This is an optimization exercise on Yosys and OpenROAD, whose aim is small area, a short achievable clock period and few clock cycles per item, not a production implementation. Where RTL was checked, it was by simulation tests only, not by an equivalence proof against the original. Some runs may be left out. An edit can pass the tests and still lose a function that they never use. Function not checked in runs 1, 4 and 5: the RTL went through the layout flow alone.

--- design/flow/design.v ---
module multiplier(
  output [63:0] prod,
  output busy,
  input [31:0] mc,
  input [31:0] mp,
  input clk,
  input rst,
  input start);
reg [31:0] M, S;
reg [30:0] C;
reg [23:0] Q;
reg [7:0] Ls, Lc;
reg t, cl, busy_r;
reg sel_r, idle_r;   
reg [1:0] cnt;
reg [3:0] d_one, d_two, d_neg;
wire fin = busy_r & (cnt == 2'd2);
wire it = start | busy_r;
function [11:0] dec;
  input [8:0] b;
  integer k;
  reg [3:0] o, w, n;
  begin
    for (k = 0; k < 4; k = k + 1) begin
      o[k] = b[2*k+1] ^ b[2*k];
      w[k] = (b[2*k+2] ^ b[2*k+1]) & ~(b[2*k+1] ^ b[2*k]);
      n[k] = b[2*k+2];
    end
    dec = {n, w, o};
  end
endfunction
wire [11:0] dec0 = dec({{mp[7:0]}, 1'b0});
wire [11:0] decn = dec(sel_r ? Q[8:0] : {mp[15:7]});
wire [31:0] Me = sel_r ? M : mc;
wire [3:0] oe = sel_r ? d_one : dec0[3:0];
wire [3:0] we = sel_r ? d_two : dec0[7:4];
wire [3:0] ne = sel_r ? d_neg : dec0[11:8];
wire [31:0] Se = S & {32{~idle_r}};
wire [30:0] Ce = C & {31{~idle_r}};
wire te = t | idle_r;
wire [32:0] Mx = {Me[31], Me};
wire [33:0] Mx2 = {Mx, 1'b0};
wire [32:0] x0 = ({33{oe[0]}} & Mx) | ({33{we[0]}} & Mx2[32:0]);
wire [32:0] p0 = x0 ^ {33{ne[0]}};
wire [33:0] pp0 = {~p0[32], p0};
wire [32:0] x1 = ({33{oe[1]}} & Mx) | ({33{we[1]}} & Mx2[32:0]);
wire [32:0] p1 = x1 ^ {33{ne[1]}};
wire [33:0] pp1 = {~p1[32], p1};
wire [32:0] x2 = ({33{oe[2]}} & Mx) | ({33{we[2]}} & Mx2[32:0]);
wire [32:0] p2 = x2 ^ {33{ne[2]}};
wire [33:0] pp2 = {~p2[32], p2};
wire [32:0] x3 = ({33{oe[3]}} & Mx) | ({33{we[3]}} & Mx2[32:0]);
wire [32:0] p3 = x3 ^ {33{ne[3]}};
wire [33:0] pp3 = {~p3[32], p3};
wire hs1, hc1;
mul_ha u1 (.a(Ce[5]), .b(Se[6]), .s(hs1), .co(hc1));
wire hs2, hc2;
mul_ha u2 (.a(Ce[6]), .b(Se[7]), .s(hs2), .co(hc2));
wire hs3, hc3;
mul_ha u3 (.a(Ce[7]), .b(Se[8]), .s(hs3), .co(hc3));
wire hs4, hc4;
mul_ha u4 (.a(Ce[8]), .b(Se[9]), .s(hs4), .co(hc4));
wire hs5, hc5;
mul_ha u5 (.a(Ce[9]), .b(Se[10]), .s(hs5), .co(hc5));
wire hs6, hc6;
mul_ha u6 (.a(Ce[10]), .b(Se[11]), .s(hs6), .co(hc6));
wire hs7, hc7;
mul_ha u7 (.a(Ce[11]), .b(Se[12]), .s(hs7), .co(hc7));
wire hs8, hc8;
mul_ha u8 (.a(Ce[12]), .b(Se[13]), .s(hs8), .co(hc8));
wire hs9, hc9;
mul_ha u9 (.a(Ce[13]), .b(Se[14]), .s(hs9), .co(hc9));
wire hs10, hc10;
mul_ha u10 (.a(Ce[14]), .b(Se[15]), .s(hs10), .co(hc10));
wire hs11, hc11;
mul_ha u11 (.a(Ce[15]), .b(Se[16]), .s(hs11), .co(hc11));
wire hs12, hc12;
mul_ha u12 (.a(Ce[16]), .b(Se[17]), .s(hs12), .co(hc12));
wire hs13, hc13;
mul_ha u13 (.a(Ce[17]), .b(Se[18]), .s(hs13), .co(hc13));
wire hs14, hc14;
mul_ha u14 (.a(Ce[18]), .b(Se[19]), .s(hs14), .co(hc14));
wire hs15, hc15;
mul_ha u15 (.a(Ce[19]), .b(Se[20]), .s(hs15), .co(hc15));
wire hs16, hc16;
mul_ha u16 (.a(Ce[20]), .b(Se[21]), .s(hs16), .co(hc16));
wire hs17, hc17;
mul_ha u17 (.a(Ce[21]), .b(Se[22]), .s(hs17), .co(hc17));
wire hs18, hc18;
mul_ha u18 (.a(Ce[22]), .b(Se[23]), .s(hs18), .co(hc18));
wire hs19, hc19;
mul_ha u19 (.a(Ce[23]), .b(Se[24]), .s(hs19), .co(hc19));
wire hs20, hc20;
mul_ha u20 (.a(Ce[24]), .b(Se[25]), .s(hs20), .co(hc20));
wire hs21, hc21;
mul_ha u21 (.a(Ce[25]), .b(Se[26]), .s(hs21), .co(hc21));
wire hs22, hc22;
mul_ha u22 (.a(Ce[26]), .b(Se[27]), .s(hs22), .co(hc22));
wire hs23, hc23;
mul_ha u23 (.a(Ce[27]), .b(Se[28]), .s(hs23), .co(hc23));
wire hs24, hc24;
mul_ha u24 (.a(Ce[28]), .b(Se[29]), .s(hs24), .co(hc24));
wire hs25, hc25;
mul_ha u25 (.a(Ce[29]), .b(Se[30]), .s(hs25), .co(hc25));
wire hs26, hc26;
mul_ha u26 (.a(Ce[30]), .b(Se[31]), .s(hs26), .co(hc26));
wire hs27, hc27;
mul_ha u27 (.a(Ce[1]), .b(Se[2]), .s(hs27), .co(hc27));
wire hs28, hc28;
mul_ha u28 (.a(Ce[2]), .b(Se[3]), .s(hs28), .co(hc28));
wire fs29, fc29;
mul_fa u29 (.a(Ce[3]), .b(Se[4]), .c(ne[2]), .s(fs29), .co(fc29));
wire hs30, hc30;
mul_ha u30 (.a(pp0[4]), .b(pp1[2]), .s(hs30), .co(hc30));
wire fs31, fc31;
mul_fa u31 (.a(Ce[4]), .b(Se[5]), .c(pp0[5]), .s(fs31), .co(fc31));
wire hs32, hc32;
mul_ha u32 (.a(pp1[3]), .b(pp2[1]), .s(hs32), .co(hc32));
wire fs33, fc33;
mul_fa u33 (.a(hs1), .b(ne[3]), .c(pp0[6]), .s(fs33), .co(fc33));
wire fs34, fc34;
mul_fa u34 (.a(pp1[4]), .b(pp2[2]), .c(pp3[0]), .s(fs34), .co(fc34));
wire fs35, fc35;
mul_fa u35 (.a(hc1), .b(hs2), .c(pp0[7]), .s(fs35), .co(fc35));
wire fs36, fc36;
mul_fa u36 (.a(pp1[5]), .b(pp2[3]), .c(pp3[1]), .s(fs36), .co(fc36));
wire fs37, fc37;
mul_fa u37 (.a(hc2), .b(hs3), .c(pp0[8]), .s(fs37), .co(fc37));
wire fs38, fc38;
mul_fa u38 (.a(pp1[6]), .b(pp2[4]), .c(pp3[2]), .s(fs38), .co(fc38));
wire fs39, fc39;
mul_fa u39 (.a(hc3), .b(hs4), .c(pp0[9]), .s(fs39), .co(fc39));
wire fs40, fc40;
mul_fa u40 (.a(pp1[7]), .b(pp2[5]), .c(pp3[3]), .s(fs40), .co(fc40));
wire fs41, fc41;
mul_fa u41 (.a(hc4), .b(hs5), .c(pp0[10]), .s(fs41), .co(fc41));
wire fs42, fc42;
mul_fa u42 (.a(pp1[8]), .b(pp2[6]), .c(pp3[4]), .s(fs42), .co(fc42));
wire fs43, fc43;
mul_fa u43 (.a(hc5), .b(hs6), .c(pp0[11]), .s(fs43), .co(fc43));
wire fs44, fc44;
mul_fa u44 (.a(pp1[9]), .b(pp2[7]), .c(pp3[5]), .s(fs44), .co(fc44));
wire fs45, fc45;
mul_fa u45 (.a(hc6), .b(hs7), .c(pp0[12]), .s(fs45), .co(fc45));
wire fs46, fc46;
mul_fa u46 (.a(pp1[10]), .b(pp2[8]), .c(pp3[6]), .s(fs46), .co(fc46));
wire fs47, fc47;
mul_fa u47 (.a(hc7), .b(hs8), .c(pp0[13]), .s(fs47), .co(fc47));
wire fs48, fc48;
mul_fa u48 (.a(pp1[11]), .b(pp2[9]), .c(pp3[7]), .s(fs48), .co(fc48));
wire fs49, fc49;
mul_fa u49 (.a(hc8), .b(hs9), .c(pp0[14]), .s(fs49), .co(fc49));
wire fs50, fc50;
mul_fa u50 (.a(pp1[12]), .b(pp2[10]), .c(pp3[8]), .s(fs50), .co(fc50));
wire fs51, fc51;
mul_fa u51 (.a(hc9), .b(hs10), .c(pp0[15]), .s(fs51), .co(fc51));
wire fs52, fc52;
mul_fa u52 (.a(pp1[13]), .b(pp2[11]), .c(pp3[9]), .s(fs52), .co(fc52));
wire fs53, fc53;
mul_fa u53 (.a(hc10), .b(hs11), .c(pp0[16]), .s(fs53), .co(fc53));
wire fs54, fc54;
mul_fa u54 (.a(pp1[14]), .b(pp2[12]), .c(pp3[10]), .s(fs54), .co(fc54));
wire fs55, fc55;
mul_fa u55 (.a(hc11), .b(hs12), .c(pp0[17]), .s(fs55), .co(fc55));
wire fs56, fc56;
mul_fa u56 (.a(pp1[15]), .b(pp2[13]), .c(pp3[11]), .s(fs56), .co(fc56));
wire fs57, fc57;
mul_fa u57 (.a(hc12), .b(hs13), .c(pp0[18]), .s(fs57), .co(fc57));
wire fs58, fc58;
mul_fa u58 (.a(pp1[16]), .b(pp2[14]), .c(pp3[12]), .s(fs58), .co(fc58));
wire fs59, fc59;
mul_fa u59 (.a(hc13), .b(hs14), .c(pp0[19]), .s(fs59), .co(fc59));
wire fs60, fc60;
mul_fa u60 (.a(pp1[17]), .b(pp2[15]), .c(pp3[13]), .s(fs60), .co(fc60));
wire fs61, fc61;
mul_fa u61 (.a(hc14), .b(hs15), .c(pp0[20]), .s(fs61), .co(fc61));
wire fs62, fc62;
mul_fa u62 (.a(pp1[18]), .b(pp2[16]), .c(pp3[14]), .s(fs62), .co(fc62));
wire fs63, fc63;
mul_fa u63 (.a(hc15), .b(hs16), .c(pp0[21]), .s(fs63), .co(fc63));
wire fs64, fc64;
mul_fa u64 (.a(pp1[19]), .b(pp2[17]), .c(pp3[15]), .s(fs64), .co(fc64));
wire fs65, fc65;
mul_fa u65 (.a(hc16), .b(hs17), .c(pp0[22]), .s(fs65), .co(fc65));
wire fs66, fc66;
mul_fa u66 (.a(pp1[20]), .b(pp2[18]), .c(pp3[16]), .s(fs66), .co(fc66));
wire fs67, fc67;
mul_fa u67 (.a(hc17), .b(hs18), .c(pp0[23]), .s(fs67), .co(fc67));
wire fs68, fc68;
mul_fa u68 (.a(pp1[21]), .b(pp2[19]), .c(pp3[17]), .s(fs68), .co(fc68));
wire fs69, fc69;
mul_fa u69 (.a(hc18), .b(hs19), .c(pp0[24]), .s(fs69), .co(fc69));
wire fs70, fc70;
mul_fa u70 (.a(pp1[22]), .b(pp2[20]), .c(pp3[18]), .s(fs70), .co(fc70));
wire fs71, fc71;
mul_fa u71 (.a(hc19), .b(hs20), .c(pp0[25]), .s(fs71), .co(fc71));
wire fs72, fc72;
mul_fa u72 (.a(pp1[23]), .b(pp2[21]), .c(pp3[19]), .s(fs72), .co(fc72));
wire fs73, fc73;
mul_fa u73 (.a(hc20), .b(hs21), .c(pp0[26]), .s(fs73), .co(fc73));
wire fs74, fc74;
mul_fa u74 (.a(pp1[24]), .b(pp2[22]), .c(pp3[20]), .s(fs74), .co(fc74));
wire fs75, fc75;
mul_fa u75 (.a(hc21), .b(hs22), .c(pp0[27]), .s(fs75), .co(fc75));
wire fs76, fc76;
mul_fa u76 (.a(pp1[25]), .b(pp2[23]), .c(pp3[21]), .s(fs76), .co(fc76));
wire fs77, fc77;
mul_fa u77 (.a(hc22), .b(hs23), .c(pp0[28]), .s(fs77), .co(fc77));
wire fs78, fc78;
mul_fa u78 (.a(pp1[26]), .b(pp2[24]), .c(pp3[22]), .s(fs78), .co(fc78));
wire fs79, fc79;
mul_fa u79 (.a(hc23), .b(hs24), .c(pp0[29]), .s(fs79), .co(fc79));
wire fs80, fc80;
mul_fa u80 (.a(pp1[27]), .b(pp2[25]), .c(pp3[23]), .s(fs80), .co(fc80));
wire fs81, fc81;
mul_fa u81 (.a(hc24), .b(hs25), .c(pp0[30]), .s(fs81), .co(fc81));
wire fs82, fc82;
mul_fa u82 (.a(pp1[28]), .b(pp2[26]), .c(pp3[24]), .s(fs82), .co(fc82));
wire fs83, fc83;
mul_fa u83 (.a(hc25), .b(hs26), .c(pp0[31]), .s(fs83), .co(fc83));
wire fs84, fc84;
mul_fa u84 (.a(pp1[29]), .b(pp2[27]), .c(pp3[25]), .s(fs84), .co(fc84));
wire fs85, fc85;
mul_fa u85 (.a(~te), .b(hc26), .c(pp0[32]), .s(fs85), .co(fc85));
wire fs86, fc86;
mul_fa u86 (.a(pp1[30]), .b(pp2[28]), .c(pp3[26]), .s(fs86), .co(fc86));
wire fs87, fc87;
mul_fa u87 (.a(te), .b(pp0[33]), .c(pp1[31]), .s(fs87), .co(fc87));
wire hs88, hc88;
mul_ha u88 (.a(pp2[29]), .b(pp3[27]), .s(hs88), .co(hc88));
wire fs89, fc89;
mul_fa u89 (.a(1'b1), .b(pp1[32]), .c(pp2[30]), .s(fs89), .co(fc89));
wire hs90, hc90;
mul_ha u90 (.a(hs27), .b(ne[1]), .s(hs90), .co(hc90));
wire fs91, fc91;
mul_fa u91 (.a(hc27), .b(hs28), .c(pp0[3]), .s(fs91), .co(fc91));
wire fs92, fc92;
mul_fa u92 (.a(hc28), .b(fs29), .c(pp2[0]), .s(fs92), .co(fc92));
wire fs93, fc93;
mul_fa u93 (.a(fc29), .b(hc30), .c(hs32), .s(fs93), .co(fc93));
wire fs94, fc94;
mul_fa u94 (.a(hc32), .b(fc31), .c(fs33), .s(fs94), .co(fc94));
wire fs95, fc95;
mul_fa u95 (.a(fc33), .b(fc34), .c(fs35), .s(fs95), .co(fc95));
wire fs96, fc96;
mul_fa u96 (.a(fc35), .b(fc36), .c(fs37), .s(fs96), .co(fc96));
wire fs97, fc97;
mul_fa u97 (.a(fc37), .b(fc38), .c(fs39), .s(fs97), .co(fc97));
wire fs98, fc98;
mul_fa u98 (.a(fc39), .b(fc40), .c(fs41), .s(fs98), .co(fc98));
wire fs99, fc99;
mul_fa u99 (.a(fc41), .b(fc42), .c(fs43), .s(fs99), .co(fc99));
wire fs100, fc100;
mul_fa u100 (.a(fc43), .b(fc44), .c(fs45), .s(fs100), .co(fc100));
wire fs101, fc101;
mul_fa u101 (.a(fc45), .b(fc46), .c(fs47), .s(fs101), .co(fc101));
wire fs102, fc102;
mul_fa u102 (.a(fc47), .b(fc48), .c(fs49), .s(fs102), .co(fc102));
wire fs103, fc103;
mul_fa u103 (.a(fc49), .b(fc50), .c(fs51), .s(fs103), .co(fc103));
wire fs104, fc104;
mul_fa u104 (.a(fc51), .b(fc52), .c(fs53), .s(fs104), .co(fc104));
wire fs105, fc105;
mul_fa u105 (.a(fc53), .b(fc54), .c(fs55), .s(fs105), .co(fc105));
wire fs106, fc106;
mul_fa u106 (.a(fc55), .b(fc56), .c(fs57), .s(fs106), .co(fc106));
wire fs107, fc107;
mul_fa u107 (.a(fc57), .b(fc58), .c(fs59), .s(fs107), .co(fc107));
wire fs108, fc108;
mul_fa u108 (.a(fc59), .b(fc60), .c(fs61), .s(fs108), .co(fc108));
wire fs109, fc109;
mul_fa u109 (.a(fc61), .b(fc62), .c(fs63), .s(fs109), .co(fc109));
wire fs110, fc110;
mul_fa u110 (.a(fc63), .b(fc64), .c(fs65), .s(fs110), .co(fc110));
wire fs111, fc111;
mul_fa u111 (.a(fc65), .b(fc66), .c(fs67), .s(fs111), .co(fc111));
wire fs112, fc112;
mul_fa u112 (.a(fc67), .b(fc68), .c(fs69), .s(fs112), .co(fc112));
wire fs113, fc113;
mul_fa u113 (.a(fc69), .b(fc70), .c(fs71), .s(fs113), .co(fc113));
wire fs114, fc114;
mul_fa u114 (.a(fc71), .b(fc72), .c(fs73), .s(fs114), .co(fc114));
wire fs115, fc115;
mul_fa u115 (.a(fc73), .b(fc74), .c(fs75), .s(fs115), .co(fc115));
wire fs116, fc116;
mul_fa u116 (.a(fc75), .b(fc76), .c(fs77), .s(fs116), .co(fc116));
wire fs117, fc117;
mul_fa u117 (.a(fc77), .b(fc78), .c(fs79), .s(fs117), .co(fc117));
wire fs118, fc118;
mul_fa u118 (.a(fc79), .b(fc80), .c(fs81), .s(fs118), .co(fc118));
wire fs119, fc119;
mul_fa u119 (.a(fc81), .b(fc82), .c(fs83), .s(fs119), .co(fc119));
wire fs120, fc120;
mul_fa u120 (.a(fc83), .b(fc84), .c(fs85), .s(fs120), .co(fc120));
wire fs121, fc121;
mul_fa u121 (.a(hs88), .b(fc85), .c(fc86), .s(fs121), .co(fc121));
wire fs122, fc122;
mul_fa u122 (.a(pp3[28]), .b(hc88), .c(fc87), .s(fs122), .co(fc122));
wire fs123, fc123;
mul_fa u123 (.a(pp1[33]), .b(pp2[31]), .c(pp3[29]), .s(fs123), .co(fc123));
wire hs124, hc124;
mul_ha u124 (.a(1'b1), .b(pp2[32]), .s(hs124), .co(hc124));
wire hs125, hc125;
mul_ha u125 (.a(Se[0]), .b(ne[0]), .s(hs125), .co(hc125));
wire fs126, fc126;
mul_fa u126 (.a(Ce[0]), .b(Se[1]), .c(pp0[1]), .s(fs126), .co(fc126));
wire fs127, fc127;
mul_fa u127 (.a(hs90), .b(pp0[2]), .c(pp1[0]), .s(fs127), .co(fc127));
wire fs128, fc128;
mul_fa u128 (.a(hc90), .b(pp1[1]), .c(fs91), .s(fs128), .co(fc128));
wire fs129, fc129;
mul_fa u129 (.a(hs30), .b(fc91), .c(fs92), .s(fs129), .co(fc129));
wire fs130, fc130;
mul_fa u130 (.a(fc92), .b(fs31), .c(fs93), .s(fs130), .co(fc130));
wire fs131, fc131;
mul_fa u131 (.a(fs34), .b(fc93), .c(fs94), .s(fs131), .co(fc131));
wire fs132, fc132;
mul_fa u132 (.a(fs36), .b(fc94), .c(fs95), .s(fs132), .co(fc132));
wire fs133, fc133;
mul_fa u133 (.a(fs38), .b(fc95), .c(fs96), .s(fs133), .co(fc133));
wire fs134, fc134;
mul_fa u134 (.a(fs40), .b(fc96), .c(fs97), .s(fs134), .co(fc134));
wire fs135, fc135;
mul_fa u135 (.a(fs42), .b(fc97), .c(fs98), .s(fs135), .co(fc135));
wire fs136, fc136;
mul_fa u136 (.a(fs44), .b(fc98), .c(fs99), .s(fs136), .co(fc136));
wire fs137, fc137;
mul_fa u137 (.a(fs46), .b(fc99), .c(fs100), .s(fs137), .co(fc137));
wire fs138, fc138;
mul_fa u138 (.a(fs48), .b(fc100), .c(fs101), .s(fs138), .co(fc138));
wire fs139, fc139;
mul_fa u139 (.a(fs50), .b(fc101), .c(fs102), .s(fs139), .co(fc139));
wire fs140, fc140;
mul_fa u140 (.a(fs52), .b(fc102), .c(fs103), .s(fs140), .co(fc140));
wire fs141, fc141;
mul_fa u141 (.a(fs54), .b(fc103), .c(fs104), .s(fs141), .co(fc141));
wire fs142, fc142;
mul_fa u142 (.a(fs56), .b(fc104), .c(fs105), .s(fs142), .co(fc142));
wire fs143, fc143;
mul_fa u143 (.a(fs58), .b(fc105), .c(fs106), .s(fs143), .co(fc143));
wire fs144, fc144;
mul_fa u144 (.a(fs60), .b(fc106), .c(fs107), .s(fs144), .co(fc144));
wire fs145, fc145;
mul_fa u145 (.a(fs62), .b(fc107), .c(fs108), .s(fs145), .co(fc145));
wire fs146, fc146;
mul_fa u146 (.a(fs64), .b(fc108), .c(fs109), .s(fs146), .co(fc146));
wire fs147, fc147;
mul_fa u147 (.a(fs66), .b(fc109), .c(fs110), .s(fs147), .co(fc147));
wire fs148, fc148;
mul_fa u148 (.a(fs68), .b(fc110), .c(fs111), .s(fs148), .co(fc148));
wire fs149, fc149;
mul_fa u149 (.a(fs70), .b(fc111), .c(fs112), .s(fs149), .co(fc149));
wire fs150, fc150;
mul_fa u150 (.a(fs72), .b(fc112), .c(fs113), .s(fs150), .co(fc150));
wire fs151, fc151;
mul_fa u151 (.a(fs74), .b(fc113), .c(fs114), .s(fs151), .co(fc151));
wire fs152, fc152;
mul_fa u152 (.a(fs76), .b(fc114), .c(fs115), .s(fs152), .co(fc152));
wire fs153, fc153;
mul_fa u153 (.a(fs78), .b(fc115), .c(fs116), .s(fs153), .co(fc153));
wire fs154, fc154;
mul_fa u154 (.a(fs80), .b(fc116), .c(fs117), .s(fs154), .co(fc154));
wire fs155, fc155;
mul_fa u155 (.a(fs82), .b(fc117), .c(fs118), .s(fs155), .co(fc155));
wire fs156, fc156;
mul_fa u156 (.a(fs84), .b(fc118), .c(fs119), .s(fs156), .co(fc156));
wire fs157, fc157;
mul_fa u157 (.a(fs86), .b(fc119), .c(fs120), .s(fs157), .co(fc157));
wire fs158, fc158;
mul_fa u158 (.a(fs87), .b(fs121), .c(fc120), .s(fs158), .co(fc158));
wire fs159, fc159;
mul_fa u159 (.a(fs89), .b(fc121), .c(fs122), .s(fs159), .co(fc159));
wire fs160, fc160;
mul_fa u160 (.a(fc89), .b(fs123), .c(fc122), .s(fs160), .co(fc160));
wire fs161, fc161;
mul_fa u161 (.a(pp3[30]), .b(hs124), .c(fc123), .s(fs161), .co(fc161));
wire fs162, fc162;
mul_fa u162 (.a(pp2[33]), .b(pp3[31]), .c(hc124), .s(fs162), .co(fc162));
wire hs163, hc163;
mul_ha u163 (.a(1'b1), .b(pp3[32]), .s(hs163), .co(hc163));
wire [40:0] R0 = {1'b0, pp3[33], hs163, fs162, fs161, fc159, fc158, fc157, fc156, fc155, fc154, fc153, fc152, fc151, fc150, fc149, fc148, fc147, fc146, fc145, fc144, fc143, fc142, fc141, fc140, fc139, fc138, fc137, fc136, fc135, fc134, fc133, fc132, fc131, fc130, fc129, fc128, fc127, fc126, hc125, hs125};
wire [40:0] R1 = {1'b0, hc163, fc162, fc161, fc160, fs160, fs159, fs158, fs157, fs156, fs155, fs154, fs153, fs152, fs151, fs150, fs149, fs148, fs147, fs146, fs145, fs144, fs143, fs142, fs141, fs140, fs139, fs138, fs137, fs136, fs135, fs134, fs133, fs132, fs131, fs130, fs129, fs128, fs127, fs126, pp0[0]};
wire [39:0] fa_p = {S, Ls};
wire [40:0] pg0_g = {1'b0, C, Lc, cl};
wire [40:0] pg0_p = {fa_p, 1'b0};
wire [40:0] pg1_g, pg1_p;
assign pg1_g[0] = pg0_g[0];
assign pg1_p[0] = pg0_p[0];
assign pg1_g[1] = pg0_g[1] | (pg0_p[1] & pg0_g[0]);
assign pg1_p[1] = pg0_p[1] & pg0_p[0];
assign pg1_g[2] = pg0_g[2];
assign pg1_p[2] = pg0_p[2];
assign pg1_g[3] = pg0_g[3] | (pg0_p[3] & pg0_g[2]);
assign pg1_p[3] = pg0_p[3] & pg0_p[2];
assign pg1_g[4] = pg0_g[4];
assign pg1_p[4] = pg0_p[4];
assign pg1_g[5] = pg0_g[5] | (pg0_p[5] & pg0_g[4]);
assign pg1_p[5] = pg0_p[5] & pg0_p[4];
assign pg1_g[6] = pg0_g[6];
assign pg1_p[6] = pg0_p[6];
assign pg1_g[7] = pg0_g[7] | (pg0_p[7] & pg0_g[6]);
assign pg1_p[7] = pg0_p[7] & pg0_p[6];
assign pg1_g[8] = pg0_g[8];
assign pg1_p[8] = pg0_p[8];
assign pg1_g[9] = pg0_g[9] | (pg0_p[9] & pg0_g[8]);
assign pg1_p[9] = pg0_p[9] & pg0_p[8];
assign pg1_g[10] = pg0_g[10];
assign pg1_p[10] = pg0_p[10];
assign pg1_g[11] = pg0_g[11] | (pg0_p[11] & pg0_g[10]);
assign pg1_p[11] = pg0_p[11] & pg0_p[10];
assign pg1_g[12] = pg0_g[12];
assign pg1_p[12] = pg0_p[12];
assign pg1_g[13] = pg0_g[13] | (pg0_p[13] & pg0_g[12]);
assign pg1_p[13] = pg0_p[13] & pg0_p[12];
assign pg1_g[14] = pg0_g[14];
assign pg1_p[14] = pg0_p[14];
assign pg1_g[15] = pg0_g[15] | (pg0_p[15] & pg0_g[14]);
assign pg1_p[15] = pg0_p[15] & pg0_p[14];
assign pg1_g[16] = pg0_g[16];
assign pg1_p[16] = pg0_p[16];
assign pg1_g[17] = pg0_g[17] | (pg0_p[17] & pg0_g[16]);
assign pg1_p[17] = pg0_p[17] & pg0_p[16];
assign pg1_g[18] = pg0_g[18];
assign pg1_p[18] = pg0_p[18];
assign pg1_g[19] = pg0_g[19] | (pg0_p[19] & pg0_g[18]);
assign pg1_p[19] = pg0_p[19] & pg0_p[18];
assign pg1_g[20] = pg0_g[20];
assign pg1_p[20] = pg0_p[20];
assign pg1_g[21] = pg0_g[21] | (pg0_p[21] & pg0_g[20]);
assign pg1_p[21] = pg0_p[21] & pg0_p[20];
assign pg1_g[22] = pg0_g[22];
assign pg1_p[22] = pg0_p[22];
assign pg1_g[23] = pg0_g[23] | (pg0_p[23] & pg0_g[22]);
assign pg1_p[23] = pg0_p[23] & pg0_p[22];
assign pg1_g[24] = pg0_g[24];
assign pg1_p[24] = pg0_p[24];
assign pg1_g[25] = pg0_g[25] | (pg0_p[25] & pg0_g[24]);
assign pg1_p[25] = pg0_p[25] & pg0_p[24];
assign pg1_g[26] = pg0_g[26];
assign pg1_p[26] = pg0_p[26];
assign pg1_g[27] = pg0_g[27] | (pg0_p[27] & pg0_g[26]);
assign pg1_p[27] = pg0_p[27] & pg0_p[26];
assign pg1_g[28] = pg0_g[28];
assign pg1_p[28] = pg0_p[28];
assign pg1_g[29] = pg0_g[29] | (pg0_p[29] & pg0_g[28]);
assign pg1_p[29] = pg0_p[29] & pg0_p[28];
assign pg1_g[30] = pg0_g[30];
assign pg1_p[30] = pg0_p[30];
assign pg1_g[31] = pg0_g[31] | (pg0_p[31] & pg0_g[30]);
assign pg1_p[31] = pg0_p[31] & pg0_p[30];
assign pg1_g[32] = pg0_g[32];
assign pg1_p[32] = pg0_p[32];
assign pg1_g[33] = pg0_g[33] | (pg0_p[33] & pg0_g[32]);
assign pg1_p[33] = pg0_p[33] & pg0_p[32];
assign pg1_g[34] = pg0_g[34];
assign pg1_p[34] = pg0_p[34];
assign pg1_g[35] = pg0_g[35] | (pg0_p[35] & pg0_g[34]);
assign pg1_p[35] = pg0_p[35] & pg0_p[34];
assign pg1_g[36] = pg0_g[36];
assign pg1_p[36] = pg0_p[36];
assign pg1_g[37] = pg0_g[37] | (pg0_p[37] & pg0_g[36]);
assign pg1_p[37] = pg0_p[37] & pg0_p[36];
assign pg1_g[38] = pg0_g[38];
assign pg1_p[38] = pg0_p[38];
assign pg1_g[39] = pg0_g[39] | (pg0_p[39] & pg0_g[38]);
assign pg1_p[39] = pg0_p[39] & pg0_p[38];
assign pg1_g[40] = pg0_g[40];
assign pg1_p[40] = pg0_p[40];
wire [40:0] pg2_g, pg2_p;
assign pg2_g[0] = pg1_g[0];
assign pg2_p[0] = pg1_p[0];
assign pg2_g[1] = pg1_g[1];
assign pg2_p[1] = pg1_p[1];
assign pg2_g[2] = pg1_g[2] | (pg1_p[2] & pg1_g[1]);
assign pg2_p[2] = pg1_p[2] & pg1_p[1];
assign pg2_g[3] = pg1_g[3] | (pg1_p[3] & pg1_g[1]);
assign pg2_p[3] = pg1_p[3] & pg1_p[1];
assign pg2_g[4] = pg1_g[4];
assign pg2_p[4] = pg1_p[4];
assign pg2_g[5] = pg1_g[5];
assign pg2_p[5] = pg1_p[5];
assign pg2_g[6] = pg1_g[6] | (pg1_p[6] & pg1_g[5]);
assign pg2_p[6] = pg1_p[6] & pg1_p[5];
assign pg2_g[7] = pg1_g[7] | (pg1_p[7] & pg1_g[5]);
assign pg2_p[7] = pg1_p[7] & pg1_p[5];
assign pg2_g[8] = pg1_g[8];
assign pg2_p[8] = pg1_p[8];
assign pg2_g[9] = pg1_g[9];
assign pg2_p[9] = pg1_p[9];
assign pg2_g[10] = pg1_g[10] | (pg1_p[10] & pg1_g[9]);
assign pg2_p[10] = pg1_p[10] & pg1_p[9];
assign pg2_g[11] = pg1_g[11] | (pg1_p[11] & pg1_g[9]);
assign pg2_p[11] = pg1_p[11] & pg1_p[9];
assign pg2_g[12] = pg1_g[12];
assign pg2_p[12] = pg1_p[12];
assign pg2_g[13] = pg1_g[13];
assign pg2_p[13] = pg1_p[13];
assign pg2_g[14] = pg1_g[14] | (pg1_p[14] & pg1_g[13]);
assign pg2_p[14] = pg1_p[14] & pg1_p[13];
assign pg2_g[15] = pg1_g[15] | (pg1_p[15] & pg1_g[13]);
assign pg2_p[15] = pg1_p[15] & pg1_p[13];
assign pg2_g[16] = pg1_g[16];
assign pg2_p[16] = pg1_p[16];
assign pg2_g[17] = pg1_g[17];
assign pg2_p[17] = pg1_p[17];
assign pg2_g[18] = pg1_g[18] | (pg1_p[18] & pg1_g[17]);
assign pg2_p[18] = pg1_p[18] & pg1_p[17];
assign pg2_g[19] = pg1_g[19] | (pg1_p[19] & pg1_g[17]);
assign pg2_p[19] = pg1_p[19] & pg1_p[17];
assign pg2_g[20] = pg1_g[20];
assign pg2_p[20] = pg1_p[20];
assign pg2_g[21] = pg1_g[21];
assign pg2_p[21] = pg1_p[21];
assign pg2_g[22] = pg1_g[22] | (pg1_p[22] & pg1_g[21]);
assign pg2_p[22] = pg1_p[22] & pg1_p[21];
assign pg2_g[23] = pg1_g[23] | (pg1_p[23] & pg1_g[21]);
assign pg2_p[23] = pg1_p[23] & pg1_p[21];
assign pg2_g[24] = pg1_g[24];
assign pg2_p[24] = pg1_p[24];
assign pg2_g[25] = pg1_g[25];
assign pg2_p[25] = pg1_p[25];
assign pg2_g[26] = pg1_g[26] | (pg1_p[26] & pg1_g[25]);
assign pg2_p[26] = pg1_p[26] & pg1_p[25];
assign pg2_g[27] = pg1_g[27] | (pg1_p[27] & pg1_g[25]);
assign pg2_p[27] = pg1_p[27] & pg1_p[25];
assign pg2_g[28] = pg1_g[28];
assign pg2_p[28] = pg1_p[28];
assign pg2_g[29] = pg1_g[29];
assign pg2_p[29] = pg1_p[29];
assign pg2_g[30] = pg1_g[30] | (pg1_p[30] & pg1_g[29]);
assign pg2_p[30] = pg1_p[30] & pg1_p[29];
assign pg2_g[31] = pg1_g[31] | (pg1_p[31] & pg1_g[29]);
assign pg2_p[31] = pg1_p[31] & pg1_p[29];
assign pg2_g[32] = pg1_g[32];
assign pg2_p[32] = pg1_p[32];
assign pg2_g[33] = pg1_g[33];
assign pg2_p[33] = pg1_p[33];
assign pg2_g[34] = pg1_g[34] | (pg1_p[34] & pg1_g[33]);
assign pg2_p[34] = pg1_p[34] & pg1_p[33];
assign pg2_g[35] = pg1_g[35] | (pg1_p[35] & pg1_g[33]);
assign pg2_p[35] = pg1_p[35] & pg1_p[33];
assign pg2_g[36] = pg1_g[36];
assign pg2_p[36] = pg1_p[36];
assign pg2_g[37] = pg1_g[37];
assign pg2_p[37] = pg1_p[37];
assign pg2_g[38] = pg1_g[38] | (pg1_p[38] & pg1_g[37]);
assign pg2_p[38] = pg1_p[38] & pg1_p[37];
assign pg2_g[39] = pg1_g[39] | (pg1_p[39] & pg1_g[37]);
assign pg2_p[39] = pg1_p[39] & pg1_p[37];
assign pg2_g[40] = pg1_g[40];
assign pg2_p[40] = pg1_p[40];
wire [40:0] pg3_g, pg3_p;
assign pg3_g[0] = pg2_g[0];
assign pg3_p[0] = pg2_p[0];
assign pg3_g[1] = pg2_g[1];
assign pg3_p[1] = pg2_p[1];
assign pg3_g[2] = pg2_g[2];
assign pg3_p[2] = pg2_p[2];
assign pg3_g[3] = pg2_g[3];
assign pg3_p[3] = pg2_p[3];
assign pg3_g[4] = pg2_g[4] | (pg2_p[4] & pg2_g[3]);
assign pg3_p[4] = pg2_p[4] & pg2_p[3];
assign pg3_g[5] = pg2_g[5] | (pg2_p[5] & pg2_g[3]);
assign pg3_p[5] = pg2_p[5] & pg2_p[3];
assign pg3_g[6] = pg2_g[6] | (pg2_p[6] & pg2_g[3]);
assign pg3_p[6] = pg2_p[6] & pg2_p[3];
assign pg3_g[7] = pg2_g[7] | (pg2_p[7] & pg2_g[3]);
assign pg3_p[7] = pg2_p[7] & pg2_p[3];
assign pg3_g[8] = pg2_g[8];
assign pg3_p[8] = pg2_p[8];
assign pg3_g[9] = pg2_g[9];
assign pg3_p[9] = pg2_p[9];
assign pg3_g[10] = pg2_g[10];
assign pg3_p[10] = pg2_p[10];
assign pg3_g[11] = pg2_g[11];
assign pg3_p[11] = pg2_p[11];
assign pg3_g[12] = pg2_g[12] | (pg2_p[12] & pg2_g[11]);
assign pg3_p[12] = pg2_p[12] & pg2_p[11];
assign pg3_g[13] = pg2_g[13] | (pg2_p[13] & pg2_g[11]);
assign pg3_p[13] = pg2_p[13] & pg2_p[11];
assign pg3_g[14] = pg2_g[14] | (pg2_p[14] & pg2_g[11]);
assign pg3_p[14] = pg2_p[14] & pg2_p[11];
assign pg3_g[15] = pg2_g[15] | (pg2_p[15] & pg2_g[11]);
assign pg3_p[15] = pg2_p[15] & pg2_p[11];
assign pg3_g[16] = pg2_g[16];
assign pg3_p[16] = pg2_p[16];
assign pg3_g[17] = pg2_g[17];
assign pg3_p[17] = pg2_p[17];
assign pg3_g[18] = pg2_g[18];
assign pg3_p[18] = pg2_p[18];
assign pg3_g[19] = pg2_g[19];
assign pg3_p[19] = pg2_p[19];
assign pg3_g[20] = pg2_g[20] | (pg2_p[20] & pg2_g[19]);
assign pg3_p[20] = pg2_p[20] & pg2_p[19];
assign pg3_g[21] = pg2_g[21] | (pg2_p[21] & pg2_g[19]);
assign pg3_p[21] = pg2_p[21] & pg2_p[19];
assign pg3_g[22] = pg2_g[22] | (pg2_p[22] & pg2_g[19]);
assign pg3_p[22] = pg2_p[22] & pg2_p[19];
assign pg3_g[23] = pg2_g[23] | (pg2_p[23] & pg2_g[19]);
assign pg3_p[23] = pg2_p[23] & pg2_p[19];
assign pg3_g[24] = pg2_g[24];
assign pg3_p[24] = pg2_p[24];
assign pg3_g[25] = pg2_g[25];
assign pg3_p[25] = pg2_p[25];
assign pg3_g[26] = pg2_g[26];
assign pg3_p[26] = pg2_p[26];
assign pg3_g[27] = pg2_g[27];
assign pg3_p[27] = pg2_p[27];
assign pg3_g[28] = pg2_g[28] | (pg2_p[28] & pg2_g[27]);
assign pg3_p[28] = pg2_p[28] & pg2_p[27];
assign pg3_g[29] = pg2_g[29] | (pg2_p[29] & pg2_g[27]);
assign pg3_p[29] = pg2_p[29] & pg2_p[27];
assign pg3_g[30] = pg2_g[30] | (pg2_p[30] & pg2_g[27]);
assign pg3_p[30] = pg2_p[30] & pg2_p[27];
assign pg3_g[31] = pg2_g[31] | (pg2_p[31] & pg2_g[27]);
assign pg3_p[31] = pg2_p[31] & pg2_p[27];
assign pg3_g[32] = pg2_g[32];
assign pg3_p[32] = pg2_p[32];
assign pg3_g[33] = pg2_g[33];
assign pg3_p[33] = pg2_p[33];
assign pg3_g[34] = pg2_g[34];
assign pg3_p[34] = pg2_p[34];
assign pg3_g[35] = pg2_g[35];
assign pg3_p[35] = pg2_p[35];
assign pg3_g[36] = pg2_g[36] | (pg2_p[36] & pg2_g[35]);
assign pg3_p[36] = pg2_p[36] & pg2_p[35];
assign pg3_g[37] = pg2_g[37] | (pg2_p[37] & pg2_g[35]);
assign pg3_p[37] = pg2_p[37] & pg2_p[35];
assign pg3_g[38] = pg2_g[38] | (pg2_p[38] & pg2_g[35]);
assign pg3_p[38] = pg2_p[38] & pg2_p[35];
assign pg3_g[39] = pg2_g[39] | (pg2_p[39] & pg2_g[35]);
assign pg3_p[39] = pg2_p[39] & pg2_p[35];
assign pg3_g[40] = pg2_g[40];
assign pg3_p[40] = pg2_p[40];
wire [40:0] pg4_g, pg4_p;
assign pg4_g[0] = pg3_g[0];
assign pg4_p[0] = pg3_p[0];
assign pg4_g[1] = pg3_g[1];
assign pg4_p[1] = pg3_p[1];
assign pg4_g[2] = pg3_g[2];
assign pg4_p[2] = pg3_p[2];
assign pg4_g[3] = pg3_g[3];
assign pg4_p[3] = pg3_p[3];
assign pg4_g[4] = pg3_g[4];
assign pg4_p[4] = pg3_p[4];
assign pg4_g[5] = pg3_g[5];
assign pg4_p[5] = pg3_p[5];
assign pg4_g[6] = pg3_g[6];
assign pg4_p[6] = pg3_p[6];
assign pg4_g[7] = pg3_g[7];
assign pg4_p[7] = pg3_p[7];
assign pg4_g[8] = pg3_g[8] | (pg3_p[8] & pg3_g[7]);
assign pg4_p[8] = pg3_p[8] & pg3_p[7];
assign pg4_g[9] = pg3_g[9] | (pg3_p[9] & pg3_g[7]);
assign pg4_p[9] = pg3_p[9] & pg3_p[7];
assign pg4_g[10] = pg3_g[10] | (pg3_p[10] & pg3_g[7]);
assign pg4_p[10] = pg3_p[10] & pg3_p[7];
assign pg4_g[11] = pg3_g[11] | (pg3_p[11] & pg3_g[7]);
assign pg4_p[11] = pg3_p[11] & pg3_p[7];
assign pg4_g[12] = pg3_g[12] | (pg3_p[12] & pg3_g[7]);
assign pg4_p[12] = pg3_p[12] & pg3_p[7];
assign pg4_g[13] = pg3_g[13] | (pg3_p[13] & pg3_g[7]);
assign pg4_p[13] = pg3_p[13] & pg3_p[7];
assign pg4_g[14] = pg3_g[14] | (pg3_p[14] & pg3_g[7]);
assign pg4_p[14] = pg3_p[14] & pg3_p[7];
assign pg4_g[15] = pg3_g[15] | (pg3_p[15] & pg3_g[7]);
assign pg4_p[15] = pg3_p[15] & pg3_p[7];
assign pg4_g[16] = pg3_g[16];
assign pg4_p[16] = pg3_p[16];
assign pg4_g[17] = pg3_g[17];
assign pg4_p[17] = pg3_p[17];
assign pg4_g[18] = pg3_g[18];
assign pg4_p[18] = pg3_p[18];
assign pg4_g[19] = pg3_g[19];
assign pg4_p[19] = pg3_p[19];
assign pg4_g[20] = pg3_g[20];
assign pg4_p[20] = pg3_p[20];
assign pg4_g[21] = pg3_g[21];
assign pg4_p[21] = pg3_p[21];
assign pg4_g[22] = pg3_g[22];
assign pg4_p[22] = pg3_p[22];
assign pg4_g[23] = pg3_g[23];
assign pg4_p[23] = pg3_p[23];
assign pg4_g[24] = pg3_g[24] | (pg3_p[24] & pg3_g[23]);
assign pg4_p[24] = pg3_p[24] & pg3_p[23];
assign pg4_g[25] = pg3_g[25] | (pg3_p[25] & pg3_g[23]);
assign pg4_p[25] = pg3_p[25] & pg3_p[23];
assign pg4_g[26] = pg3_g[26] | (pg3_p[26] & pg3_g[23]);
assign pg4_p[26] = pg3_p[26] & pg3_p[23];
assign pg4_g[27] = pg3_g[27] | (pg3_p[27] & pg3_g[23]);
assign pg4_p[27] = pg3_p[27] & pg3_p[23];
assign pg4_g[28] = pg3_g[28] | (pg3_p[28] & pg3_g[23]);
assign pg4_p[28] = pg3_p[28] & pg3_p[23];
assign pg4_g[29] = pg3_g[29] | (pg3_p[29] & pg3_g[23]);
assign pg4_p[29] = pg3_p[29] & pg3_p[23];
assign pg4_g[30] = pg3_g[30] | (pg3_p[30] & pg3_g[23]);
assign pg4_p[30] = pg3_p[30] & pg3_p[23];
assign pg4_g[31] = pg3_g[31] | (pg3_p[31] & pg3_g[23]);
assign pg4_p[31] = pg3_p[31] & pg3_p[23];
assign pg4_g[32] = pg3_g[32];
assign pg4_p[32] = pg3_p[32];
assign pg4_g[33] = pg3_g[33];
assign pg4_p[33] = pg3_p[33];
assign pg4_g[34] = pg3_g[34];
assign pg4_p[34] = pg3_p[34];
assign pg4_g[35] = pg3_g[35];
assign pg4_p[35] = pg3_p[35];
assign pg4_g[36] = pg3_g[36];
assign pg4_p[36] = pg3_p[36];
assign pg4_g[37] = pg3_g[37];
assign pg4_p[37] = pg3_p[37];
assign pg4_g[38] = pg3_g[38];
assign pg4_p[38] = pg3_p[38];
assign pg4_g[39] = pg3_g[39];
assign pg4_p[39] = pg3_p[39];
assign pg4_g[40] = pg3_g[40] | (pg3_p[40] & pg3_g[39]);
assign pg4_p[40] = pg3_p[40] & pg3_p[39];
wire [40:0] pg5_g, pg5_p;
assign pg5_g[0] = pg4_g[0];
assign pg5_p[0] = pg4_p[0];
assign pg5_g[1] = pg4_g[1];
assign pg5_p[1] = pg4_p[1];
assign pg5_g[2] = pg4_g[2];
assign pg5_p[2] = pg4_p[2];
assign pg5_g[3] = pg4_g[3];
assign pg5_p[3] = pg4_p[3];
assign pg5_g[4] = pg4_g[4];
assign pg5_p[4] = pg4_p[4];
assign pg5_g[5] = pg4_g[5];
assign pg5_p[5] = pg4_p[5];
assign pg5_g[6] = pg4_g[6];
assign pg5_p[6] = pg4_p[6];
assign pg5_g[7] = pg4_g[7];
assign pg5_p[7] = pg4_p[7];
assign pg5_g[8] = pg4_g[8];
assign pg5_p[8] = pg4_p[8];
assign pg5_g[9] = pg4_g[9];
assign pg5_p[9] = pg4_p[9];
assign pg5_g[10] = pg4_g[10];
assign pg5_p[10] = pg4_p[10];
assign pg5_g[11] = pg4_g[11];
assign pg5_p[11] = pg4_p[11];
assign pg5_g[12] = pg4_g[12];
assign pg5_p[12] = pg4_p[12];
assign pg5_g[13] = pg4_g[13];
assign pg5_p[13] = pg4_p[13];
assign pg5_g[14] = pg4_g[14];
assign pg5_p[14] = pg4_p[14];
assign pg5_g[15] = pg4_g[15];
assign pg5_p[15] = pg4_p[15];
assign pg5_g[16] = pg4_g[16] | (pg4_p[16] & pg4_g[15]);
assign pg5_p[16] = pg4_p[16] & pg4_p[15];
assign pg5_g[17] = pg4_g[17] | (pg4_p[17] & pg4_g[15]);
assign pg5_p[17] = pg4_p[17] & pg4_p[15];
assign pg5_g[18] = pg4_g[18] | (pg4_p[18] & pg4_g[15]);
assign pg5_p[18] = pg4_p[18] & pg4_p[15];
assign pg5_g[19] = pg4_g[19] | (pg4_p[19] & pg4_g[15]);
assign pg5_p[19] = pg4_p[19] & pg4_p[15];
assign pg5_g[20] = pg4_g[20] | (pg4_p[20] & pg4_g[15]);
assign pg5_p[20] = pg4_p[20] & pg4_p[15];
assign pg5_g[21] = pg4_g[21] | (pg4_p[21] & pg4_g[15]);
assign pg5_p[21] = pg4_p[21] & pg4_p[15];
assign pg5_g[22] = pg4_g[22] | (pg4_p[22] & pg4_g[15]);
assign pg5_p[22] = pg4_p[22] & pg4_p[15];
assign pg5_g[23] = pg4_g[23] | (pg4_p[23] & pg4_g[15]);
assign pg5_p[23] = pg4_p[23] & pg4_p[15];
assign pg5_g[24] = pg4_g[24] | (pg4_p[24] & pg4_g[15]);
assign pg5_p[24] = pg4_p[24] & pg4_p[15];
assign pg5_g[25] = pg4_g[25] | (pg4_p[25] & pg4_g[15]);
assign pg5_p[25] = pg4_p[25] & pg4_p[15];
assign pg5_g[26] = pg4_g[26] | (pg4_p[26] & pg4_g[15]);
assign pg5_p[26] = pg4_p[26] & pg4_p[15];
assign pg5_g[27] = pg4_g[27] | (pg4_p[27] & pg4_g[15]);
assign pg5_p[27] = pg4_p[27] & pg4_p[15];
assign pg5_g[28] = pg4_g[28] | (pg4_p[28] & pg4_g[15]);
assign pg5_p[28] = pg4_p[28] & pg4_p[15];
assign pg5_g[29] = pg4_g[29] | (pg4_p[29] & pg4_g[15]);
assign pg5_p[29] = pg4_p[29] & pg4_p[15];
assign pg5_g[30] = pg4_g[30] | (pg4_p[30] & pg4_g[15]);
assign pg5_p[30] = pg4_p[30] & pg4_p[15];
assign pg5_g[31] = pg4_g[31] | (pg4_p[31] & pg4_g[15]);
assign pg5_p[31] = pg4_p[31] & pg4_p[15];
assign pg5_g[32] = pg4_g[32];
assign pg5_p[32] = pg4_p[32];
assign pg5_g[33] = pg4_g[33];
assign pg5_p[33] = pg4_p[33];
assign pg5_g[34] = pg4_g[34];
assign pg5_p[34] = pg4_p[34];
assign pg5_g[35] = pg4_g[35];
assign pg5_p[35] = pg4_p[35];
assign pg5_g[36] = pg4_g[36];
assign pg5_p[36] = pg4_p[36];
assign pg5_g[37] = pg4_g[37];
assign pg5_p[37] = pg4_p[37];
assign pg5_g[38] = pg4_g[38];
assign pg5_p[38] = pg4_p[38];
assign pg5_g[39] = pg4_g[39];
assign pg5_p[39] = pg4_p[39];
assign pg5_g[40] = pg4_g[40];
assign pg5_p[40] = pg4_p[40];
wire [40:0] pg6_g, pg6_p;
assign pg6_g[0] = pg5_g[0];
assign pg6_p[0] = pg5_p[0];
assign pg6_g[1] = pg5_g[1];
assign pg6_p[1] = pg5_p[1];
assign pg6_g[2] = pg5_g[2];
assign pg6_p[2] = pg5_p[2];
assign pg6_g[3] = pg5_g[3];
assign pg6_p[3] = pg5_p[3];
assign pg6_g[4] = pg5_g[4];
assign pg6_p[4] = pg5_p[4];
assign pg6_g[5] = pg5_g[5];
assign pg6_p[5] = pg5_p[5];
assign pg6_g[6] = pg5_g[6];
assign pg6_p[6] = pg5_p[6];
assign pg6_g[7] = pg5_g[7];
assign pg6_p[7] = pg5_p[7];
assign pg6_g[8] = pg5_g[8];
assign pg6_p[8] = pg5_p[8];
assign pg6_g[9] = pg5_g[9];
assign pg6_p[9] = pg5_p[9];
assign pg6_g[10] = pg5_g[10];
assign pg6_p[10] = pg5_p[10];
assign pg6_g[11] = pg5_g[11];
assign pg6_p[11] = pg5_p[11];
assign pg6_g[12] = pg5_g[12];
assign pg6_p[12] = pg5_p[12];
assign pg6_g[13] = pg5_g[13];
assign pg6_p[13] = pg5_p[13];
assign pg6_g[14] = pg5_g[14];
assign pg6_p[14] = pg5_p[14];
assign pg6_g[15] = pg5_g[15];
assign pg6_p[15] = pg5_p[15];
assign pg6_g[16] = pg5_g[16];
assign pg6_p[16] = pg5_p[16];
assign pg6_g[17] = pg5_g[17];
assign pg6_p[17] = pg5_p[17];
assign pg6_g[18] = pg5_g[18];
assign pg6_p[18] = pg5_p[18];
assign pg6_g[19] = pg5_g[19];
assign pg6_p[19] = pg5_p[19];
assign pg6_g[20] = pg5_g[20];
assign pg6_p[20] = pg5_p[20];
assign pg6_g[21] = pg5_g[21];
assign pg6_p[21] = pg5_p[21];
assign pg6_g[22] = pg5_g[22];
assign pg6_p[22] = pg5_p[22];
assign pg6_g[23] = pg5_g[23];
assign pg6_p[23] = pg5_p[23];
assign pg6_g[24] = pg5_g[24];
assign pg6_p[24] = pg5_p[24];
assign pg6_g[25] = pg5_g[25];
assign pg6_p[25] = pg5_p[25];
assign pg6_g[26] = pg5_g[26];
assign pg6_p[26] = pg5_p[26];
assign pg6_g[27] = pg5_g[27];
assign pg6_p[27] = pg5_p[27];
assign pg6_g[28] = pg5_g[28];
assign pg6_p[28] = pg5_p[28];
assign pg6_g[29] = pg5_g[29];
assign pg6_p[29] = pg5_p[29];
assign pg6_g[30] = pg5_g[30];
assign pg6_p[30] = pg5_p[30];
assign pg6_g[31] = pg5_g[31];
assign pg6_p[31] = pg5_p[31];
assign pg6_g[32] = pg5_g[32] | (pg5_p[32] & pg5_g[31]);
assign pg6_p[32] = pg5_p[32] & pg5_p[31];
assign pg6_g[33] = pg5_g[33] | (pg5_p[33] & pg5_g[31]);
assign pg6_p[33] = pg5_p[33] & pg5_p[31];
assign pg6_g[34] = pg5_g[34] | (pg5_p[34] & pg5_g[31]);
assign pg6_p[34] = pg5_p[34] & pg5_p[31];
assign pg6_g[35] = pg5_g[35] | (pg5_p[35] & pg5_g[31]);
assign pg6_p[35] = pg5_p[35] & pg5_p[31];
assign pg6_g[36] = pg5_g[36] | (pg5_p[36] & pg5_g[31]);
assign pg6_p[36] = pg5_p[36] & pg5_p[31];
assign pg6_g[37] = pg5_g[37] | (pg5_p[37] & pg5_g[31]);
assign pg6_p[37] = pg5_p[37] & pg5_p[31];
assign pg6_g[38] = pg5_g[38] | (pg5_p[38] & pg5_g[31]);
assign pg6_p[38] = pg5_p[38] & pg5_p[31];
assign pg6_g[39] = pg5_g[39] | (pg5_p[39] & pg5_g[31]);
assign pg6_p[39] = pg5_p[39] & pg5_p[31];
assign pg6_g[40] = pg5_g[40] | (pg5_p[40] & pg5_g[31]);
assign pg6_p[40] = pg5_p[40] & pg5_p[31];
wire [39:0] F = fa_p ^ pg6_g[39:0];
wire csh = pg6_g[8];   
wire [40:0] Tp = R0 ^ R1;
wire [40:0] Tg = R0 & R1;
always @(posedge clk) begin
  if (rst) busy_r <= 1'b0;
  else if (start) busy_r <= 1'b1;
  else if (fin) busy_r <= 1'b0;
  sel_r <= ~rst & (start | (busy_r & ~fin));
  idle_r <= rst | ~(start | (busy_r & ~fin));
  cnt <= start ? 2'd0 : cnt + 2'd1;
  M <= Me;
  if (start) Q <= {7'd0, {mp[31:15]}};
  else if (busy_r) Q <= {F[7:0], Q[23:8]};
  d_one <= decn[3:0];
  d_two <= decn[7:4];
  d_neg <= decn[11:8];
  if (it) begin
    S <= Tp[39:8];
    C <= Tg[38:8];
    t <= Tp[40] | Tg[39];
    Ls <= Tp[7:0];
    Lc <= Tg[7:0];
    cl <= csh & busy_r;
  end
end
assign busy = busy_r;
wire [63:0] Pfull = {F, Q[23:0]};
assign prod = Pfull[63:0];
endmodule
module mul_fa(input a, input b, input c, output s, output co);
  assign s = a ^ b ^ c;
  assign co = (a & b) | (c & (a ^ b));
endmodule
module mul_ha(input a, input b, output s, output co);
  assign s = a ^ b;
  assign co = a & b;
endmodule
--- design/flow/flow/run.sh ---
#!/bin/bash
# Layout flow: the standard flow (standard synthesis and ORFS steps), except
# that the port buffers inserted before global placement are buf_2 cells
# instead of the delay-cell buffers ORFS picks by default. Every input and
# output port still gets its own buffer.
set -euo pipefail
export BUFFER_PORTS_ARGS="-buffer_cell sky130_fd_sc_hd__buf_2"
bash standard.sh finish > standard_flow.log 2>&1
--- design/flow/standard.sh ---
#!/bin/bash
# synth_recipe.tcl (not shown) runs the flow's synth.tcl, then flattens the netlist and writes it again
# the make line also repeats each setting of config.mk as NAME=value (left out here)
make -C /OpenROAD-flow-scripts/flow DESIGN_CONFIG=/design/flow/config.mk WORK_HOME=/design/flow/orfs CLKGATE_MAP_FILE= SYNTH_SCRIPT=/design/flow/synth_recipe.tcl "${@:-finish}"
--- design/flow/config.mk ---
export PLATFORM = sky130hd
export DESIGN_NAME = multiplier
export DESIGN_NICKNAME = multiplier
export VERILOG_FILES = /design/flow/design.v
export SDC_FILE = /design/flow/constraint.sdc
export NUM_CORES = 4
export LEC_CHECK = 0
export CAP_MARGIN = 20
export CORE_MARGIN = 2
export CORE_UTILIZATION = 40
export SETUP_SLACK_MARGIN = 0.0
export SLEW_MARGIN = 20
export SYNTH_HIERARCHICAL = 1
export SYNTH_MINIMUM_KEEP_SIZE = 0
--- design/flow/constraint.sdc ---
create_clock -name core_clock -period 4.0 [get_ports {clk}]
set_input_delay 0.8000 -clock core_clock [delete_from_list [all_inputs] [get_ports {clk}]]
set_output_delay 0.8000 -clock core_clock [all_outputs]
set_load 0.01 [all_outputs]
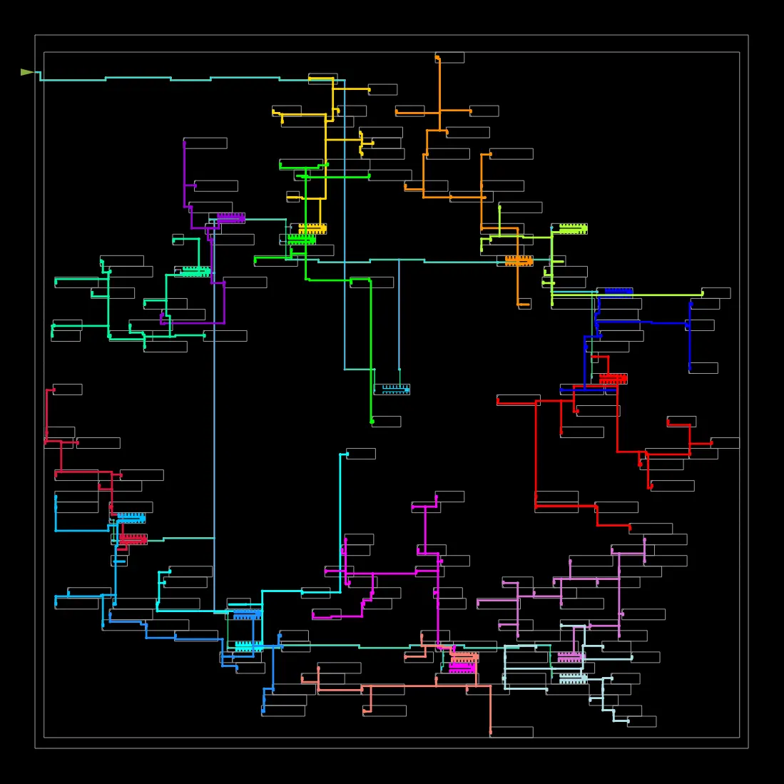
Run 1: CTS result over the die
count of flip-flops and latches: 154
Max H-tree Level: 4
library cell used as clock root buffer: sky130_fd_sc_hd__clkbuf_16
TritonCTS Sinks: 154
clock buffer count from CTS: 17

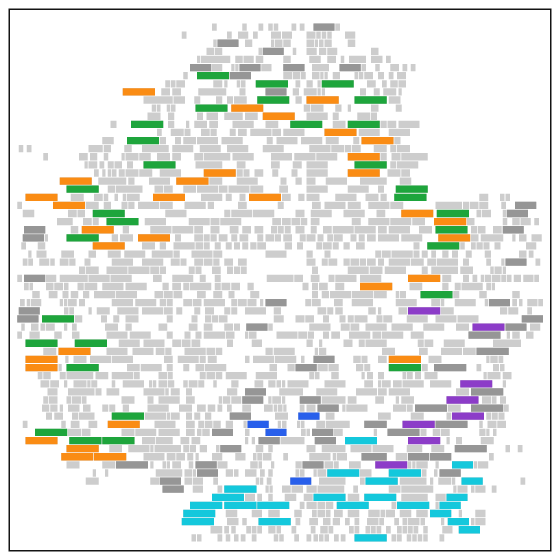
Run 1: where the registers sit
Other sequential cells in the stronger gray, the rest of the logic in the fainter gray.
- green: C (sequential cells 31)
- purple: Ls (sequential cells 8; where lower right)
- cyan: Q (sequential cells 24)
- orange: S (sequential cells 32)
- blue: d_two (sequential cells 4; where bottom center)
- not colored: 55

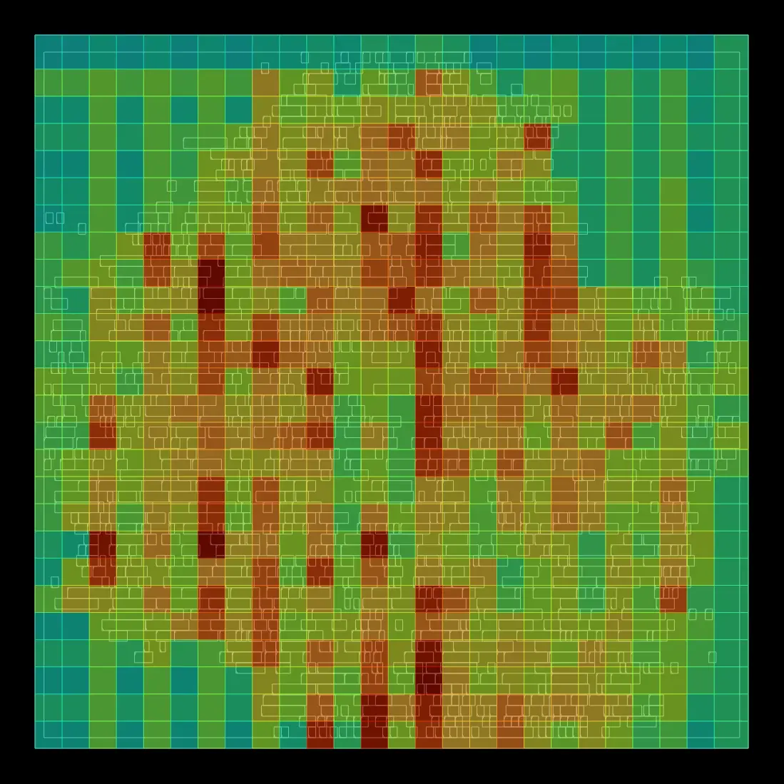
Run 1: routing congestion map
most congested layer reported by global routing: met2
global-route met1 utilization: 26.4%
Tot GR Track Use: 20.0%
final core utilization: 49.4%

==> run 1: cells by family (layout without fill, tap and decap cells) <==
group	after synthesis	count (layout)	synth area share (%)
AO/OA/AOI/OAI	214	214	10.9
XOR/XNOR	169	169	11.8
adder cells (fa/ha/maj)	210	210	28.6
buffers and inverters	113	304	3.51
flip-flops	154	154	32.4
multiplexers	69	69	5.69
other	1	7	0.0299
AND/OR/NAND/NOR	167	167	7.09
==> run 1: routing by layer <==
layer  part of all wire [%]  vias to the layer above  track usage (%)
met5                      0                        -                0
met4                    1.4                        0             6.34
met3                    3.7                       23             3.31
met2                     50                      204             33.7
met1                     45                     4506             26.4
li1                       -                     4244                -
==> run 1: modules after synthesis (local to each module, per instance) <==
module	copies in the design	cell area, um^2
mul_ha	35	12.5
mul_fa	128	20.0
multiplier	1	9550
==> results.txt, run 1 <==
* Result of the run: finished clean
* Share of the final layout cell area in multi-input gates at 54.7%
* Synthesized flop and latch total at 154
* Area overhead of the layout relative to synthesis at 20.9%
* Total count of hold-check failures in the final report at 0
* Number of top-level pins at 132
* Max Root-Sink Buffers at 2
* Final net count at 1554
* Drt initial violations at 567
* CP startpoint: cl$_DFFE_PP_
* Via count of the first global-routing pass at 9247
* Signal arrival time at the worst endpoint at 3160 ps
* Height of the die at 181 um
* Non-clk bufs at 216
* Termination of the worst setup path: prod[53]
* Flip-flop cell with the highest count after synthesis: sky130_fd_sc_hd__edfxtp_1
* Kind of critical path: register to primary output
* Max-cap violations at 0
* Delay-heaviest family, CP: compound AO/OA/AOI/OAI gates
* Actual slew at the worst max-slew pin at 755 ps
* Syn_area_per_cell at 11.4 um^2
* NonClk Buf Share at 9.90%
* CP max-delay cell: sky130_fd_sc_hd__or4b_4
* Starting density of the core at 40.8%
* Hold-critical path endpoint: cnt[0]$_SDFF_PP0_
* Biggest area consumer among synthesized cells: sky130_fd_sc_hd__edfxtp_1
* Clock transition time at the flip-flop clock pins of the worst setup and hold paths at 70 ps
* Clkbuf count at 18
* Clk Latency, worst-skew pair at 450 ps
* Hold bufs inserted after CTS at 0
* Setup Viol. Count Final at 0
* DIE AREA at 0.0328 mm^2
* Synth top area share at 23.4%
* Finished layout cell area at 0.0152 mm^2
* Commonest cells after routing, fill and taps aside: sky130_fd_sc_hd__xnor2_1, sky130_fd_sc_hd__buf_2, sky130_fd_sc_hd__fa_1
* Most area-consuming cells after synthesis: sky130_fd_sc_hd__edfxtp_1, sky130_fd_sc_hd__fa_1, sky130_fd_sc_hd__xnor2_1
* Placer congestion estimate at 0.851
* Worst-case setup margin in the final layout at 40.8 ps
* Required time of the critical path at 3200 ps
* Max-area cell class: multi-input combinational cells
* Post-Place Worst Slack at -300 ps
* Unique masters post-synth at 51
* Critical path's most frequent cell: sky130_fd_sc_hd__o2111ai_4
* Kind of launch point of the worst setup path: register
* Layout clock area frac at 3.86%
* Unrepaired setup endpoints after global routing: true
* Area taken by multi-input logic gates at 0.00830 mm^2
* Leading post-synthesis cells by instance count: sky130_fd_sc_hd__xnor2_1, sky130_fd_sc_hd__fa_1, sky130_fd_sc_hd__o22ai_1, sky130_fd_sc_hd__edfxtp_1, sky130_fd_sc_hd__ha_1
* R2R Path End: S[2]$_DFFE_PP_
* Area after detailed placement at 0.0143 mm^2
* Count of flip-flops with a built-in enable after synthesis at 98
* Count of port buffers added during placement at 131
* Most common cell after layout, fill and taps aside: sky130_fd_sc_hd__xnor2_1
* Maximum number of pins on one net before global-route repair at 65
* Clock tree skew after final layout at 12.2 ps
* Cells along the critical path: ha_2 -> o211ai_1 -> a21oi_2 -> o2111ai_4 -> o211ai_4 -> a22o_4 -> a41oi_4 -> buf_4 -> buf_6 -> or4b_4 -> o2111ai_4 -> buf_2
* Floorplan Core Area at 0.0307 mm^2
* Reg2Reg Setup Slack at 240 ps
* Cells after Synth at 1097
* Final wirelength at 31.7 mm
* CP Buf/Inv Count at 3
* # placed instances at 1643
* Part of the Yosys area used for sequential elements at 32.4%
* Wire length per cell after detailed routing at 18.7 um
* Wire length of the first global-routing pass at 50.9 mm
* Worst Hold Depth at 1
* Setup TNS at 0 ps
* Fill cell total of the finished layout at 2830
* Number of antenna violations at the first check in global routing at 4
* Number of buffers inserted to repair setup after CTS at 4
* Largest stage delay on the critical path at 490 ps
* Number of standard-cell rows in the floorplan at 64
* Combined area of all synthesized cells at 0.0126 mm^2
* Residual DRC count at 0
* Fraction of final layout cells with drive strength greater than 1 at 23.9%
* TritonCTS clock tree: done
* Multi-input combinational cell count at 832
* Final worst path period share at 99.0%
* Number of nets with antenna violations after detailed routing at 0
* Count of non-CTS inverters in the layout at 56
* Reg2reg path depth at 9
* Via total after detailed routing at 8977
Run 1, met3 routing:
Scale bar: 50 um.
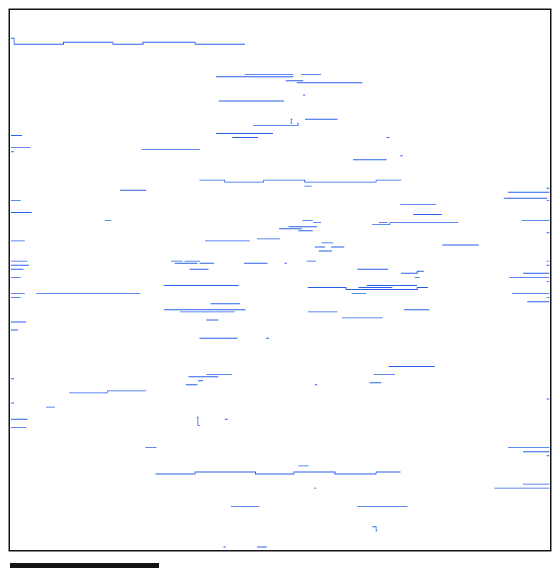

--- run 2 (diff from run 1) ---
--- a/design/flow/design.v
+++ b/design/flow/design.v
@@ -12,5 +12,4 @@
 reg [7:0] Ls, Lc;
 reg t, cl, busy_r;
-reg sel_r, idle_r;   
 reg [1:0] cnt;
 reg [3:0] d_one, d_two, d_neg;
@@ -31,12 +30,12 @@
 endfunction
 wire [11:0] dec0 = dec({{mp[7:0]}, 1'b0});
-wire [11:0] decn = dec(sel_r ? Q[8:0] : {mp[15:7]});
-wire [31:0] Me = sel_r ? M : mc;
-wire [3:0] oe = sel_r ? d_one : dec0[3:0];
-wire [3:0] we = sel_r ? d_two : dec0[7:4];
-wire [3:0] ne = sel_r ? d_neg : dec0[11:8];
-wire [31:0] Se = S & {32{~idle_r}};
-wire [30:0] Ce = C & {31{~idle_r}};
-wire te = t | idle_r;
+wire [11:0] decn = dec(busy_r ? Q[8:0] : {mp[15:7]});
+wire [31:0] Me = busy_r ? M : mc;
+wire [3:0] oe = busy_r ? d_one : dec0[3:0];
+wire [3:0] we = busy_r ? d_two : dec0[7:4];
+wire [3:0] ne = busy_r ? d_neg : dec0[11:8];
+wire [31:0] Se = S & {32{busy_r}};
+wire [30:0] Ce = C & {31{busy_r}};
+wire te = t | ~busy_r;
 wire [32:0] Mx = {Me[31], Me};
 wire [33:0] Mx2 = {Mx, 1'b0};
@@ -368,5 +367,5 @@
 mul_fa u157 (.a(fs86), .b(fc119), .c(fs120), .s(fs157), .co(fc157));
 wire fs158, fc158;
-mul_fa u158 (.a(fs87), .b(fs121), .c(fc120), .s(fs158), .co(fc158));
+mul_fa u158 (.a(fs87), .b(fc120), .c(fs121), .s(fs158), .co(fc158));
 wire fs159, fc159;
 mul_fa u159 (.a(fs89), .b(fc121), .c(fs122), .s(fs159), .co(fc159));
@@ -379,6 +378,6 @@
 wire hs163, hc163;
 mul_ha u163 (.a(1'b1), .b(pp3[32]), .s(hs163), .co(hc163));
-wire [40:0] R0 = {1'b0, pp3[33], hs163, fs162, fs161, fc159, fc158, fc157, fc156, fc155, fc154, fc153, fc152, fc151, fc150, fc149, fc148, fc147, fc146, fc145, fc144, fc143, fc142, fc141, fc140, fc139, fc138, fc137, fc136, fc135, fc134, fc133, fc132, fc131, fc130, fc129, fc128, fc127, fc126, hc125, hs125};
-wire [40:0] R1 = {1'b0, hc163, fc162, fc161, fc160, fs160, fs159, fs158, fs157, fs156, fs155, fs154, fs153, fs152, fs151, fs150, fs149, fs148, fs147, fs146, fs145, fs144, fs143, fs142, fs141, fs140, fs139, fs138, fs137, fs136, fs135, fs134, fs133, fs132, fs131, fs130, fs129, fs128, fs127, fs126, pp0[0]};
+wire [40:0] R0 = {1'b0, pp3[33], hs163, fs162, fs161, fc159, fc158, fs158, fc156, fc155, fc154, fc153, fc152, fc151, fc150, fc149, fc148, fc147, fc146, fc145, fc144, fc143, fc142, fc141, fc140, fc139, fc138, fc137, fc136, fc135, fc134, fc133, fc132, fc131, fc130, fc129, fc128, fc127, fc126, hc125, hs125};
+wire [40:0] R1 = {1'b0, hc163, fc162, fc161, fc160, fs160, fs159, fc157, fs157, fs156, fs155, fs154, fs153, fs152, fs151, fs150, fs149, fs148, fs147, fs146, fs145, fs144, fs143, fs142, fs141, fs140, fs139, fs138, fs137, fs136, fs135, fs134, fs133, fs132, fs131, fs130, fs129, fs128, fs127, fs126, pp0[0]};
 wire [39:0] fa_p = {S, Ls};
 wire [40:0] pg0_g = {1'b0, C, Lc, cl};
@@ -890,6 +889,4 @@
   else if (start) busy_r <= 1'b1;
   else if (fin) busy_r <= 1'b0;
-  sel_r <= ~rst & (start | (busy_r & ~fin));
-  idle_r <= rst | ~(start | (busy_r & ~fin));
   cnt <= start ? 2'd0 : cnt + 2'd1;
   M <= Me;
--- a/design/flow/config.mk
+++ b/design/flow/config.mk
@@ -9,4 +9,5 @@
 export CORE_MARGIN = 2
 export CORE_UTILIZATION = 40
+export CTS_BUF_LIST = sky130_fd_sc_hd__clkbuf_8
 export SETUP_SLACK_MARGIN = 0.0
 export SLEW_MARGIN = 20
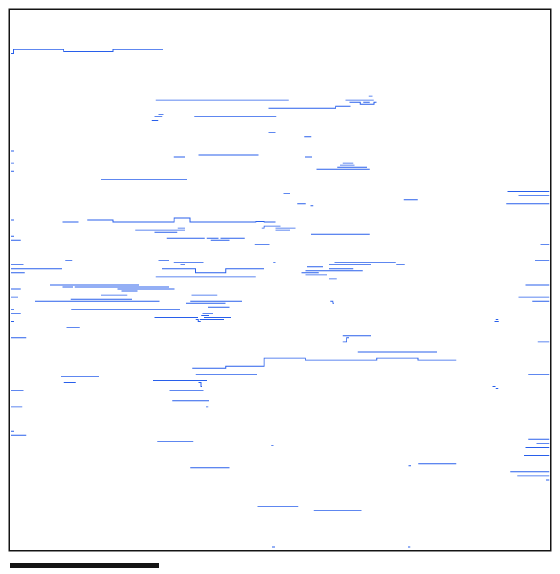
Run 2: met3 routing
Scale bar: 50 um.
- wire length on this layer: 1370 um
- share of all routed wire: 4.4%
- main direction: horizontal
- nets with wire on the layer: 98
- longest straight run: 44.2 um

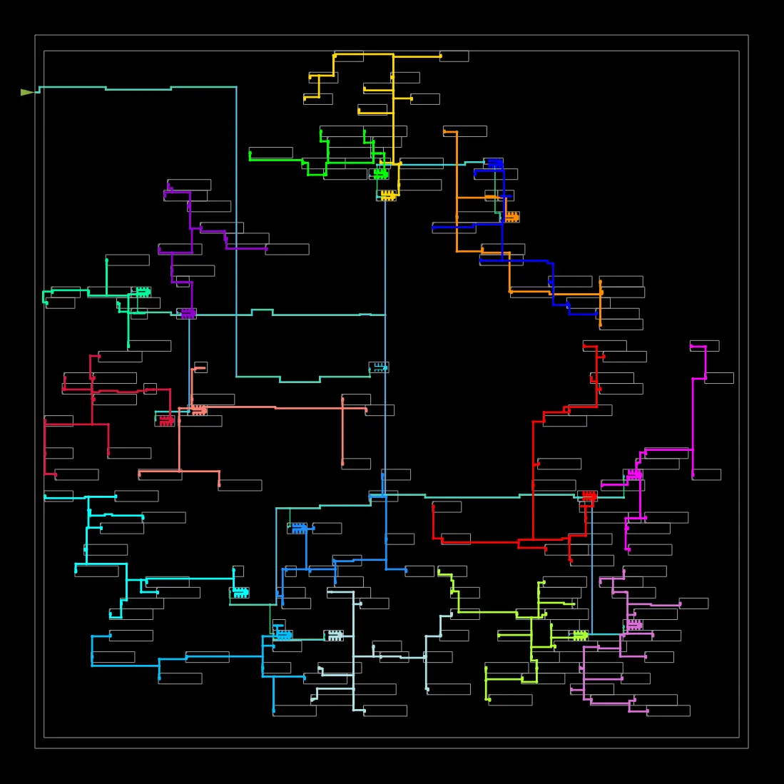
Run 2: CTS result over the die
TritonCTS Sinks: 152
count of flip-flops and latches: 152

==> run 2 against run 1 <==
Compared with the run above:
- critical path type unchanged
- still clean
- highest routed layer unchanged
- final area shrank 2.3%
- critical endpoint is now prod[56]
- sequential share of layout area grew 0.35 points
- non-clock buffer count is 1 lower
==> results.txt, run 2 <==
* Result of the run: finished clean
* Setup Viol. Count Final at 0 (unchanged)
* Biggest area consumer among synthesized cells: sky130_fd_sc_hd__edfxtp_1
* Kind of critical path: register to primary output
* Commonest cells after routing, fill and taps aside: sky130_fd_sc_hd__xnor2_1, sky130_fd_sc_hd__buf_2, sky130_fd_sc_hd__fa_1
* Min Tclk post-route at 3910 ps
* Area after detailed placement at 0.0143 mm^2 (-0.47%)
* Storage element area at 0.00403 mm^2
* Cell depth of the worst setup path at 15
* YS warnings at 7
* Dominant cell by count in the synthesized netlist: sky130_fd_sc_hd__xnor2_1
* Hold bufs inserted after CTS at 0 (unchanged)
* CP startpoint: cl$_DFFE_PP_
* Count of flip-flops with a built-in enable after synthesis at 98 (unchanged)
* Post-synthesis compound-gate area fraction at 10.7% (-0.28 points)
* Unrepaired setup endpoints after global routing: true
* Clock buffer count from CTS at 17 (unchanged)
* # placed instances at 1639 (-0.24%)
* Critical register-to-register path startpoint: busy_r$_SDFFE_PP0P_
* CP Buf/Inv Count at 3 (unchanged)
* Leading post-synthesis cells by instance count: sky130_fd_sc_hd__xnor2_1, sky130_fd_sc_hd__fa_1, sky130_fd_sc_hd__o22ai_1, sky130_fd_sc_hd__edfxtp_1, sky130_fd_sc_hd__ha_1
* Crit. End Element: primary output
* Registers with the highest flip-flop counts: M: 32 flops, S: 32 flops, C: 31 flops
* Max H-tree Level at 4 (unchanged)
* Worst-case setup margin in the final layout at 88.9 ps (+48.1 ps)
* Wire length per cell after detailed routing at 18.6 um (-0.98%)
* Via count of the first global-routing pass at 9354 (+1.2%)
* Residual DRC count at 0 (unchanged)
* Max layer used: met4
* Worst Hold Depth at 1 (unchanged)
* Setup TNS at 0 ps (unchanged)
* Total count of hold-check failures in the final report at 0 (unchanged)
* Wire length of the first global-routing pass at 51.3 mm (+0.64%)
* TritonCTS clock tree: done
* Synth top area share at 23.5% (+0.089 points)
* Clock tree skew after final layout at 19.6 ps (+7.33 ps)
* Kind of launch point of the worst setup path: register
* Combinational family with the most area after synthesis: adder cells
* Adder and majority gate portion of the synthesized area at 28.7% (+0.11 points)
* Routed length on met3 at 1.37 mm (+17%)
* CP max-delay cell: sky130_fd_sc_hd__edfxtp_1
* Number of max-slew violations in the final report at 0
* Floorplan Core Area at 0.0307 mm^2 (-0.26%)
* Met2 Use GR at 32.5% (-1.1 points)
* Number of top-level pins at 132 (unchanged)
* Post-Synth XOR/XNOR Area at 11.9% (+0.11 points)
* Termination of the worst setup path: prod[56]
* Most common cell after layout, fill and taps aside: sky130_fd_sc_hd__xnor2_1
* Count of port buffers added during placement at 131 (unchanged)
* Unique masters post-synth at 52 (+2.0%)
* Synthesized flop and latch total at 152 (-1.3%)
* Delay-heaviest family, CP: compound AO/OA/AOI/OAI gates
* Share of async-settable or async-resettable flops after synthesis at 0%
* Most area-consuming cells after synthesis: sky130_fd_sc_hd__edfxtp_1, sky130_fd_sc_hd__fa_1, sky130_fd_sc_hd__xnor2_1
* Library cell used as clock root buffer: sky130_fd_sc_hd__clkbuf_8
* Combined area of all synthesized cells at 0.0125 mm^2 (-0.38%)
* DIE AREA at 0.0327 mm^2 (-0.37%)
* Placer congestion estimate at 0.837 (-1.7%)
* R2R Path End: S[23]$_DFFE_PP_
* Number of standard-cell rows in the floorplan at 64 (unchanged)
* Height of the die at 181 um (-0.19%)
* Max Root-Sink Buffers at 2 (unchanged)
* Fraction of final layout cells with drive strength greater than 1 at 22.9% (-0.93 points)
* Signal arrival time at the worst endpoint at 3110 ps (-50 ps)
* Top fanout value on the critical path at 3
* Number of nets with antenna violations after detailed routing at 0 (unchanged)
* Hold-critical path endpoint: cnt[0]$_SDFF_PP0_
* Number of antenna violations at the first check in global routing at 1 (-3)
* Flip-flop cell with the highest count after synthesis: sky130_fd_sc_hd__edfxtp_1
* Clock transition time at the flip-flop clock pins of the worst setup and hold paths at 100 ps (+30 ps)
* Final worst path period share at 97.8% (-1.2 points)
* Synth Area in Simple Gates at 7.50% (+0.42 points)
* Cells along the critical path: ha_2 -> o211ai_1 -> a21oi_2 -> o211ai_1 -> buf_4 -> a2111oi_4 -> buf_4 -> nor2_2 -> o21ai_2 -> nand2_1 -> nand2_1 -> ha_1 -> nor2_1 -> xnor2_1 -> buf_2
* Beginning of the worst hold path: cnt[0]$_SDFF_PP0_
* Area taken by multi-input logic gates at 0.00824 mm^2 (-0.77%)
* Fill cell total of the finished layout at 2819 (-0.39%)
* Area overhead of the layout relative to synthesis at 18.6%
* Max-cap violations at 0 (unchanged)
* Starting density of the core at 40.8% (-0.048 points)
* Reg2reg path depth at 8 (-1)
* Portion of netlist area occupied by mux cells at 5.71% (+0.022 points)
* Post-Place Worst Slack at -136 ps (+163 ps)
* Dpl hpwl at 23.3 mm
* Drt initial violations at 661 (+17%)
* Most congested layer reported by global routing: met2
* Finished layout cell area at 0.0148 mm^2 (-2.3%)
* Total length of routed met2 wires at 15.3 mm (-3.9%)
* Largest stage delay on the critical path at 380 ps (-110 ps)
* Final net count at 1554 (unchanged)
* Syn_area_per_cell at 11.4 um^2 (-0.29%)
* Part of the Yosys area used for sequential elements at 32.2% (-0.20 points)
* Clk Latency, worst-skew pair at 500 ps (+50 ps)
* Final core utilization at 48.4% (-1.0 points)
* Metal-1 WL at 14.1 mm (+0.33%)
* Final wirelength at 31.3 mm (-1.2%)
* Worst hold path class: register to register
* Cells after Synth at 1096 (-0.091%)
* Reg2Reg Setup Slack at 390 ps (+150 ps)
* Required time of the critical path at 3200 ps (about the same)
* Maximum number of pins on one net before global-route repair at 46 (-29%)
* Via total after detailed routing at 8995 (+0.20%)
* Overall die width at 181 um
Testbench counts for the RTL of run 2, summed over its fixed seeds: cycles 12,800, items 3,200.
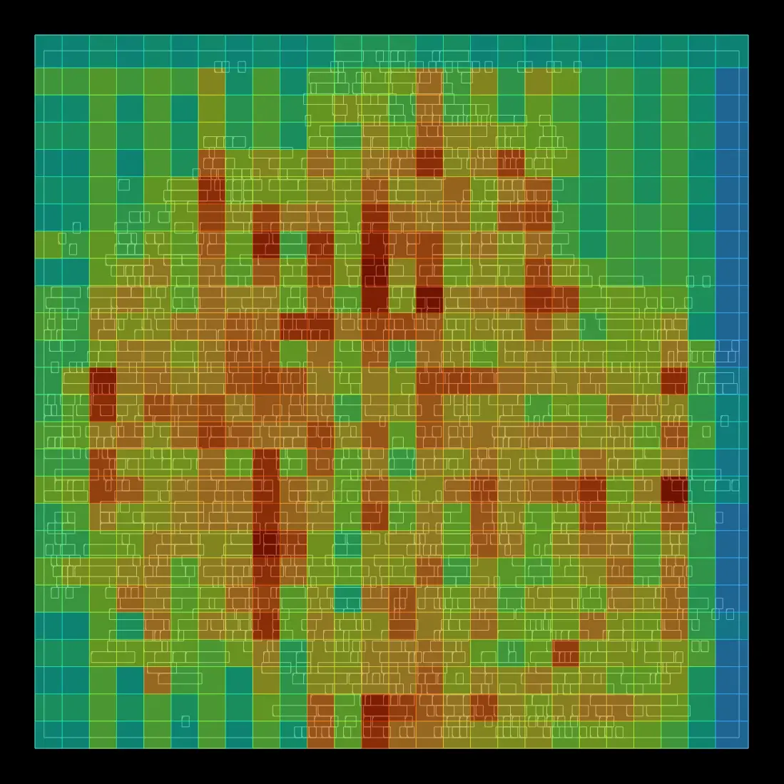
Run 2: routing congestion map
met3 Usage GRT: 3.45%
Tot GR Track Use: 19.9%
global-route met1 utilization: 27.3%

[run 2: cell types whose count changed after synthesis, sizes merged, moves of 3 or more]
cell and delta:
inv -5, o21bai -3, and2 +61, nor2 -5, o21ai +5, or2 -3, nand3 +3, nand2 +8
nor2b -55
[run 2: final cells by class]
class	instances	area share (%)
Antenna cell	1	0.0169
Clock buffer	17	1.58
Clock inverter	15	0.970
Inverter	51	1.29
Multi-Input combinational cell	840	55.6
Sequential cell	152	27.2
Tap cell	396	3.34
Timing Repair Buffer	215	10.1
[run 2: what timing repair did]
item,4_1_cts,5_1_grt
pin swaps,2,8
setup endpoints to repair,16,9
gates resized for setup,9,6
endpoints found under the hold margin,0,0
setup buffers,5,10
[run 2: per-module statistics from Yosys (local to each module, per instance)]
module	cell area, um^2	copies in the design	flip-flops and latches
multiplier	9510	1	152
mul_fa	20.0	128	0
mul_ha	12.5	35	0
Run 2, cell classes on the final placement:
Scale bar: 50 um. Fill, decap, tap and diode cells in gray.
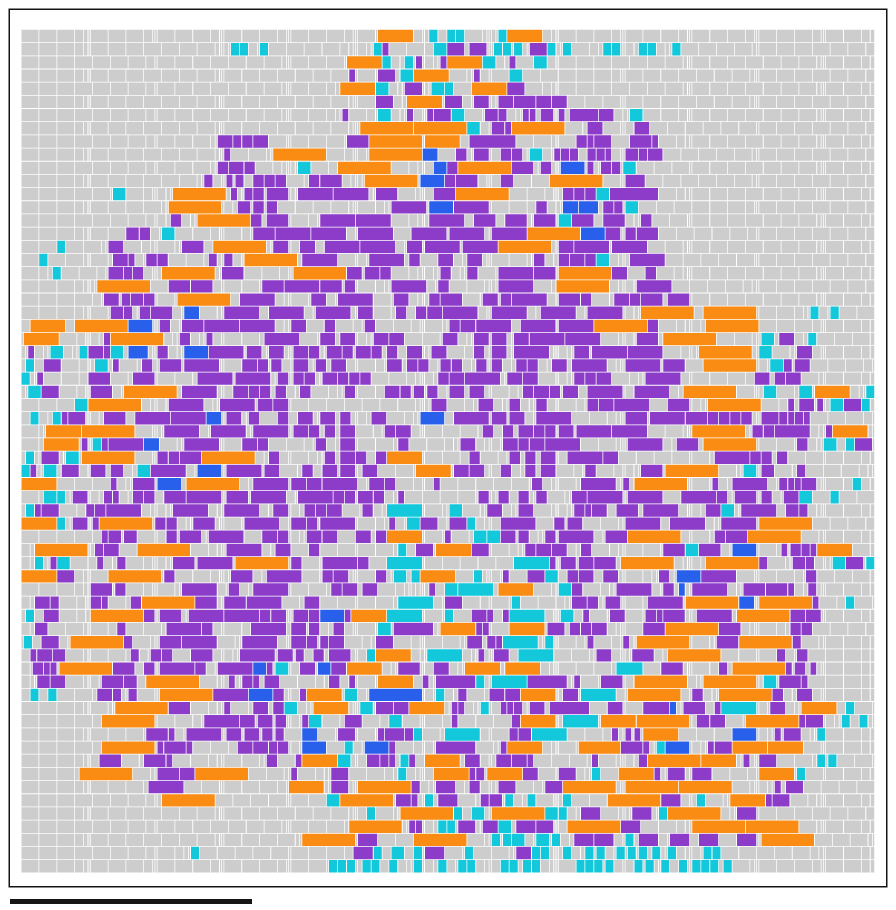

--- run 3 (diff from run 2) ---
--- a/design/flow/config.mk
+++ b/design/flow/config.mk
@@ -9,5 +9,4 @@
 export CORE_MARGIN = 2
 export CORE_UTILIZATION = 40
-export CTS_BUF_LIST = sky130_fd_sc_hd__clkbuf_8
 export SETUP_SLACK_MARGIN = 0.0
 export SLEW_MARGIN = 20
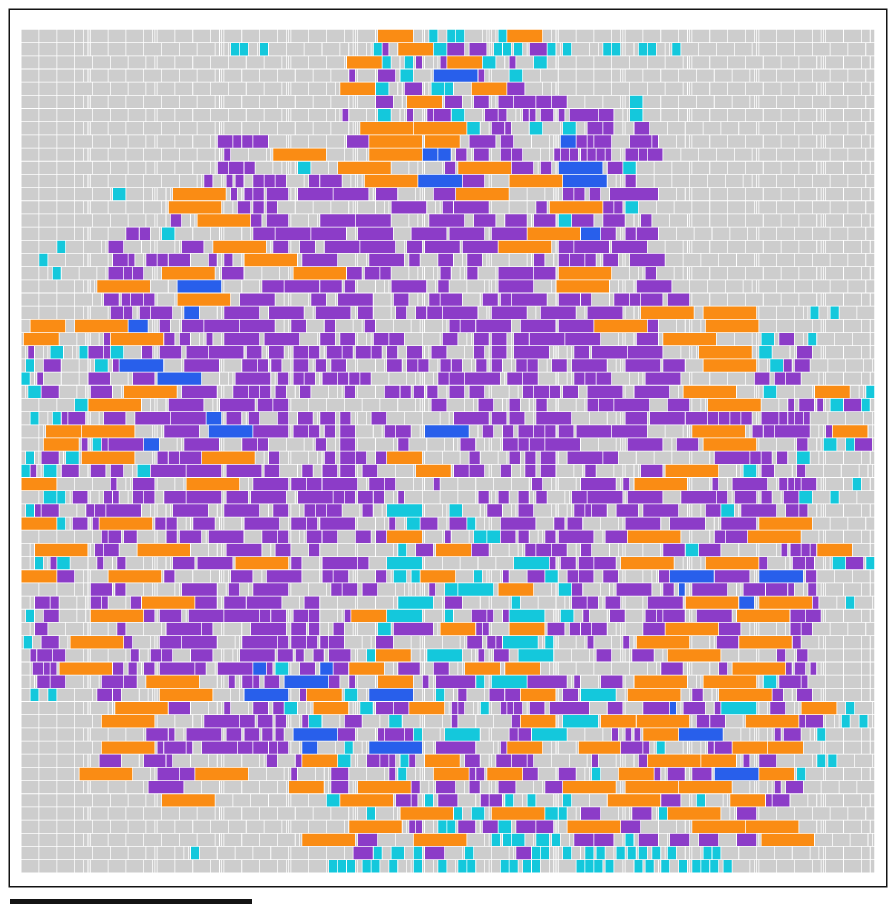
Run 3: cell classes on the final placement
Scale bar: 50 um. Fill, decap, tap and diode cells in gray.
- cyan: remaining buffers and delay cells (cells 214; share of their area 10%)
- blue: clock drivers and dummy loads (cells 32; share of their area 3.9%)
- orange: registers (cells 152; share of their area 28%)
- purple: remaining logic cells (cells 891; share of their area 58%)

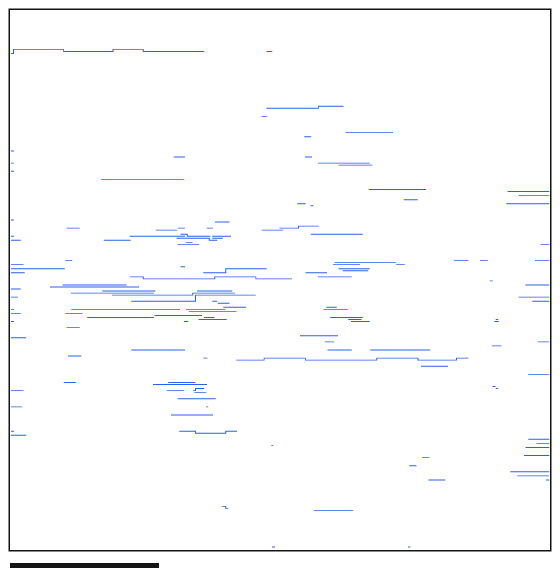
Run 3: met3 routing
Scale bar: 50 um.
- longest straight run: 36.1 um
- share of all routed wire: 4.2%

==> run 3 against run 2 <==
Compared with the run above:
- first-iteration DRC count fell by 7.7%
- die area unchanged
- via count decreased by 0.46%
- cell count barely moved
- non-clock buffer count is 1 lower
- synthesized cell count unchanged
- clock skew decreased by 7.4 ps
- flip-flop and latch count is the same
- area after synthesis unchanged
- utilization grew 0.51 points
==> results.txt, run 3 <==
* Result of the run: finished clean
* Most common cell after layout, fill and taps aside: sky130_fd_sc_hd__xnor2_1
* Setup TNS at 0 ps (unchanged)
* Hold-critical path endpoint: cnt[0]$_SDFF_PP0_
* YS warnings at 7 (unchanged)
* Beginning of the worst hold path: cnt[0]$_SDFF_PP0_
* Library cell used as clock root buffer: sky130_fd_sc_hd__clkbuf_16
* Number of top-level pins at 132 (unchanged)
* Starting density of the core at 40.8% (unchanged)
* Actual slew at the worst max-slew pin at 506 ps
* Worst Hold Depth at 1 (unchanged)
* Max layer used: met4
* Most area-consuming cells after synthesis: sky130_fd_sc_hd__edfxtp_1, sky130_fd_sc_hd__fa_1, sky130_fd_sc_hd__xnor2_1
* Largest stage delay on the critical path at 500 ps (+120 ps)
* Achievable clock frequency at 259 MHz
* Combined area of all synthesized cells at 0.0125 mm^2 (unchanged)
* Reg2reg path depth at 8 (unchanged)
* Cell depth of the worst setup path at 13 (-2)
* Number of max-slew violations in the final report at 0 (unchanged)
* Top fanout value on the critical path at 6 (+3)
* Synthesized flop and latch total at 152 (unchanged)
* Clock transition time at the flip-flop clock pins of the worst setup and hold paths at 70 ps (-30 ps)
* Signal arrival time at the worst endpoint at 3060 ps (-50 ps)
* Relative slew slack at 66.3%
* Max Root-Sink Buffers at 2 (unchanged)
* Area after detailed placement at 0.0143 mm^2 (unchanged)
* # placed instances at 1639 (unchanged)
* Syn_area_per_cell at 11.4 um^2 (unchanged)
* Fill cell total of the finished layout at 2804 (-0.53%)
* Total count of hold-check failures in the final report at 0 (unchanged)
* Worst-case setup margin in the final layout at 140 ps (+50.9 ps)
* Max H-tree Level at 4 (unchanged)
* Routed length on met3 at 1.31 mm (-4.3%)
* Hold bufs inserted after CTS at 0 (unchanged)
* CP startpoint: S[8]$_DFFE_PP_
* Number of antenna violations at the first check in global routing at 1 (unchanged)
* Registers with the highest flip-flop counts: M: 32 flops, S: 32 flops, C: 31 flops
* DIE AREA at 0.0327 mm^2 (unchanged)
* Worst hold path class: register to register
* Final core utilization at 48.9% (+0.51 points)
* Smallest hold slack at 419 ps
* Via total after detailed routing at 8954 (-0.46%)
* Critical register-to-register path startpoint: busy_r$_SDFFE_PP0P_
* Biggest area consumer among synthesized cells: sky130_fd_sc_hd__edfxtp_1
* Number of nets with antenna violations after detailed routing at 0 (unchanged)
* Flip-flop cell with the highest count after synthesis: sky130_fd_sc_hd__edfxtp_1
* Via count of the first global-routing pass at 9388 (+0.36%)
* Most congested layer reported by global routing: met2
* Commonest cells after routing, fill and taps aside: sky130_fd_sc_hd__xnor2_1, sky130_fd_sc_hd__buf_2, sky130_fd_sc_hd__fa_1
* Router iterations before antenna repair at 5
* Final worst path period share at 96.5% (-1.3 points)
* Dpl hpwl at 23.3 mm (unchanged)
* Cells along the critical path: a21oi_2 -> o21ai_0 -> a221oi_2 -> buf_4 -> o21ai_0 -> nor2_2 -> o21ai_2 -> nand2_1 -> nand2_1 -> ha_1 -> nor2_1 -> xnor2_1 -> buf_2
* Total length of routed met2 wires at 15.3 mm (-0.10%)
* Dominant cell by count in the synthesized netlist: sky130_fd_sc_hd__xnor2_1
* Part of the Yosys area used for sequential elements at 32.2% (unchanged)
* Overall die width at 181 um (unchanged)
* Tot GR Track Use at 20.0% (+0.14 points)
* Area overhead of the layout relative to synthesis at 19.8%
* Count of port buffers added during placement at 131 (unchanged)
* Crit. End Element: primary output
* Post-CTS sizing at 7 (-2)
* Placer congestion estimate at 0.837 (unchanged)
* Cells after Synth at 1096 (unchanged)
* Kind of launch point of the worst setup path: register
* Floorplan Core Area at 0.0307 mm^2 (unchanged)
* CP Buf/Inv Count at 2 (-1)
* Final wirelength at 31.4 mm (+0.16%)
* Wire length per cell after detailed routing at 18.6 um (+0.22%)
* Termination of the worst setup path: prod[56]
* Residual DRC count at 0 (unchanged)
* Leading post-synthesis cells by instance count: sky130_fd_sc_hd__xnor2_1, sky130_fd_sc_hd__fa_1, sky130_fd_sc_hd__o22ai_1, sky130_fd_sc_hd__edfxtp_1, sky130_fd_sc_hd__ha_1
* Unrepaired setup endpoints after global routing: true
* Post-route non-filler standard cell count at 1686
* Synth top area share at 23.5% (unchanged)
* Min Tclk post-route at 3860 ps (-50.9 ps)
* Required time of the critical path at 3200 ps (about the same)
* Clock buffer count from CTS at 17 (unchanged)
* Count of flip-flops with a built-in enable after synthesis at 98 (unchanged)
* Max-cap violations at 0 (unchanged)
* TritonCTS clock tree: done
* Finished layout cell area at 0.0150 mm^2 (+1.1%)
* TritonCTS Sinks at 152 (unchanged)
* Reg2Reg Setup Slack at 220 ps (-170 ps)
* Drt initial violations at 610 (-7.7%)
* Kind of critical path: register to primary output
* Vias per cell at 5.31
* Delay-heaviest family, CP: compound AO/OA/AOI/OAI gates
* R2R Path End: S[23]$_DFFE_PP_
* Metal-1 WL at 14.2 mm (+0.55%)
* Setup Viol. Count Final at 0 (unchanged)
* Final net count at 1553 (-0.064%)
* Share of async-settable or async-resettable flops after synthesis at 0% (unchanged)
* Maximum number of pins on one net before global-route repair at 46 (unchanged)
* Clock tree skew after final layout at 12.2 ps (-7.35 ps)
* Number of buffers inserted to repair setup after CTS at 4 (-1)
* Remaining Overflow, GRT at 0
* Post-Place Worst Slack at -136 ps (unchanged)
* Number of standard-cell rows in the floorplan at 64 (unchanged)
* Height of the die at 181 um (unchanged)
* Global-route met1 utilization at 27.3% (about the same)
* Fraction of final layout cells with drive strength greater than 1 at 22.9% (-0.060 points)
* Wire length of the first global-routing pass at 51.6 mm (+0.67%)
* Clk Latency, worst-skew pair at 450 ps (-50 ps)
* Unique masters post-synth at 52 (unchanged)
* CP max-delay cell: sky130_fd_sc_hd__edfxtp_1
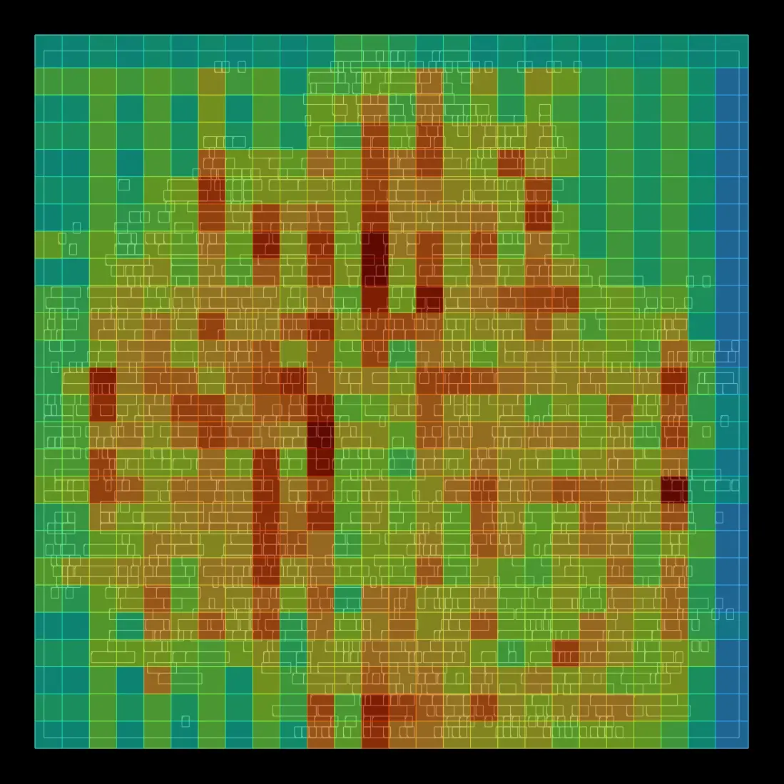
Run 3: routing congestion map
met3 Usage GRT: 3.57%
met2 Use GR: 32.8%

[run 3: cell counts after synthesis]
Identical to the previous run, type by type.
[run 3: final cells by class]
class	instances	area, um^2	share of cell area [%]
Clock buffer	19	433	2.89
Multi-Input combinational cell	840	8220	54.9
Antenna cell	1	2.50	0.0167
Tap cell	396	495	3.31
Clock inverter	13	136	0.910
Timing Repair Buffer	214	1480	9.87
Inverter	51	191	1.28
Sequential cell	152	4030	26.9
[run 3: cell families (layout without fill, tap and decap cells)]
| kind of cell | Yosys count | in the layout | synth area share [%] |
|---|---|---|---|
| buf+inv | 106 | 297 | 3.32 |
| other cells | 1 | 4 | 0.0300 |
| simple gates | 176 | 176 | 7.50 |
| fa+ha+maj | 210 | 210 | 28.7 |
| flops | 152 | 152 | 32.2 |
| compound gates | 212 | 212 | 10.7 |
| xor+xnor | 170 | 170 | 11.9 |
| mux | 69 | 69 | 5.71 |
Run 3, where the registers sit:
Other sequential cells in the stronger gray, the rest of the logic in the fainter gray.
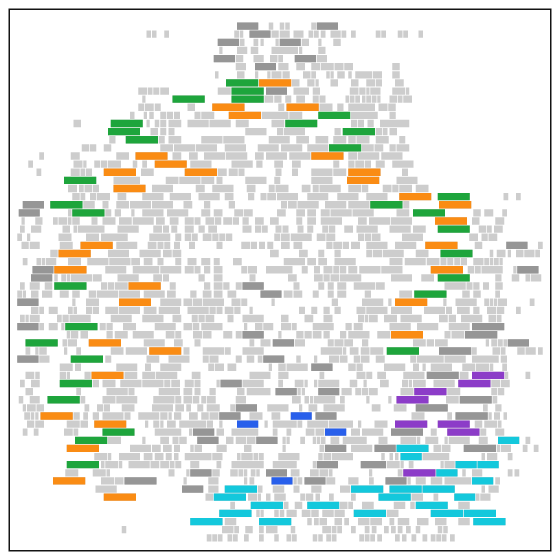

--- run 4 (changed files replaced; the others as in run 3) ---
==> design/flow/design.v <==
module multiplier(
  output [63:0] prod,
  output busy,
  input [31:0] mc,
  input [31:0] mp,
  input clk,
  input rst,
  input start);
reg [31:0] M, S;
reg [30:0] C;
reg [23:0] Q;
reg [7:0] Ls, Lc;
reg t, cl, busy_r;
reg [1:0] cnt;
reg [3:0] d_one, d_two, d_neg;
wire fin = busy_r & (cnt == 2'd2);
wire it = start | busy_r;
function [11:0] dec;
  input [8:0] b;
  integer k;
  reg [3:0] o, w, n;
  begin
    for (k = 0; k < 4; k = k + 1) begin
      o[k] = b[2*k+1] ^ b[2*k];
      w[k] = (b[2*k+2] ^ b[2*k+1]) & ~(b[2*k+1] ^ b[2*k]);
      n[k] = b[2*k+2];
    end
    dec = {n, w, o};
  end
endfunction
wire [11:0] dec0 = dec({{mp[7:0]}, 1'b0});
wire [11:0] decn = dec(busy_r ? Q[8:0] : {mp[15:7]});
wire [31:0] Me = busy_r ? M : mc;
wire [3:0] oe = busy_r ? d_one : dec0[3:0];
wire [3:0] we = busy_r ? d_two : dec0[7:4];
wire [3:0] ne = busy_r ? d_neg : dec0[11:8];
wire [31:0] Se = S & {32{busy_r}};
wire [30:0] Ce = C & {31{busy_r}};
wire te = t | ~busy_r;
wire [32:0] Mx = {Me[31], Me};
wire [33:0] Mx2 = {Mx, 1'b0};
wire [32:0] x0 = ({33{oe[0]}} & Mx) | ({33{we[0]}} & Mx2[32:0]);
wire [32:0] p0 = x0 ^ {33{ne[0]}};
wire [33:0] pp0 = {~p0[32], p0};
wire [32:0] x1 = ({33{oe[1]}} & Mx) | ({33{we[1]}} & Mx2[32:0]);
wire [32:0] p1 = x1 ^ {33{ne[1]}};
wire [33:0] pp1 = {~p1[32], p1};
wire [32:0] x2 = ({33{oe[2]}} & Mx) | ({33{we[2]}} & Mx2[32:0]);
wire [32:0] p2 = x2 ^ {33{ne[2]}};
wire [33:0] pp2 = {~p2[32], p2};
wire [32:0] x3 = ({33{oe[3]}} & Mx) | ({33{we[3]}} & Mx2[32:0]);
wire [32:0] p3 = x3 ^ {33{ne[3]}};
wire [33:0] pp3 = {~p3[32], p3};
wire hs1, hc1;
mul_ha u1 (.a(Ce[5]), .b(Se[6]), .s(hs1), .co(hc1));
wire hs2, hc2;
mul_ha u2 (.a(Ce[6]), .b(Se[7]), .s(hs2), .co(hc2));
wire hs3, hc3;
mul_ha u3 (.a(Ce[7]), .b(Se[8]), .s(hs3), .co(hc3));
wire hs4, hc4;
mul_ha u4 (.a(Ce[8]), .b(Se[9]), .s(hs4), .co(hc4));
wire hs5, hc5;
mul_ha u5 (.a(Ce[9]), .b(Se[10]), .s(hs5), .co(hc5));
wire hs6, hc6;
mul_ha u6 (.a(Ce[10]), .b(Se[11]), .s(hs6), .co(hc6));
wire hs7, hc7;
mul_ha u7 (.a(Ce[11]), .b(Se[12]), .s(hs7), .co(hc7));
wire hs8, hc8;
mul_ha u8 (.a(Ce[12]), .b(Se[13]), .s(hs8), .co(hc8));
wire hs9, hc9;
mul_ha u9 (.a(Ce[13]), .b(Se[14]), .s(hs9), .co(hc9));
wire hs10, hc10;
mul_ha u10 (.a(Ce[14]), .b(Se[15]), .s(hs10), .co(hc10));
wire hs11, hc11;
mul_ha u11 (.a(Ce[15]), .b(Se[16]), .s(hs11), .co(hc11));
wire hs12, hc12;
mul_ha u12 (.a(Ce[16]), .b(Se[17]), .s(hs12), .co(hc12));
wire hs13, hc13;
mul_ha u13 (.a(Ce[17]), .b(Se[18]), .s(hs13), .co(hc13));
wire hs14, hc14;
mul_ha u14 (.a(Ce[18]), .b(Se[19]), .s(hs14), .co(hc14));
wire hs15, hc15;
mul_ha u15 (.a(Ce[19]), .b(Se[20]), .s(hs15), .co(hc15));
wire hs16, hc16;
mul_ha u16 (.a(Ce[20]), .b(Se[21]), .s(hs16), .co(hc16));
wire hs17, hc17;
mul_ha u17 (.a(Ce[21]), .b(Se[22]), .s(hs17), .co(hc17));
wire hs18, hc18;
mul_ha u18 (.a(Ce[22]), .b(Se[23]), .s(hs18), .co(hc18));
wire hs19, hc19;
mul_ha u19 (.a(Ce[23]), .b(Se[24]), .s(hs19), .co(hc19));
wire hs20, hc20;
mul_ha u20 (.a(Ce[24]), .b(Se[25]), .s(hs20), .co(hc20));
wire hs21, hc21;
mul_ha u21 (.a(Ce[25]), .b(Se[26]), .s(hs21), .co(hc21));
wire hs22, hc22;
mul_ha u22 (.a(Ce[26]), .b(Se[27]), .s(hs22), .co(hc22));
wire hs23, hc23;
mul_ha u23 (.a(Ce[27]), .b(Se[28]), .s(hs23), .co(hc23));
wire hs24, hc24;
mul_ha u24 (.a(Ce[28]), .b(Se[29]), .s(hs24), .co(hc24));
wire hs25, hc25;
mul_ha u25 (.a(Ce[29]), .b(Se[30]), .s(hs25), .co(hc25));
wire hs26, hc26;
mul_ha u26 (.a(Ce[30]), .b(Se[31]), .s(hs26), .co(hc26));
wire hs27, hc27;
mul_ha u27 (.a(Ce[1]), .b(Se[2]), .s(hs27), .co(hc27));
wire hs28, hc28;
mul_ha u28 (.a(Ce[2]), .b(Se[3]), .s(hs28), .co(hc28));
wire fs29, fc29;
mul_fa u29 (.a(Ce[3]), .b(Se[4]), .c(ne[2]), .s(fs29), .co(fc29));
wire hs30, hc30;
mul_ha u30 (.a(pp0[4]), .b(pp1[2]), .s(hs30), .co(hc30));
wire fs31, fc31;
mul_fa u31 (.a(Ce[4]), .b(Se[5]), .c(pp0[5]), .s(fs31), .co(fc31));
wire hs32, hc32;
mul_ha u32 (.a(pp1[3]), .b(pp2[1]), .s(hs32), .co(hc32));
wire fs33, fc33;
mul_fa u33 (.a(hs1), .b(ne[3]), .c(pp0[6]), .s(fs33), .co(fc33));
wire fs34, fc34;
mul_fa u34 (.a(pp1[4]), .b(pp2[2]), .c(pp3[0]), .s(fs34), .co(fc34));
wire fs35, fc35;
mul_fa u35 (.a(hc1), .b(hs2), .c(pp0[7]), .s(fs35), .co(fc35));
wire fs36, fc36;
mul_fa u36 (.a(pp1[5]), .b(pp2[3]), .c(pp3[1]), .s(fs36), .co(fc36));
wire fs37, fc37;
mul_fa u37 (.a(hc2), .b(hs3), .c(pp0[8]), .s(fs37), .co(fc37));
wire fs38, fc38;
mul_fa u38 (.a(pp1[6]), .b(pp2[4]), .c(pp3[2]), .s(fs38), .co(fc38));
wire fs39, fc39;
mul_fa u39 (.a(hc3), .b(hs4), .c(pp0[9]), .s(fs39), .co(fc39));
wire fs40, fc40;
mul_fa u40 (.a(pp1[7]), .b(pp2[5]), .c(pp3[3]), .s(fs40), .co(fc40));
wire fs41, fc41;
mul_fa u41 (.a(hc4), .b(hs5), .c(pp0[10]), .s(fs41), .co(fc41));
wire fs42, fc42;
mul_fa u42 (.a(pp1[8]), .b(pp2[6]), .c(pp3[4]), .s(fs42), .co(fc42));
wire fs43, fc43;
mul_fa u43 (.a(hc5), .b(hs6), .c(pp0[11]), .s(fs43), .co(fc43));
wire fs44, fc44;
mul_fa u44 (.a(pp1[9]), .b(pp2[7]), .c(pp3[5]), .s(fs44), .co(fc44));
wire fs45, fc45;
mul_fa u45 (.a(hc6), .b(hs7), .c(pp0[12]), .s(fs45), .co(fc45));
wire fs46, fc46;
mul_fa u46 (.a(pp1[10]), .b(pp2[8]), .c(pp3[6]), .s(fs46), .co(fc46));
wire fs47, fc47;
mul_fa u47 (.a(hc7), .b(hs8), .c(pp0[13]), .s(fs47), .co(fc47));
wire fs48, fc48;
mul_fa u48 (.a(pp1[11]), .b(pp2[9]), .c(pp3[7]), .s(fs48), .co(fc48));
wire fs49, fc49;
mul_fa u49 (.a(hc8), .b(hs9), .c(pp0[14]), .s(fs49), .co(fc49));
wire fs50, fc50;
mul_fa u50 (.a(pp1[12]), .b(pp2[10]), .c(pp3[8]), .s(fs50), .co(fc50));
wire fs51, fc51;
mul_fa u51 (.a(hc9), .b(hs10), .c(pp0[15]), .s(fs51), .co(fc51));
wire fs52, fc52;
mul_fa u52 (.a(pp1[13]), .b(pp2[11]), .c(pp3[9]), .s(fs52), .co(fc52));
wire fs53, fc53;
mul_fa u53 (.a(hc10), .b(hs11), .c(pp0[16]), .s(fs53), .co(fc53));
wire fs54, fc54;
mul_fa u54 (.a(pp1[14]), .b(pp2[12]), .c(pp3[10]), .s(fs54), .co(fc54));
wire fs55, fc55;
mul_fa u55 (.a(hc11), .b(hs12), .c(pp0[17]), .s(fs55), .co(fc55));
wire fs56, fc56;
mul_fa u56 (.a(pp1[15]), .b(pp2[13]), .c(pp3[11]), .s(fs56), .co(fc56));
wire fs57, fc57;
mul_fa u57 (.a(hc12), .b(hs13), .c(pp0[18]), .s(fs57), .co(fc57));
wire fs58, fc58;
mul_fa u58 (.a(pp1[16]), .b(pp2[14]), .c(pp3[12]), .s(fs58), .co(fc58));
wire fs59, fc59;
mul_fa u59 (.a(hc13), .b(hs14), .c(pp0[19]), .s(fs59), .co(fc59));
wire fs60, fc60;
mul_fa u60 (.a(pp1[17]), .b(pp2[15]), .c(pp3[13]), .s(fs60), .co(fc60));
wire fs61, fc61;
mul_fa u61 (.a(hc14), .b(hs15), .c(pp0[20]), .s(fs61), .co(fc61));
wire fs62, fc62;
mul_fa u62 (.a(pp1[18]), .b(pp2[16]), .c(pp3[14]), .s(fs62), .co(fc62));
wire fs63, fc63;
mul_fa u63 (.a(hc15), .b(hs16), .c(pp0[21]), .s(fs63), .co(fc63));
wire fs64, fc64;
mul_fa u64 (.a(pp1[19]), .b(pp2[17]), .c(pp3[15]), .s(fs64), .co(fc64));
wire fs65, fc65;
mul_fa u65 (.a(hc16), .b(hs17), .c(pp0[22]), .s(fs65), .co(fc65));
wire fs66, fc66;
mul_fa u66 (.a(pp1[20]), .b(pp2[18]), .c(pp3[16]), .s(fs66), .co(fc66));
wire fs67, fc67;
mul_fa u67 (.a(hc17), .b(hs18), .c(pp0[23]), .s(fs67), .co(fc67));
wire fs68, fc68;
mul_fa u68 (.a(pp1[21]), .b(pp2[19]), .c(pp3[17]), .s(fs68), .co(fc68));
wire fs69, fc69;
mul_fa u69 (.a(hc18), .b(hs19), .c(pp0[24]), .s(fs69), .co(fc69));
wire fs70, fc70;
mul_fa u70 (.a(pp1[22]), .b(pp2[20]), .c(pp3[18]), .s(fs70), .co(fc70));
wire fs71, fc71;
mul_fa u71 (.a(hc19), .b(hs20), .c(pp0[25]), .s(fs71), .co(fc71));
wire fs72, fc72;
mul_fa u72 (.a(pp1[23]), .b(pp2[21]), .c(pp3[19]), .s(fs72), .co(fc72));
wire fs73, fc73;
mul_fa u73 (.a(hc20), .b(hs21), .c(pp0[26]), .s(fs73), .co(fc73));
wire fs74, fc74;
mul_fa u74 (.a(pp1[24]), .b(pp2[22]), .c(pp3[20]), .s(fs74), .co(fc74));
wire fs75, fc75;
mul_fa u75 (.a(hc21), .b(hs22), .c(pp0[27]), .s(fs75), .co(fc75));
wire fs76, fc76;
mul_fa u76 (.a(pp1[25]), .b(pp2[23]), .c(pp3[21]), .s(fs76), .co(fc76));
wire fs77, fc77;
mul_fa u77 (.a(hc22), .b(hs23), .c(pp0[28]), .s(fs77), .co(fc77));
wire fs78, fc78;
mul_fa u78 (.a(pp1[26]), .b(pp2[24]), .c(pp3[22]), .s(fs78), .co(fc78));
wire fs79, fc79;
mul_fa u79 (.a(hc23), .b(hs24), .c(pp0[29]), .s(fs79), .co(fc79));
wire fs80, fc80;
mul_fa u80 (.a(pp1[27]), .b(pp2[25]), .c(pp3[23]), .s(fs80), .co(fc80));
wire fs81, fc81;
mul_fa u81 (.a(hc24), .b(hs25), .c(pp0[30]), .s(fs81), .co(fc81));
wire fs82, fc82;
mul_fa u82 (.a(pp1[28]), .b(pp2[26]), .c(pp3[24]), .s(fs82), .co(fc82));
wire fs83, fc83;
mul_fa u83 (.a(hc25), .b(hs26), .c(pp0[31]), .s(fs83), .co(fc83));
wire fs84, fc84;
mul_fa u84 (.a(pp1[29]), .b(pp2[27]), .c(pp3[25]), .s(fs84), .co(fc84));
wire fs85, fc85;
mul_fa u85 (.a(~te), .b(hc26), .c(pp0[32]), .s(fs85), .co(fc85));
wire fs86, fc86;
mul_fa u86 (.a(pp1[30]), .b(pp2[28]), .c(pp3[26]), .s(fs86), .co(fc86));
wire fs87, fc87;
mul_fa u87 (.a(te), .b(pp0[33]), .c(pp1[31]), .s(fs87), .co(fc87));
wire hs88, hc88;
mul_ha u88 (.a(pp2[29]), .b(pp3[27]), .s(hs88), .co(hc88));
wire fs89, fc89;
mul_fa u89 (.a(1'b1), .b(pp1[32]), .c(pp2[30]), .s(fs89), .co(fc89));
wire hs90, hc90;
mul_ha u90 (.a(hs27), .b(ne[1]), .s(hs90), .co(hc90));
wire fs91, fc91;
mul_fa u91 (.a(hc27), .b(hs28), .c(pp0[3]), .s(fs91), .co(fc91));
wire fs92, fc92;
mul_fa u92 (.a(hc28), .b(fs29), .c(pp2[0]), .s(fs92), .co(fc92));
wire fs93, fc93;
mul_fa u93 (.a(fc29), .b(hc30), .c(hs32), .s(fs93), .co(fc93));
wire fs94, fc94;
mul_fa u94 (.a(hc32), .b(fc31), .c(fs33), .s(fs94), .co(fc94));
wire fs95, fc95;
mul_fa u95 (.a(fc33), .b(fc34), .c(fs35), .s(fs95), .co(fc95));
wire fs96, fc96;
mul_fa u96 (.a(fc35), .b(fc36), .c(fs37), .s(fs96), .co(fc96));
wire fs97, fc97;
mul_fa u97 (.a(fc37), .b(fc38), .c(fs39), .s(fs97), .co(fc97));
wire fs98, fc98;
mul_fa u98 (.a(fc39), .b(fc40), .c(fs41), .s(fs98), .co(fc98));
wire fs99, fc99;
mul_fa u99 (.a(fc41), .b(fc42), .c(fs43), .s(fs99), .co(fc99));
wire fs100, fc100;
mul_fa u100 (.a(fc43), .b(fc44), .c(fs45), .s(fs100), .co(fc100));
wire fs101, fc101;
mul_fa u101 (.a(fc45), .b(fc46), .c(fs47), .s(fs101), .co(fc101));
wire fs102, fc102;
mul_fa u102 (.a(fc47), .b(fc48), .c(fs49), .s(fs102), .co(fc102));
wire fs103, fc103;
mul_fa u103 (.a(fc49), .b(fc50), .c(fs51), .s(fs103), .co(fc103));
wire fs104, fc104;
mul_fa u104 (.a(fc51), .b(fc52), .c(fs53), .s(fs104), .co(fc104));
wire fs105, fc105;
mul_fa u105 (.a(fc53), .b(fc54), .c(fs55), .s(fs105), .co(fc105));
wire fs106, fc106;
mul_fa u106 (.a(fc55), .b(fc56), .c(fs57), .s(fs106), .co(fc106));
wire fs107, fc107;
mul_fa u107 (.a(fc57), .b(fc58), .c(fs59), .s(fs107), .co(fc107));
wire fs108, fc108;
mul_fa u108 (.a(fc59), .b(fc60), .c(fs61), .s(fs108), .co(fc108));
wire fs109, fc109;
mul_fa u109 (.a(fc61), .b(fc62), .c(fs63), .s(fs109), .co(fc109));
wire fs110, fc110;
mul_fa u110 (.a(fc63), .b(fc64), .c(fs65), .s(fs110), .co(fc110));
wire fs111, fc111;
mul_fa u111 (.a(fc65), .b(fc66), .c(fs67), .s(fs111), .co(fc111));
wire fs112, fc112;
mul_fa u112 (.a(fc67), .b(fc68), .c(fs69), .s(fs112), .co(fc112));
wire fs113, fc113;
mul_fa u113 (.a(fc69), .b(fc70), .c(fs71), .s(fs113), .co(fc113));
wire fs114, fc114;
mul_fa u114 (.a(fc71), .b(fc72), .c(fs73), .s(fs114), .co(fc114));
wire fs115, fc115;
mul_fa u115 (.a(fc73), .b(fc74), .c(fs75), .s(fs115), .co(fc115));
wire fs116, fc116;
mul_fa u116 (.a(fc75), .b(fc76), .c(fs77), .s(fs116), .co(fc116));
wire fs117, fc117;
mul_fa u117 (.a(fc77), .b(fc78), .c(fs79), .s(fs117), .co(fc117));
wire fs118, fc118;
mul_fa u118 (.a(fc79), .b(fc80), .c(fs81), .s(fs118), .co(fc118));
wire fs119, fc119;
mul_fa u119 (.a(fc81), .b(fc82), .c(fs83), .s(fs119), .co(fc119));
wire fs120, fc120;
mul_fa u120 (.a(fc83), .b(fc84), .c(fs85), .s(fs120), .co(fc120));
wire fs121, fc121;
mul_fa u121 (.a(hs88), .b(fc85), .c(fc86), .s(fs121), .co(fc121));
wire fs122, fc122;
mul_fa u122 (.a(pp3[28]), .b(hc88), .c(fc87), .s(fs122), .co(fc122));
wire fs123, fc123;
mul_fa u123 (.a(pp1[33]), .b(pp2[31]), .c(pp3[29]), .s(fs123), .co(fc123));
wire hs124, hc124;
mul_ha u124 (.a(1'b1), .b(pp2[32]), .s(hs124), .co(hc124));
wire hs125, hc125;
mul_ha u125 (.a(Se[0]), .b(ne[0]), .s(hs125), .co(hc125));
wire fs126, fc126;
mul_fa u126 (.a(Ce[0]), .b(Se[1]), .c(pp0[1]), .s(fs126), .co(fc126));
wire fs127, fc127;
mul_fa u127 (.a(hs90), .b(pp0[2]), .c(pp1[0]), .s(fs127), .co(fc127));
wire fs128, fc128;
mul_fa u128 (.a(hc90), .b(pp1[1]), .c(fs91), .s(fs128), .co(fc128));
wire fs129, fc129;
mul_fa u129 (.a(hs30), .b(fc91), .c(fs92), .s(fs129), .co(fc129));
wire fs130, fc130;
mul_fa u130 (.a(fc92), .b(fs31), .c(fs93), .s(fs130), .co(fc130));
wire fs131, fc131;
mul_fa u131 (.a(fs34), .b(fc93), .c(fs94), .s(fs131), .co(fc131));
wire fs132, fc132;
mul_fa u132 (.a(fs36), .b(fc94), .c(fs95), .s(fs132), .co(fc132));
wire fs133, fc133;
mul_fa u133 (.a(fs38), .b(fc95), .c(fs96), .s(fs133), .co(fc133));
wire fs134, fc134;
mul_fa u134 (.a(fs40), .b(fc96), .c(fs97), .s(fs134), .co(fc134));
wire fs135, fc135;
mul_fa u135 (.a(fs42), .b(fc97), .c(fs98), .s(fs135), .co(fc135));
wire fs136, fc136;
mul_fa u136 (.a(fs44), .b(fc98), .c(fs99), .s(fs136), .co(fc136));
wire fs137, fc137;
mul_fa u137 (.a(fs46), .b(fc99), .c(fs100), .s(fs137), .co(fc137));
wire fs138, fc138;
mul_fa u138 (.a(fs48), .b(fc100), .c(fs101), .s(fs138), .co(fc138));
wire fs139, fc139;
mul_fa u139 (.a(fs50), .b(fc101), .c(fs102), .s(fs139), .co(fc139));
wire fs140, fc140;
mul_fa u140 (.a(fs52), .b(fc102), .c(fs103), .s(fs140), .co(fc140));
wire fs141, fc141;
mul_fa u141 (.a(fs54), .b(fc103), .c(fs104), .s(fs141), .co(fc141));
wire fs142, fc142;
mul_fa u142 (.a(fs56), .b(fc104), .c(fs105), .s(fs142), .co(fc142));
wire fs143, fc143;
mul_fa u143 (.a(fs58), .b(fc105), .c(fs106), .s(fs143), .co(fc143));
wire fs144, fc144;
mul_fa u144 (.a(fs60), .b(fc106), .c(fs107), .s(fs144), .co(fc144));
wire fs145, fc145;
mul_fa u145 (.a(fs62), .b(fc107), .c(fs108), .s(fs145), .co(fc145));
wire fs146, fc146;
mul_fa u146 (.a(fs64), .b(fc108), .c(fs109), .s(fs146), .co(fc146));
wire fs147, fc147;
mul_fa u147 (.a(fs66), .b(fc109), .c(fs110), .s(fs147), .co(fc147));
wire fs148, fc148;
mul_fa u148 (.a(fs68), .b(fc110), .c(fs111), .s(fs148), .co(fc148));
wire fs149, fc149;
mul_fa u149 (.a(fs70), .b(fc111), .c(fs112), .s(fs149), .co(fc149));
wire fs150, fc150;
mul_fa u150 (.a(fs72), .b(fc112), .c(fs113), .s(fs150), .co(fc150));
wire fs151, fc151;
mul_fa u151 (.a(fs74), .b(fc113), .c(fs114), .s(fs151), .co(fc151));
wire fs152, fc152;
mul_fa u152 (.a(fs76), .b(fc114), .c(fs115), .s(fs152), .co(fc152));
wire fs153, fc153;
mul_fa u153 (.a(fs78), .b(fc115), .c(fs116), .s(fs153), .co(fc153));
wire fs154, fc154;
mul_fa u154 (.a(fs80), .b(fc116), .c(fs117), .s(fs154), .co(fc154));
wire fs155, fc155;
mul_fa u155 (.a(fs82), .b(fc117), .c(fs118), .s(fs155), .co(fc155));
wire fs156, fc156;
mul_fa u156 (.a(fs84), .b(fc118), .c(fs119), .s(fs156), .co(fc156));
wire fs157, fc157;
mul_fa u157 (.a(fs86), .b(fc119), .c(fs120), .s(fs157), .co(fc157));
wire fs158, fc158;
mul_fa u158 (.a(fs87), .b(fs121), .c(fc120), .s(fs158), .co(fc158));
wire fs159, fc159;
mul_fa u159 (.a(fs89), .b(fc121), .c(fs122), .s(fs159), .co(fc159));
wire fs160, fc160;
mul_fa u160 (.a(fc89), .b(fs123), .c(fc122), .s(fs160), .co(fc160));
wire fs161, fc161;
mul_fa u161 (.a(pp3[30]), .b(hs124), .c(fc123), .s(fs161), .co(fc161));
wire fs162, fc162;
mul_fa u162 (.a(pp2[33]), .b(pp3[31]), .c(hc124), .s(fs162), .co(fc162));
wire hs163, hc163;
mul_ha u163 (.a(1'b1), .b(pp3[32]), .s(hs163), .co(hc163));
wire [40:0] R0 = {1'b0, pp3[33], hs163, fs162, fs161, fc159, fc158, fc157, fc156, fc155, fc154, fc153, fc152, fc151, fc150, fc149, fc148, fc147, fc146, fc145, fc144, fc143, fc142, fc141, fc140, fc139, fc138, fc137, fc136, fc135, fc134, fc133, fc132, fc131, fc130, fc129, fc128, fc127, fc126, hc125, hs125};
wire [40:0] R1 = {1'b0, hc163, fc162, fc161, fc160, fs160, fs159, fs158, fs157, fs156, fs155, fs154, fs153, fs152, fs151, fs150, fs149, fs148, fs147, fs146, fs145, fs144, fs143, fs142, fs141, fs140, fs139, fs138, fs137, fs136, fs135, fs134, fs133, fs132, fs131, fs130, fs129, fs128, fs127, fs126, pp0[0]};
wire [39:0] F;
wire csh;   
mul_cpa ucpa (.p({S, Ls}), .g({1'b0, C, Lc, cl}), .f(F), .csh(csh));
wire [40:0] Tp = R0 ^ R1;
wire [40:0] Tg = R0 & R1;
always @(posedge clk) begin
  if (rst) busy_r <= 1'b0;
  else if (start) busy_r <= 1'b1;
  else if (fin) busy_r <= 1'b0;
  cnt <= start ? 2'd0 : cnt + 2'd1;
  M <= Me;
  if (start) Q <= {7'd0, {mp[31:15]}};
  else if (busy_r) Q <= {F[7:0], Q[23:8]};
  d_one <= decn[3:0];
  d_two <= decn[7:4];
  d_neg <= decn[11:8];
  if (it) begin
    S <= Tp[39:8];
    C <= Tg[38:8];
    t <= Tp[40] | Tg[39];
    Ls <= Tp[7:0];
    Lc <= Tg[7:0];
    cl <= csh & busy_r;
  end
end
assign busy = busy_r;
wire [63:0] Pfull = {F, Q[23:0]};
assign prod = Pfull[63:0];
endmodule
module mul_cpa(input [39:0] p, input [40:0] g, output [39:0] f, output csh);
  wire [39:0] fa_p = p;
  wire [40:0] pg0_g = g;
  wire [40:0] pg0_p = {fa_p, 1'b0};
  wire [40:0] pg1_g, pg1_p;
  assign pg1_g[0] = pg0_g[0];
  assign pg1_p[0] = pg0_p[0];
  assign pg1_g[1] = pg0_g[1] | (pg0_p[1] & pg0_g[0]);
  assign pg1_p[1] = pg0_p[1] & pg0_p[0];
  assign pg1_g[2] = pg0_g[2];
  assign pg1_p[2] = pg0_p[2];
  assign pg1_g[3] = pg0_g[3] | (pg0_p[3] & pg0_g[2]);
  assign pg1_p[3] = pg0_p[3] & pg0_p[2];
  assign pg1_g[4] = pg0_g[4];
  assign pg1_p[4] = pg0_p[4];
  assign pg1_g[5] = pg0_g[5] | (pg0_p[5] & pg0_g[4]);
  assign pg1_p[5] = pg0_p[5] & pg0_p[4];
  assign pg1_g[6] = pg0_g[6];
  assign pg1_p[6] = pg0_p[6];
  assign pg1_g[7] = pg0_g[7] | (pg0_p[7] & pg0_g[6]);
  assign pg1_p[7] = pg0_p[7] & pg0_p[6];
  assign pg1_g[8] = pg0_g[8];
  assign pg1_p[8] = pg0_p[8];
  assign pg1_g[9] = pg0_g[9] | (pg0_p[9] & pg0_g[8]);
  assign pg1_p[9] = pg0_p[9] & pg0_p[8];
  assign pg1_g[10] = pg0_g[10];
  assign pg1_p[10] = pg0_p[10];
  assign pg1_g[11] = pg0_g[11] | (pg0_p[11] & pg0_g[10]);
  assign pg1_p[11] = pg0_p[11] & pg0_p[10];
  assign pg1_g[12] = pg0_g[12];
  assign pg1_p[12] = pg0_p[12];
  assign pg1_g[13] = pg0_g[13] | (pg0_p[13] & pg0_g[12]);
  assign pg1_p[13] = pg0_p[13] & pg0_p[12];
  assign pg1_g[14] = pg0_g[14];
  assign pg1_p[14] = pg0_p[14];
  assign pg1_g[15] = pg0_g[15] | (pg0_p[15] & pg0_g[14]);
  assign pg1_p[15] = pg0_p[15] & pg0_p[14];
  assign pg1_g[16] = pg0_g[16];
  assign pg1_p[16] = pg0_p[16];
  assign pg1_g[17] = pg0_g[17] | (pg0_p[17] & pg0_g[16]);
  assign pg1_p[17] = pg0_p[17] & pg0_p[16];
  assign pg1_g[18] = pg0_g[18];
  assign pg1_p[18] = pg0_p[18];
  assign pg1_g[19] = pg0_g[19] | (pg0_p[19] & pg0_g[18]);
  assign pg1_p[19] = pg0_p[19] & pg0_p[18];
  assign pg1_g[20] = pg0_g[20];
  assign pg1_p[20] = pg0_p[20];
  assign pg1_g[21] = pg0_g[21] | (pg0_p[21] & pg0_g[20]);
  assign pg1_p[21] = pg0_p[21] & pg0_p[20];
  assign pg1_g[22] = pg0_g[22];
  assign pg1_p[22] = pg0_p[22];
  assign pg1_g[23] = pg0_g[23] | (pg0_p[23] & pg0_g[22]);
  assign pg1_p[23] = pg0_p[23] & pg0_p[22];
  assign pg1_g[24] = pg0_g[24];
  assign pg1_p[24] = pg0_p[24];
  assign pg1_g[25] = pg0_g[25] | (pg0_p[25] & pg0_g[24]);
  assign pg1_p[25] = pg0_p[25] & pg0_p[24];
  assign pg1_g[26] = pg0_g[26];
  assign pg1_p[26] = pg0_p[26];
  assign pg1_g[27] = pg0_g[27] | (pg0_p[27] & pg0_g[26]);
  assign pg1_p[27] = pg0_p[27] & pg0_p[26];
  assign pg1_g[28] = pg0_g[28];
  assign pg1_p[28] = pg0_p[28];
  assign pg1_g[29] = pg0_g[29] | (pg0_p[29] & pg0_g[28]);
  assign pg1_p[29] = pg0_p[29] & pg0_p[28];
  assign pg1_g[30] = pg0_g[30];
  assign pg1_p[30] = pg0_p[30];
  assign pg1_g[31] = pg0_g[31] | (pg0_p[31] & pg0_g[30]);
  assign pg1_p[31] = pg0_p[31] & pg0_p[30];
  assign pg1_g[32] = pg0_g[32];
  assign pg1_p[32] = pg0_p[32];
  assign pg1_g[33] = pg0_g[33] | (pg0_p[33] & pg0_g[32]);
  assign pg1_p[33] = pg0_p[33] & pg0_p[32];
  assign pg1_g[34] = pg0_g[34];
  assign pg1_p[34] = pg0_p[34];
  assign pg1_g[35] = pg0_g[35] | (pg0_p[35] & pg0_g[34]);
  assign pg1_p[35] = pg0_p[35] & pg0_p[34];
  assign pg1_g[36] = pg0_g[36];
  assign pg1_p[36] = pg0_p[36];
  assign pg1_g[37] = pg0_g[37] | (pg0_p[37] & pg0_g[36]);
  assign pg1_p[37] = pg0_p[37] & pg0_p[36];
  assign pg1_g[38] = pg0_g[38];
  assign pg1_p[38] = pg0_p[38];
  assign pg1_g[39] = pg0_g[39] | (pg0_p[39] & pg0_g[38]);
  assign pg1_p[39] = pg0_p[39] & pg0_p[38];
  assign pg1_g[40] = pg0_g[40];
  assign pg1_p[40] = pg0_p[40];
  wire [40:0] pg2_g, pg2_p;
  assign pg2_g[0] = pg1_g[0];
  assign pg2_p[0] = pg1_p[0];
  assign pg2_g[1] = pg1_g[1];
  assign pg2_p[1] = pg1_p[1];
  assign pg2_g[2] = pg1_g[2] | (pg1_p[2] & pg1_g[1]);
  assign pg2_p[2] = pg1_p[2] & pg1_p[1];
  assign pg2_g[3] = pg1_g[3] | (pg1_p[3] & pg1_g[1]);
  assign pg2_p[3] = pg1_p[3] & pg1_p[1];
  assign pg2_g[4] = pg1_g[4];
  assign pg2_p[4] = pg1_p[4];
  assign pg2_g[5] = pg1_g[5];
  assign pg2_p[5] = pg1_p[5];
  assign pg2_g[6] = pg1_g[6] | (pg1_p[6] & pg1_g[5]);
  assign pg2_p[6] = pg1_p[6] & pg1_p[5];
  assign pg2_g[7] = pg1_g[7] | (pg1_p[7] & pg1_g[5]);
  assign pg2_p[7] = pg1_p[7] & pg1_p[5];
  assign pg2_g[8] = pg1_g[8];
  assign pg2_p[8] = pg1_p[8];
  assign pg2_g[9] = pg1_g[9];
  assign pg2_p[9] = pg1_p[9];
  assign pg2_g[10] = pg1_g[10] | (pg1_p[10] & pg1_g[9]);
  assign pg2_p[10] = pg1_p[10] & pg1_p[9];
  assign pg2_g[11] = pg1_g[11] | (pg1_p[11] & pg1_g[9]);
  assign pg2_p[11] = pg1_p[11] & pg1_p[9];
  assign pg2_g[12] = pg1_g[12];
  assign pg2_p[12] = pg1_p[12];
  assign pg2_g[13] = pg1_g[13];
  assign pg2_p[13] = pg1_p[13];
  assign pg2_g[14] = pg1_g[14] | (pg1_p[14] & pg1_g[13]);
  assign pg2_p[14] = pg1_p[14] & pg1_p[13];
  assign pg2_g[15] = pg1_g[15] | (pg1_p[15] & pg1_g[13]);
  assign pg2_p[15] = pg1_p[15] & pg1_p[13];
  assign pg2_g[16] = pg1_g[16];
  assign pg2_p[16] = pg1_p[16];
  assign pg2_g[17] = pg1_g[17];
  assign pg2_p[17] = pg1_p[17];
  assign pg2_g[18] = pg1_g[18] | (pg1_p[18] & pg1_g[17]);
  assign pg2_p[18] = pg1_p[18] & pg1_p[17];
  assign pg2_g[19] = pg1_g[19] | (pg1_p[19] & pg1_g[17]);
  assign pg2_p[19] = pg1_p[19] & pg1_p[17];
  assign pg2_g[20] = pg1_g[20];
  assign pg2_p[20] = pg1_p[20];
  assign pg2_g[21] = pg1_g[21];
  assign pg2_p[21] = pg1_p[21];
  assign pg2_g[22] = pg1_g[22] | (pg1_p[22] & pg1_g[21]);
  assign pg2_p[22] = pg1_p[22] & pg1_p[21];
  assign pg2_g[23] = pg1_g[23] | (pg1_p[23] & pg1_g[21]);
  assign pg2_p[23] = pg1_p[23] & pg1_p[21];
  assign pg2_g[24] = pg1_g[24];
  assign pg2_p[24] = pg1_p[24];
  assign pg2_g[25] = pg1_g[25];
  assign pg2_p[25] = pg1_p[25];
  assign pg2_g[26] = pg1_g[26] | (pg1_p[26] & pg1_g[25]);
  assign pg2_p[26] = pg1_p[26] & pg1_p[25];
  assign pg2_g[27] = pg1_g[27] | (pg1_p[27] & pg1_g[25]);
  assign pg2_p[27] = pg1_p[27] & pg1_p[25];
  assign pg2_g[28] = pg1_g[28];
  assign pg2_p[28] = pg1_p[28];
  assign pg2_g[29] = pg1_g[29];
  assign pg2_p[29] = pg1_p[29];
  assign pg2_g[30] = pg1_g[30] | (pg1_p[30] & pg1_g[29]);
  assign pg2_p[30] = pg1_p[30] & pg1_p[29];
  assign pg2_g[31] = pg1_g[31] | (pg1_p[31] & pg1_g[29]);
  assign pg2_p[31] = pg1_p[31] & pg1_p[29];
  assign pg2_g[32] = pg1_g[32];
  assign pg2_p[32] = pg1_p[32];
  assign pg2_g[33] = pg1_g[33];
  assign pg2_p[33] = pg1_p[33];
  assign pg2_g[34] = pg1_g[34] | (pg1_p[34] & pg1_g[33]);
  assign pg2_p[34] = pg1_p[34] & pg1_p[33];
  assign pg2_g[35] = pg1_g[35] | (pg1_p[35] & pg1_g[33]);
  assign pg2_p[35] = pg1_p[35] & pg1_p[33];
  assign pg2_g[36] = pg1_g[36];
  assign pg2_p[36] = pg1_p[36];
  assign pg2_g[37] = pg1_g[37];
  assign pg2_p[37] = pg1_p[37];
  assign pg2_g[38] = pg1_g[38] | (pg1_p[38] & pg1_g[37]);
  assign pg2_p[38] = pg1_p[38] & pg1_p[37];
  assign pg2_g[39] = pg1_g[39] | (pg1_p[39] & pg1_g[37]);
  assign pg2_p[39] = pg1_p[39] & pg1_p[37];
  assign pg2_g[40] = pg1_g[40];
  assign pg2_p[40] = pg1_p[40];
  wire [40:0] pg3_g, pg3_p;
  assign pg3_g[0] = pg2_g[0];
  assign pg3_p[0] = pg2_p[0];
  assign pg3_g[1] = pg2_g[1];
  assign pg3_p[1] = pg2_p[1];
  assign pg3_g[2] = pg2_g[2];
  assign pg3_p[2] = pg2_p[2];
  assign pg3_g[3] = pg2_g[3];
  assign pg3_p[3] = pg2_p[3];
  assign pg3_g[4] = pg2_g[4] | (pg2_p[4] & pg2_g[3]);
  assign pg3_p[4] = pg2_p[4] & pg2_p[3];
  assign pg3_g[5] = pg2_g[5] | (pg2_p[5] & pg2_g[3]);
  assign pg3_p[5] = pg2_p[5] & pg2_p[3];
  assign pg3_g[6] = pg2_g[6] | (pg2_p[6] & pg2_g[3]);
  assign pg3_p[6] = pg2_p[6] & pg2_p[3];
  assign pg3_g[7] = pg2_g[7] | (pg2_p[7] & pg2_g[3]);
  assign pg3_p[7] = pg2_p[7] & pg2_p[3];
  assign pg3_g[8] = pg2_g[8];
  assign pg3_p[8] = pg2_p[8];
  assign pg3_g[9] = pg2_g[9];
  assign pg3_p[9] = pg2_p[9];
  assign pg3_g[10] = pg2_g[10];
  assign pg3_p[10] = pg2_p[10];
  assign pg3_g[11] = pg2_g[11];
  assign pg3_p[11] = pg2_p[11];
  assign pg3_g[12] = pg2_g[12] | (pg2_p[12] & pg2_g[11]);
  assign pg3_p[12] = pg2_p[12] & pg2_p[11];
  assign pg3_g[13] = pg2_g[13] | (pg2_p[13] & pg2_g[11]);
  assign pg3_p[13] = pg2_p[13] & pg2_p[11];
  assign pg3_g[14] = pg2_g[14] | (pg2_p[14] & pg2_g[11]);
  assign pg3_p[14] = pg2_p[14] & pg2_p[11];
  assign pg3_g[15] = pg2_g[15] | (pg2_p[15] & pg2_g[11]);
  assign pg3_p[15] = pg2_p[15] & pg2_p[11];
  assign pg3_g[16] = pg2_g[16];
  assign pg3_p[16] = pg2_p[16];
  assign pg3_g[17] = pg2_g[17];
  assign pg3_p[17] = pg2_p[17];
  assign pg3_g[18] = pg2_g[18];
  assign pg3_p[18] = pg2_p[18];
  assign pg3_g[19] = pg2_g[19];
  assign pg3_p[19] = pg2_p[19];
  assign pg3_g[20] = pg2_g[20] | (pg2_p[20] & pg2_g[19]);
  assign pg3_p[20] = pg2_p[20] & pg2_p[19];
  assign pg3_g[21] = pg2_g[21] | (pg2_p[21] & pg2_g[19]);
  assign pg3_p[21] = pg2_p[21] & pg2_p[19];
  assign pg3_g[22] = pg2_g[22] | (pg2_p[22] & pg2_g[19]);
  assign pg3_p[22] = pg2_p[22] & pg2_p[19];
  assign pg3_g[23] = pg2_g[23] | (pg2_p[23] & pg2_g[19]);
  assign pg3_p[23] = pg2_p[23] & pg2_p[19];
  assign pg3_g[24] = pg2_g[24];
  assign pg3_p[24] = pg2_p[24];
  assign pg3_g[25] = pg2_g[25];
  assign pg3_p[25] = pg2_p[25];
  assign pg3_g[26] = pg2_g[26];
  assign pg3_p[26] = pg2_p[26];
  assign pg3_g[27] = pg2_g[27];
  assign pg3_p[27] = pg2_p[27];
  assign pg3_g[28] = pg2_g[28] | (pg2_p[28] & pg2_g[27]);
  assign pg3_p[28] = pg2_p[28] & pg2_p[27];
  assign pg3_g[29] = pg2_g[29] | (pg2_p[29] & pg2_g[27]);
  assign pg3_p[29] = pg2_p[29] & pg2_p[27];
  assign pg3_g[30] = pg2_g[30] | (pg2_p[30] & pg2_g[27]);
  assign pg3_p[30] = pg2_p[30] & pg2_p[27];
  assign pg3_g[31] = pg2_g[31] | (pg2_p[31] & pg2_g[27]);
  assign pg3_p[31] = pg2_p[31] & pg2_p[27];
  assign pg3_g[32] = pg2_g[32];
  assign pg3_p[32] = pg2_p[32];
  assign pg3_g[33] = pg2_g[33];
  assign pg3_p[33] = pg2_p[33];
  assign pg3_g[34] = pg2_g[34];
  assign pg3_p[34] = pg2_p[34];
  assign pg3_g[35] = pg2_g[35];
  assign pg3_p[35] = pg2_p[35];
  assign pg3_g[36] = pg2_g[36] | (pg2_p[36] & pg2_g[35]);
  assign pg3_p[36] = pg2_p[36] & pg2_p[35];
  assign pg3_g[37] = pg2_g[37] | (pg2_p[37] & pg2_g[35]);
  assign pg3_p[37] = pg2_p[37] & pg2_p[35];
  assign pg3_g[38] = pg2_g[38] | (pg2_p[38] & pg2_g[35]);
  assign pg3_p[38] = pg2_p[38] & pg2_p[35];
  assign pg3_g[39] = pg2_g[39] | (pg2_p[39] & pg2_g[35]);
  assign pg3_p[39] = pg2_p[39] & pg2_p[35];
  assign pg3_g[40] = pg2_g[40];
  assign pg3_p[40] = pg2_p[40];
  wire [40:0] pg4_g, pg4_p;
  assign pg4_g[0] = pg3_g[0];
  assign pg4_p[0] = pg3_p[0];
  assign pg4_g[1] = pg3_g[1];
  assign pg4_p[1] = pg3_p[1];
  assign pg4_g[2] = pg3_g[2];
  assign pg4_p[2] = pg3_p[2];
  assign pg4_g[3] = pg3_g[3];
  assign pg4_p[3] = pg3_p[3];
  assign pg4_g[4] = pg3_g[4];
  assign pg4_p[4] = pg3_p[4];
  assign pg4_g[5] = pg3_g[5];
  assign pg4_p[5] = pg3_p[5];
  assign pg4_g[6] = pg3_g[6];
  assign pg4_p[6] = pg3_p[6];
  assign pg4_g[7] = pg3_g[7];
  assign pg4_p[7] = pg3_p[7];
  assign pg4_g[8] = pg3_g[8] | (pg3_p[8] & pg3_g[7]);
  assign pg4_p[8] = pg3_p[8] & pg3_p[7];
  assign pg4_g[9] = pg3_g[9] | (pg3_p[9] & pg3_g[7]);
  assign pg4_p[9] = pg3_p[9] & pg3_p[7];
  assign pg4_g[10] = pg3_g[10] | (pg3_p[10] & pg3_g[7]);
  assign pg4_p[10] = pg3_p[10] & pg3_p[7];
  assign pg4_g[11] = pg3_g[11] | (pg3_p[11] & pg3_g[7]);
  assign pg4_p[11] = pg3_p[11] & pg3_p[7];
  assign pg4_g[12] = pg3_g[12] | (pg3_p[12] & pg3_g[7]);
  assign pg4_p[12] = pg3_p[12] & pg3_p[7];
  assign pg4_g[13] = pg3_g[13] | (pg3_p[13] & pg3_g[7]);
  assign pg4_p[13] = pg3_p[13] & pg3_p[7];
  assign pg4_g[14] = pg3_g[14] | (pg3_p[14] & pg3_g[7]);
  assign pg4_p[14] = pg3_p[14] & pg3_p[7];
  assign pg4_g[15] = pg3_g[15] | (pg3_p[15] & pg3_g[7]);
  assign pg4_p[15] = pg3_p[15] & pg3_p[7];
  assign pg4_g[16] = pg3_g[16];
  assign pg4_p[16] = pg3_p[16];
  assign pg4_g[17] = pg3_g[17];
  assign pg4_p[17] = pg3_p[17];
  assign pg4_g[18] = pg3_g[18];
  assign pg4_p[18] = pg3_p[18];
  assign pg4_g[19] = pg3_g[19];
  assign pg4_p[19] = pg3_p[19];
  assign pg4_g[20] = pg3_g[20];
  assign pg4_p[20] = pg3_p[20];
  assign pg4_g[21] = pg3_g[21];
  assign pg4_p[21] = pg3_p[21];
  assign pg4_g[22] = pg3_g[22];
  assign pg4_p[22] = pg3_p[22];
  assign pg4_g[23] = pg3_g[23];
  assign pg4_p[23] = pg3_p[23];
  assign pg4_g[24] = pg3_g[24] | (pg3_p[24] & pg3_g[23]);
  assign pg4_p[24] = pg3_p[24] & pg3_p[23];
  assign pg4_g[25] = pg3_g[25] | (pg3_p[25] & pg3_g[23]);
  assign pg4_p[25] = pg3_p[25] & pg3_p[23];
  assign pg4_g[26] = pg3_g[26] | (pg3_p[26] & pg3_g[23]);
  assign pg4_p[26] = pg3_p[26] & pg3_p[23];
  assign pg4_g[27] = pg3_g[27] | (pg3_p[27] & pg3_g[23]);
  assign pg4_p[27] = pg3_p[27] & pg3_p[23];
  assign pg4_g[28] = pg3_g[28] | (pg3_p[28] & pg3_g[23]);
  assign pg4_p[28] = pg3_p[28] & pg3_p[23];
  assign pg4_g[29] = pg3_g[29] | (pg3_p[29] & pg3_g[23]);
  assign pg4_p[29] = pg3_p[29] & pg3_p[23];
  assign pg4_g[30] = pg3_g[30] | (pg3_p[30] & pg3_g[23]);
  assign pg4_p[30] = pg3_p[30] & pg3_p[23];
  assign pg4_g[31] = pg3_g[31] | (pg3_p[31] & pg3_g[23]);
  assign pg4_p[31] = pg3_p[31] & pg3_p[23];
  assign pg4_g[32] = pg3_g[32];
  assign pg4_p[32] = pg3_p[32];
  assign pg4_g[33] = pg3_g[33];
  assign pg4_p[33] = pg3_p[33];
  assign pg4_g[34] = pg3_g[34];
  assign pg4_p[34] = pg3_p[34];
  assign pg4_g[35] = pg3_g[35];
  assign pg4_p[35] = pg3_p[35];
  assign pg4_g[36] = pg3_g[36];
  assign pg4_p[36] = pg3_p[36];
  assign pg4_g[37] = pg3_g[37];
  assign pg4_p[37] = pg3_p[37];
  assign pg4_g[38] = pg3_g[38];
  assign pg4_p[38] = pg3_p[38];
  assign pg4_g[39] = pg3_g[39];
  assign pg4_p[39] = pg3_p[39];
  assign pg4_g[40] = pg3_g[40] | (pg3_p[40] & pg3_g[39]);
  assign pg4_p[40] = pg3_p[40] & pg3_p[39];
  wire [40:0] pg5_g, pg5_p;
  assign pg5_g[0] = pg4_g[0];
  assign pg5_p[0] = pg4_p[0];
  assign pg5_g[1] = pg4_g[1];
  assign pg5_p[1] = pg4_p[1];
  assign pg5_g[2] = pg4_g[2];
  assign pg5_p[2] = pg4_p[2];
  assign pg5_g[3] = pg4_g[3];
  assign pg5_p[3] = pg4_p[3];
  assign pg5_g[4] = pg4_g[4];
  assign pg5_p[4] = pg4_p[4];
  assign pg5_g[5] = pg4_g[5];
  assign pg5_p[5] = pg4_p[5];
  assign pg5_g[6] = pg4_g[6];
  assign pg5_p[6] = pg4_p[6];
  assign pg5_g[7] = pg4_g[7];
  assign pg5_p[7] = pg4_p[7];
  assign pg5_g[8] = pg4_g[8];
  assign pg5_p[8] = pg4_p[8];
  assign pg5_g[9] = pg4_g[9];
  assign pg5_p[9] = pg4_p[9];
  assign pg5_g[10] = pg4_g[10];
  assign pg5_p[10] = pg4_p[10];
  assign pg5_g[11] = pg4_g[11];
  assign pg5_p[11] = pg4_p[11];
  assign pg5_g[12] = pg4_g[12];
  assign pg5_p[12] = pg4_p[12];
  assign pg5_g[13] = pg4_g[13];
  assign pg5_p[13] = pg4_p[13];
  assign pg5_g[14] = pg4_g[14];
  assign pg5_p[14] = pg4_p[14];
  assign pg5_g[15] = pg4_g[15];
  assign pg5_p[15] = pg4_p[15];
  assign pg5_g[16] = pg4_g[16] | (pg4_p[16] & pg4_g[15]);
  assign pg5_p[16] = pg4_p[16] & pg4_p[15];
  assign pg5_g[17] = pg4_g[17] | (pg4_p[17] & pg4_g[15]);
  assign pg5_p[17] = pg4_p[17] & pg4_p[15];
  assign pg5_g[18] = pg4_g[18] | (pg4_p[18] & pg4_g[15]);
  assign pg5_p[18] = pg4_p[18] & pg4_p[15];
  assign pg5_g[19] = pg4_g[19] | (pg4_p[19] & pg4_g[15]);
  assign pg5_p[19] = pg4_p[19] & pg4_p[15];
  assign pg5_g[20] = pg4_g[20] | (pg4_p[20] & pg4_g[15]);
  assign pg5_p[20] = pg4_p[20] & pg4_p[15];
  assign pg5_g[21] = pg4_g[21] | (pg4_p[21] & pg4_g[15]);
  assign pg5_p[21] = pg4_p[21] & pg4_p[15];
  assign pg5_g[22] = pg4_g[22] | (pg4_p[22] & pg4_g[15]);
  assign pg5_p[22] = pg4_p[22] & pg4_p[15];
  assign pg5_g[23] = pg4_g[23] | (pg4_p[23] & pg4_g[15]);
  assign pg5_p[23] = pg4_p[23] & pg4_p[15];
  assign pg5_g[24] = pg4_g[24] | (pg4_p[24] & pg4_g[15]);
  assign pg5_p[24] = pg4_p[24] & pg4_p[15];
  assign pg5_g[25] = pg4_g[25] | (pg4_p[25] & pg4_g[15]);
  assign pg5_p[25] = pg4_p[25] & pg4_p[15];
  assign pg5_g[26] = pg4_g[26] | (pg4_p[26] & pg4_g[15]);
  assign pg5_p[26] = pg4_p[26] & pg4_p[15];
  assign pg5_g[27] = pg4_g[27] | (pg4_p[27] & pg4_g[15]);
  assign pg5_p[27] = pg4_p[27] & pg4_p[15];
  assign pg5_g[28] = pg4_g[28] | (pg4_p[28] & pg4_g[15]);
  assign pg5_p[28] = pg4_p[28] & pg4_p[15];
  assign pg5_g[29] = pg4_g[29] | (pg4_p[29] & pg4_g[15]);
  assign pg5_p[29] = pg4_p[29] & pg4_p[15];
  assign pg5_g[30] = pg4_g[30] | (pg4_p[30] & pg4_g[15]);
  assign pg5_p[30] = pg4_p[30] & pg4_p[15];
  assign pg5_g[31] = pg4_g[31] | (pg4_p[31] & pg4_g[15]);
  assign pg5_p[31] = pg4_p[31] & pg4_p[15];
  assign pg5_g[32] = pg4_g[32];
  assign pg5_p[32] = pg4_p[32];
  assign pg5_g[33] = pg4_g[33];
  assign pg5_p[33] = pg4_p[33];
  assign pg5_g[34] = pg4_g[34];
  assign pg5_p[34] = pg4_p[34];
  assign pg5_g[35] = pg4_g[35];
  assign pg5_p[35] = pg4_p[35];
  assign pg5_g[36] = pg4_g[36];
  assign pg5_p[36] = pg4_p[36];
  assign pg5_g[37] = pg4_g[37];
  assign pg5_p[37] = pg4_p[37];
  assign pg5_g[38] = pg4_g[38];
  assign pg5_p[38] = pg4_p[38];
  assign pg5_g[39] = pg4_g[39];
  assign pg5_p[39] = pg4_p[39];
  assign pg5_g[40] = pg4_g[40];
  assign pg5_p[40] = pg4_p[40];
  wire [40:0] pg6_g, pg6_p;
  assign pg6_g[0] = pg5_g[0];
  assign pg6_p[0] = pg5_p[0];
  assign pg6_g[1] = pg5_g[1];
  assign pg6_p[1] = pg5_p[1];
  assign pg6_g[2] = pg5_g[2];
  assign pg6_p[2] = pg5_p[2];
  assign pg6_g[3] = pg5_g[3];
  assign pg6_p[3] = pg5_p[3];
  assign pg6_g[4] = pg5_g[4];
  assign pg6_p[4] = pg5_p[4];
  assign pg6_g[5] = pg5_g[5];
  assign pg6_p[5] = pg5_p[5];
  assign pg6_g[6] = pg5_g[6];
  assign pg6_p[6] = pg5_p[6];
  assign pg6_g[7] = pg5_g[7];
  assign pg6_p[7] = pg5_p[7];
  assign pg6_g[8] = pg5_g[8];
  assign pg6_p[8] = pg5_p[8];
  assign pg6_g[9] = pg5_g[9];
  assign pg6_p[9] = pg5_p[9];
  assign pg6_g[10] = pg5_g[10];
  assign pg6_p[10] = pg5_p[10];
  assign pg6_g[11] = pg5_g[11];
  assign pg6_p[11] = pg5_p[11];
  assign pg6_g[12] = pg5_g[12];
  assign pg6_p[12] = pg5_p[12];
  assign pg6_g[13] = pg5_g[13];
  assign pg6_p[13] = pg5_p[13];
  assign pg6_g[14] = pg5_g[14];
  assign pg6_p[14] = pg5_p[14];
  assign pg6_g[15] = pg5_g[15];
  assign pg6_p[15] = pg5_p[15];
  assign pg6_g[16] = pg5_g[16];
  assign pg6_p[16] = pg5_p[16];
  assign pg6_g[17] = pg5_g[17];
  assign pg6_p[17] = pg5_p[17];
  assign pg6_g[18] = pg5_g[18];
  assign pg6_p[18] = pg5_p[18];
  assign pg6_g[19] = pg5_g[19];
  assign pg6_p[19] = pg5_p[19];
  assign pg6_g[20] = pg5_g[20];
  assign pg6_p[20] = pg5_p[20];
  assign pg6_g[21] = pg5_g[21];
  assign pg6_p[21] = pg5_p[21];
  assign pg6_g[22] = pg5_g[22];
  assign pg6_p[22] = pg5_p[22];
  assign pg6_g[23] = pg5_g[23];
  assign pg6_p[23] = pg5_p[23];
  assign pg6_g[24] = pg5_g[24];
  assign pg6_p[24] = pg5_p[24];
  assign pg6_g[25] = pg5_g[25];
  assign pg6_p[25] = pg5_p[25];
  assign pg6_g[26] = pg5_g[26];
  assign pg6_p[26] = pg5_p[26];
  assign pg6_g[27] = pg5_g[27];
  assign pg6_p[27] = pg5_p[27];
  assign pg6_g[28] = pg5_g[28];
  assign pg6_p[28] = pg5_p[28];
  assign pg6_g[29] = pg5_g[29];
  assign pg6_p[29] = pg5_p[29];
  assign pg6_g[30] = pg5_g[30];
  assign pg6_p[30] = pg5_p[30];
  assign pg6_g[31] = pg5_g[31];
  assign pg6_p[31] = pg5_p[31];
  assign pg6_g[32] = pg5_g[32] | (pg5_p[32] & pg5_g[31]);
  assign pg6_p[32] = pg5_p[32] & pg5_p[31];
  assign pg6_g[33] = pg5_g[33] | (pg5_p[33] & pg5_g[31]);
  assign pg6_p[33] = pg5_p[33] & pg5_p[31];
  assign pg6_g[34] = pg5_g[34] | (pg5_p[34] & pg5_g[31]);
  assign pg6_p[34] = pg5_p[34] & pg5_p[31];
  assign pg6_g[35] = pg5_g[35] | (pg5_p[35] & pg5_g[31]);
  assign pg6_p[35] = pg5_p[35] & pg5_p[31];
  assign pg6_g[36] = pg5_g[36] | (pg5_p[36] & pg5_g[31]);
  assign pg6_p[36] = pg5_p[36] & pg5_p[31];
  assign pg6_g[37] = pg5_g[37] | (pg5_p[37] & pg5_g[31]);
  assign pg6_p[37] = pg5_p[37] & pg5_p[31];
  assign pg6_g[38] = pg5_g[38] | (pg5_p[38] & pg5_g[31]);
  assign pg6_p[38] = pg5_p[38] & pg5_p[31];
  assign pg6_g[39] = pg5_g[39] | (pg5_p[39] & pg5_g[31]);
  assign pg6_p[39] = pg5_p[39] & pg5_p[31];
  assign pg6_g[40] = pg5_g[40] | (pg5_p[40] & pg5_g[31]);
  assign pg6_p[40] = pg5_p[40] & pg5_p[31];
  assign f = fa_p ^ pg6_g[39:0];
  assign csh = pg6_g[8];   
endmodule
module mul_fa(input a, input b, input c, output s, output co);
  assign s = a ^ b ^ c;
  assign co = (a & b) | (c & (a ^ b));
endmodule
module mul_ha(input a, input b, output s, output co);
  assign s = a ^ b;
  assign co = a & b;
endmodule
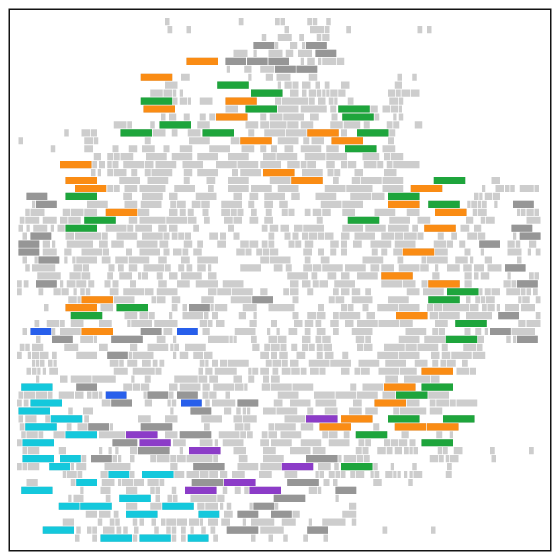
Run 4: where the registers sit
Other sequential cells in the stronger gray, the rest of the logic in the fainter gray.
- cyan: Q (sequential cells 24; where lower left)
- green: C (sequential cells 31)
- purple: Ls (sequential cells 8)
- blue: d_two (sequential cells 4)
- orange: S (sequential cells 32)

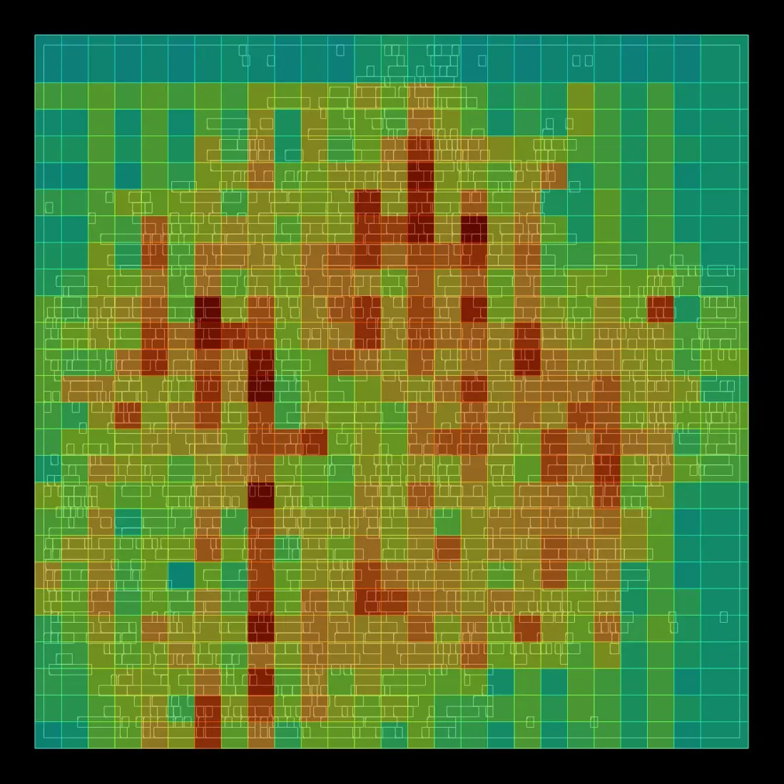
Run 4: routing congestion map
final core utilization: 46.8%
met2 Use GR: 30.7%
met3 Usage GRT: 3.64%
global-route met1 utilization: 27.1%

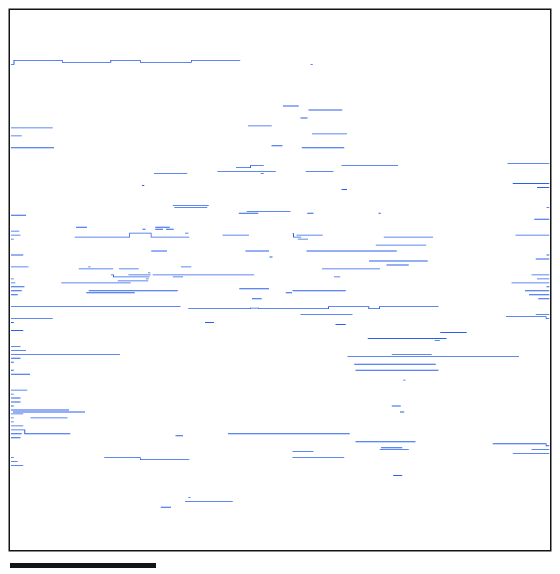
Run 4: met3 routing
Scale bar: 50 um.
- main direction: horizontal
- share of all routed wire: 4.9%

==> run 4 against run 3 <==
Compared with the run above:
- utilization fell by 2.1 points
- sequential share of layout area down 0.28 points
- global-route usage decreased by 0.66 points
- first-iteration DRC count rose by 11%
- hold slack got worse by 5.2 ps
- critical path type unchanged
==> results.txt, run 4 <==
* Clock buffer count from CTS at 17 (unchanged)
* YS warnings at 7 (unchanged)
* CP max-delay cell: sky130_fd_sc_hd__edfxtp_1
* Placer congestion estimate at 0.821 (-1.9%)
* Max-cap violations at 0 (unchanged)
* Smallest hold slack at 414 ps (-5.22 ps)
* Max H-tree Level at 4 (unchanged)
* Syn_area_per_cell at 11.9 um^2 (+4.1%)
* Signal arrival time at the worst endpoint at 3140 ps (+80 ps)
* Kind of launch point of the worst setup path: register
* DIE AREA at 0.0342 mm^2 (+4.5%)
* Drt initial violations at 677 (+11%)
* Top fanout value on the critical path at 6 (unchanged)
* CP Buf/Inv Count at 1 (-1)
* Max Root-Sink Buffers at 2 (unchanged)
* Crit. End Element: primary output
* Cells after Synth at 1102 (+0.55%)
* Metal-1 WL at 14.8 mm (+3.9%)
* TritonCTS Sinks at 152 (unchanged)
* Maximum number of pins on one net before global-route repair at 65 (+41%)
* Largest stage delay on the critical path at 470 ps (-30 ps)
* Number of buffers inserted to repair setup after CTS at 1 (-3)
* Total length of routed met2 wires at 14.9 mm (-3.0%)
* Final net count at 1531 (-1.4%)
* Routed length on met3 at 1.55 mm (+18%)
* Residual DRC count at 0 (unchanged)
* Number of top-level pins at 132 (unchanged)
* Worst hold path class: register to register
* Tot GR Track Use at 19.4% (-0.66 points)
* Cells along the critical path: a21o_1 -> a21o_1 -> a221o_1 -> a211o_1 -> o22ai_4 -> o211ai_2 -> a2111o_1 -> o311ai_1 -> buf_2
* Setup TNS at 0 ps (unchanged)
* Post-CTS sizing at 2 (-5)
* Commonest cells after routing, fill and taps aside: sky130_fd_sc_hd__xnor2_1, sky130_fd_sc_hd__buf_2, sky130_fd_sc_hd__fa_1
* Remaining Overflow, GRT at 0 (unchanged)
* Via count of the first global-routing pass at 9089 (-3.2%)
* Worst-case setup margin in the final layout at 61.2 ps (-78.7 ps)
* Actual slew at the worst max-slew pin at 588 ps (+82.7 ps)
* Max layer used: met4
* Kind of critical path: register to primary output
* Clock transition time at the flip-flop clock pins of the worst setup and hold paths at 80 ps (about the same)
* Final worst path period share at 98.5% (+2.0 points)
* # placed instances at 1674 (+2.1%)
* Floorplan Core Area at 0.0324 mm^2 (+5.5%)
* Most congested layer reported by global routing: met2
* Vias per cell at 5.26 (-1.0%)
* Required time of the critical path at 3200 ps (about the same)
* Router iterations before antenna repair at 5 (unchanged)
* Delay-heaviest family, CP: compound AO/OA/AOI/OAI gates
* Finished layout cell area at 0.0151 mm^2 (+1.1%)
* Wire length per cell after detailed routing at 18.5 um (-0.38%)
* Area taken by multi-input logic gates at 0.00847 mm^2 (+3.1%)
* Critical path's most frequent cell: sky130_fd_sc_hd__a21o_1
* Clk Latency, worst-skew pair at 450 ps (about the same)
* Achievable clock frequency at 254 MHz (-2.0%)
* Min Tclk post-route at 3940 ps (+78.7 ps)
* Area overhead of the layout relative to synthesis at 15.8%
* Setup Viol. Count Final at 0 (unchanged)
* Overall die width at 185 um (+2.2%)
* Registers with the highest flip-flop counts: M: 32 flops, S: 32 flops, C: 31 flops
* Result of the run: finished clean
* Fraction of final layout cells with drive strength greater than 1 at 23.7% (+0.79 points)
* Post-route non-filler standard cell count at 1710 (+1.4%)
* Number of max-slew violations in the final report at 0 (unchanged)
* Fill cell total of the finished layout at 3055 (+9.0%)
* Wire length of the first global-routing pass at 50.8 mm (-1.6%)
* Number of antenna violations at the first check in global routing at 1 (unchanged)
* Final wirelength at 31.7 mm (+1.0%)
* Area after detailed placement at 0.0145 mm^2 (+1.8%)
* Via total after detailed routing at 8990 (+0.40%)
* Height of the die at 185 um (+2.2%)
* Combined area of all synthesized cells at 0.0131 mm^2 (+4.6%)
* Starting density of the core at 40.4% (-0.36 points)
* Number of standard-cell rows in the floorplan at 66 (+3.1%)
* Most common cell after layout, fill and taps aside: sky130_fd_sc_hd__xnor2_1
* Clock tree skew after final layout at 15.0 ps (+2.77 ps)
* Total count of hold-check failures in the final report at 0 (unchanged)
* Count of port buffers added during placement at 131 (unchanged)
* Library cell used as clock root buffer: sky130_fd_sc_hd__clkbuf_16
* Hold bufs inserted after CTS at 0 (unchanged)
* Dpl hpwl at 24.1 mm (+3.5%)
* Number of nets with antenna violations after detailed routing at 0 (unchanged)
* Unrepaired setup endpoints after global routing: true
* Relative slew slack at 60.8% (-5.5 points)
* TritonCTS clock tree: done
* Storage element area at 0.00403 mm^2 (unchanged)
* Post-Place Worst Slack at -100 ps (+36.4 ps)
==> run 4: changes by cell type in the layout (fill, tap and decap cells not counted), moves of 6 or more <==
cell and change:
sky130_fd_sc_hd__buf_4 -26, sky130_fd_sc_hd__mux2i_2 +28, sky130_fd_sc_hd__o21ai_0 +6, sky130_fd_sc_hd__a21oi_2 -8, sky130_fd_sc_hd__mux2i_1 -33, sky130_fd_sc_hd__nand2_1 -9
==> run 4: worst paths after layout <==
path / to / from / slack (ps) / cells after the start
min: cnt[0]$_SDFF_PP0_ / cnt[0]$_SDFF_PP0_ / 410 / 1
max reg2reg: S[5]$_DFFE_PP_ / busy_r$_SDFFE_PP0P_ / 250 / 10
max: prod[63] / C[12]$_DFFE_PP_ / 60 / 9
min reg2reg: cnt[0]$_SDFF_PP0_ / cnt[0]$_SDFF_PP0_ / 410 / 1
==> run 4: final cells by class <==
cell class | instances | share of cell area (%)
Tap cell | 442 | 3.65
Antenna cell | 1 | 0.0165
Timing Repair Buffer | 189 | 8.61
Sequential cell | 152 | 26.6
Inverter | 50 | 1.24
Clock buffer | 17 | 2.81
Clock inverter | 15 | 1.15
Multi-Input combinational cell | 844 | 55.9
Run 4, floorplan with the power grid:
Pins as bars on the die edge. Tap cells in gray.
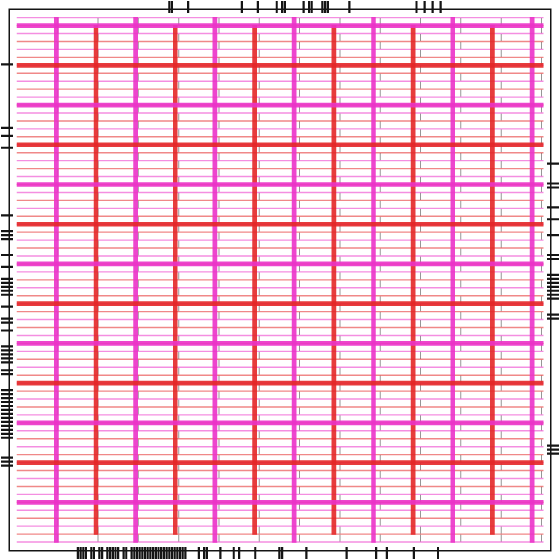

==> run 5: too many edits to list; what changed since run 4 <==
design/flow/design.v: 923 -> 1052 lines; modules unchanged: 2
  multiplier: edited, 410 -> 491 lines
  mul_cpa: edited, 505 -> 553 lines
--- a/design/flow/config.mk
+++ b/design/flow/config.mk
@@ -8,6 +8,6 @@
 export CAP_MARGIN = 20
 export CORE_MARGIN = 2
-export CORE_UTILIZATION = 40
-export SETUP_SLACK_MARGIN = 0.0
+export CORE_UTILIZATION = 55
+export SETUP_SLACK_MARGIN = 0.1
 export SLEW_MARGIN = 20
 export SYNTH_HIERARCHICAL = 1
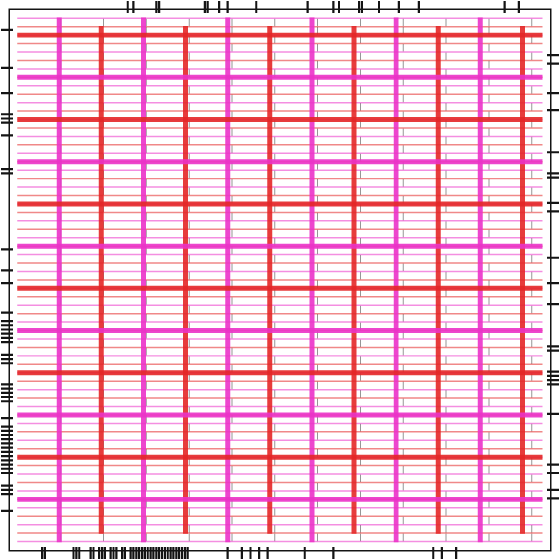
Run 5: floorplan with the power grid
Pins as bars on the die edge. Tap cells in gray.
- magenta: VSS
- red: VDD
- met5 straps: 12
- signal pins: 132
- tap cells: 384

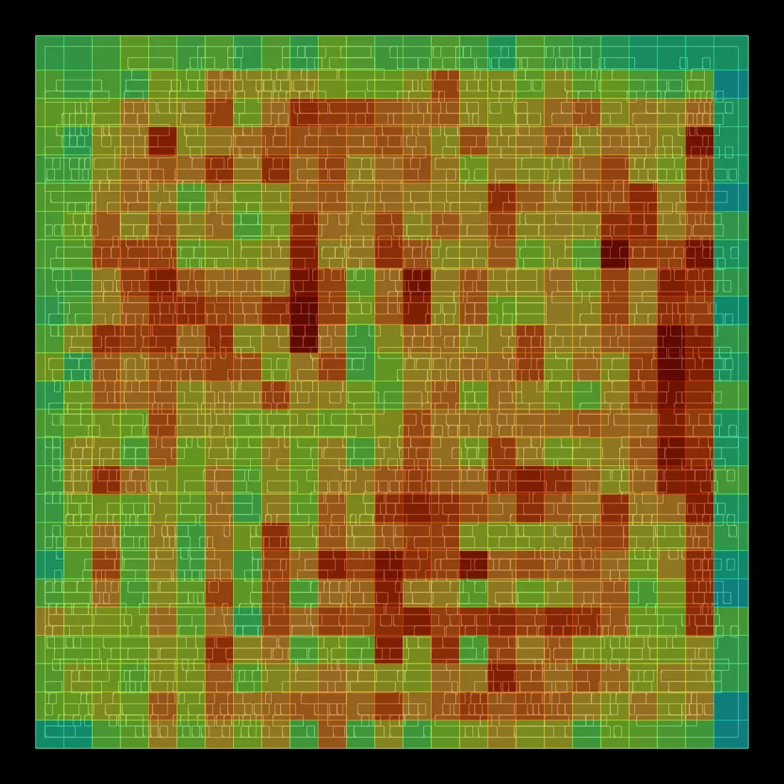
Run 5: routing congestion map
met2 Use GR: 46.4%
Tot GR Track Use: 29.8%
met3 Usage GRT: 7.74%
final core utilization: 65.4%

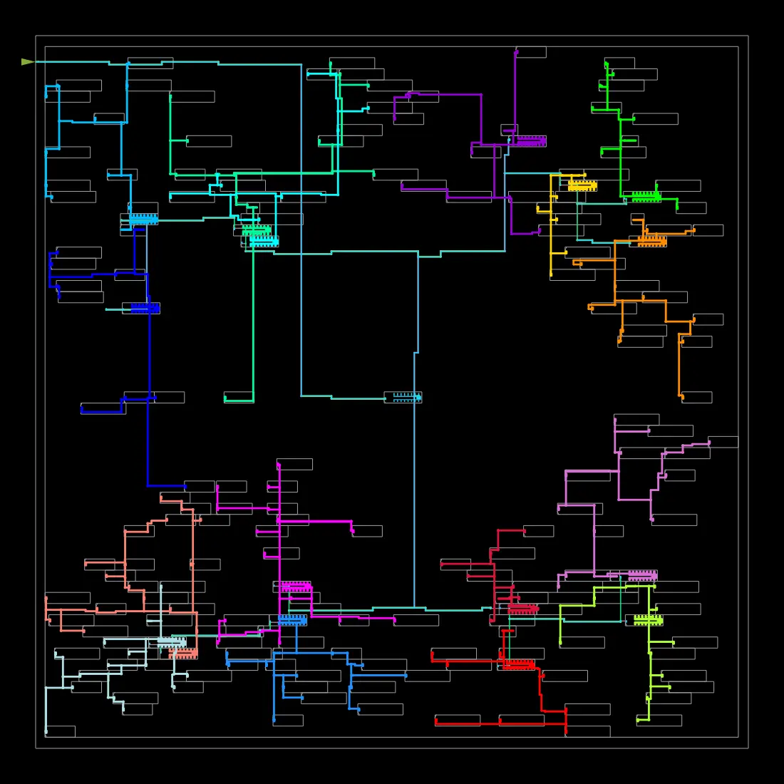
Run 5: CTS result over the die
TritonCTS Sinks: 166
count of flip-flops and latches: 166

==> run 5 against run 4 <==
Compared with the run above:
- still clean on timing, DRC and antenna
- global-route usage increased by 10 points
- synthesized cell count increased by 25%
- via count increased by 28%
- cell count increased by 14%
- critical path type is now register to register
==> results.txt, run 5 <==
* Worst Hold Depth at 1 (unchanged)
* YS warnings at 7 (unchanged)
* Registers with the highest flip-flop counts: M: 32 flops, S: 32 flops, C: 31 flops
* Dpl hpwl at 34.6 mm (+44%)
* Max Root-Sink Buffers at 2 (unchanged)
* Result of the run: finished clean
* Height of the die at 174 um (-5.9%)
* Cells along the critical path: buf_4 -> buf_16 -> and2_1 -> fa_1 -> fa_1 -> fa_1 -> fa_1 -> fa_1 -> ha_1
* Library cell used as clock root buffer: sky130_fd_sc_hd__clkbuf_16
* Maximum number of pins on one net before global-route repair at 57 (-12%)
* Largest stage delay on the critical path at 590 ps (+120 ps)
* Floorplan Core Area at 0.0285 mm^2 (-12%)
* Fill cell total of the finished layout at 2314 (-24%)
* DIE AREA at 0.0303 mm^2 (-11%)
* Cell depth of the worst setup path at 9 (unchanged)
* Vias per cell at 5.90 (+12%)
* Kind of launch point of the worst setup path: register
* Number of antenna violations at the first check in global routing at 1 (unchanged)
* Area overhead of the layout relative to synthesis at 17.5%
* Via total after detailed routing at 11.5k (+28%)
* Via count of the first global-routing pass at 11.7k (+28%)
* Final net count at 1873 (+22%)
* Finished layout cell area at 0.0187 mm^2 (+23%)
* Termination of the worst setup path: S[1]$_DFFE_PP_
* Number of top-level pins at 132 (unchanged)
* R2R Path End: S[1]$_DFFE_PP_
* Number of nets with antenna violations after detailed routing at 0 (unchanged)
* Syn_area_per_cell at 11.6 um^2 (-2.6%)
* Clock buffer count from CTS at 17 (unchanged)
* Overall die width at 174 um (-5.9%)
* Number of standard-cell rows in the floorplan at 62 (-6.1%)
* CP startpoint: busy_r$_SDFFE_PP0P_
* Delay-heaviest family, CP: adder cells
* Most common cell after layout, fill and taps aside: sky130_fd_sc_hd__xnor2_1
* Routed length on met3 at 3.88 mm (+150%)
* Area taken by multi-input logic gates at 0.0110 mm^2 (+30%)
* Starting density of the core at 55.7% (+15 points)
* Achievable clock frequency at 261 MHz (+2.7%)
* Critical register-to-register path startpoint: busy_r$_SDFFE_PP0P_
* Commonest cells after routing, fill and taps aside: sky130_fd_sc_hd__xnor2_1, sky130_fd_sc_hd__fa_1, sky130_fd_sc_hd__buf_2
* Placer congestion estimate at 0.909 (+11%)
* Top fanout value on the critical path at 18 (+12)
* Reg2Reg Setup Slack at 170 ps (-80 ps)
* Min Tclk post-route at 3830 ps (-105 ps)
* Kind of critical path: register to register
* Unrepaired setup endpoints after global routing: true
* Total count of hold-check failures in the final report at 0 (unchanged)
* Max layer used: met4
* Global-route met1 utilization at 41.8% (+15 points)
* Final worst path period share at 95.9% (-2.6 points)
* Max-cap violations at 0 (unchanged)
* Max H-tree Level at 4 (unchanged)
* Critical path's most frequent cell: sky130_fd_sc_hd__fa_1
* Beginning of the worst hold path: cnt[0]$_SDFF_PP0_
* Count of port buffers added during placement at 131 (unchanged)
* Clk Latency, worst-skew pair at 460 ps (about the same)
* TritonCTS clock tree: done
* Crit. End Element: register
* Cells after Synth at 1375 (+25%)
* Fraction of final layout cells with drive strength greater than 1 at 26.9% (+3.2 points)
* Setup Viol. Count Final at 0 (unchanged)
* Post-Place Worst Slack at -259 ps (-159 ps)
* Router iterations before antenna repair at 5 (unchanged)
* Worst hold path class: register to register
* Number of max-slew violations in the final report at 0 (unchanged)
* Metal-1 WL at 19.2 mm (+30%)
* Wire length of the first global-routing pass at 68.0 mm (+34%)
* Signal arrival time at the worst endpoint at 4030 ps (+890 ps)
* Most congested layer reported by global routing: met2
* Combined area of all synthesized cells at 0.0159 mm^2 (+22%)
* Wire length per cell after detailed routing at 22.8 um (+23%)
* Storage element area at 0.00436 mm^2 (+8.2%)
* Worst-case setup margin in the final layout at 166 ps (+105 ps)
* Reg2reg path depth at 9 (-1)
* Remaining Overflow, GRT at 0 (unchanged)
* Clock tree skew after final layout at 17.6 ps (+2.58 ps)
* Final wirelength at 44.5 mm (+40%)
* Total length of routed met2 wires at 20.5 mm (+38%)
* Hold bufs inserted after CTS at 0 (unchanged)
* Hold-critical path endpoint: cnt[0]$_SDFF_PP0_
## run 5: stage by stage
step	utilization, %	setup TNS [ps]	hold WS, ps	std cells
2_1_floorplan	-	0	390	1379
3_3_place_gp	62.1	-7610	401	1903
3_5_place_dp	62.1	-9250	429	1903
4_1_cts	64.3	0	451	1936
5_1_grt	65.4	0	463	1953
6_report	65.4	0	447	1953
## run 5: what timing repair did
item                       in CTS  in global routing
pin swaps                       1                 13
resized for setup               7                 30
setup endpoints to repair      12                 53
cloned                          0                  2
buffers inserted                1                 15
hold endpoints to repair        0                  0
## run 5: cell type report
cell class                      instances  share of cell area [%]
Timing Repair Buffer                  258                    11.0
Clock buffer                           18                    2.30
Inverter                               51                    1.02
Clock inverter                         14                   0.851
Sequential cell                       166                    23.3
Multi-Input combinational cell       1062                    59.0
Tap cell                              384                    2.57
Run 5, met3 routing:
Scale bar: 50 um.
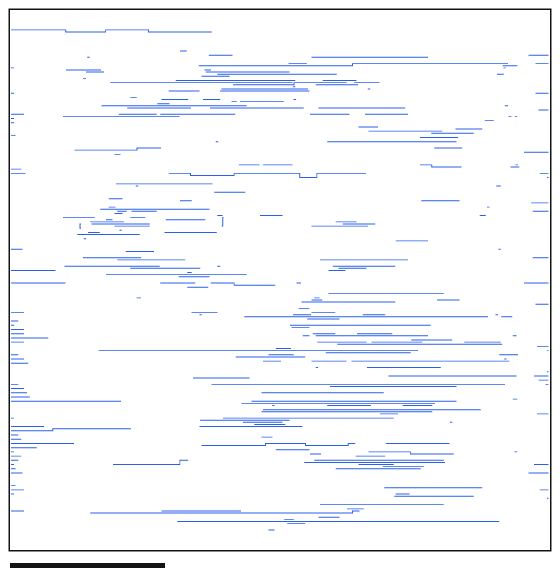

--- run 6: outline of the changes from run 5 ---
design/flow/design.v: 1052 -> 1044 lines; modules unchanged: 2
  multiplier: edited, 491 -> 1036 lines
  removed: mul_cpa
==> design/flow/flow/run.sh (replaced) <==
#!/bin/bash
# Layout flow: the standard flow (standard synthesis and ORFS steps), except
# that the port buffers inserted before global placement are buf_1 cells
# instead of the delay-cell buffers ORFS picks by default. Every input and
# output port still gets its own buffer.
set -euo pipefail
export BUFFER_PORTS_ARGS="-buffer_cell sky130_fd_sc_hd__buf_1"
bash standard.sh finish > standard_flow.log 2>&1
--- a/design/flow/config.mk
+++ b/design/flow/config.mk
@@ -8,5 +8,5 @@
 export CAP_MARGIN = 20
 export CORE_MARGIN = 2
-export CORE_UTILIZATION = 55
+export CORE_UTILIZATION = 40
 export SETUP_SLACK_MARGIN = 0.1
 export SLEW_MARGIN = 20
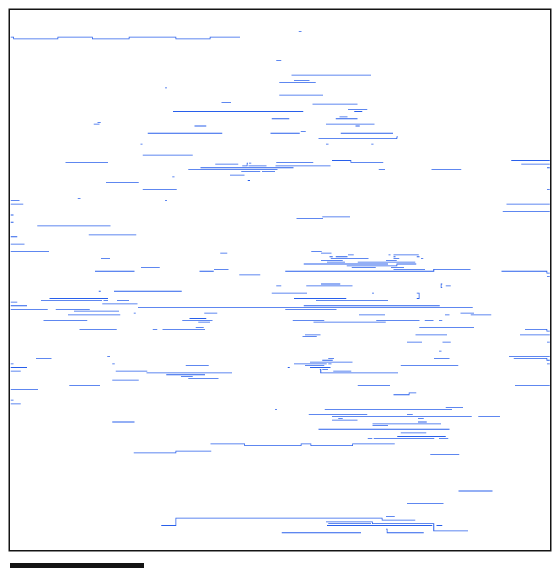
Run 6: met3 routing
Scale bar: 50 um.
- share of all routed wire: 5.9%
- main direction: horizontal
- wire length on this layer: 2710 um

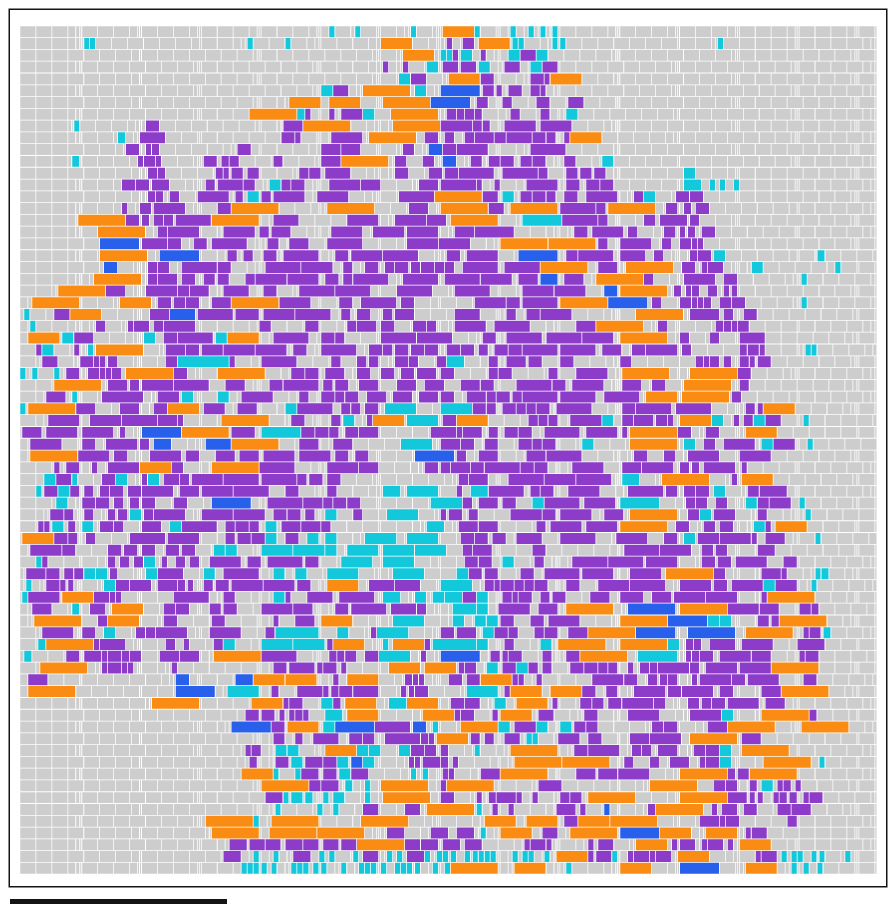
Run 6: cell classes on the final placement
Scale bar: 50 um. Fill, decap, tap and diode cells in gray.
- purple: remaining logic cells (cells 1111; share of their area 62%)
- blue: clock drivers and dummy loads (cells 32; share of their area 3.3%)
- orange: registers (cells 166; share of their area 23%)
- cyan: remaining buffers and delay cells (cells 282; share of their area 11%)

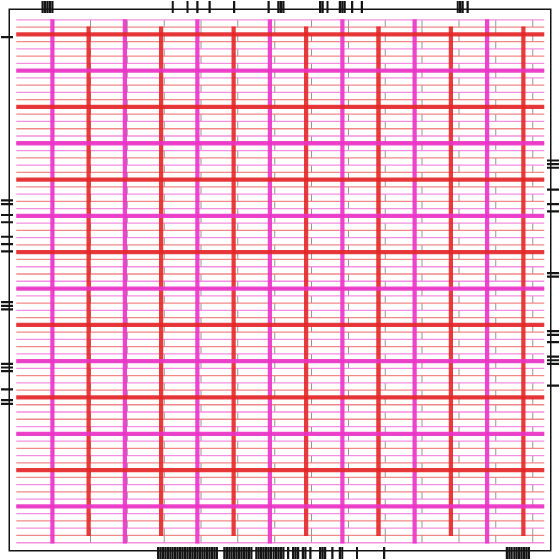
Run 6: floorplan with the power grid
Pins as bars on the die edge. Tap cells in gray.
- red: VDD
- magenta: VSS
- met4 straps: 14
- met1 rails: 73
- met5 straps: 14
- signal pins: 132
- rows: 72

==> run 6 against run 5 <==
Compared with the run above:
- still clean
- sequential share of layout area fell by 0.80 points
- via count decreased by 0.34%
- area after synthesis decreased by 1.1%
- critical path type is now input pin to register
- largest cell class unchanged
==> results.txt, run 6 <==
* Number of nets with antenna violations after detailed routing at 0 (unchanged)
* Most area-consuming cells after synthesis: sky130_fd_sc_hd__fa_1, sky130_fd_sc_hd__edfxtp_1, sky130_fd_sc_hd__xnor2_1
* Hold bufs inserted after CTS at 0 (unchanged)
* Clk Latency, worst-skew pair at 470 ps (about the same)
* Relative slew slack at 58.3%
* Drt initial violations at 817
* Placer congestion estimate at 0.870 (-4.3%)
* Number of antenna violations at the first check in global routing at 0 (-1)
* Max layer used: met4
* TritonCTS clock tree: done
* Met2 Use GR at 38.2% (-8.3 points)
* Routed length on met3 at 2.71 mm (-30%)
* Number of max-slew violations in the final report at 0 (unchanged)
* # placed instances at 2039 (+7.1%)
* Count of port buffers added during placement at 131 (unchanged)
* Wire length per cell after detailed routing at 22.0 um (-3.4%)
* Dpl hpwl at 34.7 mm (+0.39%)
* Part of the Yosys area used for sequential elements at 27.6%
* Largest stage delay on the critical path at 500 ps (-90 ps)
* Final wirelength at 46.4 mm (+4.3%)
* Clock tree skew after final layout at 13.4 ps (-4.11 ps)
* Maximum number of pins on one net before global-route repair at 63 (+11%)
* Wire length of the first global-routing pass at 70.3 mm (+3.5%)
* Floorplan Core Area at 0.0387 mm^2 (+36%)
* Remaining Overflow, GRT at 0 (unchanged)
* Worst-case setup margin in the final layout at 105 ps (-60.9 ps)
* Via count of the first global-routing pass at 12.0k (+2.8%)
* Finished layout cell area at 0.0193 mm^2 (+3.3%)
* Ant. Diodes at 0
* Worst hold path class: register to register
* Via total after detailed routing at 11.5k (-0.34%)
* Residual DRC count at 0
* Syn_area_per_cell at 11.1 um^2 (-4.1%)
* Library cell used as clock root buffer: sky130_fd_sc_hd__clkbuf_16
* Most common cell after layout, fill and taps aside: sky130_fd_sc_hd__xnor2_1
* Metal-1 WL at 19.3 mm (+0.75%)
* TritonCTS Sinks at 166 (unchanged)
* DIE AREA at 0.0409 mm^2 (+35%)
* Met3 Usage GRT at 4.58% (-3.2 points)
* Signal arrival time at the worst endpoint at 4120 ps (+90 ps)
* Actual slew at the worst max-slew pin at 625 ps
* YS warnings at 7 (unchanged)
* Min Tclk post-route at 3900 ps (+60.9 ps)
* Unrepaired setup endpoints after global routing: true
* Post-route non-filler standard cell count at 2109 (+8.0%)
* Number of standard-cell rows in the floorplan at 72 (+16%)
* Dominant cell by count in the synthesized netlist: sky130_fd_sc_hd__xnor2_1
* Combined area of all synthesized cells at 0.0157 mm^2 (-1.1%)
* Fraction of final layout cells with drive strength greater than 1 at 25.7% (-1.2 points)
* Cells after Synth at 1417 (+3.1%)
* Max Root-Sink Buffers at 2 (unchanged)
* Final worst path period share at 97.4% (+1.5 points)
* Setup TNS at 0 ps (unchanged)
* Vias per cell at 5.44 (-7.7%)
* Height of the die at 202 um (+16%)
* Share of async-settable or async-resettable flops after synthesis at 0%
* Number of buffers inserted to repair setup after CTS at 6 (+5)
* Kind of launch point of the worst setup path: input pin
* Router iterations before antenna repair at 5 (unchanged)
* Clock transition time at the flip-flop clock pins of the worst setup and hold paths at 80 ps
* Kind of critical path: input pin to register
* Cells along the critical path: buf_1 -> or3b_4 -> a21oi_4 -> buf_4 -> a21oi_4 -> buf_4 -> o22ai_2 -> xnor2_1 -> fa_2 -> fa_2 -> fa_1 -> fa_1 -> ha_1
* Clock buffer count from CTS at 17 (unchanged)
* Starting density of the core at 40.6% (-15 points)
* Overall die width at 202 um (+16%)
* Tot GR Track Use at 22.8% (-7.0 points)
* Area after detailed placement at 0.0177 mm^2
* Number of top-level pins at 132 (unchanged)
* Most congested layer reported by global routing: met2
* Final core utilization at 49.8% (-16 points)
* Registers with the highest flip-flop counts: M: 32 flops, S: 32 flops, C: 31 flops
* Final net count at 1895 (+1.2%)
* Top fanout value on the critical path at 6 (-12)
* Achievable clock frequency at 257 MHz (-1.6%)
* Commonest cells after routing, fill and taps aside: sky130_fd_sc_hd__xnor2_1, sky130_fd_sc_hd__buf_1, sky130_fd_sc_hd__fa_1
* Post-CTS sizing at 36 (+29)
* Max H-tree Level at 4 (unchanged)
* Smallest hold slack at 431 ps (-16.4 ps)
* Leading post-synthesis cells by instance count: sky130_fd_sc_hd__xnor2_1, sky130_fd_sc_hd__fa_1, sky130_fd_sc_hd__o22ai_1, sky130_fd_sc_hd__edfxtp_1, sky130_fd_sc_hd__and2_1
* Global-route met1 utilization at 29.1% (-13 points)
* Result of the run: finished clean
* Post-Place Worst Slack at -493 ps (-234 ps)
* Area overhead of the layout relative to synthesis at 22.8%
* Total count of hold-check failures in the final report at 0 (unchanged)
* Count of flip-flops with a built-in enable after synthesis at 102
* Biggest area consumer among synthesized cells: sky130_fd_sc_hd__fa_1
* Flip-flop cell with the highest count after synthesis: sky130_fd_sc_hd__edfxtp_1
* Setup Viol. Count Final at 0 (unchanged)
* Synth top area share at 24.5%
* Required time of the critical path at 4220 ps
* CP max-delay cell: sky130_fd_sc_hd__fa_1
* Total length of routed met2 wires at 23.1 mm (+13%)
* Unique masters post-synth at 53
* Max-cap violations at 0 (unchanged)
* Synthesized flop and latch total at 166
* Crit. End Element: register
Testbench counts for the RTL of run 6, summed over its fixed seeds: cycles 9,600, items 3,200.
run 6: area by class of cell:
type | instances | area [um^2]
fill | 3500 | 19400
multi-input combinational | 1048 | 11300
sequential | 166 | 4350
timing repair buffer | 282 | 2140
tap | 518 | 648
clock buffer | 18 | 429
inverter | 63 | 239
clock inverter | 14 | 186
run 6: logic make-up (layout without fill, tap and decap cells):
family	Yosys count	count (layout)	synth area share, %
simple gates	188	188	6.29
flops	166	166	27.6
fa+ha+maj	250	250	29.1
compound gates	290	291	12.2
other cells	1	5	0.0239
mux	72	72	4.70
xor+xnor	242	242	13.5
buf+inv	208	377	6.63
run 6: final timing paths:
kind	slack, ps	cells past startpoint	startpoint	end
setup / recovery	100	13	mp[4]	S[2]$_DFFE_PP_
hold / removal	430	1	cnt[0]$_SDFF_PP0_	cnt[0]$_SDFF_PP0_
setup reg to reg	100	10	busy_r$_SDFFE_PP0P_	S[19]$_DFFE_PP_
hold reg to reg	430	1	cnt[0]$_SDFF_PP0_	cnt[0]$_SDFF_PP0_
run 6: critical path: cells and delay by family:
kind	cells	cell delay [ps]
buffers and inverters	3	440
adder cells (fa/ha/maj)	5	1960
AO/OA/AOI/OAI	3	370
XOR/XNOR	1	120
AND/OR/NAND/NOR	1	420
Run 6, routing congestion map:
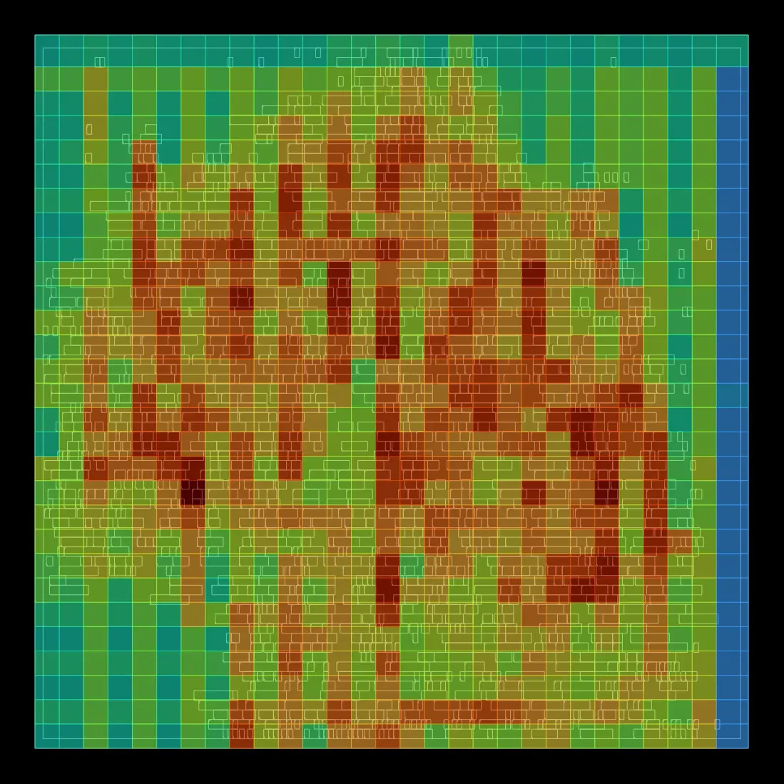

--- run 7 (diff from run 6) ---
==> design/flow/flow/run.sh (replaced) <==
#!/bin/bash
# Layout flow: the standard flow (standard synthesis and ORFS steps), except
# that the port buffers inserted before global placement are buf_2 cells
# instead of the delay-cell buffers ORFS picks by default. Every input and
# output port still gets its own buffer.
set -euo pipefail
export BUFFER_PORTS_ARGS="-buffer_cell sky130_fd_sc_hd__buf_2"
bash standard.sh finish > standard_flow.log 2>&1
--- a/design/flow/config.mk
+++ b/design/flow/config.mk
@@ -9,4 +9,5 @@
 export CORE_MARGIN = 2
 export CORE_UTILIZATION = 40
+export CTS_BUF_LIST = sky130_fd_sc_hd__clkbuf_8
 export SETUP_SLACK_MARGIN = 0.1
 export SLEW_MARGIN = 20
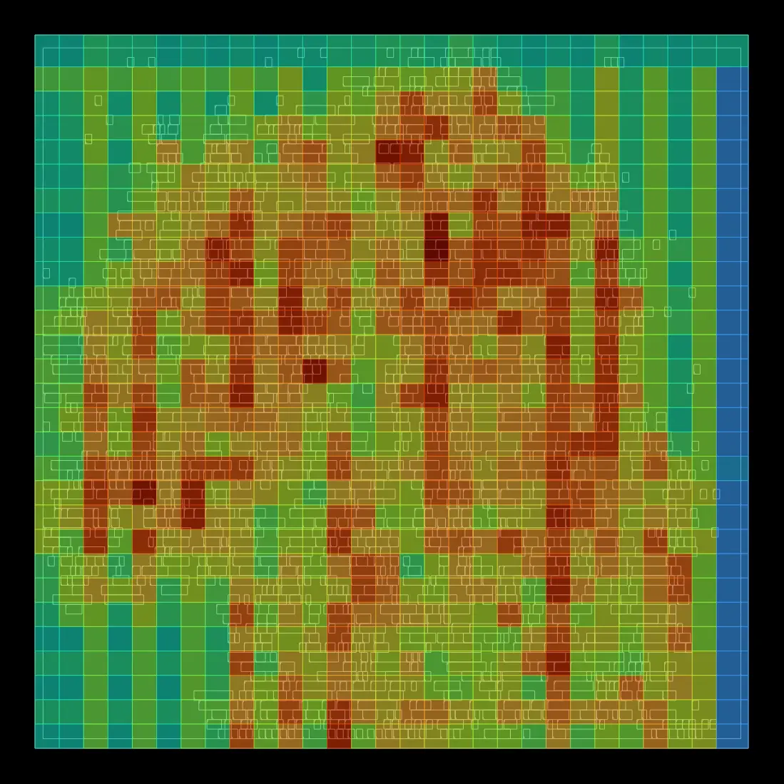
Run 7: routing congestion map
global-route met1 utilization: 29.8%
final core utilization: 49.7%
met2 Use GR: 38.6%

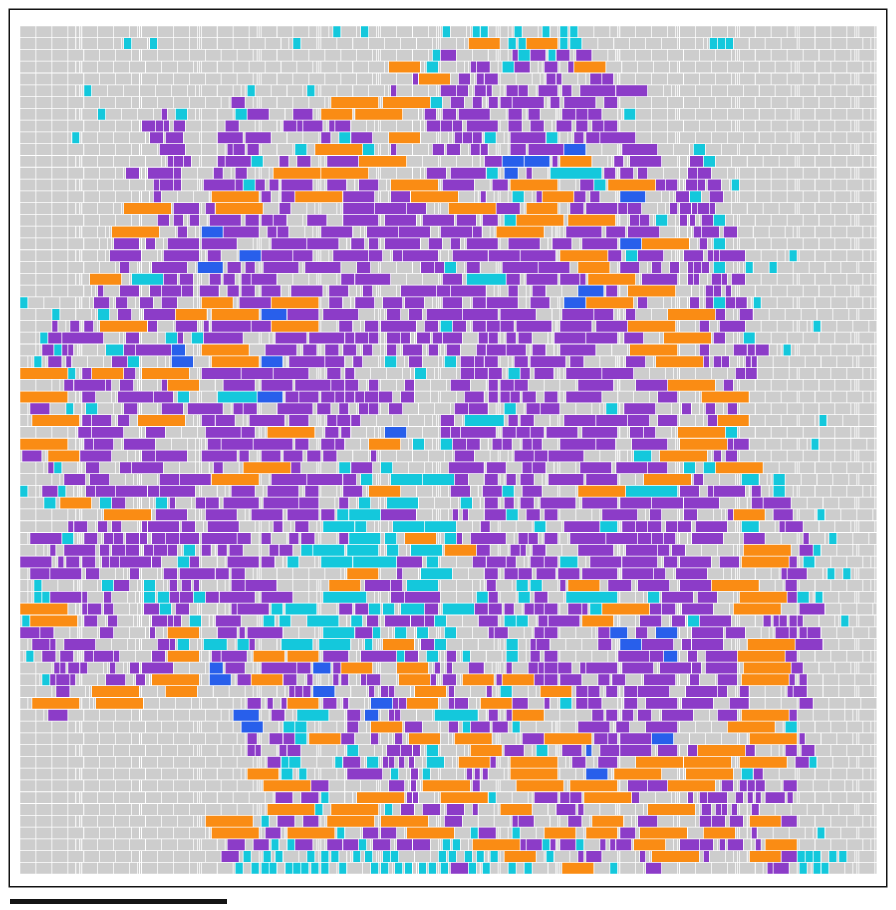
Run 7: cell classes on the final placement
Scale bar: 50 um. Fill, decap, tap and diode cells in gray.
- cyan: remaining buffers and delay cells (cells 290; share of their area 13%)
- blue: clock drivers and dummy loads (cells 32; share of their area 2.2%)
- purple: remaining logic cells (cells 1110; share of their area 62%)
- orange: registers (cells 166; share of their area 23%)

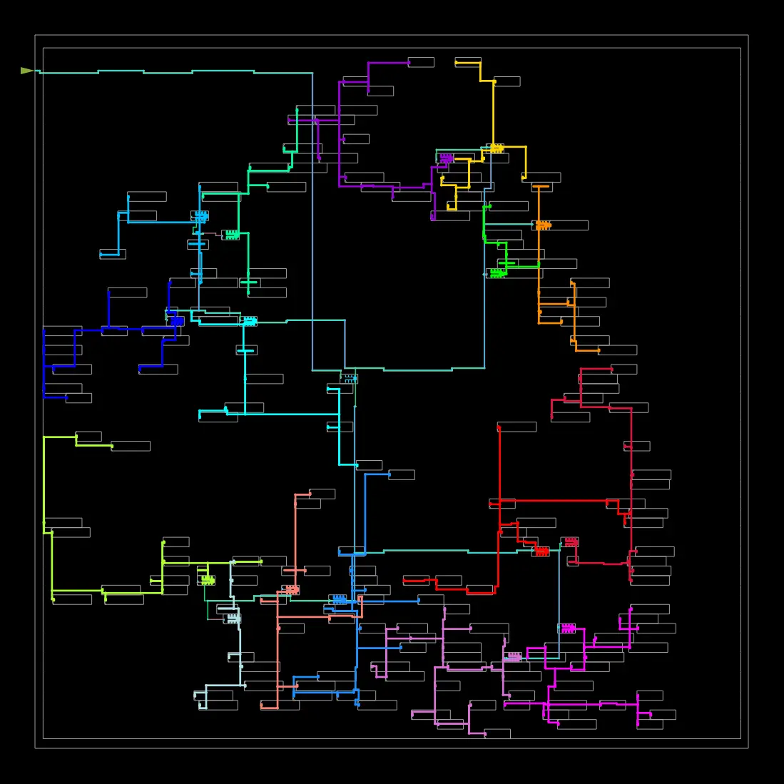
Run 7: CTS result over the die
library cell used as clock root buffer: sky130_fd_sc_hd__clkbuf_8

==> run 7 against run 6 <==
Compared with the run above:
- area after synthesis did not move
- clock skew increased by 17 ps
- hold slack worse by 4.4 ps
- setup slack worse by 19 ps
- critical path type is now register to register
- largest cell class unchanged
==> results.txt, run 7 <==
* Wire length per cell after detailed routing at 21.9 um (-0.66%)
* Kind of critical path: register to register
* Top fanout value on the critical path at 7 (+1)
* Crit. End Element: register
* Number of max-slew violations in the final report at 0 (unchanged)
* Synthesized flop and latch total at 166 (unchanged)
* Delay-heaviest family, CP: adder cells
* Starting density of the core at 40.6% (unchanged)
* Fraction of final layout cells with drive strength greater than 1 at 33.3% (+7.6 points)
* Largest stage delay on the critical path at 510 ps (about the same)
* R2R Path End: S[5]$_DFFE_PP_
* Clock buffer count from CTS at 17 (unchanged)
* CP Buf/Inv Count at 4 (+1)
* Placer congestion estimate at 0.891 (+2.4%)
* Min Tclk post-route at 3910 ps (+19.4 ps)
* Drt initial violations at 793 (-2.9%)
* Remaining Overflow, GRT at 0 (unchanged)
* TritonCTS Sinks at 166 (unchanged)
* CP startpoint: busy_r$_SDFFE_PP0P_
* Routed length on met3 at 2.34 mm (-14%)
* Maximum number of pins on one net before global-route repair at 63 (unchanged)
* Total count of hold-check failures in the final report at 0 (unchanged)
* Most congested layer reported by global routing: met2
* Height of the die at 202 um (unchanged)
* Achievable clock frequency at 255 MHz (-0.49%)
* Router iterations before antenna repair at 5 (unchanged)
* Tot GR Track Use at 22.6% (-0.20 points)
* Vias per cell at 5.42 (-0.38%)
* Clk Latency, worst-skew pair at 520 ps (+50 ps)
* Final wirelength at 46.3 mm (-0.28%)
* Dpl hpwl at 35.0 mm (+0.64%)
* Max H-tree Level at 4 (unchanged)
* Most area-consuming cells after synthesis: sky130_fd_sc_hd__fa_1, sky130_fd_sc_hd__edfxtp_1, sky130_fd_sc_hd__xnor2_1
* Clock tree skew after final layout at 30.4 ps (+17.0 ps)
* Hold-critical path endpoint: busy_r$_SDFFE_PP0P_
* Reg2Reg Setup Slack at 90 ps (-20 ps)
* Commonest cells after routing, fill and taps aside: sky130_fd_sc_hd__xnor2_1, sky130_fd_sc_hd__buf_2, sky130_fd_sc_hd__buf_4
* Met3 Usage GRT at 3.58% (-1.0 points)
* Beginning of the worst hold path: rst
* Number of antenna violations at the first check in global routing at 1 (+1)
* Hold bufs inserted after CTS at 0 (unchanged)
* Cells along the critical path: buf_4 -> nand2_1 -> inv_4 -> buf_12 -> buf_4 -> xnor2_1 -> fa_1 -> fa_2 -> fa_2 -> fa_1 -> fa_1 -> ha_1
* Unique masters post-synth at 53 (unchanged)
* Number of buffers inserted to repair setup after CTS at 12 (+6)
* Required time of the critical path at 4270 ps (+50 ps)
* Floorplan Core Area at 0.0387 mm^2 (unchanged)
* Result of the run: finished clean
* Biggest area consumer among synthesized cells: sky130_fd_sc_hd__fa_1
* Flip-flop cell with the highest count after synthesis: sky130_fd_sc_hd__edfxtp_1
* Final worst path period share at 97.9% (+0.48 points)
* Most common cell after layout, fill and taps aside: sky130_fd_sc_hd__xnor2_1
* Combined area of all synthesized cells at 0.0157 mm^2 (unchanged)
* Cell depth of the worst setup path at 12 (-1)
* Part of the Yosys area used for sequential elements at 27.6% (unchanged)
* Reg2reg path depth at 12 (+2)
* Count of port buffers added during placement at 131 (unchanged)
* Number of standard-cell rows in the floorplan at 72 (unchanged)
* YS warnings at 7 (unchanged)
* Syn_area_per_cell at 11.1 um^2 (unchanged)
* Setup Viol. Count Final at 0 (unchanged)
* Final net count at 1902 (+0.37%)
* DIE AREA at 0.0409 mm^2 (unchanged)
* Registers with the highest flip-flop counts: M: 32 flops, S: 32 flops, C: 31 flops
* CP max-delay cell: sky130_fd_sc_hd__fa_1
* Post-Place Worst Slack at -435 ps (+58.0 ps)
* Area overhead of the layout relative to synthesis at 22.6%
* Actual slew at the worst max-slew pin at 585 ps (-40.3 ps)
* Metal-1 WL at 19.7 mm (+1.8%)
* Via count of the first global-routing pass at 11.8k (-1.4%)
* Wire length of the first global-routing pass at 70.1 mm (-0.38%)
* Residual DRC count at 0 (unchanged)
* Signal arrival time at the worst endpoint at 4180 ps (+60 ps)
* Unrepaired setup endpoints after global routing: true
* Kind of launch point of the worst setup path: register
* Via total after detailed routing at 11.5k (unchanged)
* Count of flip-flops with a built-in enable after synthesis at 102 (unchanged)
==> run 7: cell counts after synthesis <==
No cell type changed its count.
==> run 7: kinds of logic (layout without fill, tap and decap cells) <==
group                    after synthesis  after routing  synth area share [%]
AO/OA/AOI/OAI                        290            290                  12.2
XOR/XNOR                             242            242                  13.5
adder cells (fa/ha/maj)              250            250                  29.1
buffers and inverters                208            385                  6.63
flip-flops                           166            166                  27.6
multiplexers                          72             72                  4.70
other                                  1              6                0.0239
AND/OR/NAND/NOR                      188            188                  6.29
==> run 7: final cells by class <==
type | count | area [um^2]
Timing Repair Buffer | 290 | 2350
Fill cell | 3520 | 19500
Clock inverter | 15 | 184
Antenna cell | 1 | 2.50
Clock buffer | 17 | 234
Inverter | 63 | 239
Multi-Input combinational cell | 1047 | 11300
Sequential cell | 166 | 4350
Tap cell | 518 | 648
==> run 7: modules after synthesis, one instance, submodules excluded <==
module	times used	cell area, um^2	cells inside
multiplier	1	11800	1218
mul_fa	192	20.0	1
mul_ha	7	12.5	1
==> run 7: metrics by stage <==
stage,instance area [um^2],setup TNS (ps)
final,19300,0
after global routing,19300,-44.6
after CTS,18700,0
after detailed placement,17900,-19290
after global placement,17800,-38480
after floorplan,16300,-798
Run 7, met3 routing:
Scale bar: 50 um.
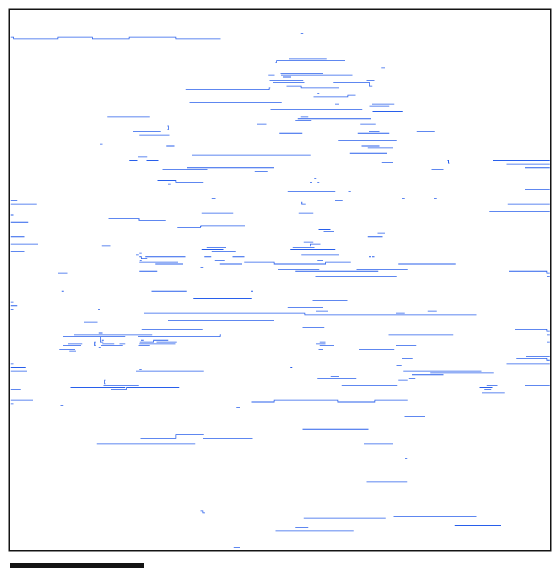

--- run 8 (diff from run 7) ---
--- a/design/flow/config.mk
+++ b/design/flow/config.mk
@@ -9,5 +9,4 @@
 export CORE_MARGIN = 2
 export CORE_UTILIZATION = 40
-export CTS_BUF_LIST = sky130_fd_sc_hd__clkbuf_8
 export SETUP_SLACK_MARGIN = 0.1
 export SLEW_MARGIN = 20
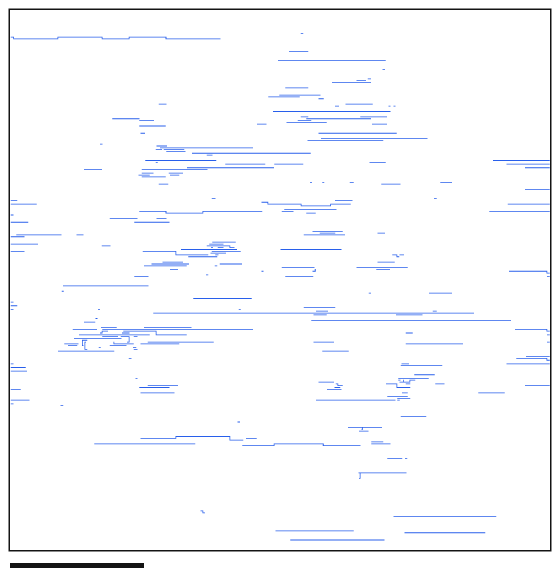
Run 8: met3 routing
Scale bar: 50 um.
- wire length on this layer: 2450 um
- main direction: horizontal

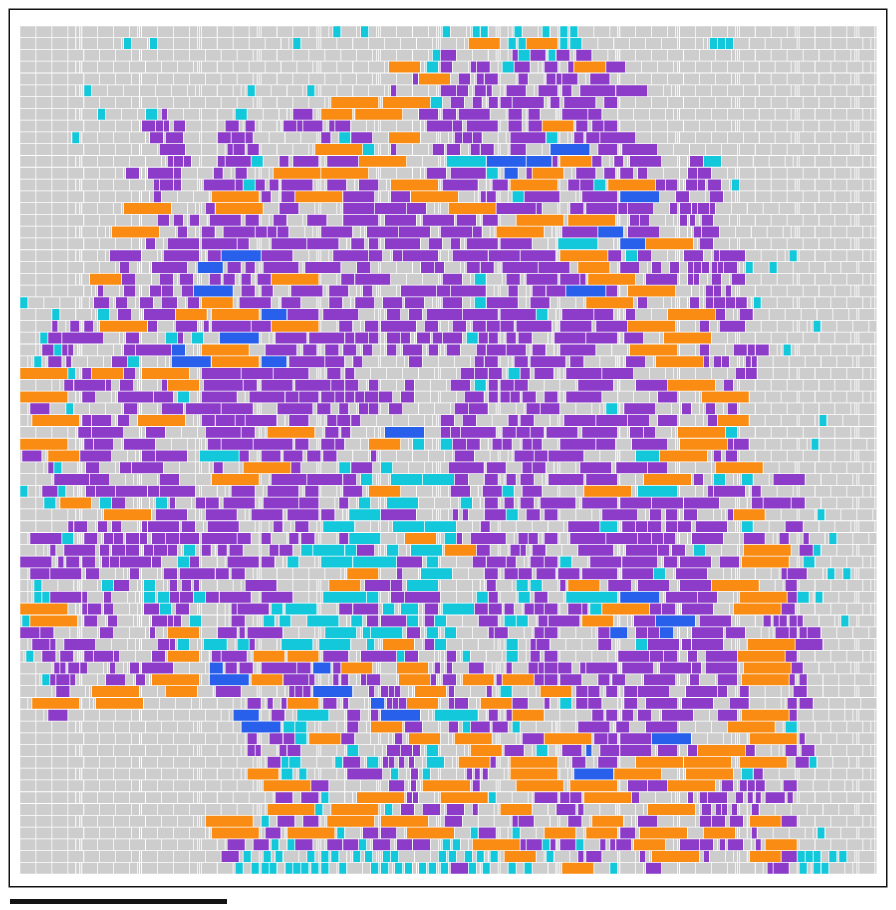
Run 8: cell classes on the final placement
Scale bar: 50 um. Fill, decap, tap and diode cells in gray.
- orange: registers (cells 166; share of their area 23%)
- blue: clock drivers and dummy loads (cells 32; share of their area 3.3%)
- purple: remaining logic cells (cells 1110; share of their area 62%)
- cyan: remaining buffers and delay cells (cells 267; share of their area 11%)

==> run 8 against run 7 <==
Compared with the run above:
- still clean
- critical path depth down 1
- area after synthesis did not move
- critical path type unchanged
- synthesized cell count stayed put
- highest routed layer unchanged
==> results.txt, run 8 <==
* Result of the run: finished clean
* Wire length of the first global-routing pass at 69.3 mm (-1.2%)
* Worst Hold Depth at 1
* Unique masters post-synth at 53 (unchanged)
* Signal arrival time at the worst endpoint at 4130 ps (-50 ps)
* Synthesized flop and latch total at 166 (unchanged)
* Share of async-settable or async-resettable flops after synthesis at 0%
* Post-CTS sizing at 34
* Worst hold path class: register to register
* Floorplan Core Area at 0.0387 mm^2 (unchanged)
* Most area-consuming cells after synthesis: sky130_fd_sc_hd__fa_1, sky130_fd_sc_hd__edfxtp_1, sky130_fd_sc_hd__xnor2_1
* Final net count at 1879 (-1.2%)
* Beginning of the worst hold path: cnt[0]$_SDFF_PP0_
* CP max-delay cell: sky130_fd_sc_hd__fa_1
* Cell depth of the worst setup path at 11 (-1)
* Largest stage delay on the critical path at 510 ps (about the same)
* Most congested layer reported by global routing: met2
* Met2 Use GR at 37.8% (-0.79 points)
* Kind of critical path: register to register
* Max H-tree Level at 4 (unchanged)
* Ant. Diodes at 0 (-1)
* Relative slew slack at 61.0%
* Most common cell after layout, fill and taps aside: sky130_fd_sc_hd__xnor2_1
* Hold bufs inserted after CTS at 0 (unchanged)
* Unrepaired setup endpoints after global routing: true
* Portion of netlist area occupied by mux cells at 4.70% (unchanged)
* DIE AREA at 0.0409 mm^2 (unchanged)
* Combined area of all synthesized cells at 0.0157 mm^2 (unchanged)
* Count of flip-flops with a built-in enable after synthesis at 102 (unchanged)
* Top fanout value on the critical path at 11 (+4)
* Adder and majority gate portion of the synthesized area at 29.1% (unchanged)
* Count of port buffers added during placement at 131 (unchanged)
* Met3 Usage GRT at 3.89% (+0.31 points)
* Via total after detailed routing at 11.5k (-0.061%)
* Placer congestion estimate at 0.891 (unchanged)
* Area after detailed placement at 0.0179 mm^2 (unchanged)
* Overall die width at 202 um
* Number of top-level pins at 132
* Biggest area consumer among synthesized cells: sky130_fd_sc_hd__fa_1
* Library cell used as clock root buffer: sky130_fd_sc_hd__clkbuf_16
* Flip-flop cell with the highest count after synthesis: sky130_fd_sc_hd__edfxtp_1
* YS warnings at 7 (unchanged)
* Cells along the critical path: and2_4 -> buf_12 -> o21ai_4 -> xnor2_2 -> buf_4 -> fa_2 -> fa_2 -> fa_2 -> fa_1 -> fa_1 -> ha_1
* Area overhead of the layout relative to synthesis at 22.3%
* Syn_area_per_cell at 11.1 um^2 (unchanged)
* Finished layout cell area at 0.0192 mm^2 (-0.18%)
* TritonCTS Sinks at 166 (unchanged)
* Setup TNS at 0 ps (unchanged)
* Dpl hpwl at 35.0 mm (unchanged)
* Smallest hold slack at 438 ps
* Worst-case setup margin in the final layout at 81.4 ps
* TritonCTS clock tree: done
* Leading post-synthesis cells by instance count: sky130_fd_sc_hd__xnor2_1, sky130_fd_sc_hd__fa_1, sky130_fd_sc_hd__o22ai_1, sky130_fd_sc_hd__edfxtp_1, sky130_fd_sc_hd__and2_1
* Height of the die at 202 um (unchanged)
* Actual slew at the worst max-slew pin at 585 ps (+0.0867 ps)
* Post-route non-filler standard cell count at 2093
* Maximum number of pins on one net before global-route repair at 63 (unchanged)
* Wire length per cell after detailed routing at 22.0 um (+0.75%)
* Max Root-Sink Buffers at 2
* Final worst path period share at 98.0% (+0.10 points)
* Tot GR Track Use at 22.3% (-0.31 points)
* Commonest cells after routing, fill and taps aside: sky130_fd_sc_hd__xnor2_1, sky130_fd_sc_hd__buf_2, sky130_fd_sc_hd__fa_1
* Critical path's most frequent cell: sky130_fd_sc_hd__fa_2
* Clock transition time at the flip-flop clock pins of the worst setup and hold paths at 80 ps
* Kind of launch point of the worst setup path: register
* Delay-heaviest family, CP: adder cells
* Part of the Yosys area used for sequential elements at 27.6% (unchanged)
* Registers with the highest flip-flop counts: M: 32 flops, S: 32 flops, C: 31 flops
* Number of max-slew violations in the final report at 0 (unchanged)
* Termination of the worst setup path: S[22]$_DFFE_PP_
* Hold-critical path endpoint: cnt[0]$_SDFF_PP0_
* Number of nets with antenna violations after detailed routing at 0
* Setup Viol. Count Final at 0 (unchanged)
* Crit. End Element: register
* Max-cap violations at 0
* Total count of hold-check failures in the final report at 0 (unchanged)
* Vias per cell at 5.48 (+1.1%)
* Residual DRC count at 0 (unchanged)
* Post-synthesis compound-gate area fraction at 12.2% (unchanged)
* Clk Latency, worst-skew pair at 460 ps (-60 ps)
* Remaining Overflow, GRT at 0 (unchanged)
* Number of antenna violations at the first check in global routing at 0 (-1)
* Number of buffers inserted to repair setup after CTS at 5 (-7)
* Reg2Reg Setup Slack at 80 ps (about the same)
* Achievable clock frequency at 255 MHz (-0.11%)
* Synth top area share at 24.5%
* # placed instances at 2041
* Critical register-to-register path startpoint: busy_r$_SDFFE_PP0P_
* Starting density of the core at 40.6% (unchanged)
* Post-Synth XOR/XNOR Area at 13.5% (unchanged)
* Fill cell total of the finished layout at 3489 (-0.88%)
* Final core utilization at 49.6% (-0.087 points)
* R2R Path End: S[22]$_DFFE_PP_
* CP startpoint: busy_r$_SDFFE_PP0P_
* Routed length on met3 at 2.45 mm (+4.4%)
* Required time of the critical path at 4220 ps (-50 ps)
* Clock buffer count from CTS at 17 (unchanged)
* Max layer used: met4
* Via count of the first global-routing pass at 11.7k (-0.73%)
* Metal-1 WL at 19.5 mm (-0.77%)
* Cells after Synth at 1417
* Global-route met1 utilization at 29.3% (-0.53 points)
* Reg2reg path depth at 11 (-1)
* Post-Place Worst Slack at -435 ps (unchanged)
* Drt initial violations at 763 (-3.8%)
* Fraction of final layout cells with drive strength greater than 1 at 32.1% (-1.2 points)
* Total length of routed met2 wires at 23.0 mm
* Clock tree skew after final layout at 18.3 ps (-12.1 ps)
* Router iterations before antenna repair at 5 (unchanged)
* Number of standard-cell rows in the floorplan at 72 (unchanged)
* Dominant cell by count in the synthesized netlist: sky130_fd_sc_hd__xnor2_1
* Final wirelength at 46.1 mm (-0.39%)
* Synth Area in Simple Gates at 6.29% (unchanged)
* Combinational family with the most area after synthesis: adder cells
* Min Tclk post-route at 3920 ps (+4.15 ps)
* CP Buf/Inv Count at 2 (-2)
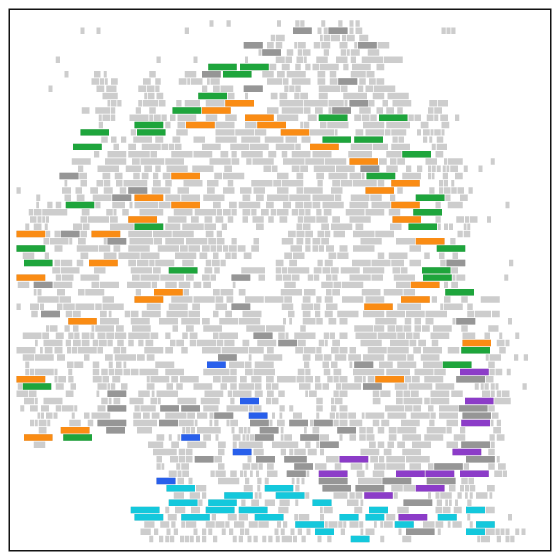
Run 8: where the registers sit
Other sequential cells in the stronger gray, the rest of the logic in the fainter gray.
- blue: d_two (sequential cells 6; where bottom center)
- green: C (sequential cells 31)
- cyan: Q (sequential cells 24)
- purple: Ls (sequential cells 12; where lower right)
- orange: S (sequential cells 32)

[run 8: cell types whose count changed in the layout (fill, tap and decap cells not counted), sizes merged]
cell,change
diode,-1
buf,-22
clkbuf,+1
bufbuf,-2
[run 8: worst reg2reg max path: cells and delay by family (launching register included)]
kind	cells	cell delay, ps
compound gates	1	160
xor+xnor	1	130
fa+ha+maj	6	2520
buf+inv	2	300
flops	1	380
simple gates	1	200
[run 8: modules after synthesis, one instance, submodules excluded]
module / cell area, um^2 / flip-flops and latches / cells inside
multiplier: 11800 / 166 / 1218
mul_ha: 12.5 / 0 / 1
mul_fa: 20.0 / 0 / 1
[run 8: final cells by class]
cell class | count | area (um^2) | area share, %
Tap cell | 518 | 648 | 3.37
Clock buffer | 17 | 425 | 2.21
Multi-Input combinational cell | 1047 | 11300 | 58.6
Inverter | 63 | 239 | 1.24
Sequential cell | 166 | 4350 | 22.6
Timing Repair Buffer | 267 | 2120 | 11.0
Clock inverter | 15 | 184 | 0.956
Run 8, routing congestion map:
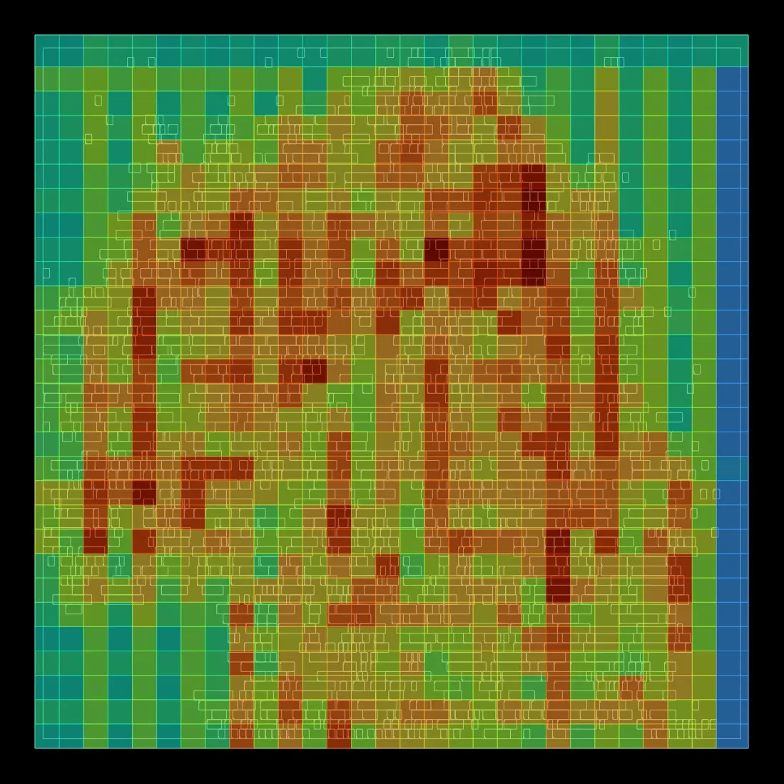

--- run 9 (diff from run 8) ---
--- a/design/flow/config.mk
+++ b/design/flow/config.mk
@@ -9,5 +9,5 @@
 export CORE_MARGIN = 2
 export CORE_UTILIZATION = 40
-export SETUP_SLACK_MARGIN = 0.1
+export SETUP_SLACK_MARGIN = 0.05
 export SLEW_MARGIN = 20
 export SYNTH_HIERARCHICAL = 1
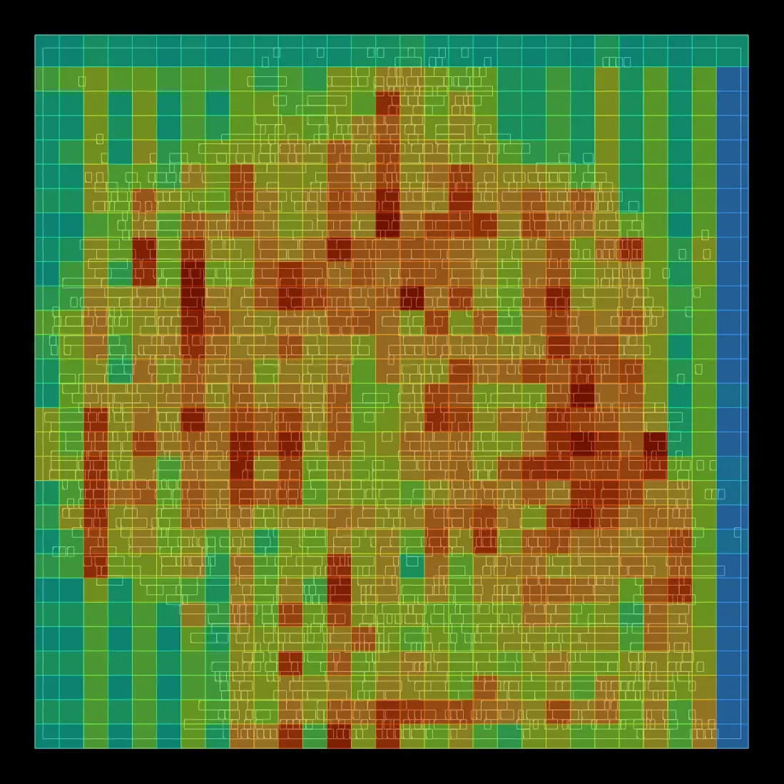
Run 9: routing congestion map
global-route met1 utilization: 29.4%
wire length per cell after detailed routing: 21.5 um
met2 Use GR: 38.5%
Tot GR Track Use: 22.7%
met3 Usage GRT: 4.60%

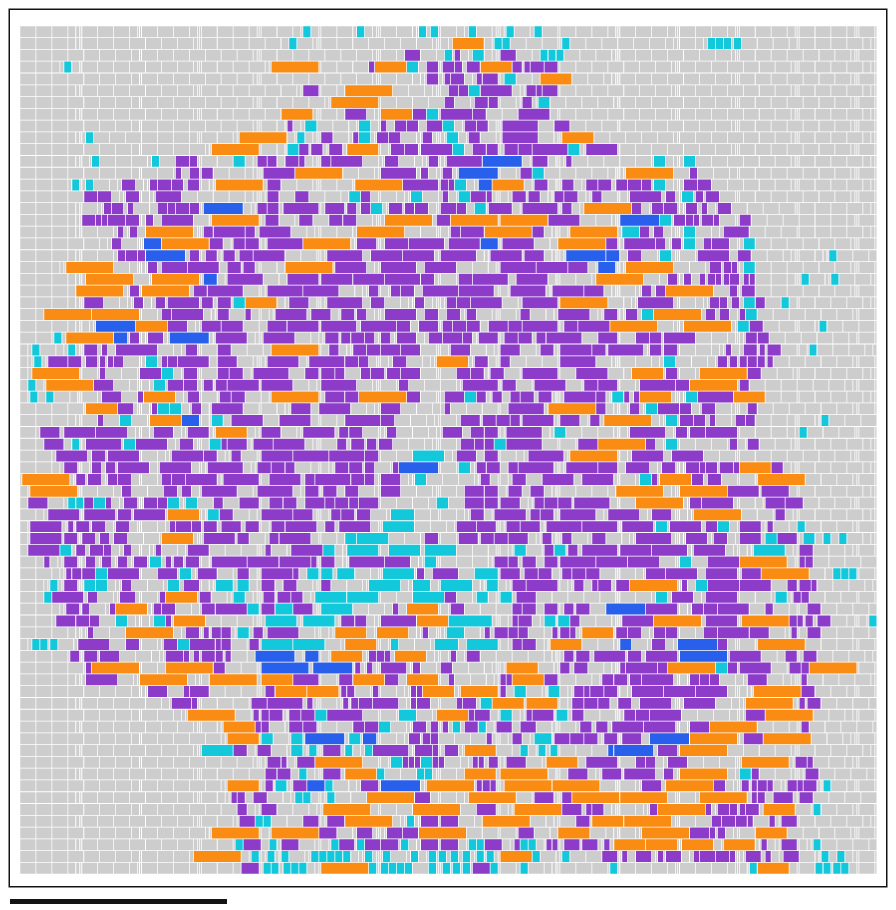
Run 9: cell classes on the final placement
Scale bar: 50 um. Fill, decap, tap and diode cells in gray.
- purple: remaining logic cells (cells 1110; share of their area 62%)
- blue: clock drivers and dummy loads (cells 32; share of their area 3.3%)
- cyan: remaining buffers and delay cells (cells 276; share of their area 11%)
- orange: registers (cells 166; share of their area 24%)

==> run 9 against run 8 <==
Compared with the run above:
- routed wire length decreased by 1.8%
- clock skew decreased by 2.8 ps
- critical path type unchanged
- hold slack got worse by 9.5 ps
==> results.txt, run 9 <==
* Kind of critical path: register to register
* Clock buffer count from CTS at 17 (unchanged)
* Delay-heaviest family, CP: adder cells
* Wire length of the first global-routing pass at 70.4 mm (+1.6%)
* Residual DRC count at 0 (unchanged)
* Unique masters post-synth at 53 (unchanged)
* Clock tree skew after final layout at 15.5 ps (-2.78 ps)
* Placer congestion estimate at 0.904 (+1.5%)
* Fraction of final layout cells with drive strength greater than 1 at 30.5% (-1.6 points)
* Floorplan Core Area at 0.0387 mm^2 (unchanged)
* Min Tclk post-route at 3960 ps (+36.9 ps)
* Synthesized flop and latch total at 166 (unchanged)
* Relative slew slack at 62.0% (+1.0 points)
* Combinational family with the most area after synthesis: adder cells
* Adder and majority gate portion of the synthesized area at 29.1% (unchanged)
* Actual slew at the worst max-slew pin at 570 ps (-15.0 ps)
* Dominant cell by count in the synthesized netlist: sky130_fd_sc_hd__xnor2_1
* Dpl hpwl at 35.8 mm (+2.3%)
* Crit. End Element: register
* Signal arrival time at the worst endpoint at 4170 ps (+40 ps)
* Via total after detailed routing at 11.3k (-1.2%)
* Post-Place Worst Slack at -260 ps (+175 ps)
* Largest stage delay on the critical path at 530 ps (+20 ps)
* Number of antenna violations at the first check in global routing at 1 (+1)
* Synth top area share at 24.5% (unchanged)
* Number of max-slew violations in the final report at 0 (unchanged)
* Part of the Yosys area used for sequential elements at 27.6% (unchanged)
* Cells along the critical path: buf_8 -> mux2i_4 -> inv_1 -> fa_1 -> fa_1 -> fa_1 -> fa_1 -> fa_1 -> ha_1
* Synth Area in Simple Gates at 6.29% (unchanged)
* Most common cell after layout, fill and taps aside: sky130_fd_sc_hd__xnor2_1
* Height of the die at 202 um (unchanged)
* Area overhead of the layout relative to synthesis at 20.5%
* CP max-delay cell: sky130_fd_sc_hd__fa_1
* Most area-consuming cells after synthesis: sky130_fd_sc_hd__fa_1, sky130_fd_sc_hd__edfxtp_1, sky130_fd_sc_hd__xnor2_1
* Number of top-level pins at 132 (unchanged)
* Leading post-synthesis cells by instance count: sky130_fd_sc_hd__xnor2_1, sky130_fd_sc_hd__fa_1, sky130_fd_sc_hd__o22ai_1, sky130_fd_sc_hd__edfxtp_1, sky130_fd_sc_hd__and2_1
* Post-synthesis compound-gate area fraction at 12.2% (unchanged)
* Number of buffers inserted to repair setup after CTS at 6 (+1)
* Total count of hold-check failures in the final report at 0 (unchanged)
* TritonCTS clock tree: done
* Result of the run: finished clean
* Via count of the first global-routing pass at 11.9k (+0.93%)
* TritonCTS Sinks at 166 (unchanged)
* Post-CTS sizing at 21 (-38%)
* Portion of netlist area occupied by mux cells at 4.70% (unchanged)
* Critical path's most frequent cell: sky130_fd_sc_hd__fa_1
* Achievable clock frequency at 253 MHz (-0.93%)
* Vias per cell at 5.39 (-1.6%)
* Worst hold path class: register to register
* DIE AREA at 0.0409 mm^2 (unchanged)
* Count of port buffers added during placement at 131 (unchanged)
* Setup Viol. Count Final at 0 (unchanged)
* Clock transition time at the flip-flop clock pins of the worst setup and hold paths at 70 ps (about the same)
* YS warnings at 7 (unchanged)
* Remaining Overflow, GRT at 0 (unchanged)
* Top fanout value on the critical path at 14 (+3)
* Syn_area_per_cell at 11.1 um^2 (unchanged)
* Reg2Reg Setup Slack at 40 ps (-40 ps)
* Number of nets with antenna violations after detailed routing at 0 (unchanged)
* Cells after Synth at 1417 (unchanged)
* Commonest cells after routing, fill and taps aside: sky130_fd_sc_hd__xnor2_1, sky130_fd_sc_hd__buf_2, sky130_fd_sc_hd__fa_1
* Final wirelength at 45.3 mm (-1.8%)
* Unrepaired setup endpoints after global routing: true
* Post-Synth XOR/XNOR Area at 13.5% (unchanged)
* Final worst path period share at 98.9% (+0.92 points)
* Fill cell total of the finished layout at 3532 (+1.2%)
* Drt initial violations at 790 (+3.5%)
* Overall die width at 202 um (unchanged)
* Maximum number of pins on one net before global-route repair at 67 (+6.3%)
* Clk Latency, worst-skew pair at 460 ps (about the same)
* Area taken by multi-input logic gates at 0.0110 mm^2 (-2.1%)
* Biggest area consumer among synthesized cells: sky130_fd_sc_hd__fa_1
* Starting density of the core at 40.6% (unchanged)
* Max-cap violations at 0 (unchanged)
* Max H-tree Level at 4 (unchanged)
* Combined area of all synthesized cells at 0.0157 mm^2 (unchanged)
* Flip-flop cell with the highest count after synthesis: sky130_fd_sc_hd__edfxtp_1
* Share of async-settable or async-resettable flops after synthesis at 0% (unchanged)
* Count of flip-flops with a built-in enable after synthesis at 102 (unchanged)
* Area after detailed placement at 0.0179 mm^2 (+0.39%)
* Setup TNS at 0 ps (unchanged)
* Final net count at 1888 (+0.48%)
* Hold bufs inserted after CTS at 0 (unchanged)
* Finished layout cell area at 0.0189 mm^2 (-1.5%)
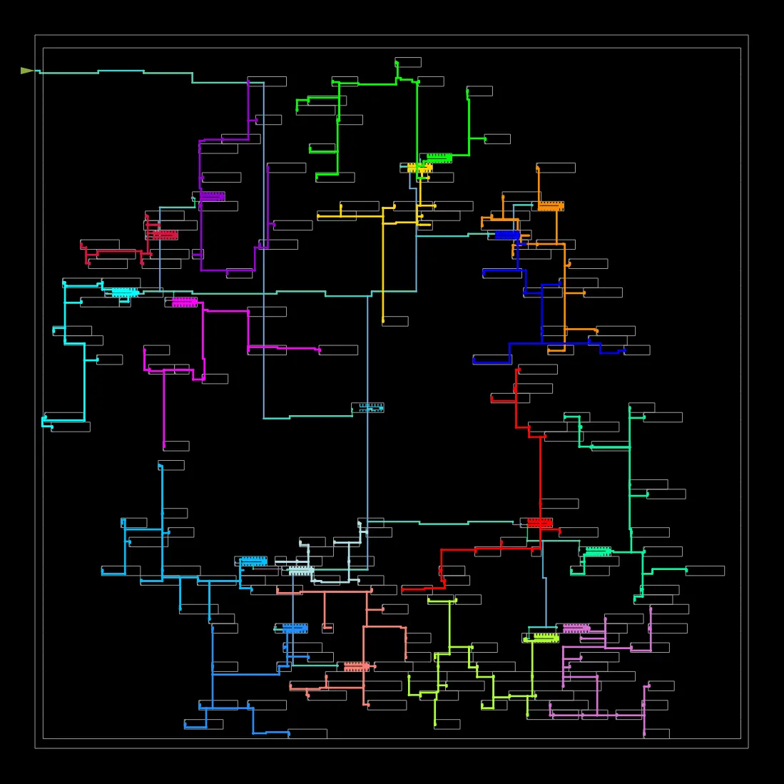
Run 9: CTS result over the die
library cell used as clock root buffer: sky130_fd_sc_hd__clkbuf_16

run 9: cell counts after synthesis:
Identical to the previous run, type by type.
run 9: worst paths after layout:
path,from,endpoint,cells past startpoint
setup / recovery,busy_r$_SDFFE_PP0P_,Ls[11]$_DFFE_PP_,9
hold / removal,cnt[0]$_SDFF_PP0_,cnt[0]$_SDFF_PP0_,1
hold reg to reg,cnt[0]$_SDFF_PP0_,cnt[0]$_SDFF_PP0_,1
setup reg to reg,busy_r$_SDFFE_PP0P_,Ls[11]$_DFFE_PP_,9
run 9: Yosys stat by module, one instance, submodules excluded:
| module | area (um^2) | flip-flops and latches |
|---|---|---|
| mul_fa | 20.0 | 0 |
| mul_ha | 12.5 | 0 |
| multiplier | 11800 | 166 |
run 9: cell type report:
type	count	area share (%)
tap	518	3.42
multi-input combinational	1047	58.2
clock inverter	14	0.932
timing repair buffer	276	10.9
antenna	1	0.0132
clock buffer	18	2.27
inverter	63	1.25
sequential	166	23.0
run 9: routing by layer:
metal / up-vias / track usage (%) / routed length (um)
met1: 5810 / 29.4 / 19600
met2: 298 / 38.5 / 22500
li1: 5177 / - / -
met3: 57 / 4.60 / 2310
met5: - / 0 / 0
met4: 0 / 6.39 / 916
Run 9, where the registers sit:
Other sequential cells in the stronger gray, the rest of the logic in the fainter gray.
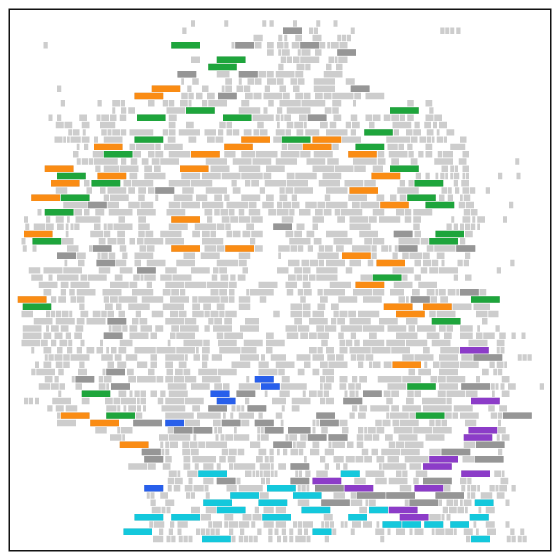

==> run 10: too many edits to list; what changed since run 9 <==
design/flow/design.v: 1044 -> 1047 lines; modules unchanged: 2
  multiplier: edited, 1036 -> 1039 lines
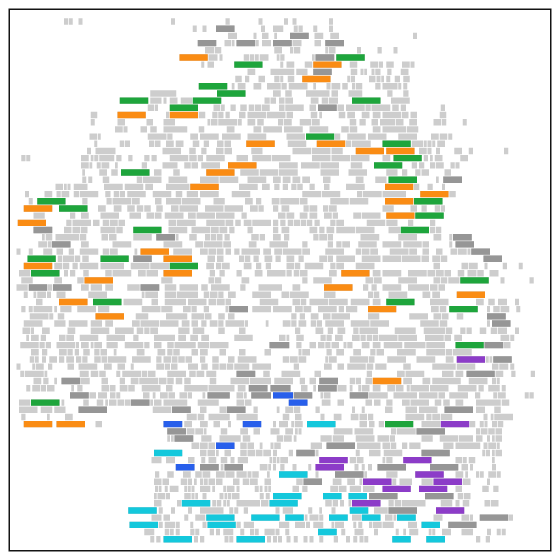
Run 10: where the registers sit
Other sequential cells in the stronger gray, the rest of the logic in the fainter gray.
- orange: S (sequential cells 32)
- blue: d_two (sequential cells 6; where bottom center)
- green: C (sequential cells 31)
- cyan: Q (sequential cells 24)
- purple: Ls (sequential cells 12; where lower right)

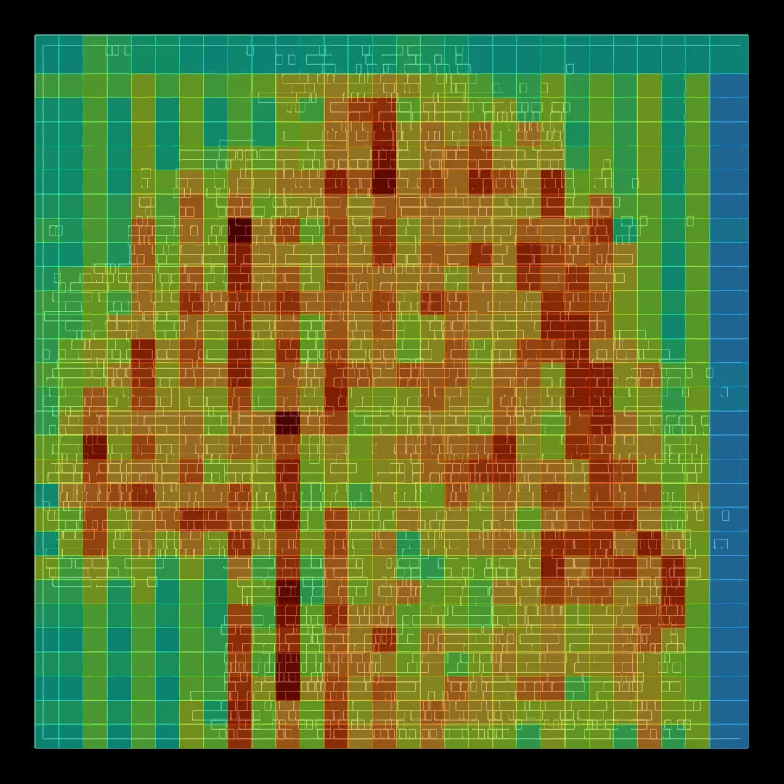
Run 10: routing congestion map
wire length per cell after detailed routing: 21.6 um
Tot GR Track Use: 22.7%
met3 Usage GRT: 4.10%

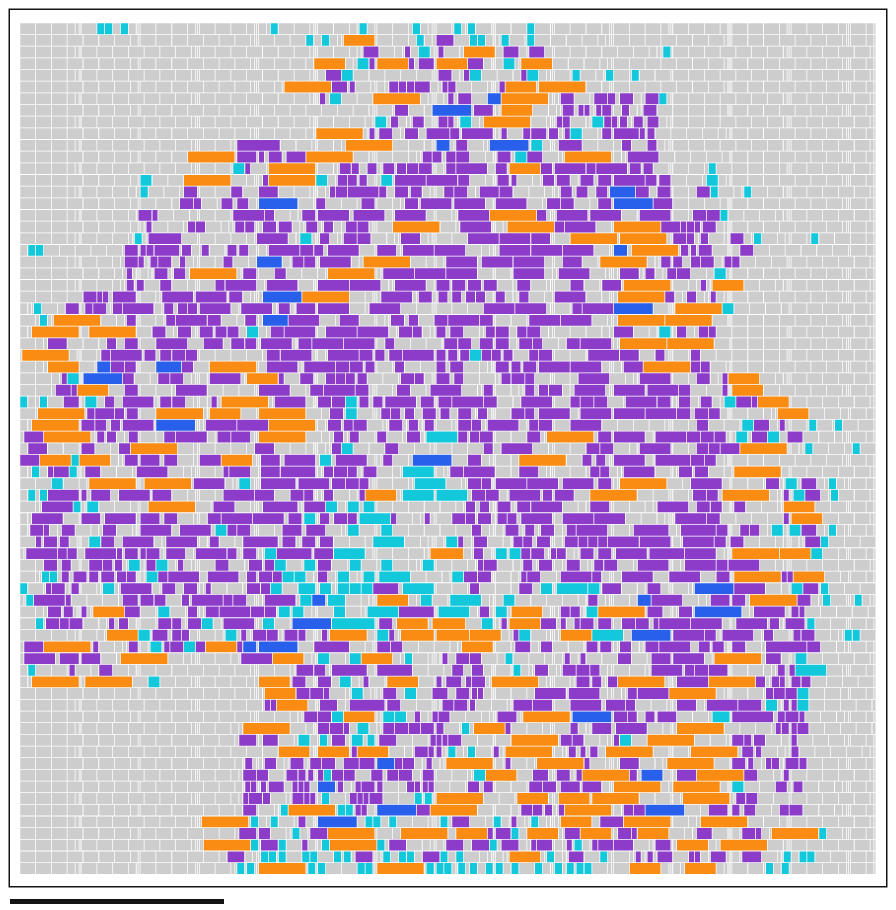
Run 10: cell classes on the final placement
Scale bar: 50 um. Fill, decap, tap and diode cells in gray.
- cyan: remaining buffers and delay cells (cells 264; share of their area 10%)
- purple: remaining logic cells (cells 1153; share of their area 62%)
- orange: registers (cells 166; share of their area 24%)
- blue: clock drivers and dummy loads (cells 32; share of their area 3.4%)

==> run 10 against run 9 <==
Compared with the run above:
- area after synthesis rose by 2.1%
- flip-flop and latch count unchanged
- first-iteration DRC count up 5.1%
- still clean
- via count is 2.9% higher
- global-route usage up 0.063 points
- synthesized cell count rose by 3.0%
- largest cell class unchanged
- critical endpoint is now prod[57]
==> results.txt, run 10 <==
* Result of the run: finished clean
* Delay-heaviest family, CP: simple AND/OR/NAND/NOR gates
* Dpl hpwl at 36.5 mm (+2.2%)
* Reg2Reg Setup Slack at 100 ps (+60 ps)
* Worst Hold Depth at 1 (unchanged)
* Leading post-synthesis cells by instance count: sky130_fd_sc_hd__xnor2_1, sky130_fd_sc_hd__fa_1, sky130_fd_sc_hd__o22ai_1, sky130_fd_sc_hd__edfxtp_1
* Starting density of the core at 40.5% (-0.098 points)
* Combined area of all synthesized cells at 0.0160 mm^2 (+2.1%)
* Non-clk bufs at 264 (-4.3%)
* Achievable clock frequency at 254 MHz (+0.66%)
* Part of the Yosys area used for sequential elements at 27.1% (-0.56 points)
* Wire length of the first global-routing pass at 71.1 mm (+1.1%)
* Dominant cell by count in the synthesized netlist: sky130_fd_sc_hd__xnor2_1
* Metal-1 WL at 19.8 mm (+1.1%)
* Biggest area consumer among synthesized cells: sky130_fd_sc_hd__fa_1
* DIE AREA at 0.0417 mm^2 (+2.0%)
* Flip-flop cell with the highest count after synthesis: sky130_fd_sc_hd__edfxtp_1
* Final core utilization at 47.1%
* Router iterations before antenna repair at 5
* Layout clock area frac at 3.31% (+0.11 points)
* Ant. Diodes at 0 (-1)
* Fill cell total of the finished layout at 3679 (+4.2%)
* Worst hold path class: register to register
* Max H-tree Level at 4 (unchanged)
* Finished layout cell area at 0.0187 mm^2 (-1.3%)
* Post-route non-filler standard cell count at 2140
* Storage element area at 0.00435 mm^2
* Clock buffer count from CTS at 17 (unchanged)
* # placed instances at 2092
* Most congested layer reported by global routing: met2
* Clock transition time at the flip-flop clock pins of the worst setup and hold paths at 80 ps (about the same)
* Reg2reg path depth at 9 (unchanged)
* Maximum number of pins on one net before global-route repair at 54 (-19%)
* TritonCTS clock tree: done
* Max-area cell class: multi-input combinational cells
* Termination of the worst setup path: prod[57]
* Area taken by multi-input logic gates at 0.0109 mm^2 (-0.75%)
* Count of flip-flops with a built-in enable after synthesis at 102 (unchanged)
* Via count of the first global-routing pass at 12.0k (+1.3%)
* Max layer used: met4
* Most area-consuming cells after synthesis: sky130_fd_sc_hd__fa_1, sky130_fd_sc_hd__edfxtp_1, sky130_fd_sc_hd__xnor2_1
* Met2 Use GR at 38.5% (about the same)
* Top fanout value on the critical path at 5 (-9)
* Synth top area share at 24.0% (-0.50 points)
* Share of the final layout cell area in multi-input gates at 58.6% (+0.35 points)
* Routed length on met3 at 2.28 mm (-1.1%)
* Global-route met1 utilization at 29.8% (+0.34 points)
* R2R Path End: S[19]$_DFFE_PP_
* Critical register-to-register path startpoint: d_two[0]$_DFF_P_
* Kind of critical path: register to primary output
* Number of standard-cell rows in the floorplan at 73
* Signal arrival time at the worst endpoint at 3130 ps (-1040 ps)
* Unrepaired setup endpoints after global routing: true
* Number of max-slew violations in the final report at 0 (unchanged)
* Clock tree skew after final layout at 16.3 ps (+0.714 ps)
* Residual DRC count at 0 (unchanged)
* Total length of routed met2 wires at 23.3 mm (+3.9%)
* Unique masters post-synth at 66 (+25%)
* Most common cell after layout, fill and taps aside: sky130_fd_sc_hd__xnor2_1
* Remaining Overflow, GRT at 0 (unchanged)
* Final wirelength at 46.2 mm (+2.0%)
* Min Tclk post-route at 3930 ps (-25.9 ps)
* Area overhead of the layout relative to synthesis at 16.4%
* Required time of the critical path at 3200 ps
* Height of the die at 204 um (+1.0%)
* CP max-delay cell: sky130_fd_sc_hd__edfxtp_1
* Relative slew slack at 57.9% (-4.1 points)
* Synthesized flop and latch total at 166 (unchanged)
* Post-Place Worst Slack at -379 ps (-119 ps)
* Worst-case setup margin in the final layout at 70.4 ps
* Fraction of final layout cells with drive strength greater than 1 at 23.5% (-7.0 points)
* Proportion of cell area occupied by registers at 23.3% (+0.34 points)
* Actual slew at the worst max-slew pin at 632 ps (+61.8 ps)
* Setup Viol. Count Final at 0 (unchanged)
* Post-CTS sizing at 5 (-76%)
* Cells along the critical path: nand4_2 -> nor3_1 -> nand3_1 -> a211oi_4 -> a2111oi_4 -> buf_4 -> o31ai_4 -> a21oi_2 -> xnor2_2 -> buf_2
* TritonCTS Sinks at 166 (unchanged)
* Multi-input combinational cell count at 1094 (+4.5%)
* Count of inserted tapcells at 525 (+1.4%)
* Hold-critical path endpoint: cnt[0]$_SDFF_PP0_
* Hold bufs inserted after CTS at 0 (unchanged)
* Count of non-CTS inverters in the layout at 59 (-6.3%)
* Max-cap violations at 0 (unchanged)
* Cell depth of the worst setup path at 10 (+1)
* Number of buffers inserted to repair setup after CTS at 3 (-3)
* Total count of hold-check failures in the final report at 0 (unchanged)
* Placer congestion estimate at 0.879 (-2.8%)
* Beginning of the worst hold path: cnt[0]$_SDFF_PP0_
* Via total after detailed routing at 11.7k (+2.9%)
* Floorplan Core Area at 0.0396 mm^2 (+2.3%)
* CP Buf/Inv Count at 2
* Count of flip-flops and latches at 166 (unchanged)
* Share of async-settable or async-resettable flops after synthesis at 0% (unchanged)
* Syn_area_per_cell at 11.0 um^2 (-0.85%)
* Overall die width at 204 um (+1.0%)
* Crit. End Element: primary output
* Setup TNS at 0 ps (unchanged)
* Final net count at 1919 (+1.6%)
* Clkbuf count at 18 (unchanged)
* CP startpoint: S[7]$_DFFE_PP_
* Kind of launch point of the worst setup path: register
* YS warnings at 7 (unchanged)
* Count of port buffers added during placement at 131 (unchanged)
* NonClk Buf Share at 10.1% (-0.82 points)
* Final worst path period share at 98.2% (-0.65 points)
* Largest stage delay on the critical path at 470 ps (-60 ps)
* Cells after Synth at 1459 (+3.0%)
* Vias per cell at 5.45 (+1.1%)
* Drt initial violations at 830 (+5.1%)
* Number of nets with antenna violations after detailed routing at 0 (unchanged)
* Registers with the highest flip-flop counts: M: 32 flops, S: 32 flops, C: 31 flops
* Number of top-level pins at 132 (unchanged)
* Library cell used as clock root buffer: sky130_fd_sc_hd__clkbuf_16
* Clk Latency, worst-skew pair at 480 ps (+20 ps)
* Smallest hold slack at 435 ps
* Commonest cells after routing, fill and taps aside: sky130_fd_sc_hd__xnor2_1, sky130_fd_sc_hd__fa_1, sky130_fd_sc_hd__buf_2
* Area after detailed placement at 0.0178 mm^2 (-0.59%)
* Max Root-Sink Buffers at 2
* Number of antenna violations at the first check in global routing at 0 (-1)
Testbench counts for the RTL of run 10, summed over its fixed seeds: cycles 9,600, items 3,200.
## run 10: cell types whose count changed after synthesis, moves of 5 or more
cell                       change
sky130_fd_sc_hd__nor2_1       +19
sky130_fd_sc_hd__a211oi_1     +15
sky130_fd_sc_hd__o21ai_0       -6
sky130_fd_sc_hd__xor2_1        +6
sky130_fd_sc_hd__and2_1        -5
sky130_fd_sc_hd__nor3_1        +5
## run 10: worst register-to-register path, stage by stage (launching register included)
cell and delay (ps):
sky130_fd_sc_hd__dfxtp_2 390, sky130_fd_sc_hd__buf_4 210, sky130_fd_sc_hd__a22oi_1 100, sky130_fd_sc_hd__xnor2_1 220, sky130_fd_sc_hd__fa_1 490, sky130_fd_sc_hd__fa_1 480
sky130_fd_sc_hd__fa_1 430, sky130_fd_sc_hd__fa_1 550, sky130_fd_sc_hd__fa_1 480, sky130_fd_sc_hd__ha_1 300
## run 10: logic make-up after synthesis
logic type	share of synthesized area, %
mux	4.15
simple gates	7.11
xor+xnor	13.5
other cells	0.0234
fa+ha+maj	28.5
compound gates	13.3
buf+inv	6.37
flops	27.1
## run 10: per-module statistics from Yosys (local to each module, per instance)
module,area (um^2),times used
multiplier,12100,1
mul_fa,20.0,192
mul_ha,12.5,7
Run 10, floorplan with the power grid:
Pins as bars on the die edge. Tap cells in gray.
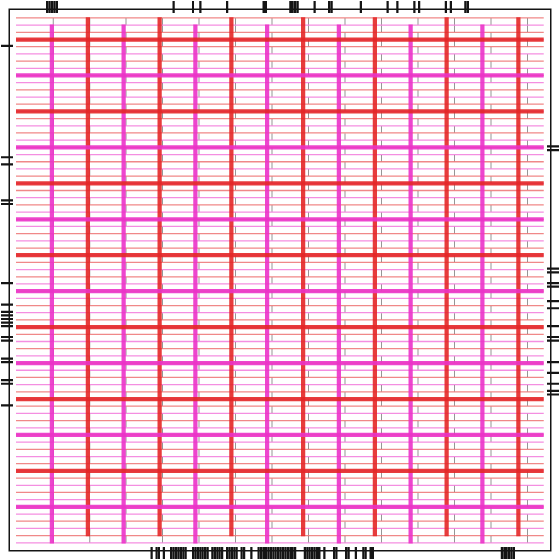

--- run 11 (diff from run 10) ---
--- a/design/flow/config.mk
+++ b/design/flow/config.mk
@@ -8,5 +8,5 @@
 export CAP_MARGIN = 20
 export CORE_MARGIN = 2
-export CORE_UTILIZATION = 40
+export CORE_UTILIZATION = 50
 export SETUP_SLACK_MARGIN = 0.05
 export SLEW_MARGIN = 20
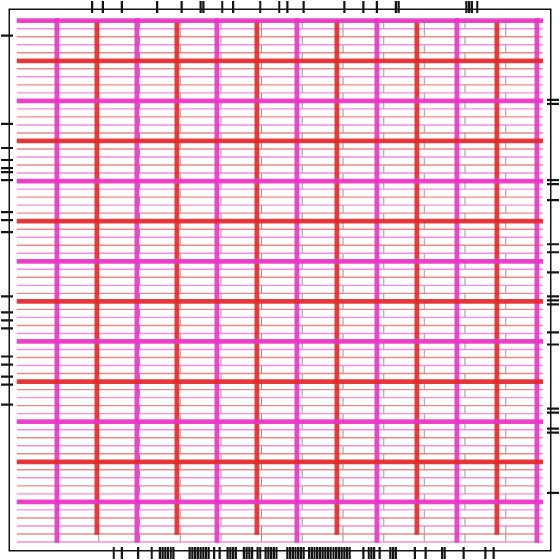
Run 11: floorplan with the power grid
Pins as bars on the die edge. Tap cells in gray.
- red: VDD
- magenta: VSS
- met4 straps: 13
- met1 rails: 66

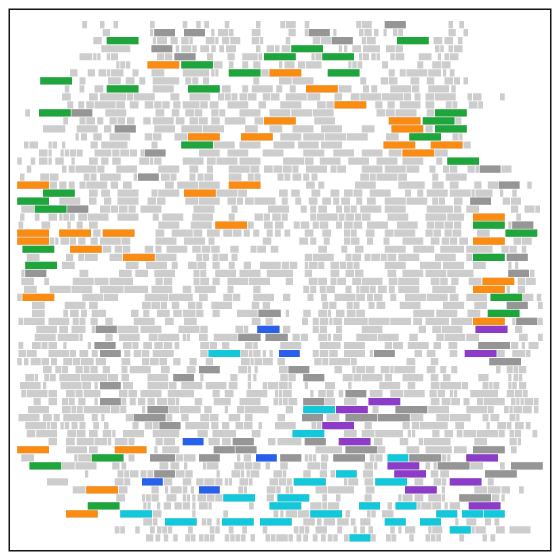
Run 11: where the registers sit
Other sequential cells in the stronger gray, the rest of the logic in the fainter gray.
- blue: d_two (sequential cells 6; where bottom center)
- green: C (sequential cells 31)
- cyan: Q (sequential cells 24)
- purple: Ls (sequential cells 12; where lower right)
- orange: S (sequential cells 32; where all over the die)

==> run 11 against run 10 <==
Compared with the run above:
- first-iteration DRC count increased by 31%
- routed wire length is 1.8% lower
- hold slack worse by 3.6 ps
- sequential share of layout area increased by 0.093 points
- global-route usage up 5.3 points
- critical path type is now register to register
==> results.txt, run 11 <==
* Result of the run: finished clean
* Area after detailed placement at 0.0178 mm^2 (-0.26%)
* Dominant cell by count in the synthesized netlist: sky130_fd_sc_hd__xnor2_1
* Post-synthesis compound-gate area fraction at 13.3% (unchanged)
* Required time of the critical path at 4220 ps (+1020 ps)
* Starting density of the core at 50.8% (+10 points)
* Number of nets with antenna violations after detailed routing at 0 (unchanged)
* Vias per cell at 5.79 (+6.2%)
* Top fanout value on the critical path at 42 (+37)
* Drt initial violations at 1087 (+31%)
* Tot GR Track Use at 28.1% (+5.3 points)
* Portion of netlist area occupied by mux cells at 4.15% (unchanged)
* Final net count at 1925 (+0.31%)
* R2R Path End: S[0]$_DFFE_PP_
* Setup TNS at 0 ps (unchanged)
* Signal arrival time at the worst endpoint at 4080 ps (+950 ps)
* Floorplan Core Area at 0.0316 mm^2 (-20%)
* Fill cell total of the finished layout at 2721 (-26%)
* Fraction of final layout cells with drive strength greater than 1 at 23.6% (+0.098 points)
* Worst hold path class: register to register
* Synthesized flop and latch total at 166 (unchanged)
* Reg2reg path depth at 9 (unchanged)
* Delay-heaviest family, CP: adder cells
* Most common cell after layout, fill and taps aside: sky130_fd_sc_hd__xnor2_1
* Finished layout cell area at 0.0186 mm^2 (-0.40%)
* Overall die width at 183 um (-10%)
* Syn_area_per_cell at 11.0 um^2 (unchanged)
* Hold bufs inserted after CTS at 0 (unchanged)
* Remaining Overflow, GRT at 0 (unchanged)
* Combined area of all synthesized cells at 0.0160 mm^2 (unchanged)
* Clk Latency, worst-skew pair at 470 ps (about the same)
* Post-route non-filler standard cell count at 2024 (-5.4%)
* DIE AREA at 0.0335 mm^2 (-20%)
* Most area-consuming cells after synthesis: sky130_fd_sc_hd__fa_1, sky130_fd_sc_hd__edfxtp_1, sky130_fd_sc_hd__xnor2_1
* Final wirelength at 45.3 mm (-1.8%)
* Post-Place Worst Slack at -261 ps (+118 ps)
* Synth top area share at 24.0% (unchanged)
* Registers with the highest flip-flop counts: M: 32 flops, S: 32 flops, C: 31 flops
* Number of buffers inserted to repair setup after CTS at 2 (-1)
* Maximum number of pins on one net before global-route repair at 104 (+93%)
* TritonCTS Sinks at 166 (unchanged)
* Max-cap violations at 0 (unchanged)
* Wire length per cell after detailed routing at 22.4 um (+3.8%)
* Cells after Synth at 1459 (unchanged)
* Height of the die at 183 um (-10%)
* Count of flip-flops with a built-in enable after synthesis at 102 (unchanged)
* Worst-case setup margin in the final layout at 142 ps (+71.9 ps)
* Kind of launch point of the worst setup path: register
* Cells along the critical path: buf_12 -> buf_12 -> and2_1 -> fa_1 -> fa_1 -> fa_1 -> fa_1 -> fa_1 -> ha_1
* CP max-delay cell: sky130_fd_sc_hd__fa_1
* Part of the Yosys area used for sequential elements at 27.1% (unchanged)
* Number of max-slew violations in the final report at 0 (unchanged)
* Setup Viol. Count Final at 0 (unchanged)
* # placed instances at 1980 (-5.4%)
* Critical register-to-register path startpoint: busy_r$_SDFFE_PP0P_
* Residual DRC count at 0 (unchanged)
* Total count of hold-check failures in the final report at 0 (unchanged)
* CP Buf/Inv Count at 2 (unchanged)
* Reg2Reg Setup Slack at 140 ps (+40 ps)
* Final core utilization at 59.0% (+12 points)
* Actual slew at the worst max-slew pin at 659 ps (+27.7 ps)
* Number of antenna violations at the first check in global routing at 2 (+2)
* Largest stage delay on the critical path at 580 ps (+110 ps)
* Placer congestion estimate at 0.909 (+3.5%)
* Beginning of the worst hold path: cnt[0]$_SDFF_PP0_
* Crit. End Element: register
* Number of top-level pins at 132 (unchanged)
* Area overhead of the layout relative to synthesis at 15.9%
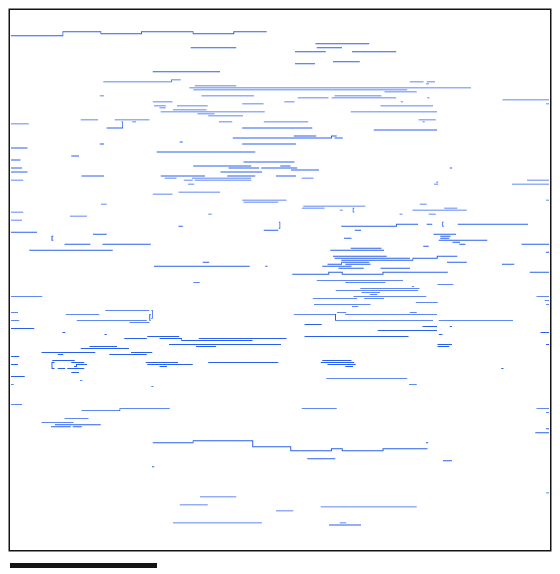
Run 11: met3 routing
Scale bar: 50 um.
- wire length on this layer: 2730 um
- longest straight run: 95.2 um

run 11: cell counts after synthesis:
Identical to the previous run, type by type.
run 11: worst max-delay path by stage:
stage	startpoint	to	depth (start not counted)
after floorplan	mp[7]	S[0]$_DFFE_PP_	9
after global placement	mp[3]	S[1]$_DFFE_PP_	11
after detailed placement	mp[3]	S[22]$_DFFE_PP_	12
after CTS	cl$_DFFE_PP_	prod[62]	11
after global routing	cl$_DFFE_PP_	prod[36]	13
final	busy_r$_SDFFE_PP0P_	S[0]$_DFFE_PP_	9
run 11: final cells by class:
cell class                      count  area (um^2)  area share (%)
Antenna cell                        1         2.50          0.0135
Clock buffer                       17          425            2.29
Clock inverter                     15          180           0.969
Inverter                           59          221            1.19
Multi-Input combinational cell   1094        10900            58.8
Sequential cell                   166         4350            23.4
Tap cell                          402          503            2.70
Timing Repair Buffer              270         1980            10.6
run 11: metal layers:
metal | part of all wire [%] | GRT usage, % | wire, um | vias up
met4 | 1.9 | 8.29 | 860 | 0
met3 | 6.0 | 4.05 | 2730 | 46
met5 | 0 | 0 | 0 | -
met2 | 50 | 47.7 | 22700 | 448
met1 | 42 | 37.5 | 19100 | 5874
li1 | - | - | - | 5354

## Gallery

Floorplan with the power grid.
Pins as bars on the die edge. Tap cells in gray.
shot_01.png
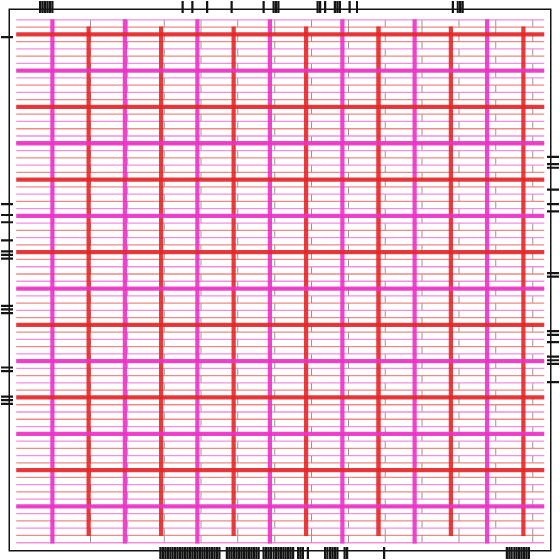
shot_02.png
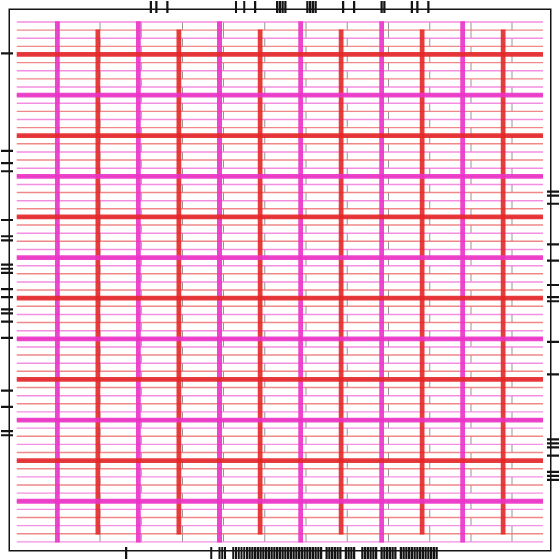
| from | picture |
|---|---|
| run 9 | shot_01.png |
| run 2 | shot_02.png |


==> screenshots <==
Cell classes on the final placement.
Scale bar: 50 um. Fill, decap, tap and diode cells in gray.
Plate I
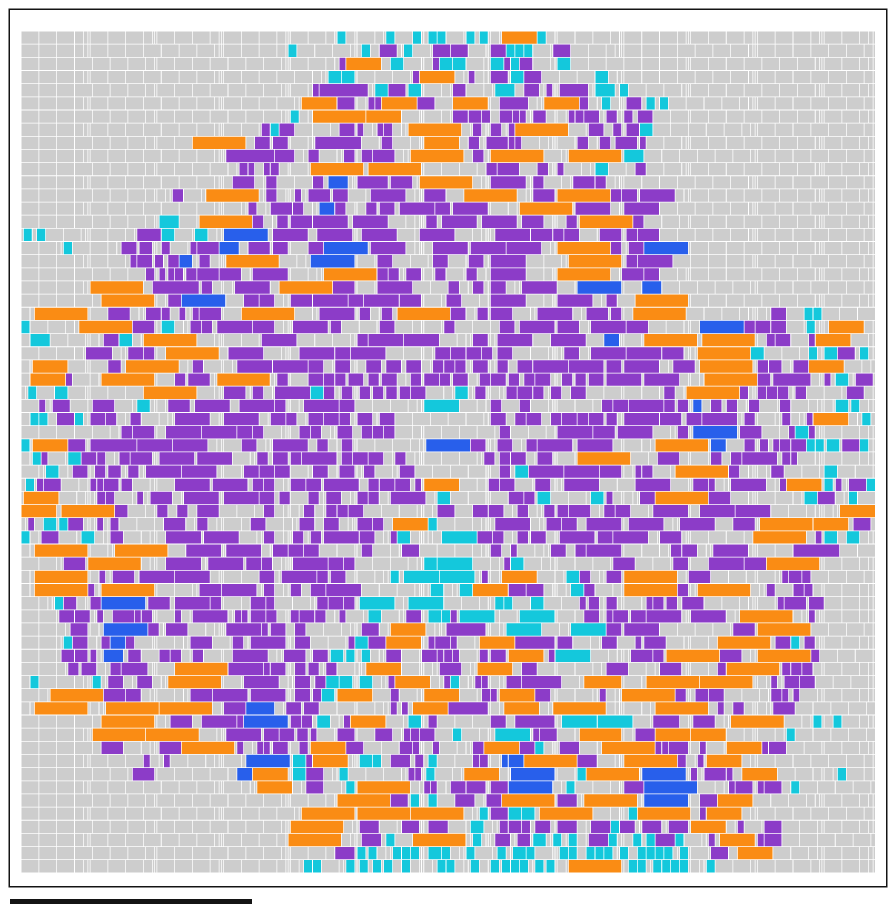
Plate II
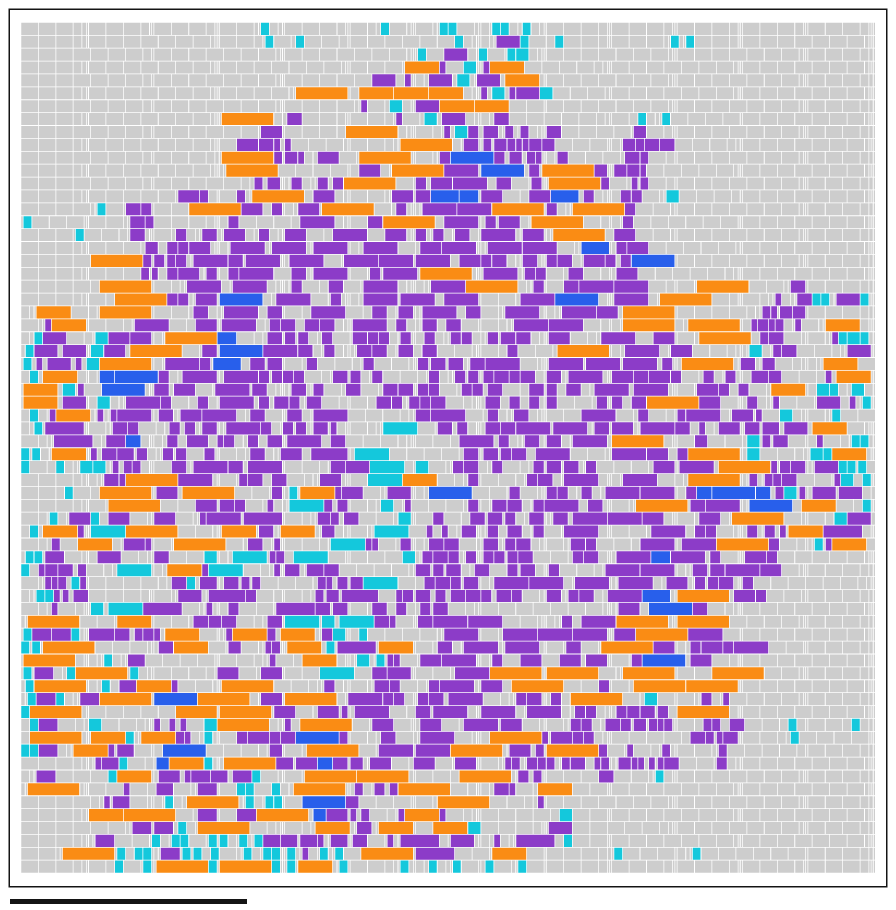
Plate III
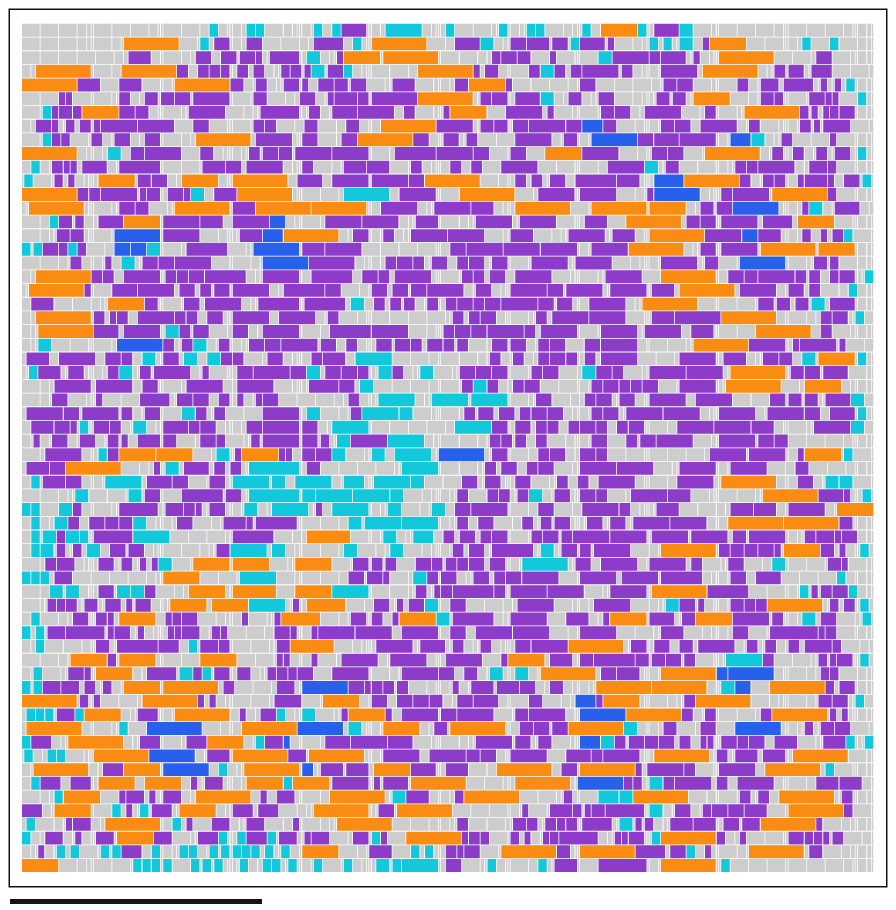
Plate IV
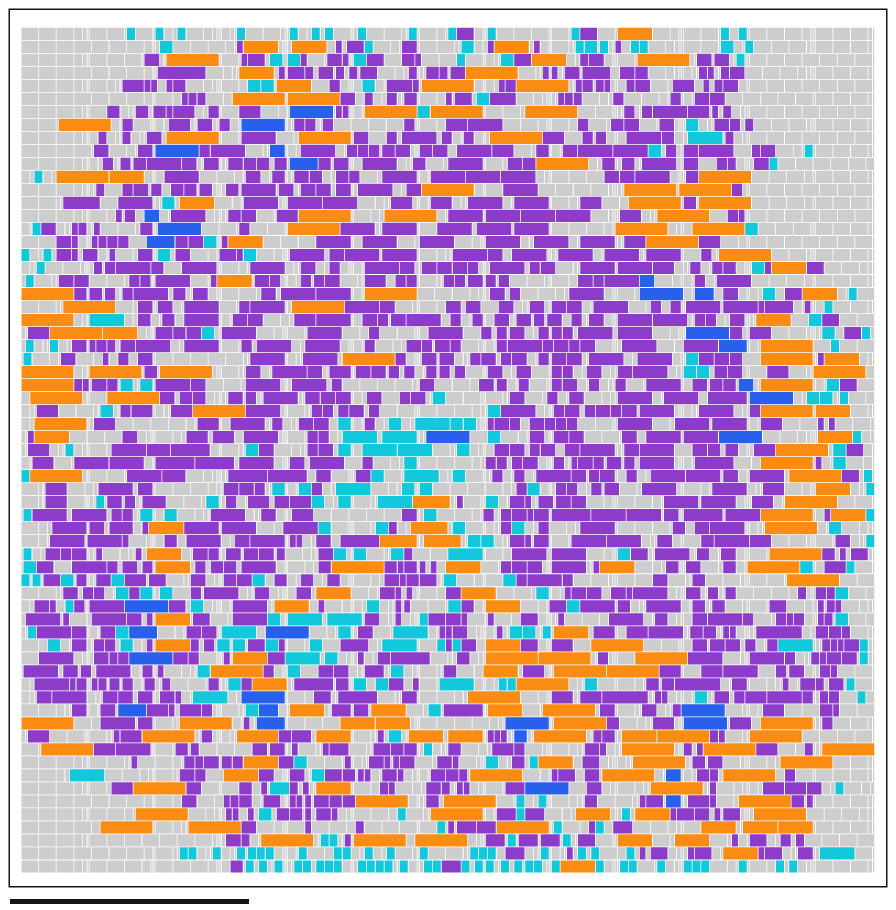
Plate II: run 4
Plate I: run 1
Plate IV: run 11
Plate III: run 5

Key to Plate III:
- orange: registers (cells 166; share of their area 24%)
- blue: clock drivers and dummy loads (cells 32; share of their area 3.2%)
- cyan: remaining buffers and delay cells (cells 258; share of their area 11%)
- purple: remaining logic cells (cells 1113; share of their area 62%)

separate check: timing with driven ports:
Ports are ideal in the flow. The routed layouts listed here were re-timed in OpenROAD.
Step 1 (the two cells are an assumption about what drives the block):
set clk [get_ports {clk}]
set_driving_cell -lib_cell sky130_fd_sc_hd__clkbuf_16 $clk
set_driving_cell -lib_cell sky130_fd_sc_hd__buf_2 [delete_from_list [all_inputs] $clk]
Step 2 adds t to the input delays and takes it off the output delays; t is the mean of the earliest and latest rising clock arrival at the registers after step 1. Input paths then give back, and output paths get back, about the clock's delay inside the block.
Slacks: ideal ports / drivers / drivers and shift; pairs: ideal ports / drivers.
| run | t, ns | setup slack, ns | worst register clock-pin slew, ns | worst slew at a driven data input, ns | pins driven straight from the clock port |
|---|---|---|---|---|---|
| run 1 | 0.490 | 0.041 / -0.008 / -0.293 | 0.08 / 0.08 | 0.09 | 1 |
| run 2 | 0.534 | 0.089 / 0.043 / -0.139 | 0.10 / 0.10 | 0.07 | 1 |
| run 3 | 0.489 | 0.140 / 0.092 / -0.135 | 0.07 / 0.07 | 0.07 | 1 |
| run 4 | 0.495 | 0.061 / 0.012 / -0.120 | 0.08 / 0.08 | 0.06 | 1 |
| run 5 | 0.504 | 0.166 / 0.117 / -0.304 | 0.08 / 0.08 | 0.05 | 1 |
| run 6 | 0.520 | 0.105 / 0.106 / -0.392 | 0.08 / 0.08 | 0.06 | 1 |
| run 7 | 0.551 | 0.086 / 0.086 / -0.319 | 0.12 / 0.12 | 0.07 | 1 |
| run 8 | 0.499 | 0.081 / 0.081 / -0.385 | 0.08 / 0.08 | 0.06 | 1 |
| run 9 | 0.506 | 0.045 / 0.045 / -0.296 | 0.08 / 0.08 | 0.07 | 1 |
| run 10 | 0.526 | 0.070 / 0.018 / -0.305 | 0.08 / 0.08 | 0.06 | 1 |
| run 11 | 0.511 | 0.142 / 0.091 / -0.248 | 0.08 / 0.08 | 0.06 | 1 |
With both steps, setup timing fails in every run listed, where it was met with ideal ports. For run 6, which loses most, drivers alone change the setup slack by +0.001 ns; drivers and shift together by -0.497 ns.
